What follows belongs to an exercise in optimizing a design on an open flow for small area; a production flow would make more cautious choices. Only simulation tests tie the RTL to the original design; equivalence was not proved. Some runs may be left out. An edit can pass the tests and still lose a function that they never use. Power and IR drop assume default switching activity.

<file path="flow/run.sh">
#!/bin/bash
# synth_recipe.tcl (not shown) runs the flow's synth.tcl, then flattens the netlist and writes it again
# the make line also repeats each setting of config.mk as NAME=value (left out here)
make -C /OpenROAD-flow-scripts/flow DESIGN_CONFIG=/design/flow/config.mk WORK_HOME=/design/flow/orfs CLKGATE_MAP_FILE= SYNTH_SCRIPT=/design/flow/synth_recipe.tcl finish
</file>
<file path="flow/config.mk">
export PLATFORM = sky130hd
export DESIGN_NAME = transposed_filter
export DESIGN_NICKNAME = transposed_filter
export VERILOG_FILES = /design/flow/design.v
export SDC_FILE = /design/flow/constraint.sdc
export NUM_CORES = 4
export LEC_CHECK = 0
export CAP_MARGIN = 20
export CORE_MARGIN = 2
export CORE_UTILIZATION = 40
export SLEW_MARGIN = 20
export SYNTH_HIERARCHICAL = 1
</file>
<file path="flow/constraint.sdc">
create_clock -name core_clock -period 10.0 [get_ports {clk}]
set_input_delay 2.0000 -clock core_clock [delete_from_list [all_inputs] [get_ports {clk}]]
set_output_delay 2.0000 -clock core_clock [all_outputs]
set_load 0.01 [all_outputs]
</file>
<file path="flow/design.v">
module transposed_filter(
  input signed [15:0] noisy_signal,
  input clk, rst,
  output signed [31:0] filtered_signal
  );
  reg [15:0] d1;
  reg [15:0] d2;
  reg [15:0] d3;
  reg [15:0] d4;
  reg [15:0] d5;
  reg [15:0] d6;
  reg [15:0] d7;
  reg [15:0] d8;
  reg [15:0] d9;
  reg [15:0] d10;
  reg [15:0] d11;
  reg [15:0] d12;
  reg [15:0] d13;
  reg [15:0] d14;
  reg [15:0] d15;
  reg [15:0] d16;
  reg [15:0] d17;
  reg [15:0] d18;
  reg [15:0] y;
  reg [31:16] ya, yb;
  reg r1;
  wire [15:0] sum;
  wire [31:16] suma, sumb, yo;
  always @(posedge clk) begin
    d1 <= rst ? 16'hffff : ~noisy_signal;
    d2 <= rst ? 16'h0000 : ~d1;
    d3 <= rst ? 16'hffff : ~d2;
    d4 <= rst ? 16'h0000 : ~d3;
    d5 <= rst ? 16'hffff : ~d4;
    d6 <= rst ? 16'h0000 : ~d5;
    d7 <= rst ? 16'hffff : ~d6;
    d8 <= rst ? 16'h0000 : ~d7;
    d9 <= rst ? 16'hffff : ~d8;
    d10 <= rst ? 16'h0000 : ~d9;
    d11 <= rst ? 16'hffff : ~d10;
    d12 <= rst ? 16'h0000 : ~d11;
    d13 <= rst ? 16'hffff : ~d12;
    d14 <= rst ? 16'h0000 : ~d13;
    d15 <= rst ? 16'hffff : ~d14;
    d16 <= rst ? 16'h0000 : ~d15;
    d17 <= rst ? 16'hffff : ~d16;
    d18 <= rst ? 16'h0000 : ~d17;
    r1 <= rst;
    y <= sum;
    ya <= suma;
    yb <= sumb;
  end
  assign filtered_signal = (rst | r1) ? 32'd0 : {yo, y};
  wire [32:16] oc;
  assign oc[16] = 1'b0;
  genvar gi;
  generate for (gi = 16; gi < 32; gi = gi + 1) begin : oadd
    fa u (.a(ya[gi]), .b(yb[gi]), .c(oc[gi]), .s(yo[gi]), .co(oc[gi+1]));
  end endgenerate
  wire s1, c2;
  ha us1 (.a(d18[0]), .b(noisy_signal[0]), .s(s1), .co(c2));
  wire s3, c4;
  fa us3 (.a(d18[1]), .b(noisy_signal[1]), .c(c2), .s(s3), .co(c4));
  wire s5, c6;
  fa us5 (.a(d18[2]), .b(noisy_signal[2]), .c(c4), .s(s5), .co(c6));
  wire s7, c8;
  fa us7 (.a(d18[3]), .b(noisy_signal[3]), .c(c6), .s(s7), .co(c8));
  wire s9, c10;
  fa us9 (.a(d18[4]), .b(noisy_signal[4]), .c(c8), .s(s9), .co(c10));
  wire s11, c12;
  fa us11 (.a(d18[5]), .b(noisy_signal[5]), .c(c10), .s(s11), .co(c12));
  wire s13, c14;
  fa us13 (.a(d18[6]), .b(noisy_signal[6]), .c(c12), .s(s13), .co(c14));
  wire s15, c16;
  fa us15 (.a(d18[7]), .b(noisy_signal[7]), .c(c14), .s(s15), .co(c16));
  wire s17, c18;
  ha us17 (.a(d18[8]), .b(noisy_signal[8]), .s(s17), .co(c18));
  wire s19, c20;
  fa us19 (.a(d18[9]), .b(noisy_signal[9]), .c(c18), .s(s19), .co(c20));
  wire s21, c22;
  fa us21 (.a(d18[10]), .b(noisy_signal[10]), .c(c20), .s(s21), .co(c22));
  wire s23, c24;
  fa us23 (.a(d18[11]), .b(noisy_signal[11]), .c(c22), .s(s23), .co(c24));
  wire s25, c26;
  fa us25 (.a(d18[12]), .b(noisy_signal[12]), .c(c24), .s(s25), .co(c26));
  wire s27, c28;
  fa us27 (.a(d18[13]), .b(noisy_signal[13]), .c(c26), .s(s27), .co(c28));
  wire s29, c30;
  fa us29 (.a(d18[14]), .b(noisy_signal[14]), .c(c28), .s(s29), .co(c30));
  wire s31, c32;
  fa us31 (.a(d18[15]), .b(noisy_signal[15]), .c(~c30), .s(s31), .co(c32));
  wire s33, c34;
  ha us33 (.a(~d1[0]), .b(~d17[0]), .s(s33), .co(c34));
  wire s35, c36;
  fa us35 (.a(d1[1]), .b(d17[1]), .c(~c34), .s(s35), .co(c36));
  wire s37, c38;
  fa us37 (.a(d1[2]), .b(d17[2]), .c(c36), .s(s37), .co(c38));
  wire s39, c40;
  fa us39 (.a(d1[3]), .b(d17[3]), .c(c38), .s(s39), .co(c40));
  wire s41, c42;
  fa us41 (.a(d1[4]), .b(d17[4]), .c(c40), .s(s41), .co(c42));
  wire s43, c44;
  fa us43 (.a(d1[5]), .b(d17[5]), .c(c42), .s(s43), .co(c44));
  wire s45, c46;
  fa us45 (.a(d1[6]), .b(d17[6]), .c(c44), .s(s45), .co(c46));
  wire s47, c48;
  fa us47 (.a(d1[7]), .b(d17[7]), .c(c46), .s(s47), .co(c48));
  wire s49, c50;
  ha us49 (.a(~d1[8]), .b(~d17[8]), .s(s49), .co(c50));
  wire s51, c52;
  fa us51 (.a(d1[9]), .b(d17[9]), .c(~c50), .s(s51), .co(c52));
  wire s53, c54;
  fa us53 (.a(d1[10]), .b(d17[10]), .c(c52), .s(s53), .co(c54));
  wire s55, c56;
  fa us55 (.a(d1[11]), .b(d17[11]), .c(c54), .s(s55), .co(c56));
  wire s57, c58;
  fa us57 (.a(d1[12]), .b(d17[12]), .c(c56), .s(s57), .co(c58));
  wire s59, c60;
  fa us59 (.a(d1[13]), .b(d17[13]), .c(c58), .s(s59), .co(c60));
  wire s61, c62;
  fa us61 (.a(d1[14]), .b(d17[14]), .c(c60), .s(s61), .co(c62));
  wire s63, c64;
  fa us63 (.a(d1[15]), .b(d17[15]), .c(~c62), .s(s63), .co(c64));
  wire s65, c66;
  ha us65 (.a(d2[0]), .b(d16[0]), .s(s65), .co(c66));
  wire s67, c68;
  fa us67 (.a(d2[1]), .b(d16[1]), .c(c66), .s(s67), .co(c68));
  wire s69, c70;
  fa us69 (.a(d2[2]), .b(d16[2]), .c(c68), .s(s69), .co(c70));
  wire s71, c72;
  fa us71 (.a(d2[3]), .b(d16[3]), .c(c70), .s(s71), .co(c72));
  wire s73, c74;
  fa us73 (.a(d2[4]), .b(d16[4]), .c(c72), .s(s73), .co(c74));
  wire s75, c76;
  fa us75 (.a(d2[5]), .b(d16[5]), .c(c74), .s(s75), .co(c76));
  wire s77, c78;
  fa us77 (.a(d2[6]), .b(d16[6]), .c(c76), .s(s77), .co(c78));
  wire s79, c80;
  fa us79 (.a(d2[7]), .b(d16[7]), .c(c78), .s(s79), .co(c80));
  wire s81, c82;
  ha us81 (.a(d2[8]), .b(d16[8]), .s(s81), .co(c82));
  wire s83, c84;
  fa us83 (.a(d2[9]), .b(d16[9]), .c(c82), .s(s83), .co(c84));
  wire s85, c86;
  fa us85 (.a(d2[10]), .b(d16[10]), .c(c84), .s(s85), .co(c86));
  wire s87, c88;
  fa us87 (.a(d2[11]), .b(d16[11]), .c(c86), .s(s87), .co(c88));
  wire s89, c90;
  fa us89 (.a(d2[12]), .b(d16[12]), .c(c88), .s(s89), .co(c90));
  wire s91, c92;
  fa us91 (.a(d2[13]), .b(d16[13]), .c(c90), .s(s91), .co(c92));
  wire s93, c94;
  fa us93 (.a(d2[14]), .b(d16[14]), .c(c92), .s(s93), .co(c94));
  wire s95, c96;
  fa us95 (.a(d2[15]), .b(d16[15]), .c(~c94), .s(s95), .co(c96));
  wire s97, c98;
  ha us97 (.a(~d3[0]), .b(~d15[0]), .s(s97), .co(c98));
  wire s99, c100;
  fa us99 (.a(d3[1]), .b(d15[1]), .c(~c98), .s(s99), .co(c100));
  wire s101, c102;
  fa us101 (.a(d3[2]), .b(d15[2]), .c(c100), .s(s101), .co(c102));
  wire s103, c104;
  fa us103 (.a(d3[3]), .b(d15[3]), .c(c102), .s(s103), .co(c104));
  wire s105, c106;
  fa us105 (.a(d3[4]), .b(d15[4]), .c(c104), .s(s105), .co(c106));
  wire s107, c108;
  fa us107 (.a(d3[5]), .b(d15[5]), .c(c106), .s(s107), .co(c108));
  wire s109, c110;
  fa us109 (.a(d3[6]), .b(d15[6]), .c(c108), .s(s109), .co(c110));
  wire s111, c112;
  fa us111 (.a(d3[7]), .b(d15[7]), .c(c110), .s(s111), .co(c112));
  wire s113, c114;
  ha us113 (.a(~d3[8]), .b(~d15[8]), .s(s113), .co(c114));
  wire s115, c116;
  fa us115 (.a(d3[9]), .b(d15[9]), .c(~c114), .s(s115), .co(c116));
  wire s117, c118;
  fa us117 (.a(d3[10]), .b(d15[10]), .c(c116), .s(s117), .co(c118));
  wire s119, c120;
  fa us119 (.a(d3[11]), .b(d15[11]), .c(c118), .s(s119), .co(c120));
  wire s121, c122;
  fa us121 (.a(d3[12]), .b(d15[12]), .c(c120), .s(s121), .co(c122));
  wire s123, c124;
  fa us123 (.a(d3[13]), .b(d15[13]), .c(c122), .s(s123), .co(c124));
  wire s125, c126;
  fa us125 (.a(d3[14]), .b(d15[14]), .c(c124), .s(s125), .co(c126));
  wire s127, c128;
  fa us127 (.a(d3[15]), .b(d15[15]), .c(~c126), .s(s127), .co(c128));
  wire s129, c130;
  ha us129 (.a(~d5[0]), .b(~d13[0]), .s(s129), .co(c130));
  wire s131, c132;
  fa us131 (.a(d5[1]), .b(d13[1]), .c(~c130), .s(s131), .co(c132));
  wire s133, c134;
  fa us133 (.a(d5[2]), .b(d13[2]), .c(c132), .s(s133), .co(c134));
  wire s135, c136;
  fa us135 (.a(d5[3]), .b(d13[3]), .c(c134), .s(s135), .co(c136));
  wire s137, c138;
  fa us137 (.a(d5[4]), .b(d13[4]), .c(c136), .s(s137), .co(c138));
  wire s139, c140;
  fa us139 (.a(d5[5]), .b(d13[5]), .c(c138), .s(s139), .co(c140));
  wire s141, c142;
  fa us141 (.a(d5[6]), .b(d13[6]), .c(c140), .s(s141), .co(c142));
  wire s143, c144;
  fa us143 (.a(d5[7]), .b(d13[7]), .c(c142), .s(s143), .co(c144));
  wire s145, c146;
  ha us145 (.a(~d5[8]), .b(~d13[8]), .s(s145), .co(c146));
  wire s147, c148;
  fa us147 (.a(d5[9]), .b(d13[9]), .c(~c146), .s(s147), .co(c148));
  wire s149, c150;
  fa us149 (.a(d5[10]), .b(d13[10]), .c(c148), .s(s149), .co(c150));
  wire s151, c152;
  fa us151 (.a(d5[11]), .b(d13[11]), .c(c150), .s(s151), .co(c152));
  wire s153, c154;
  fa us153 (.a(d5[12]), .b(d13[12]), .c(c152), .s(s153), .co(c154));
  wire s155, c156;
  fa us155 (.a(d5[13]), .b(d13[13]), .c(c154), .s(s155), .co(c156));
  wire s157, c158;
  fa us157 (.a(d5[14]), .b(d13[14]), .c(c156), .s(s157), .co(c158));
  wire s159, c160;
  fa us159 (.a(d5[15]), .b(d13[15]), .c(~c158), .s(s159), .co(c160));
  wire s161, c162;
  ha us161 (.a(d6[0]), .b(d12[0]), .s(s161), .co(c162));
  wire s163, c164;
  fa us163 (.a(d6[1]), .b(d12[1]), .c(c162), .s(s163), .co(c164));
  wire s165, c166;
  fa us165 (.a(d6[2]), .b(d12[2]), .c(c164), .s(s165), .co(c166));
  wire s167, c168;
  fa us167 (.a(d6[3]), .b(d12[3]), .c(c166), .s(s167), .co(c168));
  wire s169, c170;
  fa us169 (.a(d6[4]), .b(d12[4]), .c(c168), .s(s169), .co(c170));
  wire s171, c172;
  fa us171 (.a(d6[5]), .b(d12[5]), .c(c170), .s(s171), .co(c172));
  wire s173, c174;
  fa us173 (.a(d6[6]), .b(d12[6]), .c(c172), .s(s173), .co(c174));
  wire s175, c176;
  fa us175 (.a(d6[7]), .b(d12[7]), .c(c174), .s(s175), .co(c176));
  wire s177, c178;
  ha us177 (.a(d6[8]), .b(d12[8]), .s(s177), .co(c178));
  wire s179, c180;
  fa us179 (.a(d6[9]), .b(d12[9]), .c(c178), .s(s179), .co(c180));
  wire s181, c182;
  fa us181 (.a(d6[10]), .b(d12[10]), .c(c180), .s(s181), .co(c182));
  wire s183, c184;
  fa us183 (.a(d6[11]), .b(d12[11]), .c(c182), .s(s183), .co(c184));
  wire s185, c186;
  fa us185 (.a(d6[12]), .b(d12[12]), .c(c184), .s(s185), .co(c186));
  wire s187, c188;
  fa us187 (.a(d6[13]), .b(d12[13]), .c(c186), .s(s187), .co(c188));
  wire s189, c190;
  fa us189 (.a(d6[14]), .b(d12[14]), .c(c188), .s(s189), .co(c190));
  wire s191, c192;
  fa us191 (.a(d6[15]), .b(d12[15]), .c(~c190), .s(s191), .co(c192));
  wire s193, c194;
  ha us193 (.a(~d7[0]), .b(~d11[0]), .s(s193), .co(c194));
  wire s195, c196;
  fa us195 (.a(d7[1]), .b(d11[1]), .c(~c194), .s(s195), .co(c196));
  wire s197, c198;
  fa us197 (.a(d7[2]), .b(d11[2]), .c(c196), .s(s197), .co(c198));
  wire s199, c200;
  fa us199 (.a(d7[3]), .b(d11[3]), .c(c198), .s(s199), .co(c200));
  wire s201, c202;
  fa us201 (.a(d7[4]), .b(d11[4]), .c(c200), .s(s201), .co(c202));
  wire s203, c204;
  fa us203 (.a(d7[5]), .b(d11[5]), .c(c202), .s(s203), .co(c204));
  wire s205, c206;
  fa us205 (.a(d7[6]), .b(d11[6]), .c(c204), .s(s205), .co(c206));
  wire s207, c208;
  fa us207 (.a(d7[7]), .b(d11[7]), .c(c206), .s(s207), .co(c208));
  wire s209, c210;
  ha us209 (.a(~d7[8]), .b(~d11[8]), .s(s209), .co(c210));
  wire s211, c212;
  fa us211 (.a(d7[9]), .b(d11[9]), .c(~c210), .s(s211), .co(c212));
  wire s213, c214;
  fa us213 (.a(d7[10]), .b(d11[10]), .c(c212), .s(s213), .co(c214));
  wire s215, c216;
  fa us215 (.a(d7[11]), .b(d11[11]), .c(c214), .s(s215), .co(c216));
  wire s217, c218;
  fa us217 (.a(d7[12]), .b(d11[12]), .c(c216), .s(s217), .co(c218));
  wire s219, c220;
  fa us219 (.a(d7[13]), .b(d11[13]), .c(c218), .s(s219), .co(c220));
  wire s221, c222;
  fa us221 (.a(d7[14]), .b(d11[14]), .c(c220), .s(s221), .co(c222));
  wire s223, c224;
  fa us223 (.a(d7[15]), .b(d11[15]), .c(~c222), .s(s223), .co(c224));
  wire s225, c226;
  ha us225 (.a(d8[0]), .b(d10[0]), .s(s225), .co(c226));
  wire s227, c228;
  fa us227 (.a(d8[1]), .b(d10[1]), .c(c226), .s(s227), .co(c228));
  wire s229, c230;
  fa us229 (.a(d8[2]), .b(d10[2]), .c(c228), .s(s229), .co(c230));
  wire s231, c232;
  fa us231 (.a(d8[3]), .b(d10[3]), .c(c230), .s(s231), .co(c232));
  wire s233, c234;
  fa us233 (.a(d8[4]), .b(d10[4]), .c(c232), .s(s233), .co(c234));
  wire s235, c236;
  fa us235 (.a(d8[5]), .b(d10[5]), .c(c234), .s(s235), .co(c236));
  wire s237, c238;
  fa us237 (.a(d8[6]), .b(d10[6]), .c(c236), .s(s237), .co(c238));
  wire s239, c240;
  fa us239 (.a(d8[7]), .b(d10[7]), .c(c238), .s(s239), .co(c240));
  wire s241, c242;
  ha us241 (.a(d8[8]), .b(d10[8]), .s(s241), .co(c242));
  wire s243, c244;
  fa us243 (.a(d8[9]), .b(d10[9]), .c(c242), .s(s243), .co(c244));
  wire s245, c246;
  fa us245 (.a(d8[10]), .b(d10[10]), .c(c244), .s(s245), .co(c246));
  wire s247, c248;
  fa us247 (.a(d8[11]), .b(d10[11]), .c(c246), .s(s247), .co(c248));
  wire s249, c250;
  fa us249 (.a(d8[12]), .b(d10[12]), .c(c248), .s(s249), .co(c250));
  wire s251, c252;
  fa us251 (.a(d8[13]), .b(d10[13]), .c(c250), .s(s251), .co(c252));
  wire s253, c254;
  fa us253 (.a(d8[14]), .b(d10[14]), .c(c252), .s(s253), .co(c254));
  wire s255, c256;
  fa us255 (.a(d8[15]), .b(d10[15]), .c(~c254), .s(s255), .co(c256));
  wire s257, c258;
  ha us257 (.a(s129), .b(s161), .s(s257), .co(c258));
  wire s259, c260;
  fa us259 (.a(c258), .b(~s131), .c(s163), .s(s259), .co(c260));
  wire s261, c262;
  fa us261 (.a(~s133), .b(s165), .c(c260), .s(s261), .co(c262));
  wire s263, c264;
  fa us263 (.a(~s135), .b(s167), .c(c262), .s(s263), .co(c264));
  wire s265, c266;
  fa us265 (.a(~s137), .b(s169), .c(c264), .s(s265), .co(c266));
  wire s267, c268;
  fa us267 (.a(~s139), .b(s171), .c(c266), .s(s267), .co(c268));
  wire s269, c270;
  fa us269 (.a(~s141), .b(s173), .c(c268), .s(s269), .co(c270));
  wire s271, c272;
  fa us271 (.a(~s143), .b(s175), .c(c270), .s(s271), .co(c272));
  wire s273, c274;
  fa us273 (.a(s145), .b(s177), .c(c176), .s(s273), .co(c274));
  wire s275, c276;
  ha us275 (.a(~c144), .b(c272), .s(s275), .co(c276));
  wire s277, c278;
  fa us277 (.a(~s147), .b(s179), .c(c274), .s(s277), .co(c278));
  wire s279, c280;
  ha us279 (.a(c276), .b(s277), .s(s279), .co(c280));
  wire s281, c282;
  fa us281 (.a(~s149), .b(s181), .c(c278), .s(s281), .co(c282));
  wire s283, c284;
  ha us283 (.a(c280), .b(s281), .s(s283), .co(c284));
  wire s285, c286;
  fa us285 (.a(~s151), .b(s183), .c(c282), .s(s285), .co(c286));
  wire s287, c288;
  ha us287 (.a(c284), .b(s285), .s(s287), .co(c288));
  wire s289, c290;
  fa us289 (.a(~s153), .b(s185), .c(c286), .s(s289), .co(c290));
  wire s291, c292;
  ha us291 (.a(c288), .b(s289), .s(s291), .co(c292));
  wire s293, c294;
  fa us293 (.a(~s155), .b(s187), .c(c290), .s(s293), .co(c294));
  wire s295, c296;
  ha us295 (.a(c292), .b(s293), .s(s295), .co(c296));
  wire s297, c298;
  fa us297 (.a(~s157), .b(s189), .c(c294), .s(s297), .co(c298));
  wire s299, c300;
  ha us299 (.a(c296), .b(s297), .s(s299), .co(c300));
  wire s301, c302;
  fa us301 (.a(s159), .b(~s191), .c(c298), .s(s301), .co(c302));
  wire s303, c304;
  ha us303 (.a(c300), .b(s301), .s(s303), .co(c304));
  wire s305, c306;
  fa us305 (.a(c160), .b(~c192), .c(c302), .s(s305), .co(c306));
  wire s307, c308;
  fa us307 (.a(1'b1), .b(d9[0]), .c(~s129), .s(s307), .co(c308));
  wire s309, c310;
  fa us309 (.a(~s33), .b(s307), .c(s1), .s(s309), .co(c310));
  wire s311, c312;
  fa us311 (.a(d9[1]), .b(s97), .c(~s225), .s(s311), .co(c312));
  wire s313, c314;
  fa us313 (.a(c308), .b(s131), .c(s35), .s(s313), .co(c314));
  wire s315, c316;
  fa us315 (.a(s311), .b(s313), .c(c310), .s(s315), .co(c316));
  wire s317, c318;
  ha us317 (.a(s3), .b(s315), .s(s317), .co(c318));
  wire s319, c320;
  fa us319 (.a(d9[2]), .b(s65), .c(c312), .s(s319), .co(c320));
  wire s321, c322;
  fa us321 (.a(s257), .b(s99), .c(s227), .s(s321), .co(c322));
  wire s323, c324;
  fa us323 (.a(s133), .b(s37), .c(c314), .s(s323), .co(c324));
  wire s325, c326;
  fa us325 (.a(s319), .b(~s321), .c(s323), .s(s325), .co(c326));
  wire s327, c328;
  fa us327 (.a(s325), .b(s1), .c(c316), .s(s327), .co(c328));
  wire s329, c330;
  fa us329 (.a(s5), .b(c318), .c(s327), .s(s329), .co(c330));
  wire s331, c332;
  fa us331 (.a(1'b1), .b(d9[3]), .c(~s33), .s(s331), .co(c332));
  wire s333, c334;
  fa us333 (.a(~s97), .b(s67), .c(s331), .s(s333), .co(c334));
  wire s335, c336;
  fa us335 (.a(~c320), .b(s101), .c(s229), .s(s335), .co(c336));
  wire s337, c338;
  fa us337 (.a(c322), .b(s259), .c(~s333), .s(s337), .co(c338));
  wire s339, c340;
  fa us339 (.a(s135), .b(s39), .c(c324), .s(s339), .co(c340));
  wire s341, c342;
  fa us341 (.a(s335), .b(s337), .c(~c326), .s(s341), .co(c342));
  wire s343, c344;
  fa us343 (.a(s339), .b(~s341), .c(s3), .s(s343), .co(c344));
  wire s345, c346;
  fa us345 (.a(s343), .b(c328), .c(s7), .s(s345), .co(c346));
  wire s347, c348;
  ha us347 (.a(c330), .b(s345), .s(s347), .co(c348));
  wire s349, c350;
  fa us349 (.a(1'b1), .b(d9[4]), .c(s193), .s(s349), .co(c350));
  wire s351, c352;
  fa us351 (.a(s65), .b(s257), .c(~c332), .s(s351), .co(c352));
  wire s353, c354;
  fa us353 (.a(s35), .b(s99), .c(s349), .s(s353), .co(c354));
  wire s355, c356;
  fa us355 (.a(s69), .b(c334), .c(s353), .s(s355), .co(c356));
  wire s357, c358;
  fa us357 (.a(s351), .b(s103), .c(s231), .s(s357), .co(c358));
  wire s359, c360;
  fa us359 (.a(c336), .b(s261), .c(c338), .s(s359), .co(c360));
  wire s361, c362;
  fa us361 (.a(s355), .b(s137), .c(s41), .s(s361), .co(c362));
  wire s363, c364;
  fa us363 (.a(~c340), .b(s357), .c(s359), .s(s363), .co(c364));
  wire s365, c366;
  fa us365 (.a(c342), .b(~s361), .c(s363), .s(s365), .co(c366));
  wire s367, c368;
  fa us367 (.a(s5), .b(c344), .c(~s365), .s(s367), .co(c368));
  wire s369, c370;
  fa us369 (.a(s367), .b(s9), .c(c346), .s(s369), .co(c370));
  wire s371, c372;
  ha us371 (.a(c348), .b(s369), .s(s371), .co(c372));
  wire s373, c374;
  fa us373 (.a(d9[5]), .b(~d9[0]), .c(c350), .s(s373), .co(c374));
  wire s375, c376;
  fa us375 (.a(s67), .b(s195), .c(c352), .s(s375), .co(c376));
  wire s377, c378;
  fa us377 (.a(s37), .b(s101), .c(c354), .s(s377), .co(c378));
  wire s379, c380;
  fa us379 (.a(s373), .b(s71), .c(c356), .s(s379), .co(c380));
  wire s381, c382;
  fa us381 (.a(s259), .b(s375), .c(~s377), .s(s381), .co(c382));
  wire s383, c384;
  fa us383 (.a(s105), .b(s233), .c(c358), .s(s383), .co(c384));
  wire s385, c386;
  fa us385 (.a(s263), .b(c360), .c(s1), .s(s385), .co(c386));
  wire s387, c388;
  fa us387 (.a(s379), .b(s139), .c(s43), .s(s387), .co(c388));
  wire s389, c390;
  fa us389 (.a(s381), .b(s383), .c(c364), .s(s389), .co(c390));
  wire s391, c392;
  fa us391 (.a(c362), .b(~s385), .c(s387), .s(s391), .co(c392));
  wire s393, c394;
  fa us393 (.a(c366), .b(s389), .c(~s391), .s(s393), .co(c394));
  wire s395, c396;
  fa us395 (.a(s7), .b(c368), .c(~s393), .s(s395), .co(c396));
  wire s397, c398;
  fa us397 (.a(s11), .b(c370), .c(s395), .s(s397), .co(c398));
  wire s399, c400;
  ha us399 (.a(c372), .b(s397), .s(s399), .co(c400));
  wire s401, c402;
  fa us401 (.a(~d9[6]), .b(d9[1]), .c(s33), .s(s401), .co(c402));
  wire s403, c404;
  fa us403 (.a(s65), .b(s193), .c(s225), .s(s403), .co(c404));
  wire s405, c406;
  fa us405 (.a(~s97), .b(s257), .c(s401), .s(s405), .co(c406));
  wire s407, c408;
  fa us407 (.a(s403), .b(s69), .c(s197), .s(s407), .co(c408));
  wire s409, c410;
  fa us409 (.a(c374), .b(s39), .c(s103), .s(s409), .co(c410));
  wire s411, c412;
  fa us411 (.a(s405), .b(c376), .c(s261), .s(s411), .co(c412));
  wire s413, c414;
  fa us413 (.a(c378), .b(s73), .c(s409), .s(s413), .co(c414));
  wire s415, c416;
  fa us415 (.a(s407), .b(c382), .c(s411), .s(s415), .co(c416));
  wire s417, c418;
  fa us417 (.a(~c380), .b(s107), .c(s235), .s(s417), .co(c418));
  wire s419, c420;
  fa us419 (.a(c384), .b(s265), .c(c386), .s(s419), .co(c420));
  wire s421, c422;
  fa us421 (.a(s413), .b(s141), .c(s45), .s(s421), .co(c422));
  wire s423, c424;
  fa us423 (.a(s3), .b(s415), .c(s417), .s(s423), .co(c424));
  wire s425, c426;
  fa us425 (.a(c388), .b(c392), .c(s421), .s(s425), .co(c426));
  wire s427, c428;
  fa us427 (.a(c390), .b(s419), .c(s423), .s(s427), .co(c428));
  wire s429, c430;
  fa us429 (.a(~c394), .b(s425), .c(s9), .s(s429), .co(c430));
  wire s431, c432;
  fa us431 (.a(~s427), .b(c396), .c(s429), .s(s431), .co(c432));
  wire s433, c434;
  fa us433 (.a(s13), .b(c398), .c(s431), .s(s433), .co(c434));
  wire s435, c436;
  ha us435 (.a(c400), .b(s433), .s(s435), .co(c436));
  wire s437, c438;
  fa us437 (.a(1'b1), .b(d9[7]), .c(~d9[2]), .s(s437), .co(c438));
  wire s439, c440;
  fa us439 (.a(s437), .b(s35), .c(s195), .s(s439), .co(c440));
  wire s441, c442;
  fa us441 (.a(c402), .b(c404), .c(s67), .s(s441), .co(c442));
  wire s443, c444;
  fa us443 (.a(s99), .b(s227), .c(c406), .s(s443), .co(c444));
  wire s445, c446;
  fa us445 (.a(s259), .b(~s439), .c(s441), .s(s445), .co(c446));
  wire s447, c448;
  fa us447 (.a(s71), .b(s199), .c(c408), .s(s447), .co(c448));
  wire s449, c450;
  fa us449 (.a(s443), .b(s445), .c(s263), .s(s449), .co(c450));
  wire s451, c452;
  fa us451 (.a(s41), .b(s105), .c(c410), .s(s451), .co(c452));
  wire s453, c454;
  fa us453 (.a(c412), .b(s447), .c(c416), .s(s453), .co(c454));
  wire s455, c456;
  fa us455 (.a(s75), .b(c414), .c(s451), .s(s455), .co(c456));
  wire s457, c458;
  fa us457 (.a(s449), .b(s109), .c(s237), .s(s457), .co(c458));
  wire s459, c460;
  fa us459 (.a(c418), .b(s267), .c(c420), .s(s459), .co(c460));
  wire s461, c462;
  fa us461 (.a(s455), .b(s143), .c(s47), .s(s461), .co(c462));
  wire s463, c464;
  fa us463 (.a(s5), .b(s453), .c(c424), .s(s463), .co(c464));
  wire s465, c466;
  fa us465 (.a(c422), .b(c426), .c(s461), .s(s465), .co(c466));
  wire s467, c468;
  fa us467 (.a(s457), .b(s459), .c(c428), .s(s467), .co(c468));
  wire s469, c470;
  fa us469 (.a(~s463), .b(s465), .c(c430), .s(s469), .co(c470));
  wire s471, c472;
  fa us471 (.a(s11), .b(c432), .c(s469), .s(s471), .co(c472));
  wire s473, c474;
  fa us473 (.a(~s467), .b(s15), .c(c434), .s(s473), .co(c474));
  wire s475, c476;
  fa us475 (.a(s471), .b(c436), .c(s473), .s(s475), .co(c476));
  wire s477, c478;
  fa us477 (.a(1'b1), .b(d9[8]), .c(d9[0]), .s(s477), .co(c478));
  wire s479, c480;
  fa us479 (.a(d9[3]), .b(s145), .c(s49), .s(s479), .co(c480));
  wire s481, c482;
  fa us481 (.a(s65), .b(c438), .c(s477), .s(s481), .co(c482));
  wire s483, c484;
  fa us483 (.a(s193), .b(s479), .c(s69), .s(s483), .co(c484));
  wire s485, c486;
  fa us485 (.a(s481), .b(s37), .c(s197), .s(s485), .co(c486));
  wire s487, c488;
  fa us487 (.a(s101), .b(s229), .c(c442), .s(s487), .co(c488));
  wire s489, c490;
  fa us489 (.a(~c440), .b(s261), .c(c444), .s(s489), .co(c490));
  wire s491, c492;
  fa us491 (.a(c446), .b(s483), .c(s487), .s(s491), .co(c492));
  wire s493, c494;
  fa us493 (.a(~s485), .b(s73), .c(s201), .s(s493), .co(c494));
  wire s495, c496;
  fa us495 (.a(c448), .b(s489), .c(s491), .s(s495), .co(c496));
  wire s497, c498;
  fa us497 (.a(s17), .b(s43), .c(s107), .s(s497), .co(c498));
  wire s499, c500;
  fa us499 (.a(~c452), .b(s265), .c(c450), .s(s499), .co(c500));
  wire s501, c502;
  fa us501 (.a(s493), .b(s495), .c(c454), .s(s501), .co(c502));
  wire s503, c504;
  fa us503 (.a(s77), .b(c456), .c(s497), .s(s503), .co(c504));
  wire s505, c506;
  fa us505 (.a(s499), .b(s111), .c(s239), .s(s505), .co(c506));
  wire s507, c508;
  fa us507 (.a(c144), .b(c48), .c(s503), .s(s507), .co(c508));
  wire s509, c510;
  fa us509 (.a(c458), .b(s269), .c(c460), .s(s509), .co(c510));
  wire s511, c512;
  fa us511 (.a(s7), .b(s501), .c(c464), .s(s511), .co(c512));
  wire s513, c514;
  fa us513 (.a(c462), .b(~s505), .c(s507), .s(s513), .co(c514));
  wire s515, c516;
  fa us515 (.a(s509), .b(c468), .c(s511), .s(s515), .co(c516));
  wire s517, c518;
  fa us517 (.a(c466), .b(s513), .c(c470), .s(s517), .co(c518));
  wire s519, c520;
  fa us519 (.a(s13), .b(c16), .c(c472), .s(s519), .co(c520));
  wire s521, c522;
  fa us521 (.a(~s515), .b(s517), .c(c474), .s(s521), .co(c522));
  wire s523, c524;
  fa us523 (.a(s519), .b(c476), .c(s521), .s(s523), .co(c524));
  wire s525, c526;
  fa us525 (.a(d9[9]), .b(~d9[4]), .c(d9[1]), .s(s525), .co(c526));
  wire s527, c528;
  fa us527 (.a(s113), .b(s97), .c(c478), .s(s527), .co(c528));
  wire s529, c530;
  fa us529 (.a(s241), .b(s225), .c(c480), .s(s529), .co(c530));
  wire s531, c532;
  fa us531 (.a(s525), .b(s257), .c(s147), .s(s531), .co(c532));
  wire s533, c534;
  fa us533 (.a(s51), .b(s67), .c(s195), .s(s533), .co(c534));
  wire s535, c536;
  fa us535 (.a(c482), .b(s527), .c(s531), .s(s535), .co(c536));
  wire s537, c538;
  fa us537 (.a(s529), .b(s71), .c(s103), .s(s537), .co(c538));
  wire s539, c540;
  fa us539 (.a(s533), .b(s39), .c(s199), .s(s539), .co(c540));
  wire s541, c542;
  fa us541 (.a(s231), .b(c484), .c(c488), .s(s541), .co(c542));
  wire s543, c544;
  fa us543 (.a(c486), .b(s535), .c(s539), .s(s543), .co(c544));
  wire s545, c546;
  fa us545 (.a(s263), .b(c490), .c(c492), .s(s545), .co(c546));
  wire s547, c548;
  fa us547 (.a(s537), .b(s541), .c(s75), .s(s547), .co(c548));
  wire s549, c550;
  fa us549 (.a(s203), .b(c494), .c(c496), .s(s549), .co(c550));
  wire s551, c552;
  fa us551 (.a(s543), .b(s19), .c(s45), .s(s551), .co(c552));
  wire s553, c554;
  fa us553 (.a(s545), .b(s267), .c(c500), .s(s553), .co(c554));
  wire s555, c556;
  fa us555 (.a(s109), .b(c498), .c(~s547), .s(s555), .co(c556));
  wire s557, c558;
  fa us557 (.a(s549), .b(c112), .c(c240), .s(s557), .co(c558));
  wire s559, c560;
  fa us559 (.a(s79), .b(c504), .c(s551), .s(s559), .co(c560));
  wire s561, c562;
  fa us561 (.a(c502), .b(s553), .c(~s555), .s(s561), .co(c562));
  wire s563, c564;
  fa us563 (.a(c506), .b(s557), .c(s271), .s(s563), .co(c564));
  wire s565, c566;
  fa us565 (.a(c508), .b(s559), .c(~s9), .s(s565), .co(c566));
  wire s567, c568;
  fa us567 (.a(c510), .b(s561), .c(c512), .s(s567), .co(c568));
  wire s569, c570;
  fa us569 (.a(~s563), .b(c514), .c(s565), .s(s569), .co(c570));
  wire s571, c572;
  fa us571 (.a(c516), .b(s567), .c(~s569), .s(s571), .co(c572));
  wire s573, c574;
  fa us573 (.a(c518), .b(s15), .c(~s571), .s(s573), .co(c574));
  wire s575, c576;
  fa us575 (.a(c520), .b(s573), .c(c522), .s(s575), .co(c576));
  wire s577, c578;
  ha us577 (.a(c524), .b(s575), .s(s577), .co(c578));
  wire s579, c580;
  fa us579 (.a(d9[10]), .b(~d9[5]), .c(d9[2]), .s(s579), .co(c580));
  wire s581, c582;
  fa us581 (.a(d9[0]), .b(~s81), .c(s193), .s(s581), .co(c582));
  wire s583, c584;
  fa us583 (.a(c526), .b(s579), .c(c528), .s(s583), .co(c584));
  wire s585, c586;
  fa us585 (.a(s115), .b(s99), .c(s243), .s(s585), .co(c586));
  wire s587, c588;
  fa us587 (.a(s227), .b(s581), .c(c530), .s(s587), .co(c588));
  wire s589, c590;
  fa us589 (.a(s149), .b(s53), .c(s69), .s(s589), .co(c590));
  wire s591, c592;
  fa us591 (.a(s197), .b(c532), .c(c534), .s(s591), .co(c592));
  wire s593, c594;
  fa us593 (.a(s259), .b(~s585), .c(s583), .s(s593), .co(c594));
  wire s595, c596;
  fa us595 (.a(c536), .b(s589), .c(s591), .s(s595), .co(c596));
  wire s597, c598;
  fa us597 (.a(s587), .b(s73), .c(s105), .s(s597), .co(c598));
  wire s599, c600;
  fa us599 (.a(s593), .b(s41), .c(s201), .s(s599), .co(c600));
  wire s601, c602;
  fa us601 (.a(s233), .b(c538), .c(c542), .s(s601), .co(c602));
  wire s603, c604;
  fa us603 (.a(c540), .b(s595), .c(s17), .s(s603), .co(c604));
  wire s605, c606;
  fa us605 (.a(s265), .b(c546), .c(s597), .s(s605), .co(c606));
  wire s607, c608;
  fa us607 (.a(c544), .b(s599), .c(s603), .s(s607), .co(c608));
  wire s609, c610;
  fa us609 (.a(s601), .b(s77), .c(s205), .s(s609), .co(c610));
  wire s611, c612;
  fa us611 (.a(c548), .b(c550), .c(s605), .s(s611), .co(c612));
  wire s613, c614;
  fa us613 (.a(s21), .b(c80), .c(s607), .s(s613), .co(c614));
  wire s615, c616;
  fa us615 (.a(s47), .b(s111), .c(c552), .s(s615), .co(c616));
  wire s617, c618;
  fa us617 (.a(s269), .b(c554), .c(s609), .s(s617), .co(c618));
  wire s619, c620;
  fa us619 (.a(c556), .b(s613), .c(c560), .s(s619), .co(c620));
  wire s621, c622;
  fa us621 (.a(s611), .b(c558), .c(s273), .s(s621), .co(c622));
  wire s623, c624;
  fa us623 (.a(~s615), .b(c562), .c(s617), .s(s623), .co(c624));
  wire s625, c626;
  fa us625 (.a(s275), .b(c564), .c(s621), .s(s625), .co(c626));
  wire s627, c628;
  fa us627 (.a(s619), .b(c566), .c(~s11), .s(s627), .co(c628));
  wire s629, c630;
  fa us629 (.a(s623), .b(c568), .c(s625), .s(s629), .co(c630));
  wire s631, c632;
  fa us631 (.a(c570), .b(s627), .c(c16), .s(s631), .co(c632));
  wire s633, c634;
  fa us633 (.a(s629), .b(c572), .c(~s631), .s(s633), .co(c634));
  wire s635, c636;
  fa us635 (.a(c574), .b(~s633), .c(c576), .s(s635), .co(c636));
  wire s637, c638;
  ha us637 (.a(c578), .b(s635), .s(s637), .co(c638));
  wire s639, c640;
  fa us639 (.a(1'b1), .b(d9[11]), .c(d9[3]), .s(s639), .co(c640));
  wire s641, c642;
  fa us641 (.a(d9[6]), .b(d9[1]), .c(s49), .s(s641), .co(c642));
  wire s643, c644;
  fa us643 (.a(~s113), .b(s225), .c(c580), .s(s643), .co(c644));
  wire s645, c646;
  fa us645 (.a(s639), .b(s83), .c(s195), .s(s645), .co(c646));
  wire s647, c648;
  fa us647 (.a(s257), .b(c582), .c(s641), .s(s647), .co(c648));
  wire s649, c650;
  fa us649 (.a(s643), .b(s645), .c(c584), .s(s649), .co(c650));
  wire s651, c652;
  fa us651 (.a(s117), .b(s101), .c(s245), .s(s651), .co(c652));
  wire s653, c654;
  fa us653 (.a(s229), .b(c586), .c(s647), .s(s653), .co(c654));
  wire s655, c656;
  fa us655 (.a(c588), .b(s651), .c(s653), .s(s655), .co(c656));
  wire s657, c658;
  fa us657 (.a(s151), .b(s55), .c(s71), .s(s657), .co(c658));
  wire s659, c660;
  fa us659 (.a(s199), .b(c590), .c(c592), .s(s659), .co(c660));
  wire s661, c662;
  fa us661 (.a(s261), .b(c594), .c(s649), .s(s661), .co(c662));
  wire s663, c664;
  fa us663 (.a(c596), .b(s657), .c(s659), .s(s663), .co(c664));
  wire s665, c666;
  fa us665 (.a(s661), .b(s43), .c(s203), .s(s665), .co(c666));
  wire s667, c668;
  fa us667 (.a(s655), .b(s75), .c(s107), .s(s667), .co(c668));
  wire s669, c670;
  fa us669 (.a(s235), .b(c598), .c(c602), .s(s669), .co(c670));
  wire s671, c672;
  fa us671 (.a(c600), .b(s663), .c(c604), .s(s671), .co(c672));
  wire s673, c674;
  fa us673 (.a(s19), .b(s665), .c(c608), .s(s673), .co(c674));
  wire s675, c676;
  fa us675 (.a(s267), .b(c606), .c(s667), .s(s675), .co(c676));
  wire s677, c678;
  fa us677 (.a(s669), .b(s79), .c(s207), .s(s677), .co(c678));
  wire s679, c680;
  fa us679 (.a(s671), .b(c48), .c(c112), .s(s679), .co(c680));
  wire s681, c682;
  fa us681 (.a(c610), .b(c612), .c(s675), .s(s681), .co(c682));
  wire s683, c684;
  fa us683 (.a(s23), .b(c614), .c(s673), .s(s683), .co(c684));
  wire s685, c686;
  fa us685 (.a(c616), .b(s679), .c(~s271), .s(s685), .co(c686));
  wire s687, c688;
  fa us687 (.a(c618), .b(s677), .c(s681), .s(s687), .co(c688));
  wire s689, c690;
  fa us689 (.a(c622), .b(c624), .c(s279), .s(s689), .co(c690));
  wire s691, c692;
  fa us691 (.a(s683), .b(c620), .c(s685), .s(s691), .co(c692));
  wire s693, c694;
  fa us693 (.a(s687), .b(c626), .c(s13), .s(s693), .co(c694));
  wire s695, c696;
  fa us695 (.a(c628), .b(s691), .c(~s689), .s(s695), .co(c696));
  wire s697, c698;
  fa us697 (.a(c630), .b(s693), .c(~s695), .s(s697), .co(c698));
  wire s699, c700;
  fa us699 (.a(~c632), .b(s697), .c(c634), .s(s699), .co(c700));
  wire s701, c702;
  fa us701 (.a(~s699), .b(c636), .c(c638), .s(s701), .co(c702));
  wire s703, c704;
  fa us703 (.a(d9[12]), .b(d9[4]), .c(d9[0]), .s(s703), .co(c704));
  wire s705, c706;
  fa us705 (.a(d9[7]), .b(d9[2]), .c(s81), .s(s705), .co(c706));
  wire s707, c708;
  fa us707 (.a(s209), .b(s193), .c(c640), .s(s707), .co(c708));
  wire s709, c710;
  fa us709 (.a(s703), .b(s51), .c(s115), .s(s709), .co(c710));
  wire s711, c712;
  fa us711 (.a(c642), .b(~s227), .c(s705), .s(s711), .co(c712));
  wire s713, c714;
  fa us713 (.a(c644), .b(s707), .c(s85), .s(s713), .co(c714));
  wire s715, c716;
  fa us715 (.a(s197), .b(c646), .c(s709), .s(s715), .co(c716));
  wire s717, c718;
  fa us717 (.a(c648), .b(s259), .c(s711), .s(s717), .co(c718));
  wire s719, c720;
  fa us719 (.a(s119), .b(s103), .c(s247), .s(s719), .co(c720));
  wire s721, c722;
  fa us721 (.a(s231), .b(c652), .c(c654), .s(s721), .co(c722));
  wire s723, c724;
  fa us723 (.a(s713), .b(c650), .c(s715), .s(s723), .co(c724));
  wire s725, c726;
  fa us725 (.a(s717), .b(s719), .c(c656), .s(s725), .co(c726));
  wire s727, c728;
  fa us727 (.a(s153), .b(s57), .c(s73), .s(s727), .co(c728));
  wire s729, c730;
  fa us729 (.a(s201), .b(c658), .c(c660), .s(s729), .co(c730));
  wire s731, c732;
  fa us731 (.a(s263), .b(c662), .c(s723), .s(s731), .co(c732));
  wire s733, c734;
  fa us733 (.a(~s721), .b(c664), .c(s727), .s(s733), .co(c734));
  wire s735, c736;
  fa us735 (.a(s729), .b(s731), .c(s45), .s(s735), .co(c736));
  wire s737, c738;
  fa us737 (.a(s725), .b(s77), .c(s109), .s(s737), .co(c738));
  wire s739, c740;
  fa us739 (.a(s205), .b(c666), .c(s733), .s(s739), .co(c740));
  wire s741, c742;
  fa us741 (.a(s237), .b(c668), .c(c670), .s(s741), .co(c742));
  wire s743, c744;
  fa us743 (.a(c672), .b(s21), .c(s735), .s(s743), .co(c744));
  wire s745, c746;
  fa us745 (.a(c80), .b(c208), .c(s269), .s(s745), .co(c746));
  wire s747, c748;
  fa us747 (.a(c676), .b(s737), .c(s741), .s(s747), .co(c748));
  wire s749, c750;
  fa us749 (.a(s739), .b(c674), .c(c680), .s(s749), .co(c750));
  wire s751, c752;
  fa us751 (.a(s273), .b(c678), .c(c682), .s(s751), .co(c752));
  wire s753, c754;
  fa us753 (.a(s743), .b(s25), .c(c684), .s(s753), .co(c754));
  wire s755, c756;
  fa us755 (.a(s745), .b(s747), .c(s275), .s(s755), .co(c756));
  wire s757, c758;
  fa us757 (.a(s749), .b(c686), .c(s753), .s(s757), .co(c758));
  wire s759, c760;
  fa us759 (.a(c688), .b(s751), .c(s755), .s(s759), .co(c760));
  wire s761, c762;
  fa us761 (.a(~c692), .b(s283), .c(c690), .s(s761), .co(c762));
  wire s763, c764;
  fa us763 (.a(s759), .b(s15), .c(c694), .s(s763), .co(c764));
  wire s765, c766;
  fa us765 (.a(s757), .b(c696), .c(~s761), .s(s765), .co(c766));
  wire s767, c768;
  fa us767 (.a(s763), .b(c698), .c(~s765), .s(s767), .co(c768));
  wire s769, c770;
  fa us769 (.a(s767), .b(c700), .c(~c702), .s(s769), .co(c770));
  wire s771, c772;
  fa us771 (.a(d9[13]), .b(d9[5]), .c(d9[1]), .s(s771), .co(c772));
  wire s773, c774;
  fa us773 (.a(d9[8]), .b(d9[3]), .c(~s225), .s(s773), .co(c774));
  wire s775, c776;
  fa us775 (.a(c704), .b(s771), .c(c708), .s(s775), .co(c776));
  wire s777, c778;
  fa us777 (.a(c706), .b(s83), .c(s211), .s(s777), .co(c778));
  wire s779, c780;
  fa us779 (.a(s195), .b(s773), .c(c712), .s(s779), .co(c780));
  wire s781, c782;
  fa us781 (.a(s53), .b(s117), .c(s229), .s(s781), .co(c782));
  wire s783, c784;
  fa us783 (.a(c710), .b(s775), .c(s87), .s(s783), .co(c784));
  wire s785, c786;
  fa us785 (.a(s777), .b(s261), .c(c718), .s(s785), .co(c786));
  wire s787, c788;
  fa us787 (.a(s199), .b(c714), .c(c716), .s(s787), .co(c788));
  wire s789, c790;
  fa us789 (.a(s781), .b(s783), .c(c724), .s(s789), .co(c790));
  wire s791, c792;
  fa us791 (.a(s779), .b(s121), .c(s105), .s(s791), .co(c792));
  wire s793, c794;
  fa us793 (.a(s249), .b(s233), .c(c720), .s(s793), .co(c794));
  wire s795, c796;
  fa us795 (.a(c722), .b(s17), .c(s785), .s(s795), .co(c796));
  wire s797, c798;
  fa us797 (.a(s787), .b(s155), .c(s59), .s(s797), .co(c798));
  wire s799, c800;
  fa us799 (.a(s75), .b(s203), .c(c728), .s(s799), .co(c800));
  wire s801, c802;
  fa us801 (.a(c730), .b(s265), .c(c732), .s(s801), .co(c802));
  wire s803, c804;
  fa us803 (.a(s791), .b(s793), .c(c726), .s(s803), .co(c804));
  wire s805, c806;
  fa us805 (.a(s789), .b(c734), .c(s797), .s(s805), .co(c806));
  wire s807, c808;
  fa us807 (.a(s795), .b(s803), .c(s79), .s(s807), .co(c808));
  wire s809, c810;
  fa us809 (.a(s799), .b(s801), .c(s47), .s(s809), .co(c810));
  wire s811, c812;
  fa us811 (.a(s111), .b(s239), .c(c738), .s(s811), .co(c812));
  wire s813, c814;
  fa us813 (.a(s207), .b(c736), .c(c740), .s(s813), .co(c814));
  wire s815, c816;
  fa us815 (.a(~c742), .b(s805), .c(s23), .s(s815), .co(c816));
  wire s817, c818;
  fa us817 (.a(s271), .b(c746), .c(c748), .s(s817), .co(c818));
  wire s819, c820;
  fa us819 (.a(c744), .b(s809), .c(s813), .s(s819), .co(c820));
  wire s821, c822;
  fa us821 (.a(s807), .b(s811), .c(~s815), .s(s821), .co(c822));
  wire s823, c824;
  fa us823 (.a(c750), .b(s27), .c(s819), .s(s823), .co(c824));
  wire s825, c826;
  fa us825 (.a(c752), .b(s817), .c(s279), .s(s825), .co(c826));
  wire s827, c828;
  fa us827 (.a(c756), .b(~c754), .c(s821), .s(s827), .co(c828));
  wire s829, c830;
  fa us829 (.a(c760), .b(s825), .c(s827), .s(s829), .co(c830));
  wire s831, c832;
  fa us831 (.a(s823), .b(c758), .c(~c16), .s(s831), .co(c832));
  wire s833, c834;
  fa us833 (.a(s287), .b(c762), .c(s829), .s(s833), .co(c834));
  wire s835, c836;
  fa us835 (.a(~c764), .b(s831), .c(c766), .s(s835), .co(c836));
  wire s837, c838;
  fa us837 (.a(s833), .b(c768), .c(~s835), .s(s837), .co(c838));
  wire s839, c840;
  ha us839 (.a(~s837), .b(~c770), .s(s839), .co(c840));
  wire s841, c842;
  fa us841 (.a(d9[14]), .b(d9[6]), .c(d9[2]), .s(s841), .co(c842));
  wire s843, c844;
  fa us843 (.a(d9[9]), .b(d9[4]), .c(d9[0]), .s(s843), .co(c844));
  wire s845, c846;
  fa us845 (.a(s49), .b(s81), .c(s209), .s(s845), .co(c846));
  wire s847, c848;
  fa us847 (.a(s113), .b(c772), .c(s841), .s(s847), .co(c848));
  wire s849, c850;
  fa us849 (.a(s241), .b(s843), .c(c774), .s(s849), .co(c850));
  wire s851, c852;
  fa us851 (.a(s227), .b(~s845), .c(s847), .s(s851), .co(c852));
  wire s853, c854;
  fa us853 (.a(s85), .b(s213), .c(s197), .s(s853), .co(c854));
  wire s855, c856;
  fa us855 (.a(c778), .b(s849), .c(~c776), .s(s855), .co(c856));
  wire s857, c858;
  fa us857 (.a(s851), .b(s55), .c(s119), .s(s857), .co(c858));
  wire s859, c860;
  fa us859 (.a(s231), .b(c782), .c(~c780), .s(s859), .co(c860));
  wire s861, c862;
  fa us861 (.a(s853), .b(s855), .c(s263), .s(s861), .co(c862));
  wire s863, c864;
  fa us863 (.a(s89), .b(s201), .c(c784), .s(s863), .co(c864));
  wire s865, c866;
  fa us865 (.a(c788), .b(s857), .c(s859), .s(s865), .co(c866));
  wire s867, c868;
  fa us867 (.a(c786), .b(s123), .c(s107), .s(s867), .co(c868));
  wire s869, c870;
  fa us869 (.a(s251), .b(s235), .c(c792), .s(s869), .co(c870));
  wire s871, c872;
  fa us871 (.a(c794), .b(s861), .c(s19), .s(s871), .co(c872));
  wire s873, c874;
  fa us873 (.a(s863), .b(c790), .c(s865), .s(s873), .co(c874));
  wire s875, c876;
  fa us875 (.a(c796), .b(s867), .c(s869), .s(s875), .co(c876));
  wire s877, c878;
  fa us877 (.a(s157), .b(s61), .c(s77), .s(s877), .co(c878));
  wire s879, c880;
  fa us879 (.a(s205), .b(c798), .c(c800), .s(s879), .co(c880));
  wire s881, c882;
  fa us881 (.a(s267), .b(c802), .c(s873), .s(s881), .co(c882));
  wire s883, c884;
  fa us883 (.a(c804), .b(s871), .c(c80), .s(s883), .co(c884));
  wire s885, c886;
  fa us885 (.a(c48), .b(c208), .c(c806), .s(s885), .co(c886));
  wire s887, c888;
  fa us887 (.a(c112), .b(c240), .c(s875), .s(s887), .co(c888));
  wire s889, c890;
  fa us889 (.a(s877), .b(s879), .c(s881), .s(s889), .co(c890));
  wire s891, c892;
  fa us891 (.a(s273), .b(c808), .c(c812), .s(s891), .co(c892));
  wire s893, c894;
  fa us893 (.a(c810), .b(c814), .c(s885), .s(s893), .co(c894));
  wire s895, c896;
  fa us895 (.a(s883), .b(s887), .c(s275), .s(s895), .co(c896));
  wire s897, c898;
  fa us897 (.a(s25), .b(c816), .c(s889), .s(s897), .co(c898));
  wire s899, c900;
  fa us899 (.a(c818), .b(s891), .c(c822), .s(s899), .co(c900));
  wire s901, c902;
  fa us901 (.a(c820), .b(s893), .c(s897), .s(s901), .co(c902));
  wire s903, c904;
  fa us903 (.a(s895), .b(s283), .c(c826), .s(s903), .co(c904));
  wire s905, c906;
  fa us905 (.a(s29), .b(c824), .c(~c828), .s(s905), .co(c906));
  wire s907, c908;
  fa us907 (.a(s899), .b(s903), .c(c830), .s(s907), .co(c908));
  wire s909, c910;
  fa us909 (.a(s901), .b(s905), .c(c832), .s(s909), .co(c910));
  wire s911, c912;
  fa us911 (.a(s291), .b(c834), .c(s907), .s(s911), .co(c912));
  wire s913, c914;
  fa us913 (.a(s909), .b(c836), .c(~s911), .s(s913), .co(c914));
  wire s915, c916;
  fa us915 (.a(~c838), .b(s913), .c(c840), .s(s915), .co(c916));
  wire s917, c918;
  fa us917 (.a(d9[15]), .b(d9[10]), .c(d9[5]), .s(s917), .co(c918));
  wire s919, c920;
  fa us919 (.a(d9[7]), .b(d9[3]), .c(~d9[1]), .s(s919), .co(c920));
  wire s921, c922;
  fa us921 (.a(c842), .b(s919), .c(s51), .s(s921), .co(c922));
  wire s923, c924;
  fa us923 (.a(c844), .b(s917), .c(c846), .s(s923), .co(c924));
  wire s925, c926;
  fa us925 (.a(s83), .b(s115), .c(s243), .s(s925), .co(c926));
  wire s927, c928;
  fa us927 (.a(s211), .b(c848), .c(s229), .s(s927), .co(c928));
  wire s929, c930;
  fa us929 (.a(c850), .b(s923), .c(s925), .s(s929), .co(c930));
  wire s931, c932;
  fa us931 (.a(s921), .b(c852), .c(s927), .s(s931), .co(c932));
  wire s933, c934;
  fa us933 (.a(s87), .b(s215), .c(s199), .s(s933), .co(c934));
  wire s935, c936;
  fa us935 (.a(c854), .b(c856), .c(s929), .s(s935), .co(c936));
  wire s937, c938;
  fa us937 (.a(s57), .b(s121), .c(s233), .s(s937), .co(c938));
  wire s939, c940;
  fa us939 (.a(c858), .b(c860), .c(s931), .s(s939), .co(c940));
  wire s941, c942;
  fa us941 (.a(s933), .b(s935), .c(s265), .s(s941), .co(c942));
  wire s943, c944;
  fa us943 (.a(s91), .b(s203), .c(c864), .s(s943), .co(c944));
  wire s945, c946;
  fa us945 (.a(~c862), .b(s937), .c(c866), .s(s945), .co(c946));
  wire s947, c948;
  fa us947 (.a(s939), .b(s943), .c(c874), .s(s947), .co(c948));
  wire s949, c950;
  fa us949 (.a(s125), .b(s109), .c(s253), .s(s949), .co(c950));
  wire s951, c952;
  fa us951 (.a(s237), .b(c868), .c(c870), .s(s951), .co(c952));
  wire s953, c954;
  fa us953 (.a(s941), .b(s21), .c(c872), .s(s953), .co(c954));
  wire s955, c956;
  fa us955 (.a(s945), .b(s79), .c(s207), .s(s955), .co(c956));
  wire s957, c958;
  fa us957 (.a(s159), .b(s63), .c(c876), .s(s957), .co(c958));
  wire s959, c960;
  fa us959 (.a(c878), .b(c880), .c(s269), .s(s959), .co(c960));
  wire s961, c962;
  fa us961 (.a(s949), .b(s951), .c(s953), .s(s961), .co(c962));
  wire s963, c964;
  fa us963 (.a(c882), .b(s947), .c(c886), .s(s963), .co(c964));
  wire s965, c966;
  fa us965 (.a(c884), .b(c888), .c(s957), .s(s965), .co(c966));
  wire s967, c968;
  fa us967 (.a(s955), .b(s959), .c(c890), .s(s967), .co(c968));
  wire s969, c970;
  fa us969 (.a(s961), .b(c892), .c(s965), .s(s969), .co(c970));
  wire s971, c972;
  fa us971 (.a(c894), .b(s963), .c(s27), .s(s971), .co(c972));
  wire s973, c974;
  fa us973 (.a(s279), .b(c896), .c(c900), .s(s973), .co(c974));
  wire s975, c976;
  fa us975 (.a(c898), .b(s967), .c(s971), .s(s975), .co(c976));
  wire s977, c978;
  fa us977 (.a(s969), .b(s31), .c(s287), .s(s977), .co(c978));
  wire s979, c980;
  fa us979 (.a(c902), .b(c906), .c(s975), .s(s979), .co(c980));
  wire s981, c982;
  fa us981 (.a(c904), .b(s973), .c(s977), .s(s981), .co(c982));
  wire s983, c984;
  fa us983 (.a(~c908), .b(s979), .c(c910), .s(s983), .co(c984));
  wire s985, c986;
  fa us985 (.a(s295), .b(s981), .c(c912), .s(s985), .co(c986));
  wire s987, c988;
  fa us987 (.a(s983), .b(c914), .c(~s985), .s(s987), .co(c988));
  wire s989, c990;
  ha us989 (.a(s987), .b(c916), .s(s989), .co(c990));
  wire s991, c992;
  fa us991 (.a(d9[11]), .b(d9[6]), .c(d9[2]), .s(s991), .co(c992));
  wire s993, c994;
  fa us993 (.a(d9[8]), .b(d9[4]), .c(s81), .s(s993), .co(c994));
  wire s995, c996;
  fa us995 (.a(s209), .b(c918), .c(s991), .s(s995), .co(c996));
  wire s997, c998;
  fa us997 (.a(c920), .b(s993), .c(s53), .s(s997), .co(c998));
  wire s999, c1000;
  fa us999 (.a(s995), .b(c924), .c(s85), .s(s999), .co(c1000));
  wire s1001, c1002;
  fa us1001 (.a(s117), .b(s245), .c(c926), .s(s1001), .co(c1002));
  wire s1003, c1004;
  fa us1003 (.a(s213), .b(c922), .c(s231), .s(s1003), .co(c1004));
  wire s1005, c1006;
  fa us1005 (.a(c928), .b(~c930), .c(s997), .s(s1005), .co(c1006));
  wire s1007, c1008;
  fa us1007 (.a(s999), .b(s1001), .c(s89), .s(s1007), .co(c1008));
  wire s1009, c1010;
  fa us1009 (.a(s217), .b(s201), .c(c934), .s(s1009), .co(c1010));
  wire s1011, c1012;
  fa us1011 (.a(c932), .b(s1003), .c(s1005), .s(s1011), .co(c1012));
  wire s1013, c1014;
  fa us1013 (.a(c936), .b(s1007), .c(s1009), .s(s1013), .co(c1014));
  wire s1015, c1016;
  fa us1015 (.a(s59), .b(s123), .c(s235), .s(s1015), .co(c1016));
  wire s1017, c1018;
  fa us1017 (.a(c938), .b(c940), .c(s1011), .s(s1017), .co(c1018));
  wire s1019, c1020;
  fa us1019 (.a(s93), .b(s205), .c(c944), .s(s1019), .co(c1020));
  wire s1021, c1022;
  fa us1021 (.a(s267), .b(c942), .c(s1013), .s(s1021), .co(c1022));
  wire s1023, c1024;
  fa us1023 (.a(s1015), .b(c946), .c(s1017), .s(s1023), .co(c1024));
  wire s1025, c1026;
  fa us1025 (.a(c160), .b(c64), .c(s111), .s(s1025), .co(c1026));
  wire s1027, c1028;
  fa us1027 (.a(c80), .b(c208), .c(s127), .s(s1027), .co(c1028));
  wire s1029, c1030;
  fa us1029 (.a(s255), .b(s1019), .c(c948), .s(s1029), .co(c1030));
  wire s1031, c1032;
  fa us1031 (.a(s239), .b(c950), .c(c952), .s(s1031), .co(c1032));
  wire s1033, c1034;
  fa us1033 (.a(s23), .b(c954), .c(s1021), .s(s1033), .co(c1034));
  wire s1035, c1036;
  fa us1035 (.a(s1023), .b(c956), .c(s271), .s(s1035), .co(c1036));
  wire s1037, c1038;
  fa us1037 (.a(c958), .b(s1025), .c(s1031), .s(s1037), .co(c1038));
  wire s1039, c1040;
  fa us1039 (.a(c960), .b(s1027), .c(s1029), .s(s1039), .co(c1040));
  wire s1041, c1042;
  fa us1041 (.a(c962), .b(s1033), .c(c966), .s(s1041), .co(c1042));
  wire s1043, c1044;
  fa us1043 (.a(c964), .b(s1035), .c(c968), .s(s1043), .co(c1044));
  wire s1045, c1046;
  fa us1045 (.a(s1037), .b(c970), .c(s1041), .s(s1045), .co(c1046));
  wire s1047, c1048;
  fa us1047 (.a(s1039), .b(s29), .c(c972), .s(s1047), .co(c1048));
  wire s1049, c1050;
  fa us1049 (.a(s283), .b(c32), .c(c974), .s(s1049), .co(c1050));
  wire s1051, c1052;
  fa us1051 (.a(s1043), .b(c976), .c(s1047), .s(s1051), .co(c1052));
  wire s1053, c1054;
  fa us1053 (.a(s1045), .b(s291), .c(c978), .s(s1053), .co(c1054));
  wire s1055, c1056;
  fa us1055 (.a(~s1049), .b(c980), .c(s1051), .s(s1055), .co(c1056));
  wire s1057, c1058;
  fa us1057 (.a(c982), .b(s1053), .c(~s1055), .s(s1057), .co(c1058));
  wire s1059, c1060;
  fa us1059 (.a(~c984), .b(s299), .c(c986), .s(s1059), .co(c1060));
  wire s1061, c1062;
  fa us1061 (.a(s1057), .b(~c988), .c(s1059), .s(s1061), .co(c1062));
  wire s1063, c1064;
  fa us1063 (.a(d9[12]), .b(d9[7]), .c(d9[3]), .s(s1063), .co(c1064));
  wire s1065, c1066;
  fa us1065 (.a(d9[9]), .b(d9[5]), .c(s113), .s(s1065), .co(c1066));
  wire s1067, c1068;
  fa us1067 (.a(s241), .b(c992), .c(s1063), .s(s1067), .co(c1068));
  wire s1069, c1070;
  fa us1069 (.a(c994), .b(s83), .c(s211), .s(s1069), .co(c1070));
  wire s1071, c1072;
  fa us1071 (.a(~s1065), .b(c996), .c(s1067), .s(s1071), .co(c1072));
  wire s1073, c1074;
  fa us1073 (.a(s1069), .b(s55), .c(s215), .s(s1073), .co(c1074));
  wire s1075, c1076;
  fa us1075 (.a(s1071), .b(s87), .c(s119), .s(s1075), .co(c1076));
  wire s1077, c1078;
  fa us1077 (.a(s247), .b(c1000), .c(c1002), .s(s1077), .co(c1078));
  wire s1079, c1080;
  fa us1079 (.a(c998), .b(s233), .c(c1004), .s(s1079), .co(c1080));
  wire s1081, c1082;
  fa us1081 (.a(c1006), .b(s1073), .c(~s1075), .s(s1081), .co(c1082));
  wire s1083, c1084;
  fa us1083 (.a(s1077), .b(s91), .c(s219), .s(s1083), .co(c1084));
  wire s1085, c1086;
  fa us1085 (.a(s203), .b(c1008), .c(c1010), .s(s1085), .co(c1086));
  wire s1087, c1088;
  fa us1087 (.a(s1079), .b(c1012), .c(s1081), .s(s1087), .co(c1088));
  wire s1089, c1090;
  fa us1089 (.a(s61), .b(s125), .c(s237), .s(s1089), .co(c1090));
  wire s1091, c1092;
  fa us1091 (.a(c1016), .b(c1018), .c(s1087), .s(s1091), .co(c1092));
  wire s1093, c1094;
  fa us1093 (.a(c1014), .b(s1083), .c(s1085), .s(s1093), .co(c1094));
  wire s1095, c1096;
  fa us1095 (.a(c128), .b(c256), .c(s207), .s(s1095), .co(c1096));
  wire s1097, c1098;
  fa us1097 (.a(c112), .b(c240), .c(s95), .s(s1097), .co(c1098));
  wire s1099, c1100;
  fa us1099 (.a(c1020), .b(s1089), .c(c1024), .s(s1099), .co(c1100));
  wire s1101, c1102;
  fa us1101 (.a(s269), .b(c1022), .c(s1093), .s(s1101), .co(c1102));
  wire s1103, c1104;
  fa us1103 (.a(s1091), .b(s273), .c(c1028), .s(s1103), .co(c1104));
  wire s1105, c1106;
  fa us1105 (.a(c1026), .b(c1032), .c(s1097), .s(s1105), .co(c1106));
  wire s1107, c1108;
  fa us1107 (.a(s1095), .b(c1030), .c(s275), .s(s1107), .co(c1108));
  wire s1109, c1110;
  fa us1109 (.a(s25), .b(c1034), .c(s1101), .s(s1109), .co(c1110));
  wire s1111, c1112;
  fa us1111 (.a(s1099), .b(c1036), .c(s1103), .s(s1111), .co(c1112));
  wire s1113, c1114;
  fa us1113 (.a(c1038), .b(s1105), .c(s1109), .s(s1113), .co(c1114));
  wire s1115, c1116;
  fa us1115 (.a(c1040), .b(s1107), .c(s1111), .s(s1115), .co(c1116));
  wire s1117, c1118;
  fa us1117 (.a(c1042), .b(s1113), .c(s31), .s(s1117), .co(c1118));
  wire s1119, c1120;
  fa us1119 (.a(c1044), .b(c1048), .c(s1115), .s(s1119), .co(c1120));
  wire s1121, c1122;
  fa us1121 (.a(c1046), .b(s287), .c(c1050), .s(s1121), .co(c1122));
  wire s1123, c1124;
  fa us1123 (.a(c1052), .b(~s1117), .c(s1119), .s(s1123), .co(c1124));
  wire s1125, c1126;
  fa us1125 (.a(s295), .b(c1054), .c(s1121), .s(s1125), .co(c1126));
  wire s1127, c1128;
  fa us1127 (.a(c1056), .b(s1123), .c(~s1125), .s(s1127), .co(c1128));
  wire s1129, c1130;
  fa us1129 (.a(c1058), .b(s303), .c(c1060), .s(s1129), .co(c1130));
  wire s1131, c1132;
  ha us1131 (.a(s1127), .b(~c1062), .s(s1131), .co(c1132));
  wire s1133, c1134;
  fa us1133 (.a(1'b1), .b(d9[10]), .c(d9[6]), .s(s1133), .co(c1134));
  wire s1135, c1136;
  fa us1135 (.a(d9[13]), .b(d9[8]), .c(d9[4]), .s(s1135), .co(c1136));
  wire s1137, c1138;
  fa us1137 (.a(s209), .b(c1064), .c(s1135), .s(s1137), .co(c1138));
  wire s1139, c1140;
  fa us1139 (.a(s1133), .b(c1066), .c(~s115), .s(s1139), .co(c1140));
  wire s1141, c1142;
  fa us1141 (.a(s243), .b(c1068), .c(s1137), .s(s1141), .co(c1142));
  wire s1143, c1144;
  fa us1143 (.a(s85), .b(s213), .c(c1070), .s(s1143), .co(c1144));
  wire s1145, c1146;
  fa us1145 (.a(~s1139), .b(c1072), .c(s1141), .s(s1145), .co(c1146));
  wire s1147, c1148;
  fa us1147 (.a(s1143), .b(s57), .c(s217), .s(s1147), .co(c1148));
  wire s1149, c1150;
  fa us1149 (.a(s89), .b(s121), .c(s249), .s(s1149), .co(c1150));
  wire s1151, c1152;
  fa us1151 (.a(~c1074), .b(c1076), .c(c1078), .s(s1151), .co(c1152));
  wire s1153, c1154;
  fa us1153 (.a(s1145), .b(s1149), .c(s1151), .s(s1153), .co(c1154));
  wire s1155, c1156;
  fa us1155 (.a(s235), .b(c1080), .c(c1082), .s(s1155), .co(c1156));
  wire s1157, c1158;
  fa us1157 (.a(s1147), .b(c1088), .c(s1155), .s(s1157), .co(c1158));
  wire s1159, c1160;
  fa us1159 (.a(s93), .b(s221), .c(s205), .s(s1159), .co(c1160));
  wire s1161, c1162;
  fa us1161 (.a(c1084), .b(c1086), .c(s1153), .s(s1161), .co(c1162));
  wire s1163, c1164;
  fa us1163 (.a(c96), .b(s63), .c(s127), .s(s1163), .co(c1164));
  wire s1165, c1166;
  fa us1165 (.a(c208), .b(s239), .c(c1090), .s(s1165), .co(c1166));
  wire s1167, c1168;
  fa us1167 (.a(c1094), .b(s1159), .c(s1161), .s(s1167), .co(c1168));
  wire s1169, c1170;
  fa us1169 (.a(c1092), .b(s1157), .c(c1096), .s(s1169), .co(c1170));
  wire s1171, c1172;
  fa us1171 (.a(c1098), .b(s271), .c(s1163), .s(s1171), .co(c1172));
  wire s1173, c1174;
  fa us1173 (.a(s1165), .b(c1100), .c(c1104), .s(s1173), .co(c1174));
  wire s1175, c1176;
  fa us1175 (.a(c1102), .b(s1167), .c(c1106), .s(s1175), .co(c1176));
  wire s1177, c1178;
  fa us1177 (.a(s1169), .b(s279), .c(c1108), .s(s1177), .co(c1178));
  wire s1179, c1180;
  fa us1179 (.a(s1171), .b(s27), .c(c1110), .s(s1179), .co(c1180));
  wire s1181, c1182;
  fa us1181 (.a(c1112), .b(s1173), .c(s1177), .s(s1181), .co(c1182));
  wire s1183, c1184;
  fa us1183 (.a(s1175), .b(c1114), .c(s1179), .s(s1183), .co(c1184));
  wire s1185, c1186;
  fa us1185 (.a(c32), .b(s1183), .c(c1118), .s(s1185), .co(c1186));
  wire s1187, c1188;
  fa us1187 (.a(c1116), .b(s1181), .c(c1120), .s(s1187), .co(c1188));
  wire s1189, c1190;
  fa us1189 (.a(s291), .b(c1122), .c(s1185), .s(s1189), .co(c1190));
  wire s1191, c1192;
  fa us1191 (.a(c1124), .b(s1187), .c(~s299), .s(s1191), .co(c1192));
  wire s1193, c1194;
  fa us1193 (.a(c1126), .b(s1189), .c(c304), .s(s1193), .co(c1194));
  wire s1195, c1196;
  fa us1195 (.a(s1191), .b(~s305), .c(c1128), .s(s1195), .co(c1196));
  wire s1197, c1198;
  fa us1197 (.a(s1193), .b(c1130), .c(~s1195), .s(s1197), .co(c1198));
  wire s1199, c1200;
  fa us1199 (.a(d9[14]), .b(d9[9]), .c(d9[5]), .s(s1199), .co(c1200));
  wire s1201, c1202;
  fa us1201 (.a(d9[11]), .b(d9[7]), .c(s241), .s(s1201), .co(c1202));
  wire s1203, c1204;
  fa us1203 (.a(~c1134), .b(c1136), .c(s1199), .s(s1203), .co(c1204));
  wire s1205, c1206;
  fa us1205 (.a(s211), .b(s1201), .c(c1140), .s(s1205), .co(c1206));
  wire s1207, c1208;
  fa us1207 (.a(c1138), .b(s1203), .c(s117), .s(s1207), .co(c1208));
  wire s1209, c1210;
  fa us1209 (.a(s245), .b(c1142), .c(s1207), .s(s1209), .co(c1210));
  wire s1211, c1212;
  fa us1211 (.a(s87), .b(s215), .c(c1144), .s(s1211), .co(c1212));
  wire s1213, c1214;
  fa us1213 (.a(s1205), .b(~c1146), .c(s1211), .s(s1213), .co(c1214));
  wire s1215, c1216;
  fa us1215 (.a(s1209), .b(s91), .c(s123), .s(s1215), .co(c1216));
  wire s1217, c1218;
  fa us1217 (.a(s59), .b(s219), .c(c1148), .s(s1217), .co(c1218));
  wire s1219, c1220;
  fa us1219 (.a(s251), .b(c1150), .c(c1152), .s(s1219), .co(c1220));
  wire s1221, c1222;
  fa us1221 (.a(s1213), .b(s237), .c(c1156), .s(s1221), .co(c1222));
  wire s1223, c1224;
  fa us1223 (.a(c1154), .b(s1215), .c(s1219), .s(s1223), .co(c1224));
  wire s1225, c1226;
  fa us1225 (.a(s1217), .b(c240), .c(s95), .s(s1225), .co(c1226));
  wire s1227, c1228;
  fa us1227 (.a(c64), .b(c128), .c(s207), .s(s1227), .co(c1228));
  wire s1229, c1230;
  fa us1229 (.a(s223), .b(c1158), .c(s1221), .s(s1229), .co(c1230));
  wire s1231, c1232;
  fa us1231 (.a(c1160), .b(c1162), .c(s1223), .s(s1231), .co(c1232));
  wire s1233, c1234;
  fa us1233 (.a(s273), .b(c1164), .c(s1227), .s(s1233), .co(c1234));
  wire s1235, c1236;
  fa us1235 (.a(c1166), .b(s1225), .c(s1229), .s(s1235), .co(c1236));
  wire s1237, c1238;
  fa us1237 (.a(c1168), .b(s1231), .c(s275), .s(s1237), .co(c1238));
  wire s1239, c1240;
  fa us1239 (.a(~c1170), .b(c1172), .c(s1233), .s(s1239), .co(c1240));
  wire s1241, c1242;
  fa us1241 (.a(s1235), .b(~s1237), .c(c1174), .s(s1241), .co(c1242));
  wire s1243, c1244;
  fa us1243 (.a(c1176), .b(s29), .c(c1180), .s(s1243), .co(c1244));
  wire s1245, c1246;
  fa us1245 (.a(~s1239), .b(s283), .c(c1178), .s(s1245), .co(c1246));
  wire s1247, c1248;
  fa us1247 (.a(s1241), .b(c1182), .c(s1245), .s(s1247), .co(c1248));
  wire s1249, c1250;
  fa us1249 (.a(c1184), .b(s1243), .c(c1186), .s(s1249), .co(c1250));
  wire s1251, c1252;
  fa us1251 (.a(s1247), .b(c1188), .c(~s295), .s(s1251), .co(c1252));
  wire s1253, c1254;
  fa us1253 (.a(c1190), .b(s1249), .c(~s1251), .s(s1253), .co(c1254));
  wire s1255, c1256;
  fa us1255 (.a(s303), .b(c306), .c(s1253), .s(s1255), .co(c1256));
  wire s1257, c1258;
  fa us1257 (.a(c1192), .b(~c1194), .c(c1196), .s(s1257), .co(c1258));
  wire s1259, c1260;
  ha us1259 (.a(~s1255), .b(~c1198), .s(s1259), .co(c1260));
  wire s1261, c1262;
  fa us1261 (.a(d9[15]), .b(d9[12]), .c(d9[8]), .s(s1261), .co(c1262));
  wire s1263, c1264;
  fa us1263 (.a(d9[10]), .b(d9[6]), .c(c1200), .s(s1263), .co(c1264));
  wire s1265, c1266;
  fa us1265 (.a(s209), .b(s1261), .c(c1202), .s(s1265), .co(c1266));
  wire s1267, c1268;
  fa us1267 (.a(~s243), .b(c1204), .c(s1263), .s(s1267), .co(c1268));
  wire s1269, c1270;
  fa us1269 (.a(s213), .b(s1265), .c(c1206), .s(s1269), .co(c1270));
  wire s1271, c1272;
  fa us1271 (.a(s1267), .b(s119), .c(s247), .s(s1271), .co(c1272));
  wire s1273, c1274;
  fa us1273 (.a(c1208), .b(c1210), .c(s1271), .s(s1273), .co(c1274));
  wire s1275, c1276;
  fa us1275 (.a(s89), .b(s217), .c(c1212), .s(s1275), .co(c1276));
  wire s1277, c1278;
  fa us1277 (.a(s1269), .b(c1214), .c(s1275), .s(s1277), .co(c1278));
  wire s1279, c1280;
  fa us1279 (.a(s1273), .b(s93), .c(s125), .s(s1279), .co(c1280));
  wire s1281, c1282;
  fa us1281 (.a(s61), .b(s221), .c(c1218), .s(s1281), .co(c1282));
  wire s1283, c1284;
  fa us1283 (.a(s253), .b(c1216), .c(c1220), .s(s1283), .co(c1284));
  wire s1285, c1286;
  fa us1285 (.a(s1277), .b(c96), .c(c224), .s(s1285), .co(c1286));
  wire s1287, c1288;
  fa us1287 (.a(c208), .b(c1224), .c(s1279), .s(s1287), .co(c1288));
  wire s1289, c1290;
  fa us1289 (.a(s239), .b(c1222), .c(s1281), .s(s1289), .co(c1290));
  wire s1291, c1292;
  fa us1291 (.a(s1283), .b(c1228), .c(c1232), .s(s1291), .co(c1292));
  wire s1293, c1294;
  fa us1293 (.a(c1226), .b(s1285), .c(c1230), .s(s1293), .co(c1294));
  wire s1295, c1296;
  fa us1295 (.a(s1287), .b(c1234), .c(s1291), .s(s1295), .co(c1296));
  wire s1297, c1298;
  fa us1297 (.a(s1289), .b(c1236), .c(s1293), .s(s1297), .co(c1298));
  wire s1299, c1300;
  fa us1299 (.a(s279), .b(c1238), .c(c1240), .s(s1299), .co(c1300));
  wire s1301, c1302;
  fa us1301 (.a(s1295), .b(c1244), .c(s1299), .s(s1301), .co(c1302));
  wire s1303, c1304;
  fa us1303 (.a(s1297), .b(c1242), .c(s31), .s(s1303), .co(c1304));
  wire s1305, c1306;
  fa us1305 (.a(s287), .b(c1246), .c(s1303), .s(s1305), .co(c1306));
  wire s1307, c1308;
  fa us1307 (.a(~s1301), .b(c1248), .c(s1305), .s(s1307), .co(c1308));
  wire s1309, c1310;
  fa us1309 (.a(c1250), .b(s299), .c(~c1252), .s(s1309), .co(c1310));
  wire s1311, c1312;
  fa us1311 (.a(~s1307), .b(c304), .c(c1254), .s(s1311), .co(c1312));
  wire s1313, c1314;
  fa us1313 (.a(s1309), .b(s305), .c(c1256), .s(s1313), .co(c1314));
  wire s1315, c1316;
  fa us1315 (.a(s1311), .b(~c1258), .c(s1313), .s(s1315), .co(c1316));
  wire s1317, c1318;
  fa us1317 (.a(d9[13]), .b(~d9[11]), .c(d9[9]), .s(s1317), .co(c1318));
  wire s1319, c1320;
  fa us1319 (.a(~d9[7]), .b(s241), .c(c1262), .s(s1319), .co(c1320));
  wire s1321, c1322;
  fa us1321 (.a(~s1317), .b(s211), .c(c1264), .s(s1321), .co(c1322));
  wire s1323, c1324;
  fa us1323 (.a(s1319), .b(c1266), .c(s245), .s(s1323), .co(c1324));
  wire s1325, c1326;
  fa us1325 (.a(c1268), .b(s1321), .c(~s215), .s(s1325), .co(c1326));
  wire s1327, c1328;
  fa us1327 (.a(~s1323), .b(s121), .c(s249), .s(s1327), .co(c1328));
  wire s1329, c1330;
  fa us1329 (.a(~c1270), .b(c1272), .c(s1325), .s(s1329), .co(c1330));
  wire s1331, c1332;
  fa us1331 (.a(s91), .b(s219), .c(c1276), .s(s1331), .co(c1332));
  wire s1333, c1334;
  fa us1333 (.a(c1274), .b(s1327), .c(s1329), .s(s1333), .co(c1334));
  wire s1335, c1336;
  fa us1335 (.a(c1278), .b(s1331), .c(c240), .s(s1335), .co(c1336));
  wire s1337, c1338;
  fa us1337 (.a(s1333), .b(s63), .c(s223), .s(s1337), .co(c1338));
  wire s1339, c1340;
  fa us1339 (.a(s95), .b(s127), .c(s255), .s(s1339), .co(c1340));
  wire s1341, c1342;
  fa us1341 (.a(c1280), .b(~c1282), .c(c1284), .s(s1341), .co(c1342));
  wire s1343, c1344;
  fa us1343 (.a(c1286), .b(s1335), .c(c1290), .s(s1343), .co(c1344));
  wire s1345, c1346;
  fa us1345 (.a(c1288), .b(s1337), .c(s1341), .s(s1345), .co(c1346));
  wire s1347, c1348;
  fa us1347 (.a(s1339), .b(c1294), .c(s1343), .s(s1347), .co(c1348));
  wire s1349, c1350;
  fa us1349 (.a(c1292), .b(s1345), .c(c1296), .s(s1349), .co(c1350));
  wire s1351, c1352;
  fa us1351 (.a(c1298), .b(s1347), .c(~s283), .s(s1351), .co(c1352));
  wire s1353, c1354;
  fa us1353 (.a(~c32), .b(c1300), .c(s1349), .s(s1353), .co(c1354));
  wire s1355, c1356;
  fa us1355 (.a(s1351), .b(c1304), .c(s291), .s(s1355), .co(c1356));
  wire s1357, c1358;
  fa us1357 (.a(c1302), .b(s1353), .c(~c1306), .s(s1357), .co(c1358));
  wire s1359, c1360;
  fa us1359 (.a(s1355), .b(c1308), .c(~s1357), .s(s1359), .co(c1360));
  wire s1361, c1362;
  fa us1361 (.a(s303), .b(c1310), .c(c306), .s(s1361), .co(c1362));
  wire s1363, c1364;
  fa us1363 (.a(~s1359), .b(c1312), .c(s1361), .s(s1363), .co(c1364));
  wire s1365, c1366;
  ha us1365 (.a(~c1314), .b(~s1363), .s(s1365), .co(c1366));
  wire s1367, c1368;
  fa us1367 (.a(1'b1), .b(d9[14]), .c(d9[10]), .s(s1367), .co(c1368));
  wire s1369, c1370;
  fa us1369 (.a(d9[12]), .b(d9[8]), .c(~c1318), .s(s1369), .co(c1370));
  wire s1371, c1372;
  fa us1371 (.a(s1367), .b(s243), .c(c1320), .s(s1371), .co(c1372));
  wire s1373, c1374;
  fa us1373 (.a(s1369), .b(s213), .c(c1322), .s(s1373), .co(c1374));
  wire s1375, c1376;
  fa us1375 (.a(s1371), .b(s247), .c(c1324), .s(s1375), .co(c1376));
  wire s1377, c1378;
  fa us1377 (.a(s1373), .b(~s217), .c(c1326), .s(s1377), .co(c1378));
  wire s1379, c1380;
  fa us1379 (.a(~s1375), .b(s123), .c(s251), .s(s1379), .co(c1380));
  wire s1381, c1382;
  fa us1381 (.a(c1328), .b(c1330), .c(s1377), .s(s1381), .co(c1382));
  wire s1383, c1384;
  fa us1383 (.a(s93), .b(s221), .c(c1332), .s(s1383), .co(c1384));
  wire s1385, c1386;
  fa us1385 (.a(s1379), .b(c1334), .c(s1381), .s(s1385), .co(c1386));
  wire s1387, c1388;
  fa us1387 (.a(~c64), .b(c96), .c(c128), .s(s1387), .co(c1388));
  wire s1389, c1390;
  fa us1389 (.a(~c224), .b(c256), .c(s1383), .s(s1389), .co(c1390));
  wire s1391, c1392;
  fa us1391 (.a(s1385), .b(c1338), .c(c1342), .s(s1391), .co(c1392));
  wire s1393, c1394;
  fa us1393 (.a(c1336), .b(c1340), .c(s1387), .s(s1393), .co(c1394));
  wire s1395, c1396;
  fa us1395 (.a(s1389), .b(c1344), .c(s1393), .s(s1395), .co(c1396));
  wire s1397, c1398;
  fa us1397 (.a(c1346), .b(s1391), .c(~c1348), .s(s1397), .co(c1398));
  wire s1399, c1400;
  fa us1399 (.a(~s1395), .b(c1350), .c(s1397), .s(s1399), .co(c1400));
  wire s1401, c1402;
  fa us1401 (.a(s287), .b(c1354), .c(s1399), .s(s1401), .co(c1402));
  wire s1403, c1404;
  fa us1403 (.a(c1352), .b(s295), .c(c1356), .s(s1403), .co(c1404));
  wire s1405, c1406;
  fa us1405 (.a(s1401), .b(c1358), .c(~s1403), .s(s1405), .co(c1406));
  wire s1407, c1408;
  fa us1407 (.a(c304), .b(s305), .c(s1405), .s(s1407), .co(c1408));
  wire s1409, c1410;
  fa us1409 (.a(~c1360), .b(c1362), .c(s1407), .s(s1409), .co(c1410));
  wire s1411, c1412;
  ha us1411 (.a(~c1364), .b(~s1409), .s(s1411), .co(c1412));
  wire s1413, c1414;
  fa us1413 (.a(1'b0), .b(d9[15]), .c(d9[13]), .s(s1413), .co(c1414));
  wire s1415, c1416;
  fa us1415 (.a(d9[11]), .b(~d9[9]), .c(c1368), .s(s1415), .co(c1416));
  wire s1417, c1418;
  fa us1417 (.a(s1413), .b(c1370), .c(~s1415), .s(s1417), .co(c1418));
  wire s1419, c1420;
  fa us1419 (.a(s245), .b(c1372), .c(~s1417), .s(s1419), .co(c1420));
  wire s1421, c1422;
  fa us1421 (.a(s215), .b(c1374), .c(~s1419), .s(s1421), .co(c1422));
  wire s1423, c1424;
  fa us1423 (.a(s249), .b(c1376), .c(s219), .s(s1423), .co(c1424));
  wire s1425, c1426;
  fa us1425 (.a(c1378), .b(s1421), .c(s125), .s(s1425), .co(c1426));
  wire s1427, c1428;
  fa us1427 (.a(s253), .b(c1380), .c(c1382), .s(s1427), .co(c1428));
  wire s1429, c1430;
  fa us1429 (.a(~s1423), .b(s95), .c(s223), .s(s1429), .co(c1430));
  wire s1431, c1432;
  fa us1431 (.a(~c1384), .b(s1425), .c(c1386), .s(s1431), .co(c1432));
  wire s1433, c1434;
  fa us1433 (.a(s1427), .b(s1429), .c(s1431), .s(s1433), .co(c1434));
  wire s1435, c1436;
  fa us1435 (.a(c1388), .b(c1390), .c(c1394), .s(s1435), .co(c1436));
  wire s1437, c1438;
  fa us1437 (.a(c1392), .b(s1433), .c(~c1396), .s(s1437), .co(c1438));
  wire s1439, c1440;
  fa us1439 (.a(~s1435), .b(c1398), .c(s1437), .s(s1439), .co(c1440));
  wire s1441, c1442;
  fa us1441 (.a(c1400), .b(s1439), .c(s291), .s(s1441), .co(c1442));
  wire s1443, c1444;
  fa us1443 (.a(c1402), .b(s1441), .c(~s299), .s(s1443), .co(c1444));
  wire s1445, c1446;
  fa us1445 (.a(~c1404), .b(c306), .c(c1406), .s(s1445), .co(c1446));
  wire s1447, c1448;
  fa us1447 (.a(s1443), .b(c1408), .c(s1445), .s(s1447), .co(c1448));
  wire s1449, c1450;
  ha us1449 (.a(~c1410), .b(~s1447), .s(s1449), .co(c1450));
  wire s1451, c1452;
  fa us1451 (.a(d9[14]), .b(~d9[12]), .c(d9[10]), .s(s1451), .co(c1452));
  wire s1453, c1454;
  fa us1453 (.a(c1414), .b(s1451), .c(~c1416), .s(s1453), .co(c1454));
  wire s1455, c1456;
  fa us1455 (.a(c1418), .b(s1453), .c(~s247), .s(s1455), .co(c1456));
  wire s1457, c1458;
  fa us1457 (.a(~c1420), .b(s217), .c(s1455), .s(s1457), .co(c1458));
  wire s1459, c1460;
  fa us1459 (.a(c1422), .b(~s251), .c(s1457), .s(s1459), .co(c1460));
  wire s1461, c1462;
  fa us1461 (.a(s221), .b(c1424), .c(s127), .s(s1461), .co(c1462));
  wire s1463, c1464;
  fa us1463 (.a(s1459), .b(c96), .c(c224), .s(s1463), .co(c1464));
  wire s1465, c1466;
  fa us1465 (.a(~s255), .b(c1426), .c(c1428), .s(s1465), .co(c1466));
  wire s1467, c1468;
  fa us1467 (.a(c1430), .b(s1463), .c(c1432), .s(s1467), .co(c1468));
  wire s1469, c1470;
  fa us1469 (.a(~s1461), .b(s1465), .c(c1434), .s(s1469), .co(c1470));
  wire s1471, c1472;
  fa us1471 (.a(s1467), .b(s1469), .c(c1438), .s(s1471), .co(c1472));
  wire s1473, c1474;
  fa us1473 (.a(~c1436), .b(c1440), .c(s1471), .s(s1473), .co(c1474));
  wire s1475, c1476;
  fa us1475 (.a(s1473), .b(s295), .c(c1442), .s(s1475), .co(c1476));
  wire s1477, c1478;
  fa us1477 (.a(s1475), .b(~s303), .c(c1444), .s(s1477), .co(c1478));
  wire s1479, c1480;
  fa us1479 (.a(c1446), .b(s1477), .c(c1448), .s(s1479), .co(c1480));
  wire s1481, c1482;
  fa us1481 (.a(d9[15]), .b(d9[13]), .c(~d9[11]), .s(s1481), .co(c1482));
  wire s1483, c1484;
  fa us1483 (.a(c1452), .b(~s1481), .c(c1454), .s(s1483), .co(c1484));
  wire s1485, c1486;
  fa us1485 (.a(s1483), .b(~s249), .c(c1456), .s(s1485), .co(c1486));
  wire s1487, c1488;
  fa us1487 (.a(s219), .b(c1458), .c(s1485), .s(s1487), .co(c1488));
  wire s1489, c1490;
  fa us1489 (.a(s253), .b(c128), .c(c256), .s(s1489), .co(c1490));
  wire s1491, c1492;
  fa us1491 (.a(c1460), .b(s1487), .c(s223), .s(s1491), .co(c1492));
  wire s1493, c1494;
  fa us1493 (.a(c1464), .b(c1466), .c(s1491), .s(s1493), .co(c1494));
  wire s1495, c1496;
  fa us1495 (.a(c1462), .b(s1489), .c(~c1468), .s(s1495), .co(c1496));
  wire s1497, c1498;
  fa us1497 (.a(s1493), .b(c1470), .c(~s1495), .s(s1497), .co(c1498));
  wire s1499, c1500;
  fa us1499 (.a(s1497), .b(c1472), .c(c1474), .s(s1499), .co(c1500));
  wire s1501, c1502;
  fa us1501 (.a(s1499), .b(s299), .c(c1476), .s(s1501), .co(c1502));
  wire s1503, c1504;
  fa us1503 (.a(c304), .b(~s1501), .c(s305), .s(s1503), .co(c1504));
  wire s1505, c1506;
  ha us1505 (.a(~c1478), .b(s1503), .s(s1505), .co(c1506));
  wire s1507, c1508;
  fa us1507 (.a(1'b1), .b(d9[14]), .c(~d9[12]), .s(s1507), .co(c1508));
  wire s1509, c1510;
  fa us1509 (.a(c1482), .b(s1507), .c(~c1484), .s(s1509), .co(c1510));
  wire s1511, c1512;
  fa us1511 (.a(s1509), .b(s251), .c(~c1486), .s(s1511), .co(c1512));
  wire s1513, c1514;
  fa us1513 (.a(s221), .b(c1488), .c(~s1511), .s(s1513), .co(c1514));
  wire s1515, c1516;
  fa us1515 (.a(c224), .b(s255), .c(s1513), .s(s1515), .co(c1516));
  wire s1517, c1518;
  fa us1517 (.a(~c1490), .b(c1492), .c(s1515), .s(s1517), .co(c1518));
  wire s1519, c1520;
  fa us1519 (.a(c1494), .b(s1517), .c(~c1496), .s(s1519), .co(c1520));
  wire s1521, c1522;
  fa us1521 (.a(c1498), .b(s1519), .c(c1500), .s(s1521), .co(c1522));
  wire s1523, c1524;
  fa us1523 (.a(s1521), .b(s303), .c(c1502), .s(s1523), .co(c1524));
  wire s1525, c1526;
  fa us1525 (.a(c306), .b(~s1523), .c(c1504), .s(s1525), .co(c1526));
  wire s1527, c1528;
  fa us1527 (.a(d9[15]), .b(d9[13]), .c(~c1508), .s(s1527), .co(c1528));
  wire s1529, c1530;
  fa us1529 (.a(~s1527), .b(c1510), .c(s253), .s(s1529), .co(c1530));
  wire s1531, c1532;
  fa us1531 (.a(c1512), .b(s223), .c(s1529), .s(s1531), .co(c1532));
  wire s1533, c1534;
  fa us1533 (.a(c256), .b(c1514), .c(c1516), .s(s1533), .co(c1534));
  wire s1535, c1536;
  fa us1535 (.a(~s1531), .b(c1518), .c(s1533), .s(s1535), .co(c1536));
  wire s1537, c1538;
  fa us1537 (.a(s1535), .b(c1520), .c(c1522), .s(s1537), .co(c1538));
  wire s1539, c1540;
  fa us1539 (.a(c304), .b(s305), .c(s1537), .s(s1539), .co(c1540));
  wire s1541, c1542;
  ha us1541 (.a(~c1524), .b(~s1539), .s(s1541), .co(c1542));
  wire s1543, c1544;
  fa us1543 (.a(1'b0), .b(d9[14]), .c(c1528), .s(s1543), .co(c1544));
  wire s1545, c1546;
  fa us1545 (.a(s1543), .b(~c224), .c(s255), .s(s1545), .co(c1546));
  wire s1547, c1548;
  fa us1547 (.a(c1530), .b(c1532), .c(~s1545), .s(s1547), .co(c1548));
  wire s1549, c1550;
  fa us1549 (.a(c1534), .b(~s1547), .c(c1536), .s(s1549), .co(c1550));
  wire s1551, c1552;
  fa us1551 (.a(s1549), .b(c306), .c(c1538), .s(s1551), .co(c1552));
  wire s1553, c1554;
  ha us1553 (.a(~s1551), .b(~c1540), .s(s1553), .co(c1554));
  wire s1555, c1556;
  fa us1555 (.a(1'b1), .b(d9[15]), .c(~c1544), .s(s1555), .co(c1556));
  wire s1557, c1558;
  fa us1557 (.a(~s1555), .b(c256), .c(c1546), .s(s1557), .co(c1558));
  wire s1559, c1560;
  fa us1559 (.a(~c1548), .b(s1557), .c(c1550), .s(s1559), .co(c1560));
  wire s1561, c1562;
  ha us1561 (.a(~s1559), .b(~c1552), .s(s1561), .co(c1562));
  wire s1563, c1564;
  fa us1563 (.a(1'b1), .b(c1556), .c(~c1558), .s(s1563), .co(c1564));
  wire s1565, c1566;
  ha us1565 (.a(s1563), .b(~c1560), .s(s1565), .co(c1566));
  assign sum = {s989, s915, s839, ~s769, s701, s637, s577, s523, s475, s435, s399, s371, s347, s329, s317, s309};
  assign suma = {c1564, c1562, c1554, c1542, c1526, c1506, ~c1480, c1450, c1412, c1366, ~c1316, c1260, s1257, c1132, ~s1129, c990};
  assign sumb = {c1566, s1565, s1561, s1553, s1541, s1525, s1505, ~s1479, s1449, s1411, s1365, ~s1315, s1259, ~s1197, s1131, ~s1061};
endmodule
module fa(input a, b, c, output s, co);
  assign s = a ^ b ^ c;
  assign co = (a & b) | (a & c) | (b & c);
endmodule
module ha(input a, b, output s, co);
  assign s = a ^ b;
  assign co = a & b;
endmodule
</file>
==> run_1/port_nets.png <==
(2 px per um)
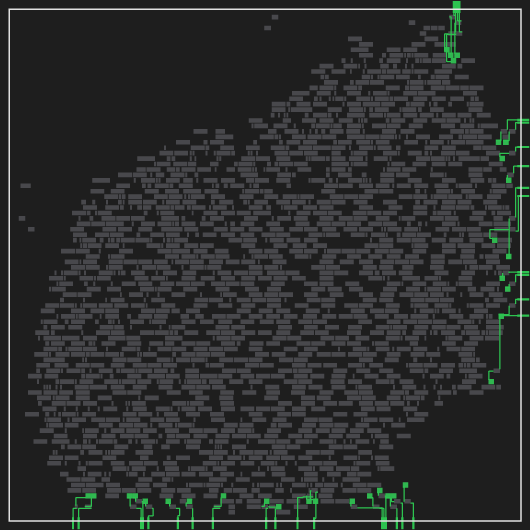
[filtered_signal] green | direction: output | edge: 18 bottom, 10 right, 4 top | end cells: 32 | wire: 561 um

==> run_1/clock_map.png <==
(1.5 px per um)
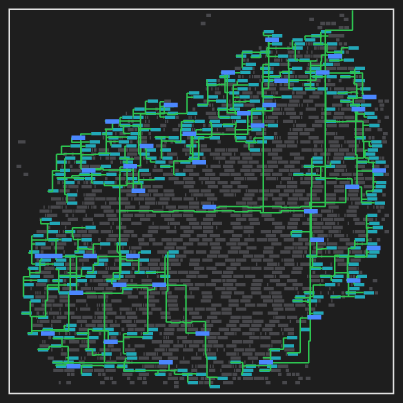
[clock wires] green | length: 4880 um
[cells driving clock nets] blue | count: 40
[flip-flops] cyan | count: 337
routed clock nets: 41
flops lie: spread over the die

==> impl_metrics.csv, run 1 <==
group,metric,value,unit
cts,cts_setup_buffers,0,
die,row_count,92,
hold_path,holdCritStartpoint,"d14[13]$_SDFF_PP0_",
worst_setup_path,startpoint_type,"flop",
sta,tightest_slew,0.762,ns
worst_setup_path,regToRegEndpoint,"y[15]$_DFF_P_",
drt,via_count,12300,
die,io_pins,50,
grt,grt_pass1_vias,15100,
place,io_buffers,49,
logic_synthesis,syn_inst,1731,
worst_setup_path,endpoint_kind,"output pin",
logic_synthesis,ys_top_cells_by_area,"fa_1 60%, dfxtp_1 27%, nand2b_1 3.6%",
cts,cts_tree,"done",
cts,cts_sinks,337,
drt,wl,55300,um
cts,cts-root-buf,"clkbuf_16",
flow_run,max_cap_violations,0,
logic_synthesis,yosys_register_bits,337,
drt,route.detailed.drc,0,
sta,tns,0,ns
finish,fillers,5604,
die,dieWidth,255,um
grt,gr-total-overflow,0,
die,dieArea,0.0651,sq mm
drt,ant_nets,0,
grt,grt_pass1_wl,86800,um
grt,antenna_found_initial,0,
sta,maxSlewViolCount,0,
sta,skew,0.0319,ns
cts,cts_hold_buf,0,
hold_path,min_path_cells,1,
worst_setup_path,worstSetupStartpoint,"ya[16]$_DFF_P_",
logic_synthesis,seq_area_frac_synth,26.7,%
worst_setup_path,cp.arrival,7.62,ns
grt,grt_max_degree,93,
finish,ff_latch_area,0.00675,sq mm
cts,clk_pin_slew,0.06,ns
drt,post_drt_wl_per_cell,20.6,um
place,dp_hpwl,48200,um
drt,viasPerCell,4.59,
finish,multi_input_area,0.0174,sq mm
worst_setup_path,ff2ff_path_depth,29,
logic_synthesis,synth_area,0.0252,sq mm
run_status,outcome,"timing/DRC/antenna clean",
pwr,p_leak,11.6,nW
cts,cts_made_buffers,40,
worst_setup_path,crit_fanout,1,
grt,grtUsageTotal,18.4,%
worst_setup_path,path_class,"flop to output pin",
pwr,irDropWorstVdd,423,uV
die,initial_core_util,40.2,%
logic_synthesis,yosysTopAreaCell,"fa_1",
place,gp_congestion,0.902,
die,core_area,0.0627,sq mm
pwr,power.density,351,mW/mm^2
worst_setup_path,crit_required,8.00,ns
drt,drt_iter0_markers,648,
worst_setup_path,reg2reg_from,"d5[0]$_SDFF_PP1_",
==> run_1/pins.png <==
(2 px per um) Pins as bars across the die edge, other pins in grey.
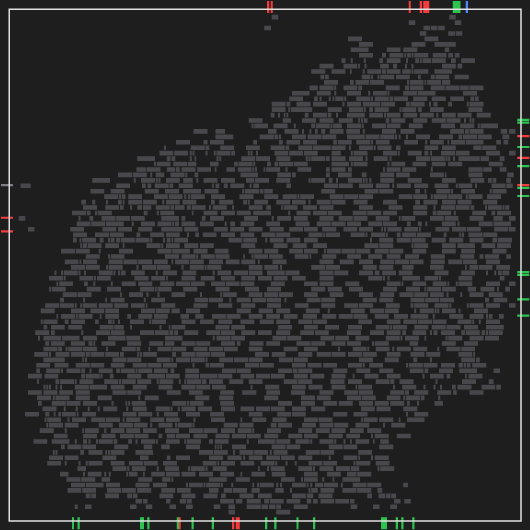
[clk] blue | pins: 1 | direction: input | edge: top
[filtered_signal] green | pins: 32 | direction: output | edge: 18 bottom, 10 right, 4 top
[noisy_signal] red | pins: 16 | direction: input | edge: 7 top, 4 bottom, 3 right, 2 left

==> run_1/final_ir_drop.png <==
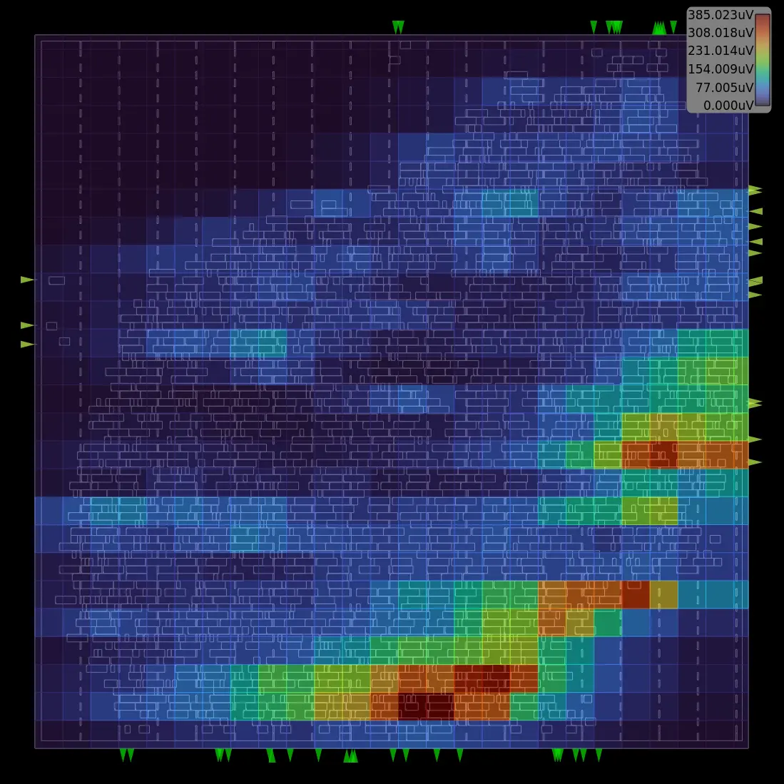
Power Total: 9.85 mW
cell internal pwr: 5.73 mW

[run 1: through the flow]
step	instances	area, sq um	setup slack [ns]	total power, mW	hold WS [ns]
final	2689	28100	0.379	9.85	0.373
after global routing	2689	28100	0.0513	11.3	0.384
after CTS	2689	28100	0.142	10.2	0.375
after detailed placement	2615	26700	0.480	8.62	0.361
after global placement	2615	26700	0.433	8.58	0.356
after floorplan	1743	25300	1.17	6.86	0.355
[run 1: final cells by class]
| class | instances | share of cell area (%) |
|---|---|---|
| clock buffer | 58 | 4.23 |
| clock inverter | 16 | 0.806 |
| inverter | 235 | 3.14 |
| multi-input combinational | 1133 | 61.9 |
| sequential | 337 | 24.0 |
| tap | 846 | 3.77 |
| timing repair buffer | 64 | 2.15 |
[run 1: Yosys stat by module (local to each module, per instance)]
module | cell area, sq um | flops+latches | copies in the design
transposed_filter | 9570 | 337 | 1
fa | 20.0 | 0 | 755
ha | 12.5 | 0 | 44
[run 1: flip-flops by register name, summed over array words and instances, names as in the netlist]
| register | cells |
|---|---|
| d16 | 16 |
| yb | 16 |
| d14 | 16 |
| r1 | 1 |
| d8 | 16 |
| d5 | 16 |
| d9 | 16 |
| d1 | 16 |
| ya | 16 |
| d17 | 16 |
| d2 | 16 |
| d12 | 16 |
| d3 | 16 |
| d4 | 16 |
| d10 | 16 |
| d6 | 16 |
| d7 | 16 |
| d18 | 16 |
| d13 | 16 |
| d15 | 16 |
| d11 | 16 |
| y | 16 |
[run 1: cells by family (layout without fill, tap and decap cells)]
logic type	count (synthesis)	after routing	synth area share [%]
adders and majority gates	799	799	62.1
DFF	337	337	26.7
and+or+nand+nor	320	320	6.66
buffers and inverters	273	373	4.49
other	2	14	0.0298
[run 1: cells in the mapped netlist]
library cell / n
nor2_1: 144
fa_1: 755
inv_1: 235
nand2b_1: 144
clkbuf_1: 6
ha_1: 44
nor3b_1: 32
conb_1: 2
buf_6: 11
dfxtp_1: 337
buf_2: 21
[run 1: layer usage]
layer	share of wire, %	global-route usage (%)	wire (um)	up-vias
li1	-	-	-	5188
met1	41	23.8	23000	6873
met2	52	32.2	28900	219
met3	4.3	3.21	2390	67
met4	2.0	4.56	1110	0
met5	0	0	0	-
[run 1: power breakdown]
| part | total (mW) | internal [mW] | switching (mW) |
|---|---|---|---|
| Combinational | 6.57 | 3.10 | 3.47 |
| Clock | 1.54 | 0.937 | 0.600 |
| Sequential | 1.74 | 1.69 | 0.0499 |
| Total | 9.85 | 5.73 | 4.12 |
[run 1: worst max-delay path by stage]
stage / end / slack (ns) / cells past startpoint
after floorplan: filtered_signal[31] / 1.17 / 17
after global placement: filtered_signal[31] / 0.43 / 18
after detailed placement: filtered_signal[31] / 0.48 / 18
after CTS: filtered_signal[31] / 0.14 / 18
after global routing: filtered_signal[31] / 0.05 / 18
final: filtered_signal[30] / 0.38 / 17
[run 1: cells in the final DEF (no fill, tap or decap)]
cell type and count:
buf_4 15, buf_8 1, bufinv_16 4, clkbuf_1 7, clkbuf_16 41, clkbuf_2 1, clkbuf_8 10, clkdlybuf4s50_1 47
clkinv_16 1, clkinv_2 7, clkinv_4 1, clkinv_8 1, clkinvlp_4 1, conb_1 14, dfxtp_1 337, fa_1 755
ha_1 44, inv_1 235, inv_6 1, nand2b_1 144, nor2_1 144, nor3b_1 32
[run 1: timing repair]
action                                  4_1_cts  5_1_grt
endpoints found under the setup margin        1        1
resized for setup                             1        2
pin swaps                                     0        0
cloned                                        0        0
endpoints found under the hold margin         0        0
[run 1: worst max-delay path, stage by stage, from the launching register on]
cell	delay [ns]
dfxtp_1	0.31
fa_1	0.43
fa_1	0.38
fa_1	0.39
fa_1	0.39
fa_1	0.39
fa_1	0.40
fa_1	0.39
fa_1	0.39
fa_1	0.41
fa_1	0.39
fa_1	0.39
fa_1	0.38
fa_1	0.38
fa_1	0.39
fa_1	0.48
nor3b_1	0.18
clkdlybuf4s50_1	0.57
--- run 2: outline of the changes from run 1 ---
flow/design.v: 1637 -> 1793 lines; modules unchanged: 2
  transposed_filter: edited, 1629 -> 1752 lines
  hn: new, 4 lines
  fa1: new, 4 lines
  fa1n: new, 4 lines
  mx: new, 3 lines
  gxor: new, 3 lines
  gxnor: new, 3 lines
  gnor: new, 3 lines
  gorb: new, 3 lines
  gnand: new, 3 lines
  gor: new, 3 lines
==> module fa1n as of run 2 <==
module fa1n(input a, b, output s, co);
  assign s = ~(a ^ b);
  assign co = ~(a & b);
endmodule
==> module fa1 as of run 2 <==
module fa1(input a, b, output s, co);
  assign s = ~(a ^ b);
  assign co = a | b;
endmodule
==> module gorb as of run 2 <==
module gorb(input an, b, output y);
  assign y = ~an | b;
endmodule
==> module gnand as of run 2 <==
module gnand(input a, b, output y);
  assign y = ~(a & b);
endmodule
==> module gxnor as of run 2 <==
module gxnor(input a, b, output y);
  assign y = ~(a ^ b);
endmodule
==> module gor as of run 2 <==
module gor(input a, b, output y);
  assign y = a | b;
endmodule
==> module hn as of run 2 <==
module hn(input a, b, output s, con);
  assign s = a ^ b;
  assign con = ~(a | b);
endmodule
==> module gnor as of run 2 <==
module gnor(input a, b, output y);
  assign y = ~(a | b);
endmodule
==> module gxor as of run 2 <==
module gxor(input a, b, output y);
  assign y = a ^ b;
endmodule
==> module mx as of run 2 <==
module mx(input a, b, s, output y);
  assign y = s ? b : a;
endmodule
==> flow/flow/run.sh (new file) <==
#!/bin/bash
# Own flow: the standard layout (standard.sh, unchanged synthesis, floorplan,
# power grid, placement and routing), with two settings passed to ORFS:
#  - port buffers use the smallest buffer cell instead of the one buffer_ports picks;
#  - clock tree synthesis without dummy loads, clkbuf_8 buffers and clusters of up to 20 sinks.
set -euo pipefail
export BUFFER_PORTS_ARGS="-buffer_cell sky130_fd_sc_hd__buf_1"
export CTS_ARGS="-sink_clustering_enable -repair_clock_nets -dont_use_dummy_load -buf_list sky130_fd_sc_hd__clkbuf_8 -sink_clustering_size 20 -sink_clustering_max_diameter 60"
bash standard.sh > standard.log 2>&1
==> flow/standard.sh (new file) <==
#!/bin/bash
# synth_recipe.tcl (not shown) runs the flow's synth.tcl, then flattens the netlist and writes it again
# the make line also repeats each setting of config.mk as NAME=value (left out here)
make -C /OpenROAD-flow-scripts/flow DESIGN_CONFIG=/design/flow/config.mk WORK_HOME=/design/flow/orfs CLKGATE_MAP_FILE= SYNTH_SCRIPT=/design/flow/synth_recipe.tcl "${@:-finish}"
removed: flow/run.sh
==> run_2/port_nets.png <==
(2 px per um)
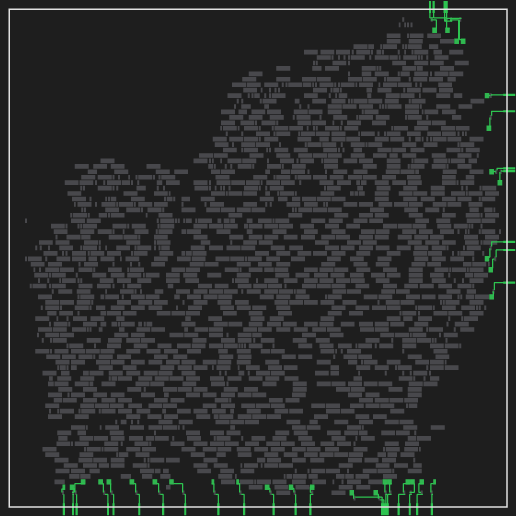
[filtered_signal] green | direction: output | edge: 21 bottom, 7 right, 4 top | end cells: 32 | wire: 409 um

==> run_2/pins.png <==
(2 px per um) Pins as bars across the die edge, other pins in grey.
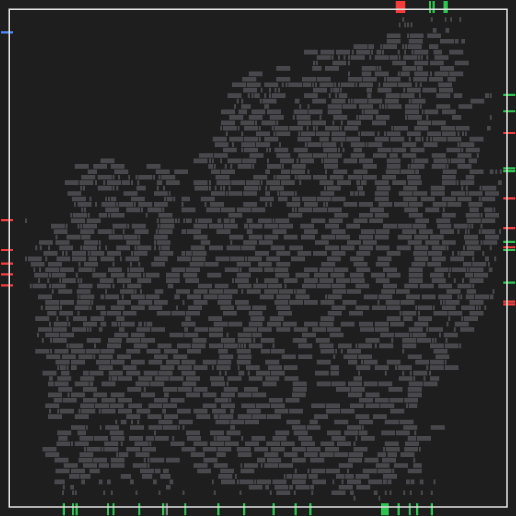
[clk] blue | pins: 1 | direction: input | edge: left
[noisy_signal] red | pins: 16 | direction: input | edge: 6 right, 5 top, 5 left
[filtered_signal] green | pins: 32 | direction: output | edge: 21 bottom, 7 right, 4 top

==> run 2 against run 1 <==
  * Synthesized cell count fell by 7.5%
  * Register-to-register slack better by 0.08 ns
  * Final cell count is 9.0% lower
  * Sequential cell count increased by 2
  * Highest routed layer unchanged
  * Global-route usage is 1.3 points higher
  * Core utilization fell by 1.8 points
  * Combinational power is 32% lower
  * Total power down 31%
==> impl_metrics.csv, run 2 <==
group,metric,value,unit
pwr,combPwrFrac,65.4,%
sta,tightest_slew,0.951,ns
finish,largestRegisters,"ya (19), yb (19)",
drt,viasPerCell,4.84,
grt,antenna_found_initial,1,
place,dp_hpwl,49500,um
flow_run,max_cap_violations,0,
pwr,power.density,269,mW/mm^2
drt,post_drt_wl_per_cell,23.2,um
die,initial_core_util,40.4,%
drt,route.detailed.drc,0,
die,row_count,89,
worst_setup_path,reg2reg_from,"d6[0]$_DFF_P_",
pwr,swShare,41.2,%
sta,tns,0,ns
place,io_buffers,49,
worst_setup_path,endpoint_kind,"flop",
die,io_pins,50,
drt,via_count,11900,
worst_setup_path,crit_top_cell,"fa_1",
run_status,outcome,"timing/DRC/antenna clean",
cts,cts-root-buf,"clkbuf_8",
logic_synthesis,yosysMostFrequentCell,"fa_1",
drt,wl_met1,23300,um
drt,met2WireLength,27600,um
place,placed_area,0.0250,sq mm
place,gp_congestion,0.936,
finish,layout_common_cells,"710 x fa_1, 339 x dfxtp_1, 164 x nor2_1",
die,dieArea,0.0616,sq mm
grt,grt_pass1_vias,14000,
die,core_area,0.0590,sq mm
sta,maxSlewViolCount,0,
cts,cts_tree,"done",
logic_synthesis,seq_area_frac_synth,28.5,%
grt,grtUsageTotal,19.7,%
logic_synthesis,yosys_register_bits,339,
logic_synthesis,synth-edff-count,0,
logic_synthesis,synth_area,0.0238,sq mm
cts,cts_resized,0,
worst_setup_path,crit_required,10.52,ns
pwr,p_switching,2.81,mW
logic_synthesis,ys.flop_type,"dfxtp_1",
drt,ant_nets,0,
grt,gr-total-overflow,0,
worst_setup_path,max_stage_delay,0.63,ns
cts,cts_setup_buffers,0,
cts,cts_hold_buf,0,
grt,grt_max_degree,83,
cts,cts_made_buffers,31,
logic_synthesis,syn_inst,1601,
logic_synthesis,yosys-top-cells-count,"710 x fa_1, 339 x dfxtp_1, 164 x nor2_1",
logic_synthesis,ys_top_cells_by_area,"fa_1 60%, dfxtp_1 28%, nor2_1 2.6%",
drt,drt_iter0_markers,709,
pwr,internal-power,4.02,mW
cts,cts_sinks,339,
worst_setup_path,path_cells,"ha_1, fa_1, fa_1, fa_1, fa_1, fa_1, fa_1, fa_1, fa_1, fa_1, fa_1, fa_1, fa_1, fa_1, fa_1, fa_1, fa_1, fa_1, inv_1, fa_1, fa_1, xor2_1",
finish,design_area,0.0254,sq mm
worst_setup_path,path_buf_inv,1,
grt,grt_pass1_wl,86700,um
drt,wl,56700,um
pwr,power.share.clock,10.4,%
worst_setup_path,crit_fanout,3,
worst_setup_path,critPathTopFamily,"adder cells",
cts,clk_pin_slew,0.11,ns
==> run_2/clock_map.png <==
(1.5 px per um)
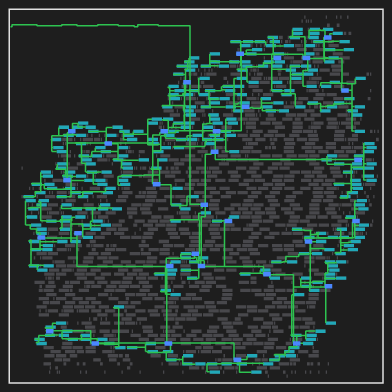
[flip-flops] cyan | count: 339
[clock wires] green | length: 4120 um
[cells driving clock nets] blue | count: 31
routed clock nets: 32

-- run 2: per-stage QoR --
step	hold slack, ns	std cells	setup WS (ns)	utilization, %	total power [mW]
after floorplan	0.343	1601	1.27	-	5.08
after global placement	0.344	2415	0.863	42.3	6.29
after detailed placement	0.347	2415	0.766	42.3	6.35
after CTS	0.337	2446	0.751	43.0	7.10
after global routing	0.347	2447	0.464	43.0	7.88
final	0.329	2447	0.791	43.0	6.83
-- run 2: power by group through the flow --
| stage | logic (mW) | registers, mW | clock network, mW |
|---|---|---|---|
| 5_1_grt | 5.42 | 1.67 | 0.788 |
| 6_report | 4.47 | 1.66 | 0.709 |
| 2_1_floorplan | 3.40 | 1.68 | 0 |
| 4_1_cts | 4.70 | 1.66 | 0.739 |
| 3_3_place_gp | 4.61 | 1.69 | 0 |
| 3_5_place_dp | 4.66 | 1.69 | 0 |
-- run 2: layer usage --
metal	GRT usage (%)	vias to the layer above
met5	0	-
met4	5.50	0
met3	4.49	85
met2	31.9	347
met1	26.8	6515
li1	-	4904
-- run 2: cell type report --
type / count / area, sq um / share of cell area (%)
antenna: 1 / 2.50 / 0.00986
timing repair buffer: 60 / 270 / 1.06
inverter: 95 / 359 / 1.41
sequential: 339 / 6790 / 26.7
clock buffer: 31 / 427 / 1.68
tap: 773 / 967 / 3.81
multi-input combinational: 1148 / 16600 / 65.3
-- run 2: final timing paths --
| kind | endpoint | slack (ns) | cells after the start |
|---|---|---|---|
| max | yb[7]$_DFF_P_ | 0.79 | 22 |
| min | d15[12]$_DFF_P_ | 0.33 | 1 |
| max reg2reg | yb[7]$_DFF_P_ | 0.79 | 22 |
| min reg2reg | d15[12]$_DFF_P_ | 0.33 | 1 |
-- run 2: worst reg2reg max path, stage by stage, from the launching register on --
cell     delay (ns)
dfxtp_1        0.33
ha_1           0.21
fa_1           0.40
fa_1           0.40
fa_1           0.40
fa_1           0.40
fa_1           0.41
fa_1           0.40
fa_1           0.43
fa_1           0.43
fa_1           0.40
fa_1           0.45
fa_1           0.64
fa_1           0.48
fa_1           0.40
fa_1           0.57
fa_1           0.43
fa_1           0.42
fa_1           0.51
inv_1          0.05
fa_1           0.38
fa_1           0.43
xor2_1         0.17
-- run 2: logic make-up (layout without fill, tap and decap cells) --
kind of cell	Yosys count	in the layout	share of synthesized area, %
multiplexers	8	8	0.504
other	0	1	0
buffers and inverters	114	186	2.05
flip-flops	339	339	28.5
AND/OR/NAND/NOR	356	356	6.05
adder cells (fa/ha/maj)	749	749	61.6
XOR/XNOR	35	35	1.29
-- run 2: per-module statistics from Yosys (local to each module, per instance) --
module             cell area [sq um]  cells inside  flip-flops and latches  copies in the design
fa                              20.0             1                       0                   710
gnand                           3.75             1                       0                   149
gnor                            3.75             1                       0                    17
mx                              15.0             1                       0                     8
gor                             6.26             1                       0                     9
transposed_filter               8010           629                     339                     1
ha                              12.5             1                       0                    39
gxor                            8.76             1                       0                    22
gorb                            6.26             1                       0                     5
gxnor                           8.76             1                       0                    13
--- run 3 (diff from run 2) ---
==> flow/flow/run.sh (replaced) <==
#!/bin/bash
# Own flow: the standard layout (standard.sh, unchanged synthesis, floorplan,
# power grid, placement and routing), with two settings passed to ORFS:
#  - port buffers use the smallest buffer cell instead of the one buffer_ports picks;
#  - clock tree synthesis without dummy loads.
set -euo pipefail
export BUFFER_PORTS_ARGS="-buffer_cell sky130_fd_sc_hd__buf_1"
export CTS_ARGS="-sink_clustering_enable -repair_clock_nets -dont_use_dummy_load "
bash standard.sh > standard.log 2>&1
==> run_3/final_ir_drop.png <==
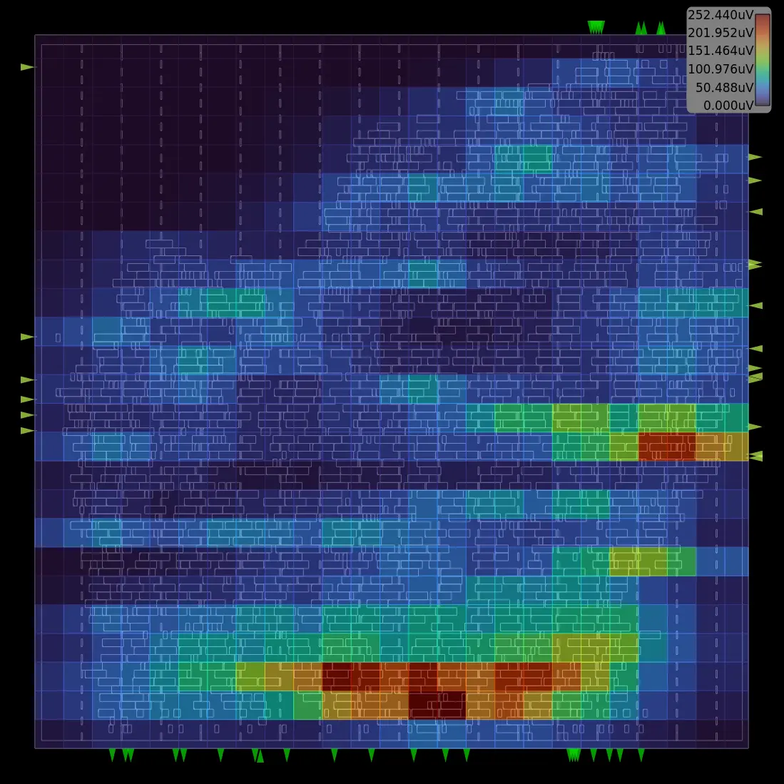
Power Total: 7.35 mW
P_sw: 2.90 mW

==> run_3/density.png <==
(1.5 px per um) 25 x 25 tiles, from dark blue (low) to red (high), 0 to 100% covered.
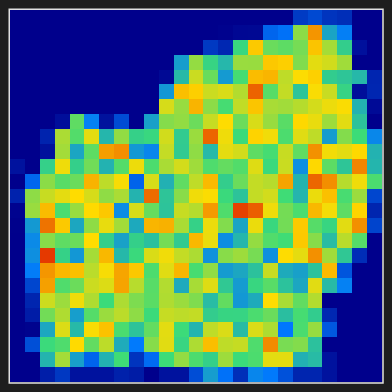
mean over tiles: 41%
fullest tile: 94%
emptiest ninth of the die: top left

==> run_3/final_congestion.png <==
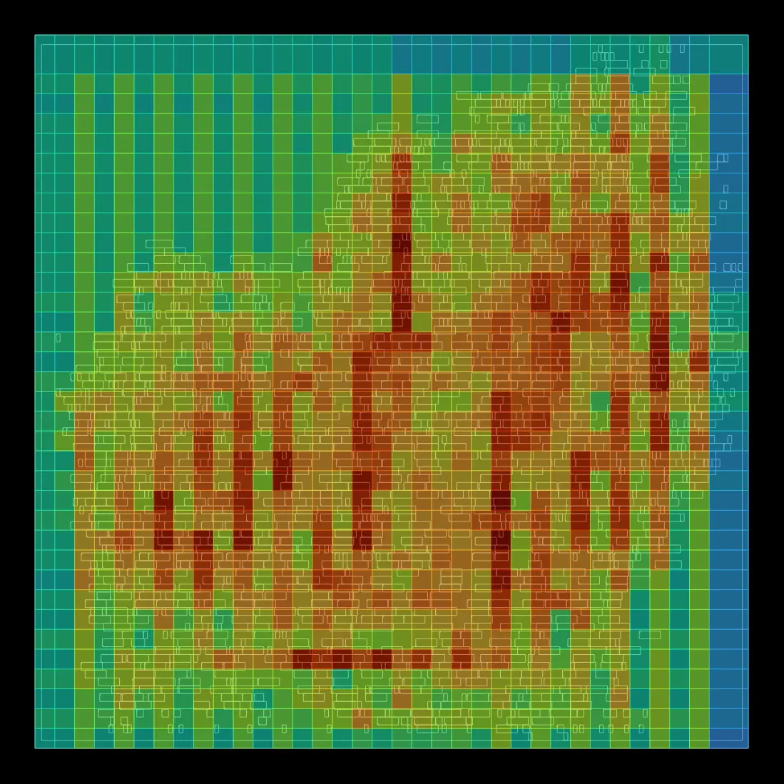
busiest grt layer: met2
fin util: 44.0%
GR Util met3: 4.84%

==> run 3 against run 2 <==
  * Setup slack worse by 0.013 ns
  * Non-clock buffer count stayed put
  * Wire length is 0.94% higher
  * Total power increased by 7.5%
  * Final area grew 2.3%
  * Critical path depth unchanged
  * Clock power increased by 72%
  * Final cell count grew 0.33%
  * Critical path type unchanged
  * Critical endpoint unchanged
  * Largest cell class unchanged
==> impl_metrics.csv, run 3 <==
group,metric,value,unit
logic_synthesis,yosys_register_bits,339,
grt,antenna_found_initial,0,
grt,grt_pass1_wl,87600,um
logic_synthesis,syn_inst,1601,
drt,drt_iter0_markers,775,
place,placed_area,0.0250,sq mm
grt,gr-total-overflow,0,
die,fp.dieH,248,um
worst_setup_path,crit_required,10.43,ns
worst_setup_path,path_class,"flop to flop",
sta,hold_viol_final,0,
drt,routed.top_layer,"met4",
logic_synthesis,yosys-top-cells-count,"710 x fa_1, 339 x dfxtp_1, 164 x nor2_1",
drt,via_count,12000,
logic_synthesis,synth_cell_type_count,14,
finish,multi_input_area,0.0166,sq mm
cts,clk_pin_slew,0.05,ns
cts,cts_hold_buf,0,
sta,setup-violations-final,0,
place,io_buffers,49,
die,initial_core_util,40.4,%
finish,layout.nets,2451,
worst_setup_path,endpoint_kind,"flop",
cts,cts_sinks,339,
grt,grt_pass1_vias,14200,
logic_synthesis,yosysTopAreaCell,"fa_1",
flow_run,max_cap_violations,0,
sta,tightest_slew,0.954,ns
logic_synthesis,ys_warn_count,7,
sta,period_minus_slack,9.22,ns
drt,wl,57200,um
run_status,outcome,"timing/DRC/antenna clean",
die,io_pins,50,
finish,drive_gt1_share,3.63,%
pwr,irDropWorstVdd,319,uV
logic_synthesis,ys_async_sr_fraction,0,%
finish,largestRegisters,"ya (19), yb (19)",
die,dieWidth,248,um
finish,layout_common_cells,"710 x fa_1, 339 x dfxtp_1, 164 x nor2_1",
place,gp_congestion,0.936,
logic_synthesis,seq_area_frac_synth,28.5,%
grt,grtUsageTotal,20.0,%
worst_setup_path,cp.arrival,9.65,ns
finish,n_antenna_cell,0,
logic_synthesis,ys.flop_type,"dfxtp_1",
sta,max_freq,108,MHz
drt,wl_met1,23400,um
pwr,p_leak,10.1,nW
sta,rsz0062_at_grt,"false",
die,row_count,89,
worst_setup_path,startpoint_type,"flop",
finish,final_common_cell,"fa_1",
finish,syn2layout_area_growth,8.84,%
logic_synthesis,syn_avg_cell_area,14.9,sq um
cts,cts_tree,"done",
drt,route.detailed.drc,0,
logic_synthesis,ys_top_cells_by_area,"fa_1 60%, dfxtp_1 28%, nor2_1 2.6%",
finish,ff_latch_area,0.00679,sq mm
sta,slew_headroom,36.4,%
finish,fillers,5352,
drt,met2WireLength,28100,um
logic_synthesis,netlist.area_leader.share,59.6,%
logic_synthesis,yosysMostFrequentCell,"fa_1",
cts,htree_levels,2,
logic_synthesis,synth-edff-count,0,
sta,skew,0.0441,ns
sta,maxSlewViolCount,0,
worst_setup_path,crit_fanout,3,
die,core_area,0.0590,sq mm
pwr,power.density,283,mW/mm^2
cts,insertion_delay,0.56,ns
cts,cts_buffer_depth,3,
hold_path,min_path_type,"flop to flop",
finish,design_area,0.0260,sq mm
logic_synthesis,synth_area,0.0238,sq mm
cts,cts_resized,0,
drt,post_drt_wl_per_cell,23.3,um
cts,cts-root-buf,"clkbuf_16",
drt,viasPerCell,4.87,
die,dieArea,0.0616,sq mm
sta,tns,0,ns
cts,cts_made_buffers,40,
grt,grt_max_degree,83,
drt,drtPass1Iterations,5,
sta,fin_crit_sh,92.2,%
drt,ant_nets,0,
place,dp_hpwl,49500,um
drt,met3_length,4130,um
cts,cts_setup_buffers,0,
-- run 3: cell counts after synthesis --
Identical to the previous run, type by type.
-- run 3: final timing paths --
| check | endpoint | slack, ns | cells past startpoint | startpoint |
|---|---|---|---|---|
| worst max-delay path | yb[7]$_DFF_P_ | 0.78 | 22 | d6[0]$_DFF_P_ |
| worst min-delay path | d11[0]$_DFF_P_ | 0.35 | 1 | d10[0]$_DFF_P_ |
| worst max register to register | yb[7]$_DFF_P_ | 0.78 | 22 | d6[0]$_DFF_P_ |
| worst min register to register | d11[0]$_DFF_P_ | 0.35 | 1 | d10[0]$_DFF_P_ |
-- run 3: modules after synthesis, one instance, submodules excluded --
module	copies in the design	area, sq um	flops+latches	cells inside
fa	710	20.0	0	1
gnand	149	3.75	0	1
gnor	17	3.75	0	1
gor	9	6.26	0	1
gorb	5	6.26	0	1
gxnor	13	8.76	0	1
gxor	22	8.76	0	1
ha	39	12.5	0	1
mx	8	15.0	0	1
transposed_filter	1	8010	339	629
-- run 3: cell families (layout without fill, tap and decap cells) --
kind of cell | count (synthesis) | after routing | share of synthesized area (%)
XOR/XNOR | 35 | 35 | 1.29
flip-flops | 339 | 339 | 28.5
buffers and inverters | 114 | 195 | 2.05
multiplexers | 8 | 8 | 0.504
adder cells (fa/ha/maj) | 749 | 749 | 61.6
AND/OR/NAND/NOR | 356 | 356 | 6.05
-- run 3: layer usage --
metal  GRT usage [%]  vias up
li1                -     4936
met1            27.0     6566
met2            32.3      363
met3            4.84       92
met4            6.06        0
met5               0        -
-- run 3: final cells by class --
type,instances,share of cell area (%)
flip-flops and latches,339,26.1
repair buffers,60,1.04
well taps,773,3.73
inverters,95,1.38
clock buffers,40,3.86
multi-input cells,1148,63.8
-- run 3: metrics by stage --
step	total power [mW]	std cells	setup slack [ns]	hold slack, ns
after global routing	8.39	2455	0.448	0.364
final	7.35	2455	0.778	0.353
after CTS	7.62	2455	0.740	0.361
after floorplan	5.08	1601	1.27	0.343
after detailed placement	6.35	2415	0.766	0.347
after global placement	6.29	2415	0.863	0.344
-- run 3: power by group --
group	internal [mW]	switching (mW)	total, mW
clock	0.699	0.518	1.22
sequential	1.61	0.0523	1.66
combinational	2.14	2.33	4.47
total	4.45	2.90	7.35
-- run 3: critical path, cell delays in order (launching register included) --
cell,delay [ns]
dfxtp_1,0.32
ha_1,0.21
fa_1,0.40
fa_1,0.40
fa_1,0.40
fa_1,0.40
fa_1,0.41
fa_1,0.40
fa_1,0.43
fa_1,0.43
fa_1,0.40
fa_1,0.45
fa_1,0.41
fa_1,0.62
fa_1,0.47
fa_1,0.57
fa_1,0.43
fa_1,0.42
fa_1,0.51
inv_1,0.05
fa_1,0.38
fa_1,0.43
xor2_1,0.17
--- run 4 (diff from run 3) ---
==> flow/flow/run.sh (replaced) <==
#!/bin/bash
# Own flow: the standard layout (standard.sh, unchanged synthesis, floorplan,
# power grid, placement and routing), with two settings passed to ORFS:
#  - port buffers use the smallest buffer cell instead of the one buffer_ports picks;
#  - clock tree synthesis without dummy loads, clkbuf_8 buffers and clusters of up to 14 sinks.
set -euo pipefail
export BUFFER_PORTS_ARGS="-buffer_cell sky130_fd_sc_hd__buf_1"
export CTS_ARGS="-sink_clustering_enable -repair_clock_nets -dont_use_dummy_load -buf_list sky130_fd_sc_hd__clkbuf_8 -sink_clustering_size 14 -sink_clustering_max_diameter 50"
bash standard.sh > standard.log 2>&1
==> run_4/final_congestion.png <==
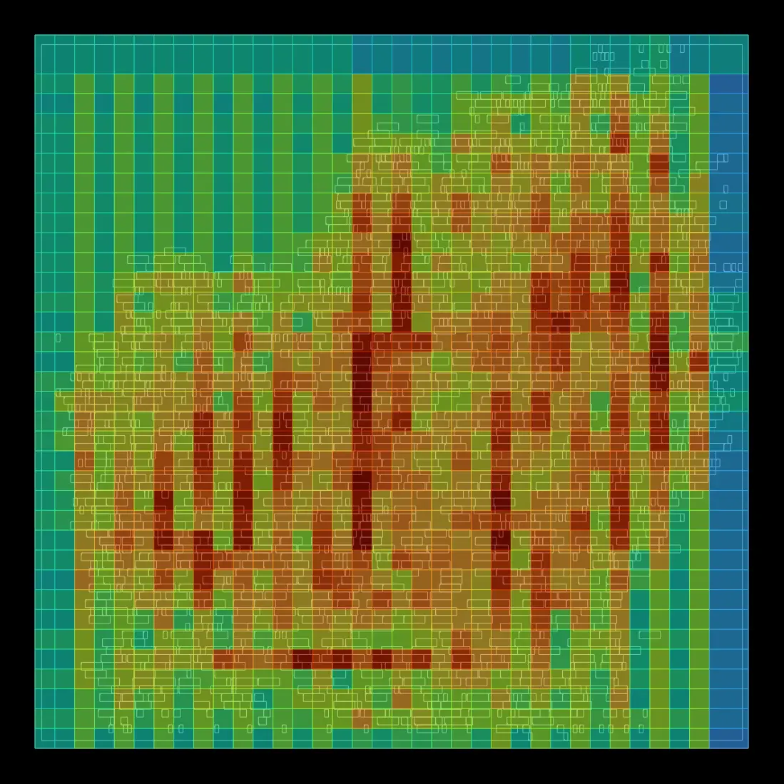
met1 usage: 27.0%
GRT Resource Usage Total: 20.0%
GR Util met3: 5.07%

==> run_4/port_nets.png <==
(2 px per um)
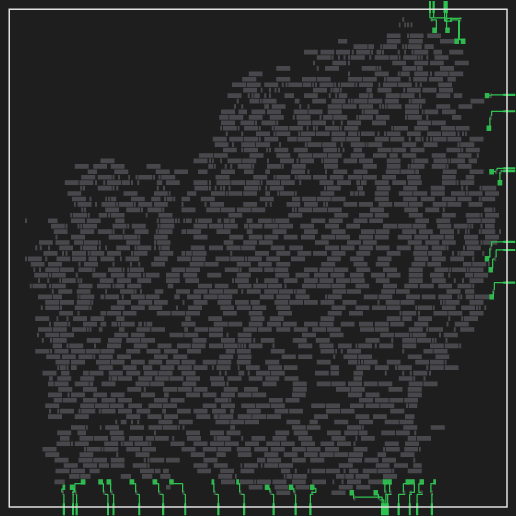
[filtered_signal] green | direction: output | edge: 21 bottom, 7 right, 4 top | end cells: 32 | wire: 409 um

==> run 4 against run 3 <==
  * Total power decreased by 5.4%
  * Largest power group unchanged
  * Sequential share of layout area increased by 0.44 points
  * Critical path depth unchanged
  * Worst hold slack got worse by 0.059 ns
  * Non-clock buffer count unchanged
  * Sequential power about the same
  * Combinational power about the same
  * Clock skew increased by 0.056 ns
  * Sequential cell count unchanged
  * Critical path type unchanged
  * Global-route usage decreased by 0.086 points
  * Via count decreased by 0.12%
  * Setup slack got worse by 0.10 ns
==> impl_metrics.csv, run 4 <==
group,metric,value,unit
logic_synthesis,netlist.area_leader.share,59.6,%
grt,grt_pass1_wl,87100,um
logic_synthesis,syn_avg_cell_area,14.9,sq um
sta,timing.final.ws_setup,0.678,ns
drt,drt_iter0_markers,751,
worst_setup_path,endpoint_kind,"flop",
place,place_ws,0.766,ns
place,dp.cells,2415,
worst_setup_path,critPathTopFamily,"adder cells",
worst_setup_path,crit_top_cell,"fa_1",
place,io_buffers,49,
logic_synthesis,ys_top_cells_by_area,"fa_1 60%, dfxtp_1 28%, nor2_1 2.6%",
sta,rsz0062_at_grt,"false",
worst_setup_path,r2r_slack,0.68,ns
run_status,outcome,"timing/DRC/antenna clean",
sta,maxSlewViolCount,0,
finish,syn2layout_area_growth,7.02,%
grt,grt_pass1_vias,14100,
cts,cts_resized,0,
worst_setup_path,path_buf_inv,1,
cts,clk_pin_slew,0.08,ns
pwr,irDropWorstVdd,340,uV
logic_synthesis,ys_warn_count,7,
drt,ant_nets,0,
pwr,swShare,40.9,%
drt,wl,57100,um
worst_setup_path,max_stage_delay,0.62,ns
cts,cts_hold_buf,0,
finish,largestRegisters,"ya (19), yb (19)",
sta,tightest_slew,0.960,ns
pwr,combPwrFrac,64.2,%
finish,ff_latch_area,0.00679,sq mm
logic_synthesis,yosysMostFrequentCell,"fa_1",
sta,slew_headroom,35.8,%
worst_setup_path,crit_required,10.45,ns
die,fp.dieH,248,um
hold_path,holdCritStartpoint,"d10[0]$_DFF_P_",
worst_setup_path,crit_fanout,3,
finish,drive_gt1_share,3.68,%
die,core_area,0.0590,sq mm
pwr,power.share.clock,11.9,%
cts,htree_levels,2,
cts,cts_made_buffers,41,
finish,fillers,5392,
drt,viasPerCell,4.86,
finish,multi_input_area,0.0166,sq mm
cts,insertion_delay,0.66,ns
die,row_count,89,
die,initial_core_util,40.4,%
sta,max_freq,107,MHz
==> run_4/final_ir_drop.png <==
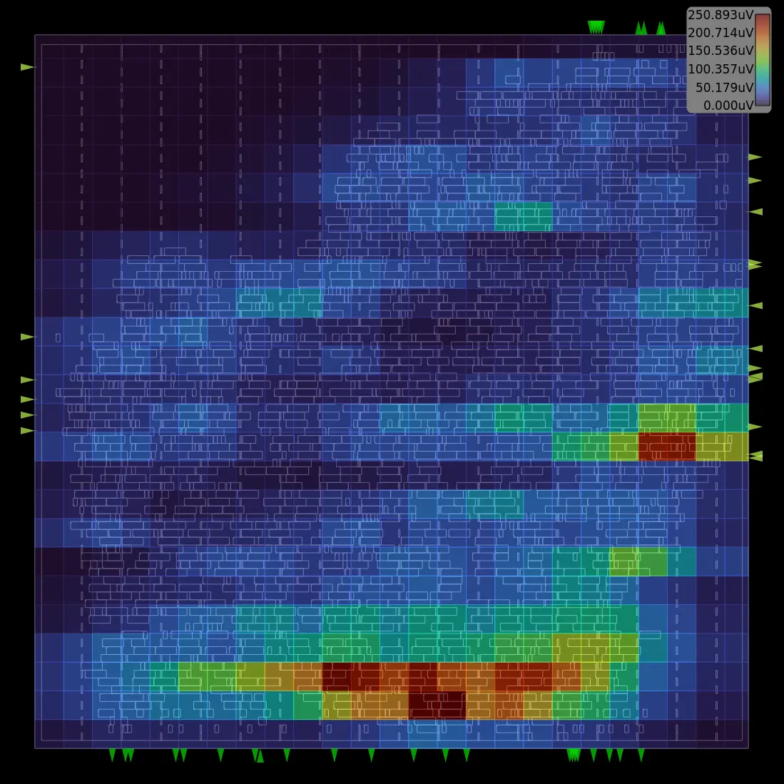
power per cell area: 272 mW/mm^2
P_sw: 2.84 mW

## run 4: cell counts after synthesis
No cell type changed its count.
## run 4: layout make-up
class,instances,share of cell area (%)
clock buffer,41,2.21
sequential,339,26.6
multi-input combinational,1148,64.9
timing repair buffer,60,1.06
inverter,95,1.41
tap,773,3.79
antenna,1,0.00980
## run 4: final timing paths
| check | to | cells past startpoint |
|---|---|---|
| hold / removal | d11[0]$_DFF_P_ | 1 |
| setup / recovery | yb[7]$_DFF_P_ | 22 |
| setup reg to reg | yb[7]$_DFF_P_ | 22 |
| hold reg to reg | d11[0]$_DFF_P_ | 1 |
## run 4: logic make-up (layout without fill, tap and decap cells)
logic type | after synthesis | after routing | share of synthesized area (%)
xor+xnor | 35 | 35 | 1.29
simple gates | 356 | 356 | 6.05
buf+inv | 114 | 196 | 2.05
fa+ha+maj | 749 | 749 | 61.6
mux | 8 | 8 | 0.504
flops | 339 | 339 | 28.5
other cells | 0 | 1 | 0
## run 4: power groups by stage
stage	Combinational (mW)	Clock (mW)	Sequential, mW
2_1_floorplan	3.40	0	1.68
3_3_place_gp	4.61	0	1.69
3_5_place_dp	4.66	0	1.69
4_1_cts	4.70	0.862	1.66
5_1_grt	5.42	0.911	1.67
6_report	4.46	0.830	1.66
## run 4: metal layers
layer  GRT usage, %  part of all wire (%)  wire length [um]
met5              0                     0                 0
met4           5.95                   2.9              1650
met3           5.07                   6.8              3900
met2           32.0                    49             27700
met1           27.0                    42             23800
## run 4: worst reg2reg max path, stage by stage, from the launching register on
cell and delay [ns]:
dfxtp_1 0.33, ha_1 0.21, fa_1 0.40, fa_1 0.40
fa_1 0.40, fa_1 0.40, fa_1 0.41, fa_1 0.40
fa_1 0.43, fa_1 0.43, fa_1 0.40, fa_1 0.45
fa_1 0.41, fa_1 0.62, fa_1 0.48, fa_1 0.57
fa_1 0.43, fa_1 0.42, fa_1 0.51, inv_1 0.05
fa_1 0.38, fa_1 0.43, xor2_1 0.17
## run 4: per-stage QoR
stage | utilization [%] | hold WS (ns)
floorplan | - | 0.343
global placement | 42.3 | 0.344
detailed placement | 42.3 | 0.347
CTS | 43.2 | 0.319
global route | 43.2 | 0.322
finish | 43.2 | 0.294
## run 4: modules after synthesis, one instance, submodules excluded
module             copies in the design  cell area (sq um)  flip-flops and latches
gxor                                 22               8.76                       0
ha                                   39               12.5                       0
transposed_filter                     1               8010                     339
gxnor                                13               8.76                       0
gnor                                 17               3.75                       0
gnand                               149               3.75                       0
gor                                   9               6.26                       0
fa                                  710               20.0                       0
gorb                                  5               6.26                       0
mx                                    8               15.0                       0
==> run_4/density.png <==
(1.5 px per um) 25 x 25 tiles, from dark blue (low) to red (high), 0 to 100% covered.
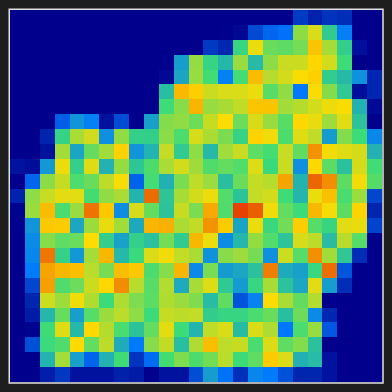

--- run 5 (diff from run 4) ---
==> flow/run.sh (new file) <==
#!/bin/bash
# synth_recipe.tcl (not shown) runs the flow's synth.tcl, then flattens the netlist and writes it again
# the make line also repeats each setting of config.mk as NAME=value (left out here)
make -C /OpenROAD-flow-scripts/flow DESIGN_CONFIG=/design/flow/config.mk WORK_HOME=/design/flow/orfs CLKGATE_MAP_FILE= SYNTH_SCRIPT=/design/flow/synth_recipe.tcl finish
removed: flow/flow/run.sh
removed: flow/standard.sh
==> run_5/density.png <==
(1.5 px per um) 25 x 25 tiles, from dark blue (low) to red (high), 0 to 100% covered.
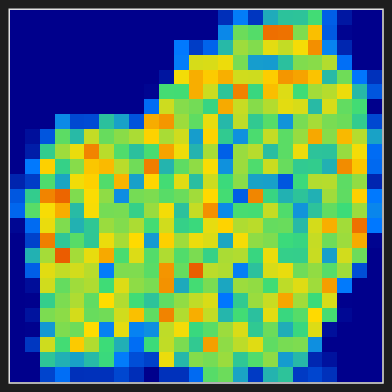
Core ar.: 0.0590 sq mm
Initial Util: 40.4%
fin util: 45.1%

==> run_5/final_ir_drop.png <==
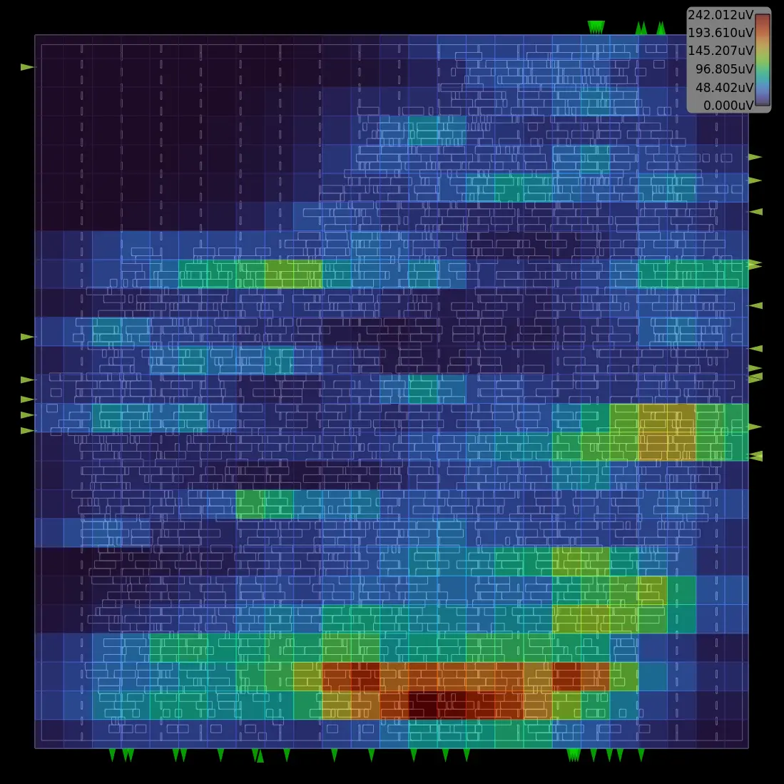
power per cell area: 288 mW/mm^2
cell internal pwr: 4.67 mW
P_sw: 2.99 mW
Power Total: 7.66 mW

==> run_5/final_congestion.png <==
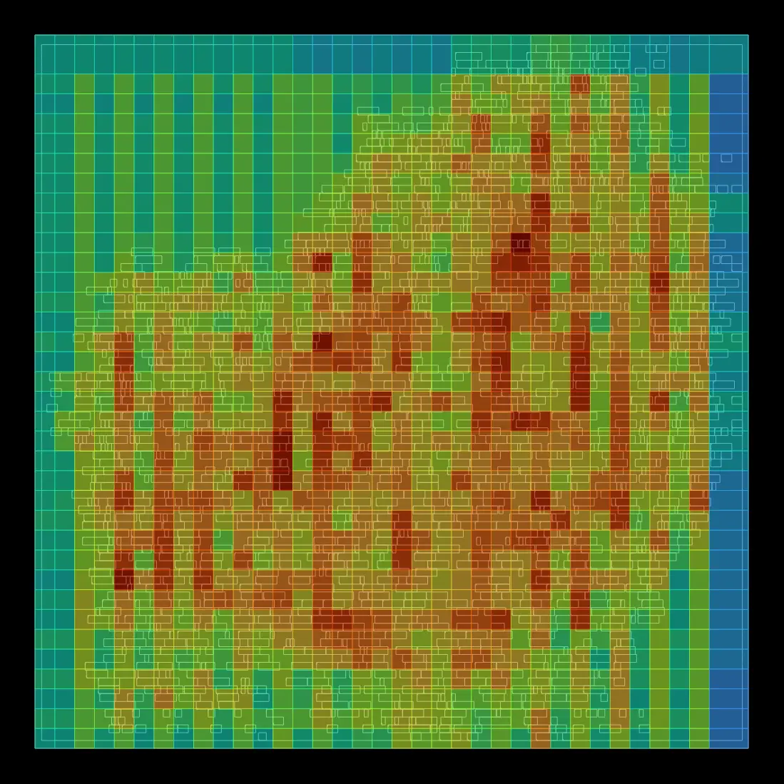
post-DR wirelength/cell: 23.1 um
GRT Resource Usage Total: 20.3%

==> run 5 against run 4 <==
  * Sequential power hardly changed
  * Via count is 1.8% lower
  * Sequential share of layout area is 1.1 points lower
  * Final area is 4.2% higher
  * Sequential cell count stayed put
  * Critical endpoint unchanged
==> impl_metrics.csv, run 5 <==
group,metric,value,unit
grt,grt_pass1_wl,88500,um
logic_synthesis,yosysMostFrequentCell,"fa_1",
worst_setup_path,reg2reg_from,"d13[0]$_DFF_P_",
worst_setup_path,worstSetupStartpoint,"d13[0]$_DFF_P_",
cts,clk_pin_slew,0.06,ns
grt,grt_max_degree,77,
cts,cts-root-buf,"clkbuf_16",
logic_synthesis,synth_area,0.0238,sq mm
cts,cts_hold_buf,0,
logic_synthesis,ys_top_cells_by_area,"fa_1 60%, dfxtp_1 28%, nor2_1 2.6%",
drt,wl,57500,um
die,dieWidth,248,um
finish,design_area,0.0266,sq mm
logic_synthesis,synth-edff-count,0,
cts,cts_resized,0,
finish,largestRegisters,"ya (19), yb (19)",
sta,setup-violations-final,0,
worst_setup_path,r2r_slack,0.71,ns
place,placed_area,0.0253,sq mm
hold_path,min_path_type,"flop to flop",
worst_setup_path,crit_required,10.45,ns
worst_setup_path,ff2ff_path_depth,24,
worst_setup_path,endpoint_kind,"flop",
sta,skew,0.0216,ns
die,io_pins,50,
flow_run,max_cap_violations,0,
logic_synthesis,ys_warn_count,7,
logic_synthesis,synth_cell_type_count,14,
logic_synthesis,ys_async_sr_fraction,0,%
cts,cts_tree,"done",
pwr,p_leak,10.4,nW
finish,drive_gt1_share,5.20,%
sta,slew_headroom,35.6,%
pwr,irDropWorstVdd,348,uV
sta,fin_crit_sh,92.9,%
drt,drtPass1Iterations,5,
sta,period_minus_slack,9.29,ns
die,row_count,89,
place,dp_hpwl,49700,um
worst_setup_path,cp.arrival,9.74,ns
finish,n_antenna_cell,0,
cts,cts_setup_buffers,0,
grt,grt_pass1_vias,14200,
worst_setup_path,cp-endpoint,"yb[7]$_DFF_P_",
sta,tns,0,ns
drt,viasPerCell,4.72,
finish,final_common_cell,"fa_1",
sta,maxSlewViolCount,0,
drt,ant_nets,0,
finish,layout.nets,2450,
logic_synthesis,seq_area_frac_synth,28.5,%
cts,insertion_delay,0.57,ns
logic_synthesis,syn_inst,1601,
place,io_buffers,49,
run_status,outcome,"timing/DRC/antenna clean",
cts,htree_levels,2,
sta,max_freq,108,MHz
logic_synthesis,yosys-top-cells-count,"710 x fa_1, 339 x dfxtp_1, 164 x nor2_1",
drt,route.detailed.drc,0,
drt,drt_iter0_markers,627,
cts,cts_sinks,339,
logic_synthesis,syn_avg_cell_area,14.9,sq um
grt,gr-total-overflow,0,
logic_synthesis,yosys_register_bits,339,
sta,holdWs,0.359,ns
cts,cts_made_buffers,38,
logic_synthesis,yosysTopAreaCell,"fa_1",
worst_setup_path,startpoint_type,"flop",
worst_setup_path,crit_fanout,4,
sta,tightest_slew,0.962,ns
grt,antenna_found_initial,0,
finish,syn2layout_area_growth,11.5,%
worst_setup_path,regToRegEndpoint,"yb[7]$_DFF_P_",
worst_setup_path,path_class,"flop to flop",
sta,hold_viol_final,0,
drt,via_count,11700,
logic_synthesis,netlist.area_leader.share,59.6,%
cts,cts_buffer_depth,3,
finish,layout_common_cells,"710 x fa_1, 339 x dfxtp_1, 164 x nor2_1",
die,fp.dieH,248,um
sta,rsz0062_at_grt,"false",
logic_synthesis,ys.flop_type,"dfxtp_1",
place,gp_congestion,0.904,
die,dieArea,0.0616,sq mm
## run 5: cell types whose count changed in the layout (fill, tap and decap cells not counted), moves of 3 or more
| cell | before | now |
|---|---|---|
| buf_1 | 48 | 0 |
| bufinv_16 | 0 | 4 |
| clkbuf_1 | 0 | 3 |
| clkbuf_16 | 0 | 39 |
| clkbuf_8 | 41 | 6 |
| clkdlybuf4s50_1 | 0 | 48 |
| clkinv_2 | 0 | 8 |
| clkinv_4 | 0 | 4 |
| clkinvlp_4 | 0 | 4 |
## run 5: worst max-delay path, stage by stage, from the launching register on
cell     delay, ns
dfxtp_1       0.33
nor2_1        0.11
inv_1         0.06
fa_1          0.39
fa_1          0.40
fa_1          0.39
fa_1          0.40
fa_1          0.45
fa_1          0.56
inv_1         0.09
fa_1          0.45
fa_1          0.45
fa_1          0.42
fa_1          0.60
fa_1          0.46
ha_1          0.22
fa_1          0.43
fa_1          0.48
fa_1          0.52
fa_1          0.41
fa_1          0.51
inv_1         0.05
fa_1          0.39
fa_1          0.43
xor2_1        0.17
## run 5: per-module statistics from Yosys, one instance, submodules excluded, a selection
module / flip-flops and latches / cells inside
fa: 0 / 1
gnand: 0 / 1
gnor: 0 / 1
gorb: 0 / 1
gxnor: 0 / 1
gxor: 0 / 1
ha: 0 / 1
mx: 0 / 1
transposed_filter: 339 / 629
## run 5: where the power goes
part | switching (mW) | internal, mW
clock | 0.599 | 0.870
sequential | 0.0519 | 1.61
combinational | 2.34 | 2.20
total | 2.99 | 4.67
## run 5: per-stage QoR
step           cells  worst slack, ns
3_3_place_gp    2416            0.687
3_5_place_dp    2416            0.623
6_report        2486            0.710
5_1_grt         2486            0.390
4_1_cts         2486            0.653
2_1_floorplan   1601             1.27
## run 5: how the worst min path moves through the flow
stage	to	cells after the start	from	slack, ns
floorplan	d15[0]$_DFF_P_	1	d14[0]$_DFF_P_	0.34
global placement	d15[11]$_DFF_P_	1	d14[11]$_DFF_P_	0.34
detailed placement	d15[2]$_DFF_P_	1	d14[2]$_DFF_P_	0.35
CTS	d15[2]$_DFF_P_	1	d14[2]$_DFF_P_	0.36
global route	d15[1]$_DFF_P_	1	d14[1]$_DFF_P_	0.38
finish	d15[12]$_DFF_P_	1	d14[12]$_DFF_P_	0.36
## run 5: cells by family (layout without fill, tap and decap cells)
logic type,after synthesis,count (layout),share of synthesized area [%]
AND/OR/NAND/NOR,356,356,6.05
multiplexers,8,8,0.504
flip-flops,339,339,28.5
buffers and inverters,114,226,2.05
XOR/XNOR,35,35,1.29
adder cells (fa/ha/maj),749,749,61.6
## run 5: per-layer routing
metal,GRT usage (%),vias to the layer above,routed length (um)
li1,-,4961,-
met1,27.7,6447,24700
met2,33.1,253,28400
met3,4.32,68,3170
met4,5.30,0,1290
met5,0,-,0
## run 5: layout make-up
cell class                 instances  area, sq um
timing repair buffer              61          578
multi-input combinational       1148        16600
tap                              773          967
fill                            5312        32400
clock buffer                      48         1070
inverter                          95          359
sequential                       339         6790
clock inverter                    22          258
--- run 6 (diff from run 5) ---
--- a/flow/design.v
+++ b/flow/design.v
@@ -1698,12 +1698,11 @@
   wire s1539, c1540;
   fa us1539 (.a(ya[23]), .b(yb[23]), .c(c1538), .s(s1539), .co(c1540));
   wire s1541, c1542;
-  gxor uxs1541 (.a(ya[24]), .b(yb[24]), .y(s1541));
-  gnor uns1541 (.a(ya[24]), .b(yb[24]), .y(c1542));
+  fa us1541 (.a(ya[24]), .b(yb[24]), .c(c1540), .s(s1541), .co(c1542));
   wire s1543, c1544;
-  fa us1543 (.a(~ya[25]), .b(yb[25]), .c(c1542), .s(s1543), .co(c1544));
+  fa us1543 (.a(ya[25]), .b(~yb[25]), .c(c1542), .s(s1543), .co(c1544));
   wire s1545, c1546;
-  fa us1545 (.a(ya[26]), .b(~yb[26]), .c(c1544), .s(s1545), .co(c1546));
+  ha us1545 (.a(ya[26]), .b(~yb[26]), .s(s1545), .co(c1546));
   wire s1547, c1548;
   fa us1547 (.a(~ya[27]), .b(yb[27]), .c(c1546), .s(s1547), .co(c1548));
   wire s1549, c1550;
@@ -1713,42 +1712,34 @@
   wire s1553, c1554;
   fa us1553 (.a(ya[30]), .b(yb[30]), .c(c1552), .s(s1553), .co(c1554));
   wire s1555, c1556;
-  gxnor uxs1555 (.a(ya[24]), .b(yb[24]), .y(s1555));
-  gnand uns1555 (.a(ya[24]), .b(yb[24]), .y(c1556));
+  gxor uxs1555 (.a(yb[26]), .b(ya[26]), .y(s1555));
+  gorb uns1555 (.an(yb[26]), .b(ya[26]), .y(c1556));
   wire s1557, c1558;
-  fa us1557 (.a(~ya[25]), .b(yb[25]), .c(c1556), .s(s1557), .co(c1558));
+  fa us1557 (.a(~ya[27]), .b(yb[27]), .c(c1556), .s(s1557), .co(c1558));
   wire s1559, c1560;
-  fa us1559 (.a(ya[26]), .b(~yb[26]), .c(c1558), .s(s1559), .co(c1560));
+  fa us1559 (.a(ya[28]), .b(~yb[28]), .c(c1558), .s(s1559), .co(c1560));
   wire s1561, c1562;
-  fa us1561 (.a(~ya[27]), .b(yb[27]), .c(c1560), .s(s1561), .co(c1562));
+  fa us1561 (.a(~ya[29]), .b(yb[29]), .c(c1560), .s(s1561), .co(c1562));
   wire s1563, c1564;
-  fa us1563 (.a(ya[28]), .b(~yb[28]), .c(c1562), .s(s1563), .co(c1564));
-  wire s1565, c1566;
-  fa us1565 (.a(~ya[29]), .b(yb[29]), .c(c1564), .s(s1565), .co(c1566));
-  wire s1567, c1568;
-  fa us1567 (.a(ya[30]), .b(yb[30]), .c(c1566), .s(s1567), .co(c1568));
+  fa us1563 (.a(ya[30]), .b(yb[30]), .c(c1562), .s(s1563), .co(c1564));
+  wire m1565;
+  mxi um1565 (.a(s1555), .b(s1545), .s(c1544), .y(m1565));
+  wire m1566;
+  mxi um1566 (.a(s1557), .b(s1547), .s(c1544), .y(m1566));
+  wire m1567;
+  mxi um1567 (.a(s1559), .b(s1549), .s(c1544), .y(m1567));
+  wire m1568;
+  mxi um1568 (.a(s1561), .b(s1551), .s(c1544), .y(m1568));
   wire m1569;
-  mx um1569 (.a(s1555), .b(s1541), .s(c1540), .y(m1569));
+  mxi um1569 (.a(s1563), .b(s1553), .s(c1544), .y(m1569));
   wire m1570;
-  mx um1570 (.a(s1557), .b(s1543), .s(c1540), .y(m1570));
-  wire m1571;
-  mx um1571 (.a(s1559), .b(s1545), .s(c1540), .y(m1571));
-  wire m1572;
-  mx um1572 (.a(s1561), .b(s1547), .s(c1540), .y(m1572));
-  wire m1573;
-  mx um1573 (.a(s1563), .b(s1549), .s(c1540), .y(m1573));
-  wire m1574;
-  mx um1574 (.a(s1565), .b(s1551), .s(c1540), .y(m1574));
-  wire m1575;
-  mx um1575 (.a(s1567), .b(s1553), .s(c1540), .y(m1575));
-  wire m1576;
-  mx um1576 (.a(c1568), .b(c1554), .s(c1540), .y(m1576));
+  mxi um1570 (.a(c1564), .b(c1554), .s(c1544), .y(m1570));
   assign sum = {s779, s725, s677, s633, s593, s557, s523, s497, s477, s459, s447, s439};
   assign suma = {1'b1, c1514, c1512, c1504, c1492, c1476, c1452, c1424, c1394, c1356, c1312, c1260, s1257, c1148, s1145, c1022, c956, c896, s893, c780};
   assign sumb = {1'b0, c1516, s1515, s1511, s1503, s1491, s1475, s1451, s1423, s1393, s1355, s1311, s1259, s1205, s1147, s1083, s1021, s959, s895, s837};
   wire clr;
   gor ucl (.a(rst), .b(r1), .y(clr));
-  assign filtered_signal = {~clr & ~m1576, ~clr & m1575, ~clr & m1574, ~clr & m1573, ~clr & m1572, ~clr & m1571, ~clr & m1570, ~clr & m1569, ~clr & ~s1539, ~clr & ~s1537, ~clr & s1535, ~clr & s1533, ~clr & s1531, ~clr & s1529, ~clr & s1527, ~clr & s1525, ~clr & s1523, ~clr & s1521, ~clr & s1519, ~clr & s1517, ~clr & ~y[11], ~clr & y[10], ~clr & y[9], ~clr & y[8], ~clr & y[7], ~clr & y[6], ~clr & y[5], ~clr & y[4], ~clr & y[3], ~clr & y[2], ~clr & y[1], ~clr & y[0]};
+  assign filtered_signal = {~clr & m1570, ~clr & ~m1569, ~clr & ~m1568, ~clr & ~m1567, ~clr & ~m1566, ~clr & ~m1565, ~clr & ~s1543, ~clr & ~s1541, ~clr & ~s1539, ~clr & ~s1537, ~clr & s1535, ~clr & s1533, ~clr & s1531, ~clr & s1529, ~clr & s1527, ~clr & s1525, ~clr & s1523, ~clr & s1521, ~clr & s1519, ~clr & s1517, ~clr & ~y[11], ~clr & y[10], ~clr & y[9], ~clr & y[8], ~clr & y[7], ~clr & y[6], ~clr & y[5], ~clr & y[4], ~clr & y[3], ~clr & y[2], ~clr & y[1], ~clr & y[0]};
 endmodule
 module fa(input a, b, c, output s, co);
   assign s = a ^ b ^ c;
@@ -1770,8 +1761,8 @@
   assign s = ~(a ^ b);
   assign co = ~(a & b);
 endmodule
-module mx(input a, b, s, output y);
-  assign y = s ? b : a;
+module mxi(input a, b, s, output y);
+  assign y = ~(s ? b : a);
 endmodule
 module gxor(input a, b, output y);
   assign y = a ^ b;
==> flow/flow/run.sh (new file) <==
#!/bin/bash
# Own flow: the standard layout (standard.sh, unchanged synthesis, floorplan,
# power grid, placement and routing), with two settings passed to ORFS:
#  - port buffers use the smallest buffer cell instead of the one buffer_ports picks;
#  - clock tree synthesis without dummy loads, clkbuf_4 or clkbuf_8 buffers and clusters of up to 12 sinks.
set -euo pipefail
export BUFFER_PORTS_ARGS="-buffer_cell sky130_fd_sc_hd__buf_1"
export CTS_ARGS="-sink_clustering_enable -repair_clock_nets -dont_use_dummy_load -buf_list {sky130_fd_sc_hd__clkbuf_4 sky130_fd_sc_hd__clkbuf_8} -sink_clustering_size 12 -sink_clustering_max_diameter 40"
bash standard.sh > standard.log 2>&1
==> flow/standard.sh (new file) <==
#!/bin/bash
# synth_recipe.tcl (not shown) runs the flow's synth.tcl, then flattens the netlist and writes it again
# the make line also repeats each setting of config.mk as NAME=value (left out here)
make -C /OpenROAD-flow-scripts/flow DESIGN_CONFIG=/design/flow/config.mk WORK_HOME=/design/flow/orfs CLKGATE_MAP_FILE= SYNTH_SCRIPT=/design/flow/synth_recipe.tcl "${@:-finish}"
removed: flow/run.sh
==> run 6 against run 5 <==
  * Still clean
  * Final cell count fell by 0.84%
  * Clock power fell by 35%
  * Sequential share of layout area is 1.0 points higher
  * Critical endpoint unchanged
==> impl_metrics.csv, run 6 <==
group,metric,value,unit
drt,wl,56800,um
logic_synthesis,synth_top_family_by_area,"adder cells",
logic_synthesis,synth_area,0.0237,sq mm
sta,hold_viol_final,0,
drt,ant_nets,0,
worst_setup_path,endpoint_kind,"flop",
die,initial_core_util,40.4,%
drt,drtPass1Iterations,5,
logic_synthesis,netlist.area_leader.share,59.7,%
worst_setup_path,path_cells,"ha_1, fa_1, fa_1, fa_1, fa_1, fa_1, fa_1, fa_1, fa_1, fa_1, fa_1, fa_1, fa_1, fa_1, fa_1, fa_1, fa_1, fa_1, inv_1, fa_1, fa_1, xor2_1",
logic_synthesis,synth-edff-count,0,
cts,clk_pin_slew,0.08,ns
die,dieWidth,248,um
sta,max_freq,107,MHz
place,dp_hpwl,49600,um
worst_setup_path,startpoint_type,"flop",
finish,layout_common_cells,"708 x fa_1, 339 x dfxtp_1, 169 x nor2_1",
cts,cts_hold_buf,0,
worst_setup_path,r2r_slack,0.67,ns
cts,cts_made_buffers,53,
flow_run,max_cap_violations,0,
worst_setup_path,cp.arrival,9.81,ns
logic_synthesis,synthMuxAreaShare,0.253,%
drt,viasPerCell,4.82,
grt,grt_max_degree,82,
grt,grt_pass1_wl,87300,um
worst_setup_path,max_stage_delay,0.58,ns
cts,cts_tree,"done",
sta,tightest_slew,0.960,ns
sta,tns,0,ns
worst_setup_path,path_buf_inv,1,
logic_synthesis,seq_area_frac_synth,28.6,%
place,gp_congestion,0.901,
run_status,outcome,"timing/DRC/antenna clean",
worst_setup_path,crit_path_top_delay_cell,"fa_1",
worst_setup_path,path_class,"flop to flop",
worst_setup_path,crit_required,10.49,ns
grt,grt_pass1_vias,14300,
finish,drive_gt1_share,3.96,%
grt,antenna_found_initial,1,
logic_synthesis,ys_async_sr_fraction,0,%
logic_synthesis,synth_cell_type_count,14,
finish,layout.nets,2459,
die,io_pins,50,
logic_synthesis,ys_warn_count,7,
logic_synthesis,syn_avg_cell_area,14.9,sq um
sta,fin_crit_sh,93.3,%
grt,grtUsageTotal,20.0,%
cts,cts_sinks,339,
worst_setup_path,crit_top_cell,"fa_1",
cts,cts-root-buf,"clkbuf_8",
sta,rsz0062_at_grt,"false",
finish,syn2layout_area_growth,7.78,%
hold_path,holdCritStartpoint,"d14[7]$_DFF_P_",
drt,route.detailed.drc,0,
logic_synthesis,syn_inst,1596,
place,io_buffers,49,
pwr,irDropWorstVdd,319,uV
worst_setup_path,worstSetupStartpoint,"d6[0]$_DFF_P_",
hold_path,min_path_type,"flop to flop",
die,dieArea,0.0613,sq mm
sta,maxSlewViolCount,0,
cts,htree_levels,2,
logic_synthesis,ys.flop_type,"dfxtp_1",
grt,gr-total-overflow,0,
logic_synthesis,yosysMostFrequentCell,"fa_1",
drt,via_count,11900,
die,fp.dieH,248,um
cts,cts_buffer_depth,3,
die,core_area,0.0588,sq mm
finish,final_common_cell,"fa_1",
sta,slew_headroom,36.0,%
logic_synthesis,synthAdderAreaFrac,61.8,%
cts,insertion_delay,0.64,ns
logic_synthesis,synth_xor_area_share,1.25,%
cts,cts_setup_buffers,0,
die,row_count,89,
logic_synthesis,yosys-top-cells-count,"708 x fa_1, 339 x dfxtp_1, 169 x nor2_1",
finish,largestRegisters,"ya (19), yb (19)",
sta,skew,0.0680,ns
logic_synthesis,yosys_register_bits,339,
logic_synthesis,ys_top_cells_by_area,"fa_1 60%, dfxtp_1 29%, nor2_1 2.7%",
logic_synthesis,synth_compound_area_share,0,%
drt,post_drt_wl_per_cell,23.1,um
cts,cts_resized,0,
logic_synthesis,yosys.area_share.simple,6.01,%
sta,setup-violations-final,0,
sta,period_minus_slack,9.33,ns
drt,drt_iter0_markers,720,
logic_synthesis,yosysTopAreaCell,"fa_1",
==> run 6: cells by family (layout without fill, tap and decap cells) <==
| logic type | Yosys count | in the layout |
|---|---|---|
| XOR/XNOR | 34 | 34 |
| adder cells (fa/ha/maj) | 748 | 748 |
| buffers and inverters | 114 | 209 |
| flip-flops | 339 | 339 |
| multiplexers | 6 | 6 |
| other | 0 | 1 |
| AND/OR/NAND/NOR | 355 | 355 |
==> run 6: worst paths after layout <==
path | cells past startpoint | to
max | 22 | yb[7]$_DFF_P_
min | 1 | d15[7]$_DFF_P_
max reg2reg | 22 | yb[7]$_DFF_P_
min reg2reg | 1 | d15[7]$_DFF_P_
==> run 6: metal layers <==
| layer | share of wire (%) | GRT usage (%) | vias to the layer above |
|---|---|---|---|
| li1 | - | - | 4942 |
| met1 | 42 | 26.7 | 6547 |
| met2 | 50 | 32.7 | 309 |
| met3 | 6.0 | 4.89 | 87 |
| met4 | 2.8 | 5.65 | 0 |
| met5 | 0 | 0 | - |
==> run 6: final cells by class <==
class,instances,area [sq um]
Timing Repair Buffer,61,278
Tap cell,773,967
Antenna cell,1,2.50
Sequential cell,339,6790
Multi-Input combinational cell,1143,16500
Clock buffer,53,729
Fill cell,5394,33200
Inverter,95,359
==> run 6: per-module statistics from Yosys (local to each module, per instance) <==
module	flip-flops and latches	area [sq um]	cells
gxor	0	8.76	1
gnor	0	3.75	1
mxi	0	10.0	1
ha	0	12.5	1
gnand	0	3.75	1
gxnor	0	8.76	1
transposed_filter	339	7990	629
gorb	0	6.26	1
fa	0	20.0	1
gor	0	6.26	1
==> run 6: stage by stage <==
| step | area, sq um | hold WS, ns | worst slack, ns | std cells | utilization, % |
|---|---|---|---|---|---|
| after floorplan | 23700 | 0.343 | 1.27 | 1596 | - |
| after global placement | 24900 | 0.345 | 0.793 | 2411 | 42.3 |
| after detailed placement | 24900 | 0.347 | 0.723 | 2411 | 42.3 |
| after CTS | 25600 | 0.333 | 0.656 | 2464 | 43.5 |
| after global routing | 25600 | 0.341 | 0.341 | 2465 | 43.5 |
| final | 25600 | 0.333 | 0.671 | 2465 | 43.5 |
==> run 6: power breakdown <==
group	switching (mW)	internal [mW]
clock network	0.489	0.462
registers	0.0504	1.61
logic	2.34	2.08
==> run_6/clock_map.png <==
(1.5 px per um)
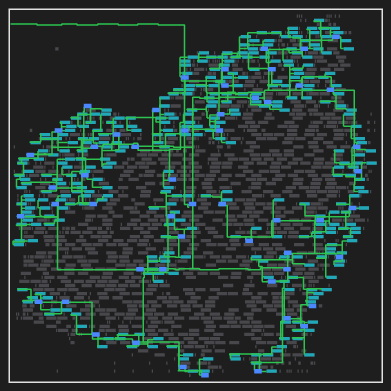
[flip-flops] cyan | count: 339
[cells driving clock nets] blue | count: 53
[clock wires] green | length: 4550 um
routed clock nets: 54
flops lie: spread over the die

==> run_6/final_ir_drop.png <==
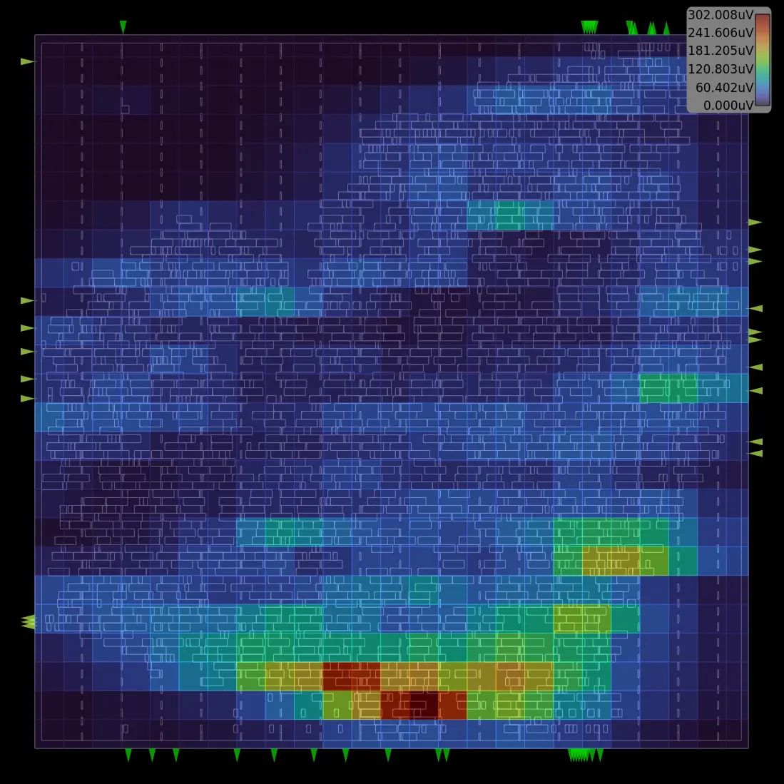
P_sw: 2.88 mW
power per cell area: 275 mW/mm^2
Power Total: 7.04 mW
cell internal pwr: 4.15 mW

==> run_6/pins.png <==
(2 px per um) Pins as bars across the die edge, other pins in grey.
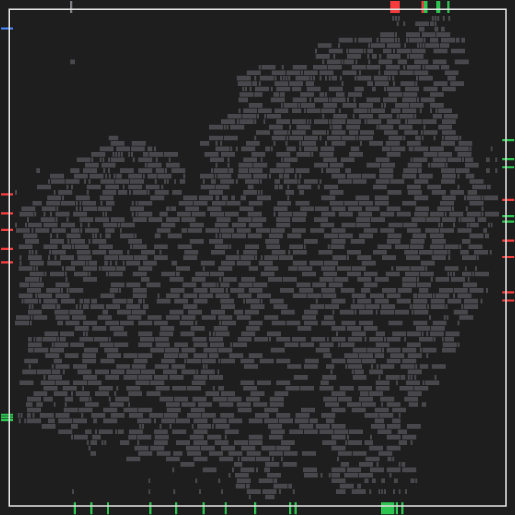
[filtered_signal] green | pins: 32 | direction: output | edge: 19 bottom, 5 top, 5 right, 3 left
[noisy_signal] red | pins: 16 | direction: input | edge: 6 top, 5 right, 5 left
[clk] blue | pins: 1 | direction: input | edge: left
all pins by edge: 19 bottom, 12 top, 10 right, 9 left

--- run 7 (diff from run 6) ---
==> flow/flow/run.sh (replaced) <==
#!/bin/bash
# Own flow: the standard layout (standard.sh, unchanged synthesis, floorplan,
# power grid, placement and routing), with two settings passed to ORFS:
#  - port buffers use the smallest buffer cell instead of the one buffer_ports picks;
#  - clock tree synthesis without dummy loads, clkbuf_4 buffers and clusters of up to 12 sinks.
set -euo pipefail
export BUFFER_PORTS_ARGS="-buffer_cell sky130_fd_sc_hd__buf_1"
export CTS_ARGS="-sink_clustering_enable -repair_clock_nets -dont_use_dummy_load -buf_list sky130_fd_sc_hd__clkbuf_4 -sink_clustering_size 12 -sink_clustering_max_diameter 30"
bash standard.sh > standard.log 2>&1
==> run 7 against run 6 <==
  * Worst hold slack got worse by 0.024 ns
  * Sequential share of layout area rose by 0.16 points
  * Total power fell by 1.9%
  * Area after synthesis did not move
  * Sequential cell count did not move
  * Global-route usage rose by 0.15 points
  * Synthesized cell count did not move
  * Setup slack improved by 0.0053 ns
  * Largest power group unchanged
  * Highest routed layer unchanged
==> impl_metrics.csv, run 7 <==
group,metric,value,unit
cts,cts_made_buffers,77,
worst_setup_path,r2r_slack,0.68,ns
worst_setup_path,worstSetupPathDepth,22,
worst_setup_path,crit_required,10.63,ns
flow_run,max_cap_violations,0,
drt,ant_nets,0,
place,io_buffers,49,
worst_setup_path,path_cells,"ha_1, fa_1, fa_1, fa_1, fa_1, fa_1, fa_1, fa_1, fa_1, fa_1, fa_1, fa_1, fa_1, fa_1, fa_1, fa_1, fa_1, fa_1, inv_1, fa_1, fa_1, xor2_1",
hold_path,min_path_type,"flop to flop",
worst_setup_path,startpoint_type,"flop",
logic_synthesis,syn_inst,1596,
worst_setup_path,ff2ff_path_depth,22,
pwr,p_leak,9.96,nW
sta,fin_crit_sh,93.2,%
drt,viasPerCell,4.83,
cts,cts_setup_buffers,0,
grt,grt_max_degree,82,
drt,via_count,12000,
die,io_pins,50,
cts,cts_hold_buf,0,
drt,drtPass1Iterations,4,
die,initial_core_util,40.4,%
worst_setup_path,cp-endpoint,"yb[7]$_DFF_P_",
finish,layout.nets,2483,
sta,rsz0062_at_grt,"false",
place,gp_congestion,0.901,
die,row_count,89,
logic_synthesis,ys.flop_type,"dfxtp_1",
finish,layout_common_cells,"708 x fa_1, 339 x dfxtp_1, 169 x nor2_1",
grt,gr-total-overflow,0,
grt,grt_pass1_wl,87700,um
finish,final_common_cell,"fa_1",
worst_setup_path,reg2reg_from,"d6[0]$_DFF_P_",
logic_synthesis,synth_cell_type_count,14,
logic_synthesis,ys_async_sr_fraction,0,%
worst_setup_path,crit_path_top_delay_cell,"fa_1",
worst_setup_path,crit_top_cell,"fa_1",
pwr,power.share.clock,12.0,%
worst_setup_path,endpoint_kind,"flop",
worst_setup_path,cp.arrival,9.95,ns
cts,cts_buffer_depth,3,
worst_setup_path,path_class,"flop to flop",
pwr,swShare,41.6,%
place,dp_hpwl,49600,um
finish,drive_gt1_share,5.31,%
worst_setup_path,crit_fanout,3,
pwr,power.density,271,mW/mm^2
pwr,p_seq_share,24.0,%
run_status,outcome,"timing/DRC/antenna clean",
logic_synthesis,yosys-top-cells-count,"708 x fa_1, 339 x dfxtp_1, 169 x nor2_1",
pwr,internal-power,4.03,mW
logic_synthesis,synth_area,0.0237,sq mm
drt,route.detailed.drc,0,
sta,hold_viol_final,0,
die,dieWidth,248,um
sta,tightest_slew,0.982,ns
sta,setup-violations-final,0,
sta,max_freq,107,MHz
cts,cts-root-buf,"clkbuf_4",
sta,slew_headroom,34.5,%
cts,cts_tree,"done",
die,core_area,0.0588,sq mm
worst_setup_path,max_stage_delay,0.59,ns
logic_synthesis,synth-edff-count,0,
finish,largestRegisters,"ya (19), yb (19)",
logic_synthesis,seq_area_frac_synth,28.6,%
cts,insertion_delay,0.83,ns
worst_setup_path,critPathTopFamily,"adder cells",
drt,drt_iter0_markers,764,
==> run 7: cell counts after synthesis <==
Identical to the previous run, type by type.
==> run 7: per-module statistics from Yosys, one instance, submodules excluded, excerpt <==
| module | cell area (sq um) | flops+latches | times used | cells |
|---|---|---|---|---|
| transposed_filter | 7990 | 339 | 1 | 629 |
| fa | 20.0 | 0 | 708 | 1 |
| ha | 12.5 | 0 | 40 | 1 |
| mxi | 10.0 | 0 | 6 | 1 |
| gxnor | 8.76 | 0 | 12 | 1 |
| gxor | 8.76 | 0 | 22 | 1 |
| gorb | 6.26 | 0 | 6 | 1 |
| gor | 6.26 | 0 | 9 | 1 |
| gnand | 3.75 | 0 | 148 | 1 |
==> run 7: layout make-up <==
cell class	count	area, sq um
antenna	2	5.00
clock buffer	77	578
fill	5412	33400
inverter	95	359
multi-input combinational	1143	16500
sequential	339	6790
tap	773	967
timing repair buffer	61	278
==> run 7: logic make-up (layout without fill, tap and decap cells) <==
kind of cell	Yosys count	after routing	share of synthesized area [%]
xor+xnor	34	34	1.25
fa+ha+maj	748	748	61.8
flops	339	339	28.6
other cells	0	2	0
buf+inv	114	233	2.06
mux	6	6	0.253
simple gates	355	355	6.01
==> run 7: how the worst min path moves through the flow <==
stage                          end  slack [ns]  depth (start not counted)
floorplan           d15[0]$_DFF_P_        0.34                          1
global placement    d15[8]$_DFF_P_        0.35                          1
detailed placement  d15[9]$_DFF_P_        0.35                          1
CTS                 d15[9]$_DFF_P_        0.32                          1
global route        d11[6]$_DFF_P_        0.32                          1
finish              d15[9]$_DFF_P_        0.31                          1
==> run 7: power by group through the flow <==
| stage | registers (mW) | logic (mW) | clock network, mW |
|---|---|---|---|
| final | 1.66 | 4.42 | 0.831 |
| after global routing | 1.67 | 5.27 | 0.933 |
| after CTS | 1.66 | 4.70 | 0.877 |
| after detailed placement | 1.69 | 4.66 | 0 |
| after global placement | 1.69 | 4.60 | 0 |
| after floorplan | 1.68 | 3.30 | 0 |
==> run 7: layer usage <==
metal | vias up | GRT usage [%] | part of all wire [%]
met5 | - | 0 | 0
met4 | 0 | 6.50 | 2.7
met1 | 6621 | 26.8 | 42
met3 | 90 | 4.97 | 5.5
met2 | 305 | 32.7 | 50
li1 | 5010 | - | -
==> run 7: per-stage QoR <==
stage	std cells	hold WS (ns)	setup slack, ns	utilization [%]	area [sq um]
after floorplan	1596	0.343	1.27	-	23700
final	2490	0.308	0.677	43.3	25400
after global placement	2411	0.345	0.793	42.3	24900
after detailed placement	2411	0.347	0.723	42.3	24900
after CTS	2488	0.315	0.624	43.2	25400
after global routing	2490	0.322	0.312	43.3	25400
==> run_7/final_congestion.png <==
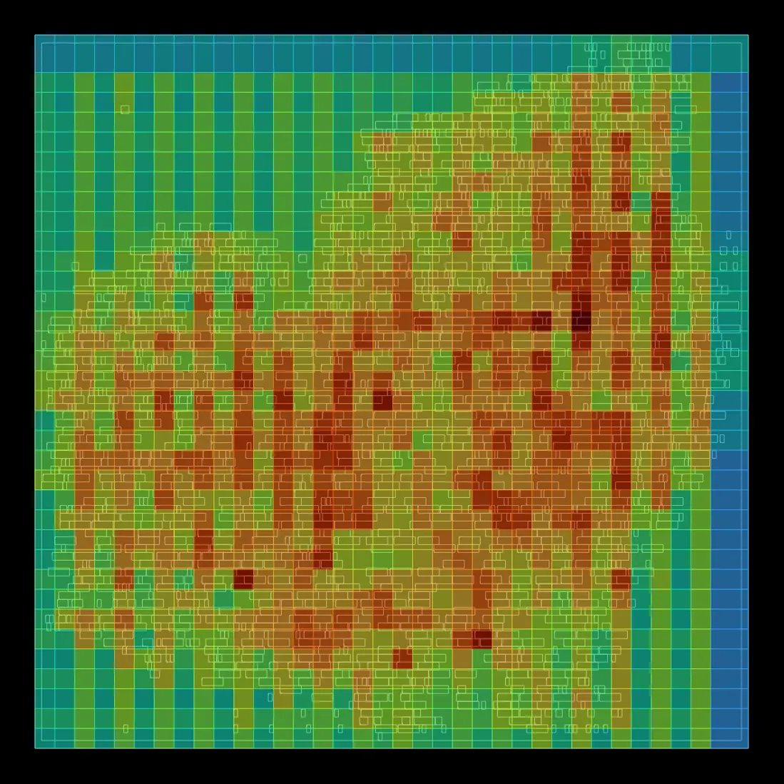
GR Util met3: 4.97%
grt met2 use: 32.7%
post-DR wirelength/cell: 22.8 um

==> run_7/clock_map.png <==
(1.5 px per um)
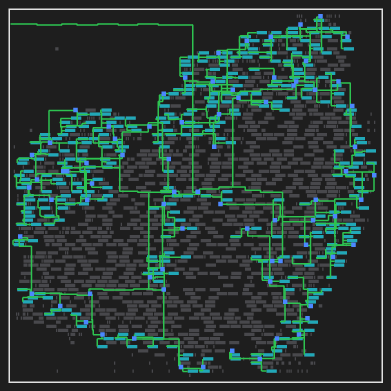
[flip-flops] cyan | count: 339
[clock wires] green | length: 4710 um
[cells driving clock nets] blue | count: 77
routed clock nets: 78
flops lie: spread over the die

==> run_7/port_nets.png <==
(2 px per um)
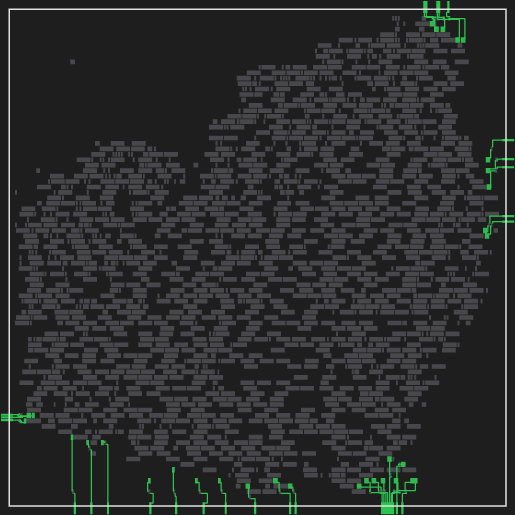
[filtered_signal] green | direction: output | edge: 19 bottom, 5 top, 5 right, 3 left | end cells: 32 | wire: 541 um

--- run 8 (diff from run 7) ---
==> flow/flow/run.sh (replaced) <==
#!/bin/bash
# Own flow: the standard layout (standard.sh, unchanged synthesis, floorplan,
# power grid, placement and routing), with two settings passed to ORFS:
#  - port buffers use the smallest buffer cell instead of the one buffer_ports picks;
#  - clock tree synthesis without dummy loads, clkbuf_4 buffers and clusters of up to 10 sinks.
set -euo pipefail
export BUFFER_PORTS_ARGS="-buffer_cell sky130_fd_sc_hd__buf_1"
export CTS_ARGS="-sink_clustering_enable -repair_clock_nets -dont_use_dummy_load -buf_list sky130_fd_sc_hd__clkbuf_4 -sink_clustering_size 10 -sink_clustering_max_diameter 40"
bash standard.sh > standard.log 2>&1
==> run_8/port_nets.png <==
(2 px per um)
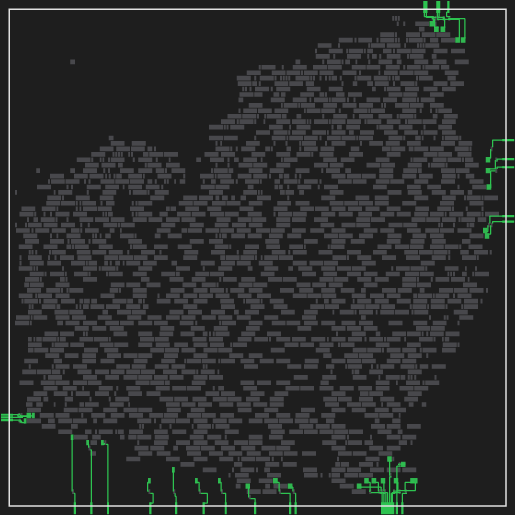
Ports: 50
PortBufs: 49

==> run_8/final_congestion.png <==
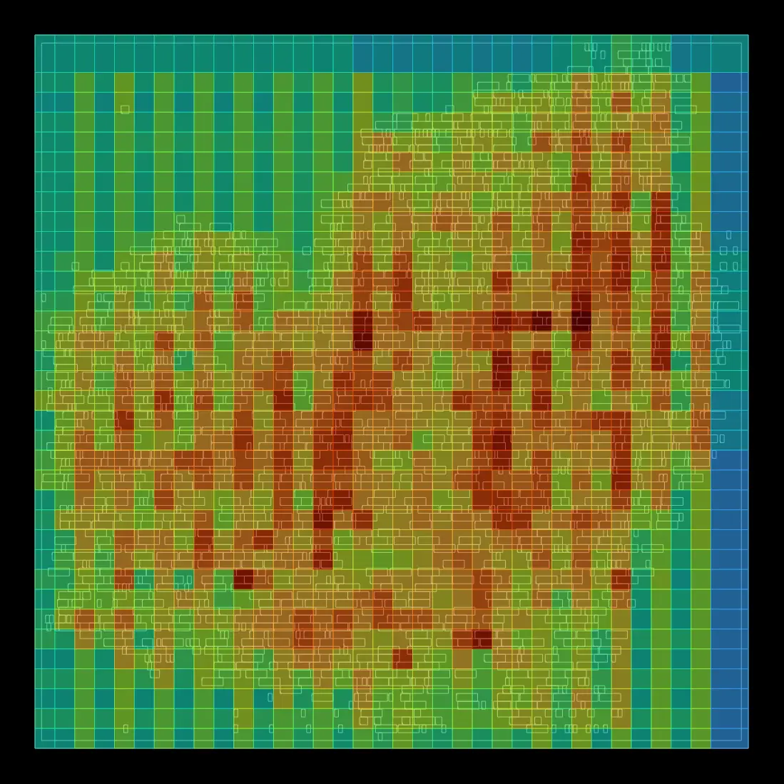
GRT Resource Usage Total: 20.0%
GR Util met3: 4.56%
fin util: 43.0%

==> run_8/pins.png <==
(2 px per um) Pins as bars across the die edge, other pins in grey.
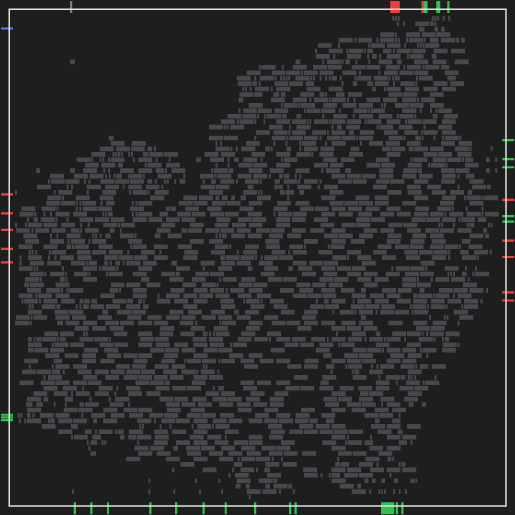
[noisy_signal] red | pins: 16 | direction: input | edge: 6 top, 5 right, 5 left
[clk] blue | pins: 1 | direction: input | edge: left
[filtered_signal] green | pins: 32 | direction: output | edge: 19 bottom, 5 top, 5 right, 3 left

==> run 8 against run 7 <==
  * Still clean on timing, DRC and antenna
  * Sequential share of layout area up 0.18 points
  * Final area decreased by 0.69%
  * Clock skew grew 0.018 ns
  * Critical path depth unchanged
  * Core utilization fell by 0.30 points
  * Combinational power about the same
  * Die area did not move
  * Final cell count shrank 0.96%
  * Worst hold slack worse by 0.0024 ns
  * Register-to-register slack barely moved
  * Critical endpoint unchanged
==> impl_metrics.csv, run 8 <==
group,metric,value,unit
run_status,outcome,"timing/DRC/antenna clean",
grt,grt_pass1_vias,14400,
drt,drtPass1Iterations,5,
logic_synthesis,ys_top_cells_by_area,"fa_1 60%, dfxtp_1 29%, nor2_1 2.7%",
cts,cts_buffer_depth,3,
grt,grt_max_degree,82,
pwr,power.density,269,mW/mm^2
logic_synthesis,ys_warn_count,7,
worst_setup_path,startpoint_type,"flop",
logic_synthesis,yosysTopAreaCell,"fa_1",
drt,viasPerCell,4.84,
pwr,p_leak,9.85,nW
worst_setup_path,r2r_slack,0.69,ns
logic_synthesis,ys.flop_type,"dfxtp_1",
sta,hold_viol_final,0,
cts,cts-root-buf,"clkbuf_4",
cts,insertion_delay,0.84,ns
drt,post_drt_wl_per_cell,23.0,um
logic_synthesis,ys_async_sr_fraction,0,%
finish,largestRegisters,"ya (19), yb (19)",
logic_synthesis,seq_area_frac_synth,28.6,%
finish,final_common_cell,"fa_1",
hold_path,min_path_cells,1,
worst_setup_path,crit_required,10.66,ns
drt,wl_met1,23700,um
drt,routed.top_layer,"met4",
cts,cts_sinks,339,
finish,layout.nets,2460,
flow_run,max_cap_violations,0,
drt,ant_nets,0,
sta,slew_headroom,34.6,%
logic_synthesis,yosys-top-cells-count,"708 x fa_1, 339 x dfxtp_1, 169 x nor2_1",
logic_synthesis,synth_cell_type_count,14,
drt,met3_length,3270,um
sta,rsz0062_at_grt,"false",
sta,fin_crit_sh,93.1,%
cts,htree_levels,2,
worst_setup_path,path_class,"flop to flop",
cts,cts_made_buffers,54,
finish,fillers,5421,
grt,antenna_found_initial,1,
hold_path,whs_endpoint,"d15[7]$_DFF_P_",
cts,cts_hold_buf,0,
drt,drt_iter0_markers,719,
worst_setup_path,crit_path_top_delay_cell,"fa_1",
drt,via_count,11900,
logic_synthesis,syn_inst,1596,
run 8: power breakdown:
| part | switching, mW | internal [mW] | leakage (nW) |
|---|---|---|---|
| sequential | 0.0505 | 1.60 | 2.76 |
| clock | 0.457 | 0.245 | 0.248 |
| combinational | 2.35 | 2.09 | 6.84 |
run 8: worst max-delay path by stage:
stage | end | slack (ns) | cells after the start
2_1_floorplan | yb[7]$_DFF_P_ | 1.27 | 24
3_3_place_gp | yb[7]$_DFF_P_ | 0.79 | 22
3_5_place_dp | yb[7]$_DFF_P_ | 0.72 | 22
4_1_cts | yb[7]$_DFF_P_ | 0.65 | 22
5_1_grt | yb[7]$_DFF_P_ | 0.33 | 24
6_report | yb[7]$_DFF_P_ | 0.69 | 22
run 8: kinds of logic (layout without fill, tap and decap cells):
kind of cell,Yosys count,count (layout),synth area share (%)
fa+ha+maj,748,748,61.8
simple gates,355,355,6.01
flops,339,339,28.6
buf+inv,114,210,2.06
xor+xnor,34,34,1.25
mux,6,6,0.253
other cells,0,1,0
run 8: layout make-up:
class | instances | area (sq um) | area share, %
diodes | 1 | 2.50 | 0.00991
well taps | 773 | 967 | 3.83
inverters | 95 | 359 | 1.42
flip-flops and latches | 339 | 6790 | 26.9
repair buffers | 61 | 278 | 1.10
clock buffers | 54 | 405 | 1.60
multi-input cells | 1143 | 16500 | 65.2
run 8: routing by layer:
layer,GRT usage [%],up-vias
met2,32.7,305
met4,6.20,0
met5,0,-
li1,-,4960
met3,4.56,82
met1,26.7,6589
run 8: per-module statistics from Yosys (local to each module, per instance):
module | flops+latches | area (sq um) | cells inside | copies in the design
fa | 0 | 20.0 | 1 | 708
gxnor | 0 | 8.76 | 1 | 12
gxor | 0 | 8.76 | 1 | 22
gor | 0 | 6.26 | 1 | 9
transposed_filter | 339 | 7990 | 629 | 1
ha | 0 | 12.5 | 1 | 40
gnor | 0 | 3.75 | 1 | 16
mxi | 0 | 10.0 | 1 | 6
gorb | 0 | 6.26 | 1 | 6
gnand | 0 | 3.75 | 1 | 148
run 8: stage by stage:
stage	cell area, sq um	total power [mW]	hold WS [ns]	setup slack (ns)	cells
floorplan	23700	4.98	0.343	1.27	1596
global placement	24900	6.28	0.345	0.793	2411
finish	25300	6.79	0.306	0.686	2466
detailed placement	24900	6.35	0.347	0.723	2411
global route	25300	7.74	0.312	0.329	2466
CTS	25300	7.10	0.313	0.652	2465
==> run 9: too many edits to list; what changed since run 8 <==
flow/design.v: 1784 -> 1672 lines; modules unchanged: 12
  transposed_filter: edited, 1743 -> 1631 lines
==> run_9/clock_map.png <==
(1.5 px per um)
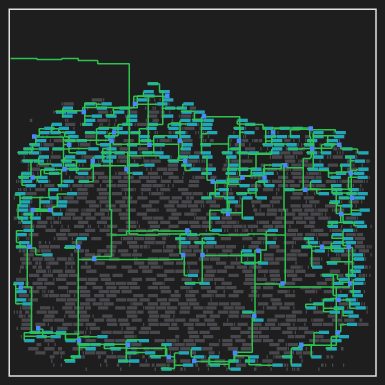
clock skew: 0.0669 ns
clock power share: 11.1%
Clk. pwr: 0.693 mW
worst-skew pair later-pin latency: 0.80 ns

==> run_9/zoom.png <==
Region (48, 170) to (73, 195) um. Cells in grey, sequential cells in the stronger grey; small squares are vias.
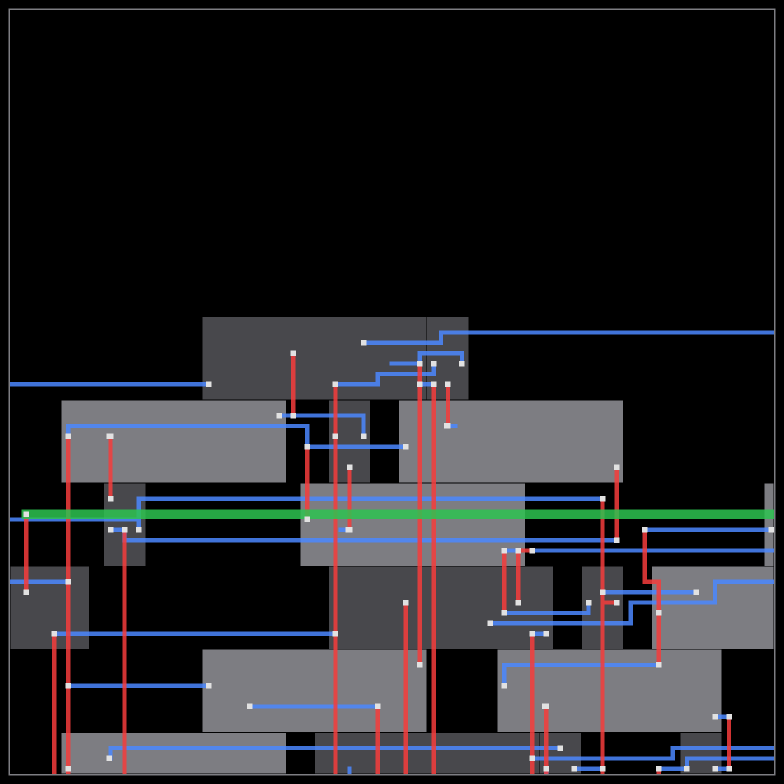
[met1] blue
[met2] red
[met3] green
cells with their middle in the window: 17
most frequent: dfxtp_1 (7)
sequential cells in the window: 7

==> run 9 against run 8 <==
  * Clock power down 1%
  * Die area down 3.3%
  * Clock skew down 0.088 ns
  * Critical path type unchanged
  * Highest routed layer unchanged
==> impl_metrics.csv, run 9 <==
group,metric,value,unit
drt,route.detailed.drc,0,
drt,post_drt_wl_per_cell,20.7,um
worst_setup_path,reg2reg_from,"d5[0]$_DFF_P_",
logic_synthesis,netlist.area_leader.share,57.3,%
sta,tns,0,ns
worst_setup_path,crit_required,10.66,ns
logic_synthesis,ys_top_cells_by_area,"fa_1 57%, dfxtp_1 30%, inv_1 2.7%",
sta,tightest_slew,1.01,ns
sta,max_freq,108,MHz
cts,clk_pin_slew,0.09,ns
logic_synthesis,synth_cell_type_count,14,
drt,viasPerCell,4.63,
logic_synthesis,ys_warn_count,7,
cts,cts_hold_buf,0,
sta,rsz0062_at_grt,"false",
pwr,power.density,255,mW/mm^2
place,dp_hpwl,44600,um
sta,slew_headroom,32.8,%
logic_synthesis,yosysTopAreaCell,"fa_1",
finish,fin_util,43.1,%
sta,maxSlewViolCount,0,
sta,hold_viol_final,0,
pwr,p_leak,9.63,nW
die,io_pins,50,
place,gp_congestion,0.886,
cts,cts_tree,"done",
finish,largestRegisters,"ya (19), yb (19)",
die,dieArea,0.0593,sq mm
place,io_buffers,49,
sta,holdWs,0.333,ns
cts,cts_buffer_depth,3,
flow_run,max_cap_violations,0,
grt,grt_max_degree,86,
worst_setup_path,worstSetupStartpoint,"d5[0]$_DFF_P_",
sta,setup-violations-final,0,
logic_synthesis,synth-edff-count,0,
worst_setup_path,cp.arrival,9.91,ns
logic_synthesis,syn_avg_cell_area,14.2,sq um
logic_synthesis,yosysMostFrequentCell,"fa_1",
finish,syn2layout_area_growth,6.38,%
die,core_area,0.0566,sq mm
drt,drt_iter0_markers,526,
place,dp.cells,2406,
grt,gr-total-overflow,0,
grt,antenna_found_initial,1,
drt,wl,50800,um
cts,cts_setup_buffers,0,
logic_synthesis,synth_area,0.0229,sq mm
grt,grt_pass1_wl,80100,um
logic_synthesis,syn_inst,1612,
die,initial_core_util,40.5,%
worst_setup_path,startpoint_type,"flop",
die,row_count,87,
grt,grt_pass1_vias,13600,
hold_path,min_path_type,"flop to flop",
cts,cts_resized,0,
die,dieWidth,244,um
worst_setup_path,path_class,"flop to flop",
logic_synthesis,yosys-top-cells-count,"657 x fa_1, 339 x dfxtp_1, 168 x inv_1",
worst_setup_path,endpoint_kind,"flop",
drt,via_count,11400,
finish,layout_common_cells,"657 x fa_1, 339 x dfxtp_1, 167 x inv_1",
pwr,irDropWorstVdd,344,uV
cts,cts_sinks,339,
finish,layout.nets,2418,
finish,instances_no_fill,2460,
logic_synthesis,ys_async_sr_fraction,0,%
cts,cts_made_buffers,53,
die,fp.dieH,244,um
run_status,outcome,"timing/DRC/antenna clean",
hold_path,holdCritStartpoint,"d14[2]$_DFF_P_",
sta,fin_crit_sh,92.5,%
grt,grtUsageTotal,18.5,%
cts,htree_levels,2,
logic_synthesis,ys.flop_type,"dfxtp_1",
drt,drtPass1Iterations,4,
finish,final_common_cell,"fa_1",
cts,cts-root-buf,"clkbuf_4",
finish,drive_gt1_share,3.70,%
logic_synthesis,yosys_register_bits,339,
worst_setup_path,crit_fanout,3,
drt,ant_nets,0,
sta,period_minus_slack,9.25,ns
logic_synthesis,seq_area_frac_synth,29.6,%
==> run_9/final_congestion.png <==
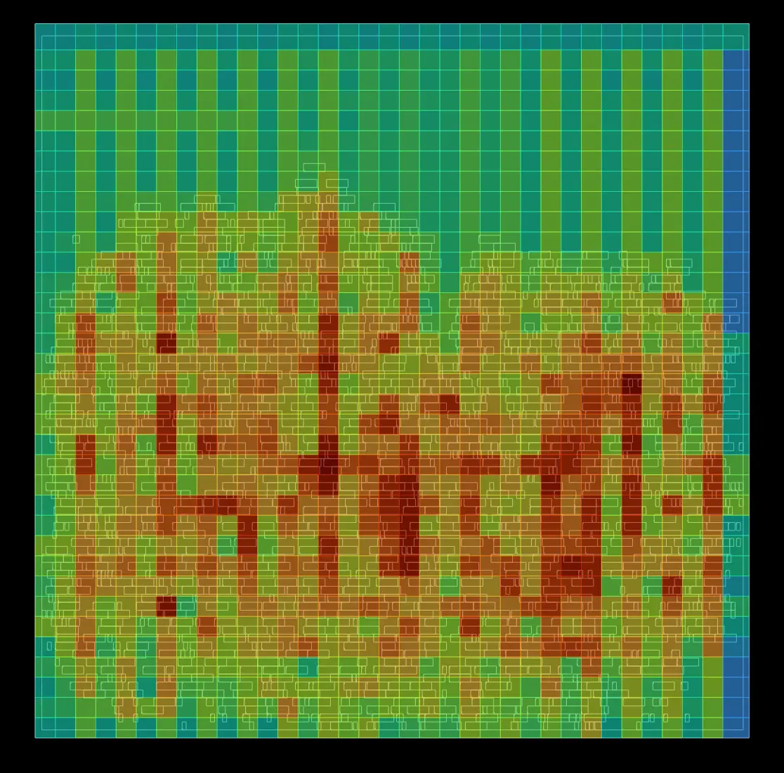
grt met2 use: 30.5%
met1 usage: 24.1%

==> run 9: changes by cell type after synthesis, sizes merged <==
cell,before,now
xor2,22,26
nand2b,6,10
or2,9,4
ha,40,38
nor2b,23,28
inv,95,168
nand2,148,147
fa,708,657
nor2,169,164
xnor2,12,6
==> run 9: per-module statistics from Yosys, one instance, submodules excluded <==
module             times used  area [sq um]  flip-flops and latches
transposed_filter           1          8280                     339
gxnor                       6          8.76                       0
gxor                       26          8.76                       0
fa                        657          20.0                       0
gnor                       16          3.75                       0
ha                         38          12.5                       0
gnand                     147          3.75                       0
mxi                         6          10.0                       0
gor                         4          6.26                       0
gorb                       10          6.26                       0
==> run 9: routing by layer <==
| metal | routed length [um] | track usage, % | vias to the layer above |
|---|---|---|---|
| li1 | - | - | 4914 |
| met1 | 20100 | 24.1 | 6137 |
| met2 | 25700 | 30.5 | 250 |
| met3 | 2990 | 3.77 | 91 |
| met4 | 2030 | 7.19 | 0 |
| met5 | 0 | 0 | - |
==> run 9: layout make-up <==
cell class	count	area [sq um]
flip-flops and latches	339	6790
repair buffers	57	248
diodes	1	2.50
inverters	168	633
well taps	756	946
fillers	5248	32200
clock buffers	53	398
multi-input cells	1086	15400
==> run 9: report_power, final <==
group	switching (mW)	total [mW]	internal (mW)
Sequential	0.0477	1.66	1.61
Clock	0.453	0.693	0.240
Combinational	2.05	3.88	1.82
Total	2.55	6.22	3.67
==> run 9: critical path: stages (launching register included) <==
cell and delay, ns:
dfxtp_1 0.34, nor2_1 0.09, inv_1 0.06, fa_1 0.37
fa_1 0.55, inv_1 0.08, fa_1 0.43, fa_1 0.63
inv_1 0.09, fa_1 0.51, inv_1 0.06, fa_1 0.46
fa_1 0.44, fa_1 0.50, inv_1 0.07, fa_1 0.45
fa_1 0.39, inv_1 0.07, fa_1 0.41, inv_1 0.08
fa_1 0.50, fa_1 0.42, fa_1 0.39, fa_1 0.38
fa_1 0.48, inv_1 0.05, fa_1 0.37, fa_1 0.44
==> run 9: path summary, 6_finish.rpt <==
check	depth (start not counted)	slack [ns]	endpoint
setup / recovery	27	0.75	yb[9]$_DFF_P_
hold / removal	1	0.33	d15[2]$_DFF_P_
setup reg to reg	27	0.75	yb[9]$_DFF_P_
hold reg to reg	1	0.33	d15[2]$_DFF_P_
==> run 9: metrics by stage <==
| stage | area, sq um | worst slack (ns) | power, mW |
|---|---|---|---|
| 6_report | 24400 | 0.751 | 6.22 |
| 5_1_grt | 24400 | 0.400 | 7.12 |
| 4_1_cts | 24400 | 0.670 | 6.51 |
| 3_5_place_dp | 24000 | 0.712 | 5.77 |
| 3_3_place_gp | 24000 | 0.752 | 5.63 |
| 2_1_floorplan | 22900 | 1.14 | 4.64 |
==> run 9: cells by family after synthesis <==
kind of cell	after synthesis	synth area share (%)
xor+xnor	32	1.22
fa+ha+maj	695	59.4
buf+inv	187	3.33
flops	339	29.6
mux	6	0.262
simple gates	353	6.23
==> run_9/final_ir_drop.png <==
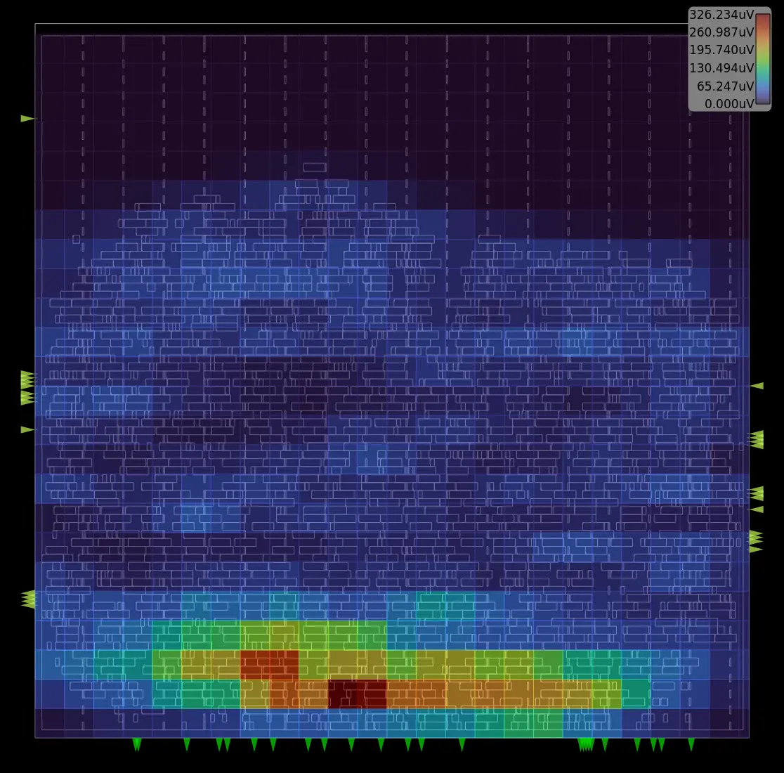

==> run 10: too many edits to list; what changed since run 9 <==
flow/design.v: 1672 -> 1667 lines; modules unchanged: 12
  transposed_filter: edited, 1631 -> 1626 lines
==> run_10/final_ir_drop.png <==
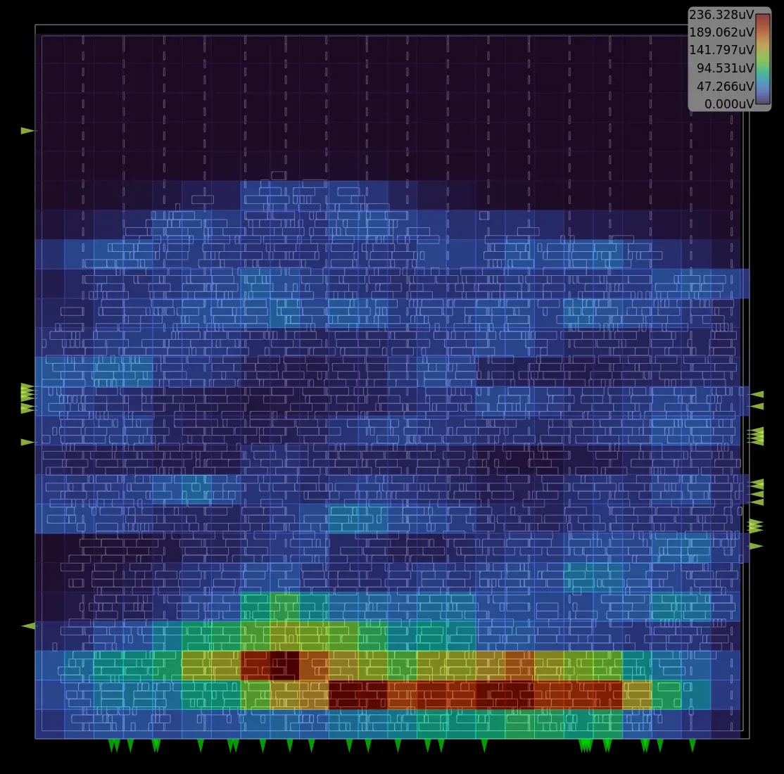
power per cell area: 237 mW/mm^2
cell internal pwr: 3.41 mW

==> run_10/clock_map.png <==
(1.5 px per um)
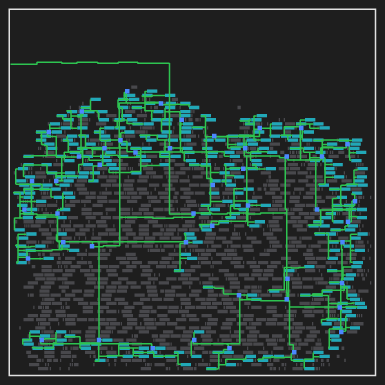
[flip-flops] cyan | count: 339
[clock wires] green | length: 4260 um
[cells driving clock nets] blue | count: 47
flops lie: spread over the die

==> run_10/final_congestion.png <==
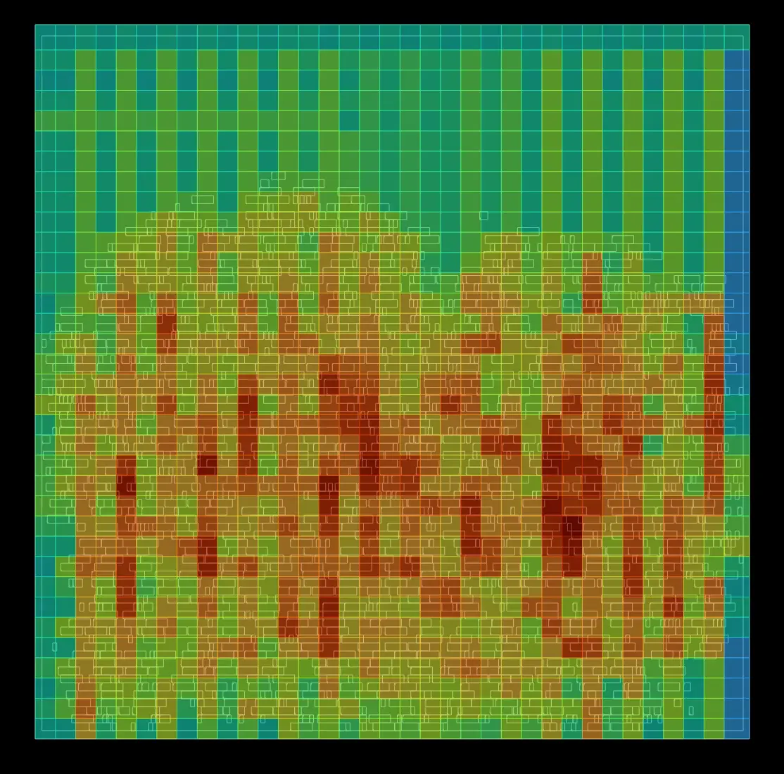
GRT Resource Usage Total: 18.9%
fin util: 43.0%

==> run 10 against run 9 <==
  * First-iteration DRC count grew 19%
  * Total power fell by 7.4%
  * Register-to-register slack improved by 0.34 ns
  * Final area fell by 0.52%
  * Via count rose by 0.79%
  * Count of clock-buffer cells in the layout down 6
  * Sequential cell count did not move
  * Sequential power about the same
  * Highest routed layer unchanged
==> impl_metrics.csv, run 10 <==
group,metric,value,unit
run_status,outcome,"timing/DRC/antenna clean",
logic_synthesis,synthMuxAreaShare,0.262,%
cts,cts_sinks,339,
logic_synthesis,synth_xor_area_share,1.19,%
drt,ant_nets,0,
logic_synthesis,yosys-top-cells-count,"657 x fa_1, 339 x dfxtp_1, 165 x nor2_1",
die,core_area,0.0565,sq mm
place,io_buffers,49,
logic_synthesis,ys_warn_count,7,
logic_synthesis,syn_avg_cell_area,14.3,sq um
worst_setup_path,endpoint_kind,"output pin",
cts,clk_pin_slew,0.10,ns
drt,route.detailed.drc,0,
logic_synthesis,yosysMostFrequentCell,"fa_1",
worst_setup_path,startpoint_type,"flop",
grt,grt_pass1_vias,13800,
cts,cts-root-buf,"clkbuf_4",
cts,cts_buffer_depth,3,
logic_synthesis,yosysTopAreaCell,"fa_1",
logic_synthesis,synth_top_family_by_area,"adder cells",
finish,largestRegisters,"ya (19), yb (19)",
sta,maxSlewViolCount,0,
sta,setup-violations-final,0,
cts,cts_tree,"done",
finish,fillers,5181,
finish,syn2layout_area_growth,6.14,%
drt,drtPass1Iterations,4,
cts,insertion_delay,0.78,ns
die,dieArea,0.0591,sq mm
die,dieWidth,243,um
sta,max_freq,112,MHz
cts,cts_setup_buffers,0,
drt,viasPerCell,4.71,
logic_synthesis,ys_top_cells_by_area,"fa_1 57%, dfxtp_1 30%, nor2_1 2.7%",
sta,fin_crit_sh,89.6,%
pwr,p_leak,9.61,nW
logic_synthesis,ys_async_sr_fraction,0,%
cts,cts_resized,0,
logic_synthesis,ys.flop_type,"dfxtp_1",
grt,antenna_found_initial,1,
place,gp_congestion,0.922,
logic_synthesis,synthAdderAreaFrac,59.5,%
logic_synthesis,synth_compound_area_share,0,%
die,initial_core_util,40.5,%
sta,tightest_slew,0.956,ns
sta,skew,0.101,ns
sta,period_minus_slack,8.96,ns
worst_setup_path,crit_fanout,6,
grt,gr-total-overflow,0,
pwr,irDropWorstVdd,308,uV
logic_synthesis,syn_inst,1599,
grt,grt_pass1_wl,82000,um
worst_setup_path,crit_required,8.00,ns
cts,htree_levels,2,
drt,drt_iter0_markers,625,
logic_synthesis,seq_area_frac_synth,29.7,%
flow_run,max_cap_violations,0,
hold_path,min_path_type,"flop to flop",
die,row_count,87,
logic_synthesis,yosys.area_share.simple,6.21,%
drt,wl,52100,um
drt,via_count,11500,
die,fp.dieH,243,um
finish,layout_common_cells,"657 x fa_1, 339 x dfxtp_1, 165 x nor2_1",
sta,slew_headroom,36.3,%
finish,drive_gt1_share,3.27,%
cts,cts_hold_buf,0,
logic_synthesis,synth_cell_type_count,14,
die,io_pins,50,
sta,holdWs,0.339,ns
logic_synthesis,yosys_register_bits,339,
logic_synthesis,synth_area,0.0229,sq mm
grt,grt_max_degree,79,
place,dp_hpwl,45800,um
sta,rsz0062_at_grt,"false",
logic_synthesis,netlist.area_leader.share,57.5,%
finish,final_common_cell,"fa_1",
worst_setup_path,cp.arrival,6.96,ns
sta,hold_viol_final,0,
drt,post_drt_wl_per_cell,21.4,um
logic_synthesis,synth-edff-count,0,
worst_setup_path,path_class,"flop to output pin",
sta,tns,0,ns
finish,layout.nets,2396,
cts,cts_made_buffers,47,
[run 10: final cells by class]
type	count	area, sq um	share of cell area, %
multi-input cells	1083	15400	63.3
flip-flops and latches	339	6790	27.9
well taps	756	946	3.90
inverters	158	596	2.45
clock buffers	47	353	1.45
repair buffers	55	233	0.958
diodes	1	2.50	0.0103
[run 10: critical path: stages (launching register included)]
cell and delay [ns]:
dfxtp_1 0.31, inv_1 0.03, ha_1 0.18, fa_1 0.39
fa_1 0.39, fa_1 0.39, fa_1 0.39, fa_1 0.39
fa_1 0.39, fa_1 0.39, fa_1 0.39, fa_1 0.38
fa_1 0.39, fa_1 0.38, fa_1 0.39, fa_1 0.54
mux2i_1 0.20, nor2b_1 0.15, buf_1 0.17
[run 10: Yosys stat by module, one instance, submodules excluded]
module	cell area, sq um	times used
mxi	10.0	6
gorb	6.26	9
gnand	3.75	147
gxnor	8.76	5
transposed_filter	8240	1
fa	20.0	657
gnor	3.75	17
ha	12.5	37
gxor	8.76	26
gor	6.26	3
[run 10: layer usage]
layer	GRT usage [%]	up-vias	wire [um]
met3	2.85	82	2120
met1	24.9	6288	21400
li1	-	4879	-
met5	0	-	0
met4	5.79	0	1450
met2	32.4	233	27200
[run 10: cells by family after synthesis]
family,Yosys count
XOR/XNOR,31
buffers and inverters,177
multiplexers,6
adder cells (fa/ha/maj),694
flip-flops,339
AND/OR/NAND/NOR,352
[run 10: power breakdown]
group          total, mW  switching, mW  internal [mW]
Clock              0.656          0.442          0.214
Sequential          1.63         0.0446           1.58
Combinational       3.48           1.86           1.62
[run 10: worst paths after layout]
check                               startpoint                   to  slack [ns]  cells past startpoint
worst min-delay path            d14[7]$_DFF_P_       d15[7]$_DFF_P_        0.34                      1
worst max register to register  d13[0]$_DFF_P_        yb[9]$_DFF_P_        1.09                     25
worst min register to register  d14[7]$_DFF_P_       d15[7]$_DFF_P_        0.34                      1
worst max-delay path             yb[0]$_DFF_P_  filtered_signal[31]        1.04                     18
[run 10: metrics by stage]
stage	setup WS [ns]	utilization [%]	cells	instance area, sq um	power (mW)
2_1_floorplan	1.55	-	1599	22900	4.27
4_1_cts	0.829	43.0	2438	24300	5.97
3_5_place_dp	1.09	42.4	2391	23900	5.28
6_report	1.04	43.0	2439	24300	5.76
5_1_grt	0.673	43.0	2439	24300	6.53
3_3_place_gp	1.16	42.4	2391	23900	5.16
==> run_10/pins.png <==
(2 px per um) Pins as bars across the die edge, other pins in grey.
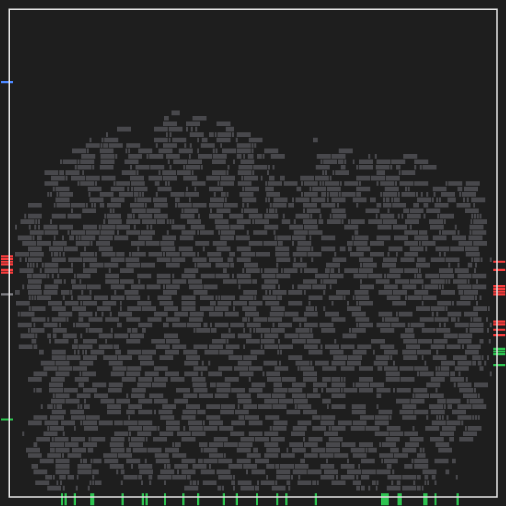

## Run 11: large edit since run 10, in outline
flow/design.v: 1667 -> 1643 lines; modules unchanged: 12
  transposed_filter: edited, 1626 -> 1602 lines
==> run_11/pins.png <==
(2 px per um) Pins as bars across the die edge, other pins in grey.
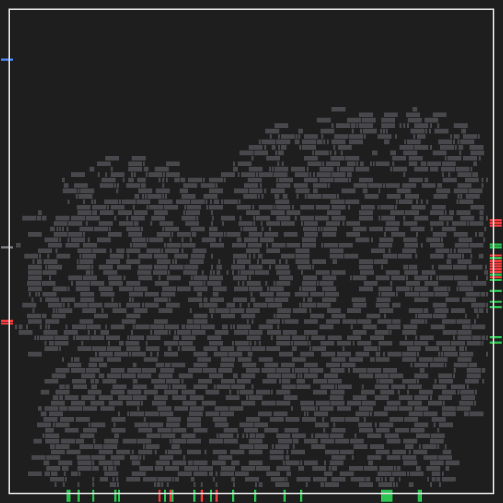
[clk] blue | pins: 1 | direction: input | edge: left
[filtered_signal] green | pins: 32 | direction: output | edge: 22 bottom, 10 right
[noisy_signal] red | pins: 16 | direction: input | edge: 10 right, 4 bottom, 2 left
all pins by edge: 26 bottom, 20 right, 4 left

==> run_11/clock_map.png <==
(1.5 px per um)
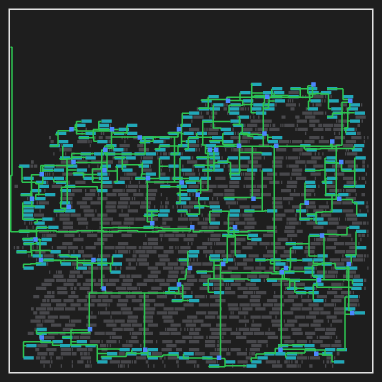
worst-skew pair later-pin latency: 0.85 ns
clock power share: 11.3%
clock skew: 0.125 ns
Clk. pwr: 0.689 mW

==> run_11/final_congestion.png <==
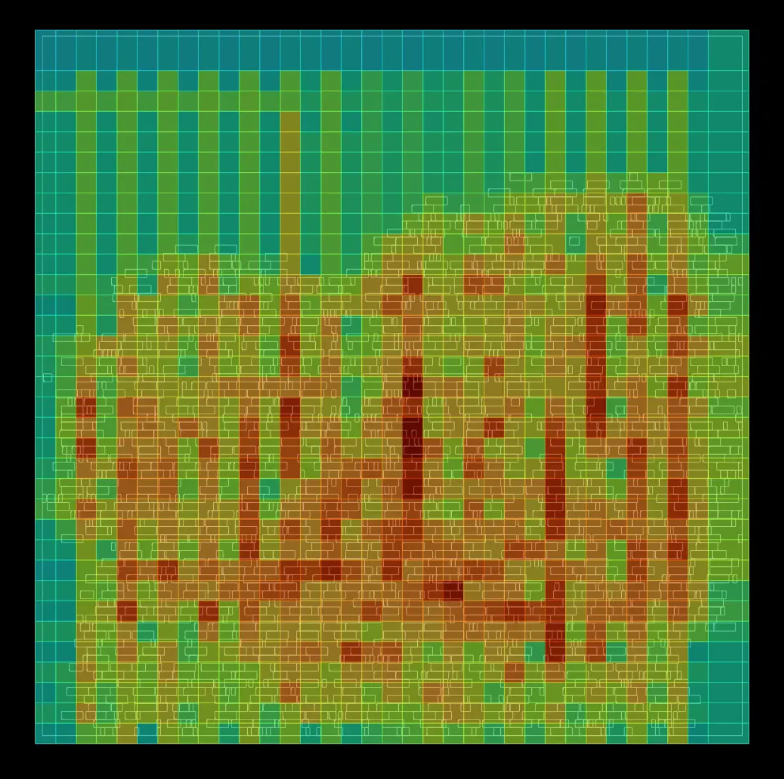
met1 usage: 25.1%
GR Util met3: 4.24%

==> run 11 against run 10 <==
  * Sequential power is essentially flat
  * Critical path depth grew 5
  * Non-clock buffer count shrank 1
  * Sequential share of layout area grew 0.46 points
  * Combinational power grew 7.2%
  * Wire length shrank 5.0%
  * Final area shrank 1.3%
  * Final cell count shrank 1.7%
  * Global-route usage shrank 0.41 points
  * Still clean on timing, DRC and antenna
  * Clock skew grew 0.024 ns
  * Die area shrank 1.4%
==> impl_metrics.csv, run 11 <==
group,metric,value,unit
run_status,outcome,"timing/DRC/antenna clean",
cts,htree_levels,2,
worst_setup_path,r2r_slack,0.78,ns
sta,rsz0062_at_grt,"false",
sta,max_freq,108,MHz
logic_synthesis,ys.flop_type,"dfxtp_1",
logic_synthesis,yosys-top-cells-count,"643 x fa_1, 340 x dfxtp_1, 153 x inv_1",
sta,period_minus_slack,9.22,ns
grt,antenna_found_initial,2,
worst_setup_path,cp.arrival,9.89,ns
drt,via_count,11000,
logic_synthesis,yosysMostFrequentCell,"fa_1",
grt,grt_pass1_wl,77500,um
grt,grt_max_degree,83,
sta,tightest_slew,1.04,ns
cts,cts_made_buffers,49,
grt,grt_pass1_vias,13200,
logic_synthesis,ys_async_sr_fraction,0,%
drt,viasPerCell,4.60,
sta,maxSlewViolCount,0,
drt,drtPass1Iterations,5,
logic_synthesis,synth_area,0.0225,sq mm
cts,cts_resized,0,
finish,layout_common_cells,"643 x fa_1, 340 x dfxtp_1, 152 x inv_1",
die,dieWidth,241,um
pwr,p_seq_share,27.3,%
finish,largest_register_ffs,20,
worst_setup_path,endpoint_kind,"flop",
drt,ant_nets,0,
drt,post_drt_wl_per_cell,20.6,um
place,placed_area,0.0236,sq mm
pwr,irDropWorstVdd,373,uV
finish,syn2layout_area_growth,6.27,%
worst_setup_path,crit_required,10.67,ns
place,io_buffers,49,
sta,tns,0,ns
pwr,swShare,41.6,%
hold_path,min_path_type,"flop to flop",
drt,wl,49500,um
cts,cts_sinks,340,
finish,top_register,"yb",
finish,largestRegisters,"yb (20), ya (19)",
drt,drt_iter0_markers,530,
-- run 11: cell count changes after synthesis, moves of 4 or more --
| cell | change |
|---|---|
| nor2_1 | -19 |
| nand2_1 | -17 |
| fa_1 | -14 |
| xnor2_1 | +10 |
| nor2b_1 | -9 |
| or2_1 | +9 |
| xor2_1 | -9 |
| and2b_1 | +8 |
| buf_2 | -7 |
| inv_1 | -5 |
| nand2b_1 | -4 |
-- run 11: worst paths after layout --
| check | from | cells after the start | to |
|---|---|---|---|
| worst min register to register | d11[8]$_DFF_P_ | 1 | d12[8]$_DFF_P_ |
| worst max register to register | d5[0]$_DFF_P_ | 23 | ya[5]$_DFF_P_ |
| worst min-delay path | d11[8]$_DFF_P_ | 1 | d12[8]$_DFF_P_ |
| worst max-delay path | d5[0]$_DFF_P_ | 23 | ya[5]$_DFF_P_ |
-- run 11: cells by family (layout without fill, tap and decap cells) --
| kind of cell | count (synthesis) | after routing | synth area share, % |
|---|---|---|---|
| fa+ha+maj | 682 | 682 | 59.3 |
| xor+xnor | 32 | 32 | 1.24 |
| simple gates | 320 | 320 | 5.86 |
| flops | 340 | 340 | 30.2 |
| buf+inv | 171 | 256 | 3.18 |
| other cells | 0 | 5 | 0 |
| mux | 6 | 6 | 0.266 |
-- run 11: power by group through the flow --
stage	Combinational (mW)	Clock [mW]	Sequential (mW)
2_1_floorplan	2.84	0	1.68
3_3_place_gp	3.84	0	1.69
3_5_place_dp	3.92	0	1.69
4_1_cts	3.93	0.725	1.67
5_1_grt	4.54	0.779	1.68
6_report	3.73	0.689	1.66
-- run 11: cell type report --
type                            instances  area, sq um  share of cell area [%]
Inverter                              153          576                    2.40
Timing Repair Buffer                   54          225                   0.940
Antenna cell                            5         12.5                  0.0522
Clock buffer                           49          368                    1.54
Sequential cell                       340         6810                    28.4
Tap cell                              756          946                    3.95
Multi-Input combinational cell       1040        15000                    62.7
-- run 11: critical path: stages, from the launching register on --
cell	delay, ns
dfxtp_1	0.35
ha_1	0.21
fa_1	0.38
fa_1	0.39
fa_1	0.53
fa_1	0.48
fa_1	0.56
fa_1	0.53
inv_1	0.05
fa_1	0.47
inv_1	0.05
fa_1	0.38
fa_1	0.50
fa_1	0.44
fa_1	0.46
fa_1	0.40
fa_1	0.42
fa_1	0.42
fa_1	0.51
fa_1	0.43
fa_1	0.40
nor2_1	0.12
ha_1	0.16
fa_1	0.40
-- run 11: metal layers --
layer / global-route usage [%] / routed length [um] / vias to the layer above
met5: 0 / 0 / -
met4: 4.98 / 1360 / 0
met3: 4.24 / 2350 / 70
met2: 30.2 / 24500 / 203
met1: 25.1 / 21300 / 6009
li1: - / - / 4739
-- run 11: modules after synthesis, one instance, submodules excluded --
module             times used  area, sq um  flip-flops and latches
gorb                        5         6.26                       0
gor                        12         6.26                       0
gxor                       17         8.76                       0
gnand                     130         3.75                       0
fa                        643         20.0                       0
mxi                         6         10.0                       0
transposed_filter           1         8200                     340
ha                         39         12.5                       0
gxnor                      15         8.76                       0
gnor                       13         3.75                       0
-- run 11: per-stage QoR --
stage / total power, mW / worst slack, ns / hold slack (ns)
6_report: 6.08 / 0.778 / 0.286
5_1_grt: 7.00 / 0.371 / 0.351
4_1_cts: 6.32 / 0.650 / 0.314
3_5_place_dp: 5.61 / 0.742 / 0.347
3_3_place_gp: 5.53 / 0.887 / 0.340
2_1_floorplan: 4.52 / 1.21 / 0.334

==> notes/layouts.md <==
Pictures saved along the way, in no particular order.

Static IR drop.
image #1
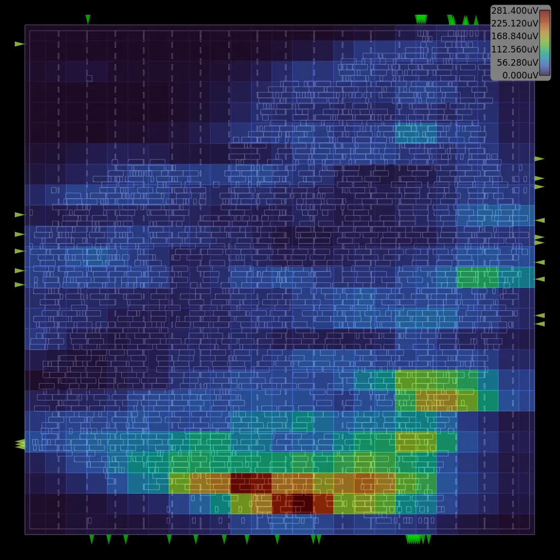
image #2
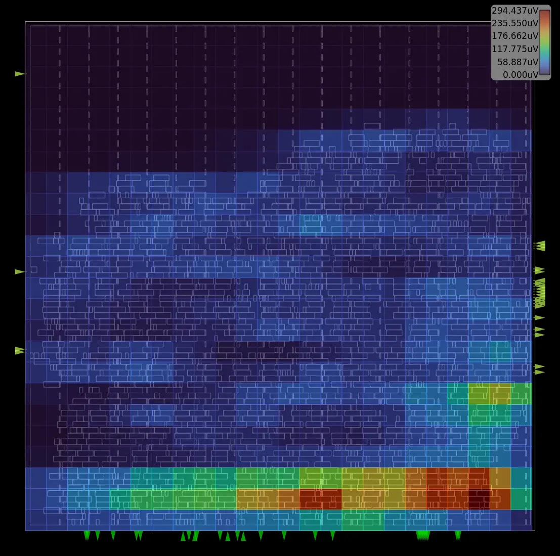
| from | picture |
|---|---|
| run 11 | image #2 |
| run 7 | image #1 |

==> port drivers added, routing unchanged <==
The flow's constraints put no driver on any port. The routed layouts listed below were extracted and timed again, unchanged, in two steps.
Step 1 assumes that a clkbuf_16 drives the clock port and a buf_2 every other input.
Step 2 adds t to the input delays and takes it off the output delays; t is the mean of the earliest and latest rising clock arrival at the registers after step 1. Input paths then give back, and output paths get back, about the clock's delay inside the block.
a / b / c = no drivers / after step 1 / after step 2; a / b = the first two.
run	shift t [ns]	slack for setup (ns)	hold slack, ns	worst slew at a driven data input, ns	pins driven straight from the clock port
run 1	0.620	0.379 / 0.316 / 0.626	0.373 / 0.373 / 0.373	0.05	1
run 2	0.696	0.791 / 0.791 / 0.791	0.329 / 0.329 / 0.329	0.03	1
run 3	0.599	0.778 / 0.778 / 0.778	0.353 / 0.353 / 0.353	0.03	1
run 4	0.664	0.678 / 0.678 / 0.678	0.294 / 0.294 / 0.294	0.03	1
run 5	0.621	0.710 / 0.710 / 0.651	0.359 / 0.359 / 0.359	0.04	1
run 6	0.665	0.671 / 0.671 / 0.671	0.333 / 0.333 / 0.333	0.04	1
run 7	0.816	0.677 / 0.677 / 0.677	0.308 / 0.308 / 0.308	0.04	1
run 8	0.817	0.686 / 0.686 / 0.686	0.306 / 0.306 / 0.306	0.04	1
run 9	0.823	0.751 / 0.751 / 0.751	0.333 / 0.333 / 0.333	0.06	1
run 10	0.783	1.036 / 0.986 / 1.095	0.339 / 0.339 / 0.339	0.06	1
run 11	0.825	0.778 / 0.778 / 0.778	0.286 / 0.286 / 0.286	0.06	1
After both steps setup and hold are still met in every run listed. For run 5, which loses most, drivers alone change the setup slack by 0.000 ns; drivers and shift together by -0.059 ns.
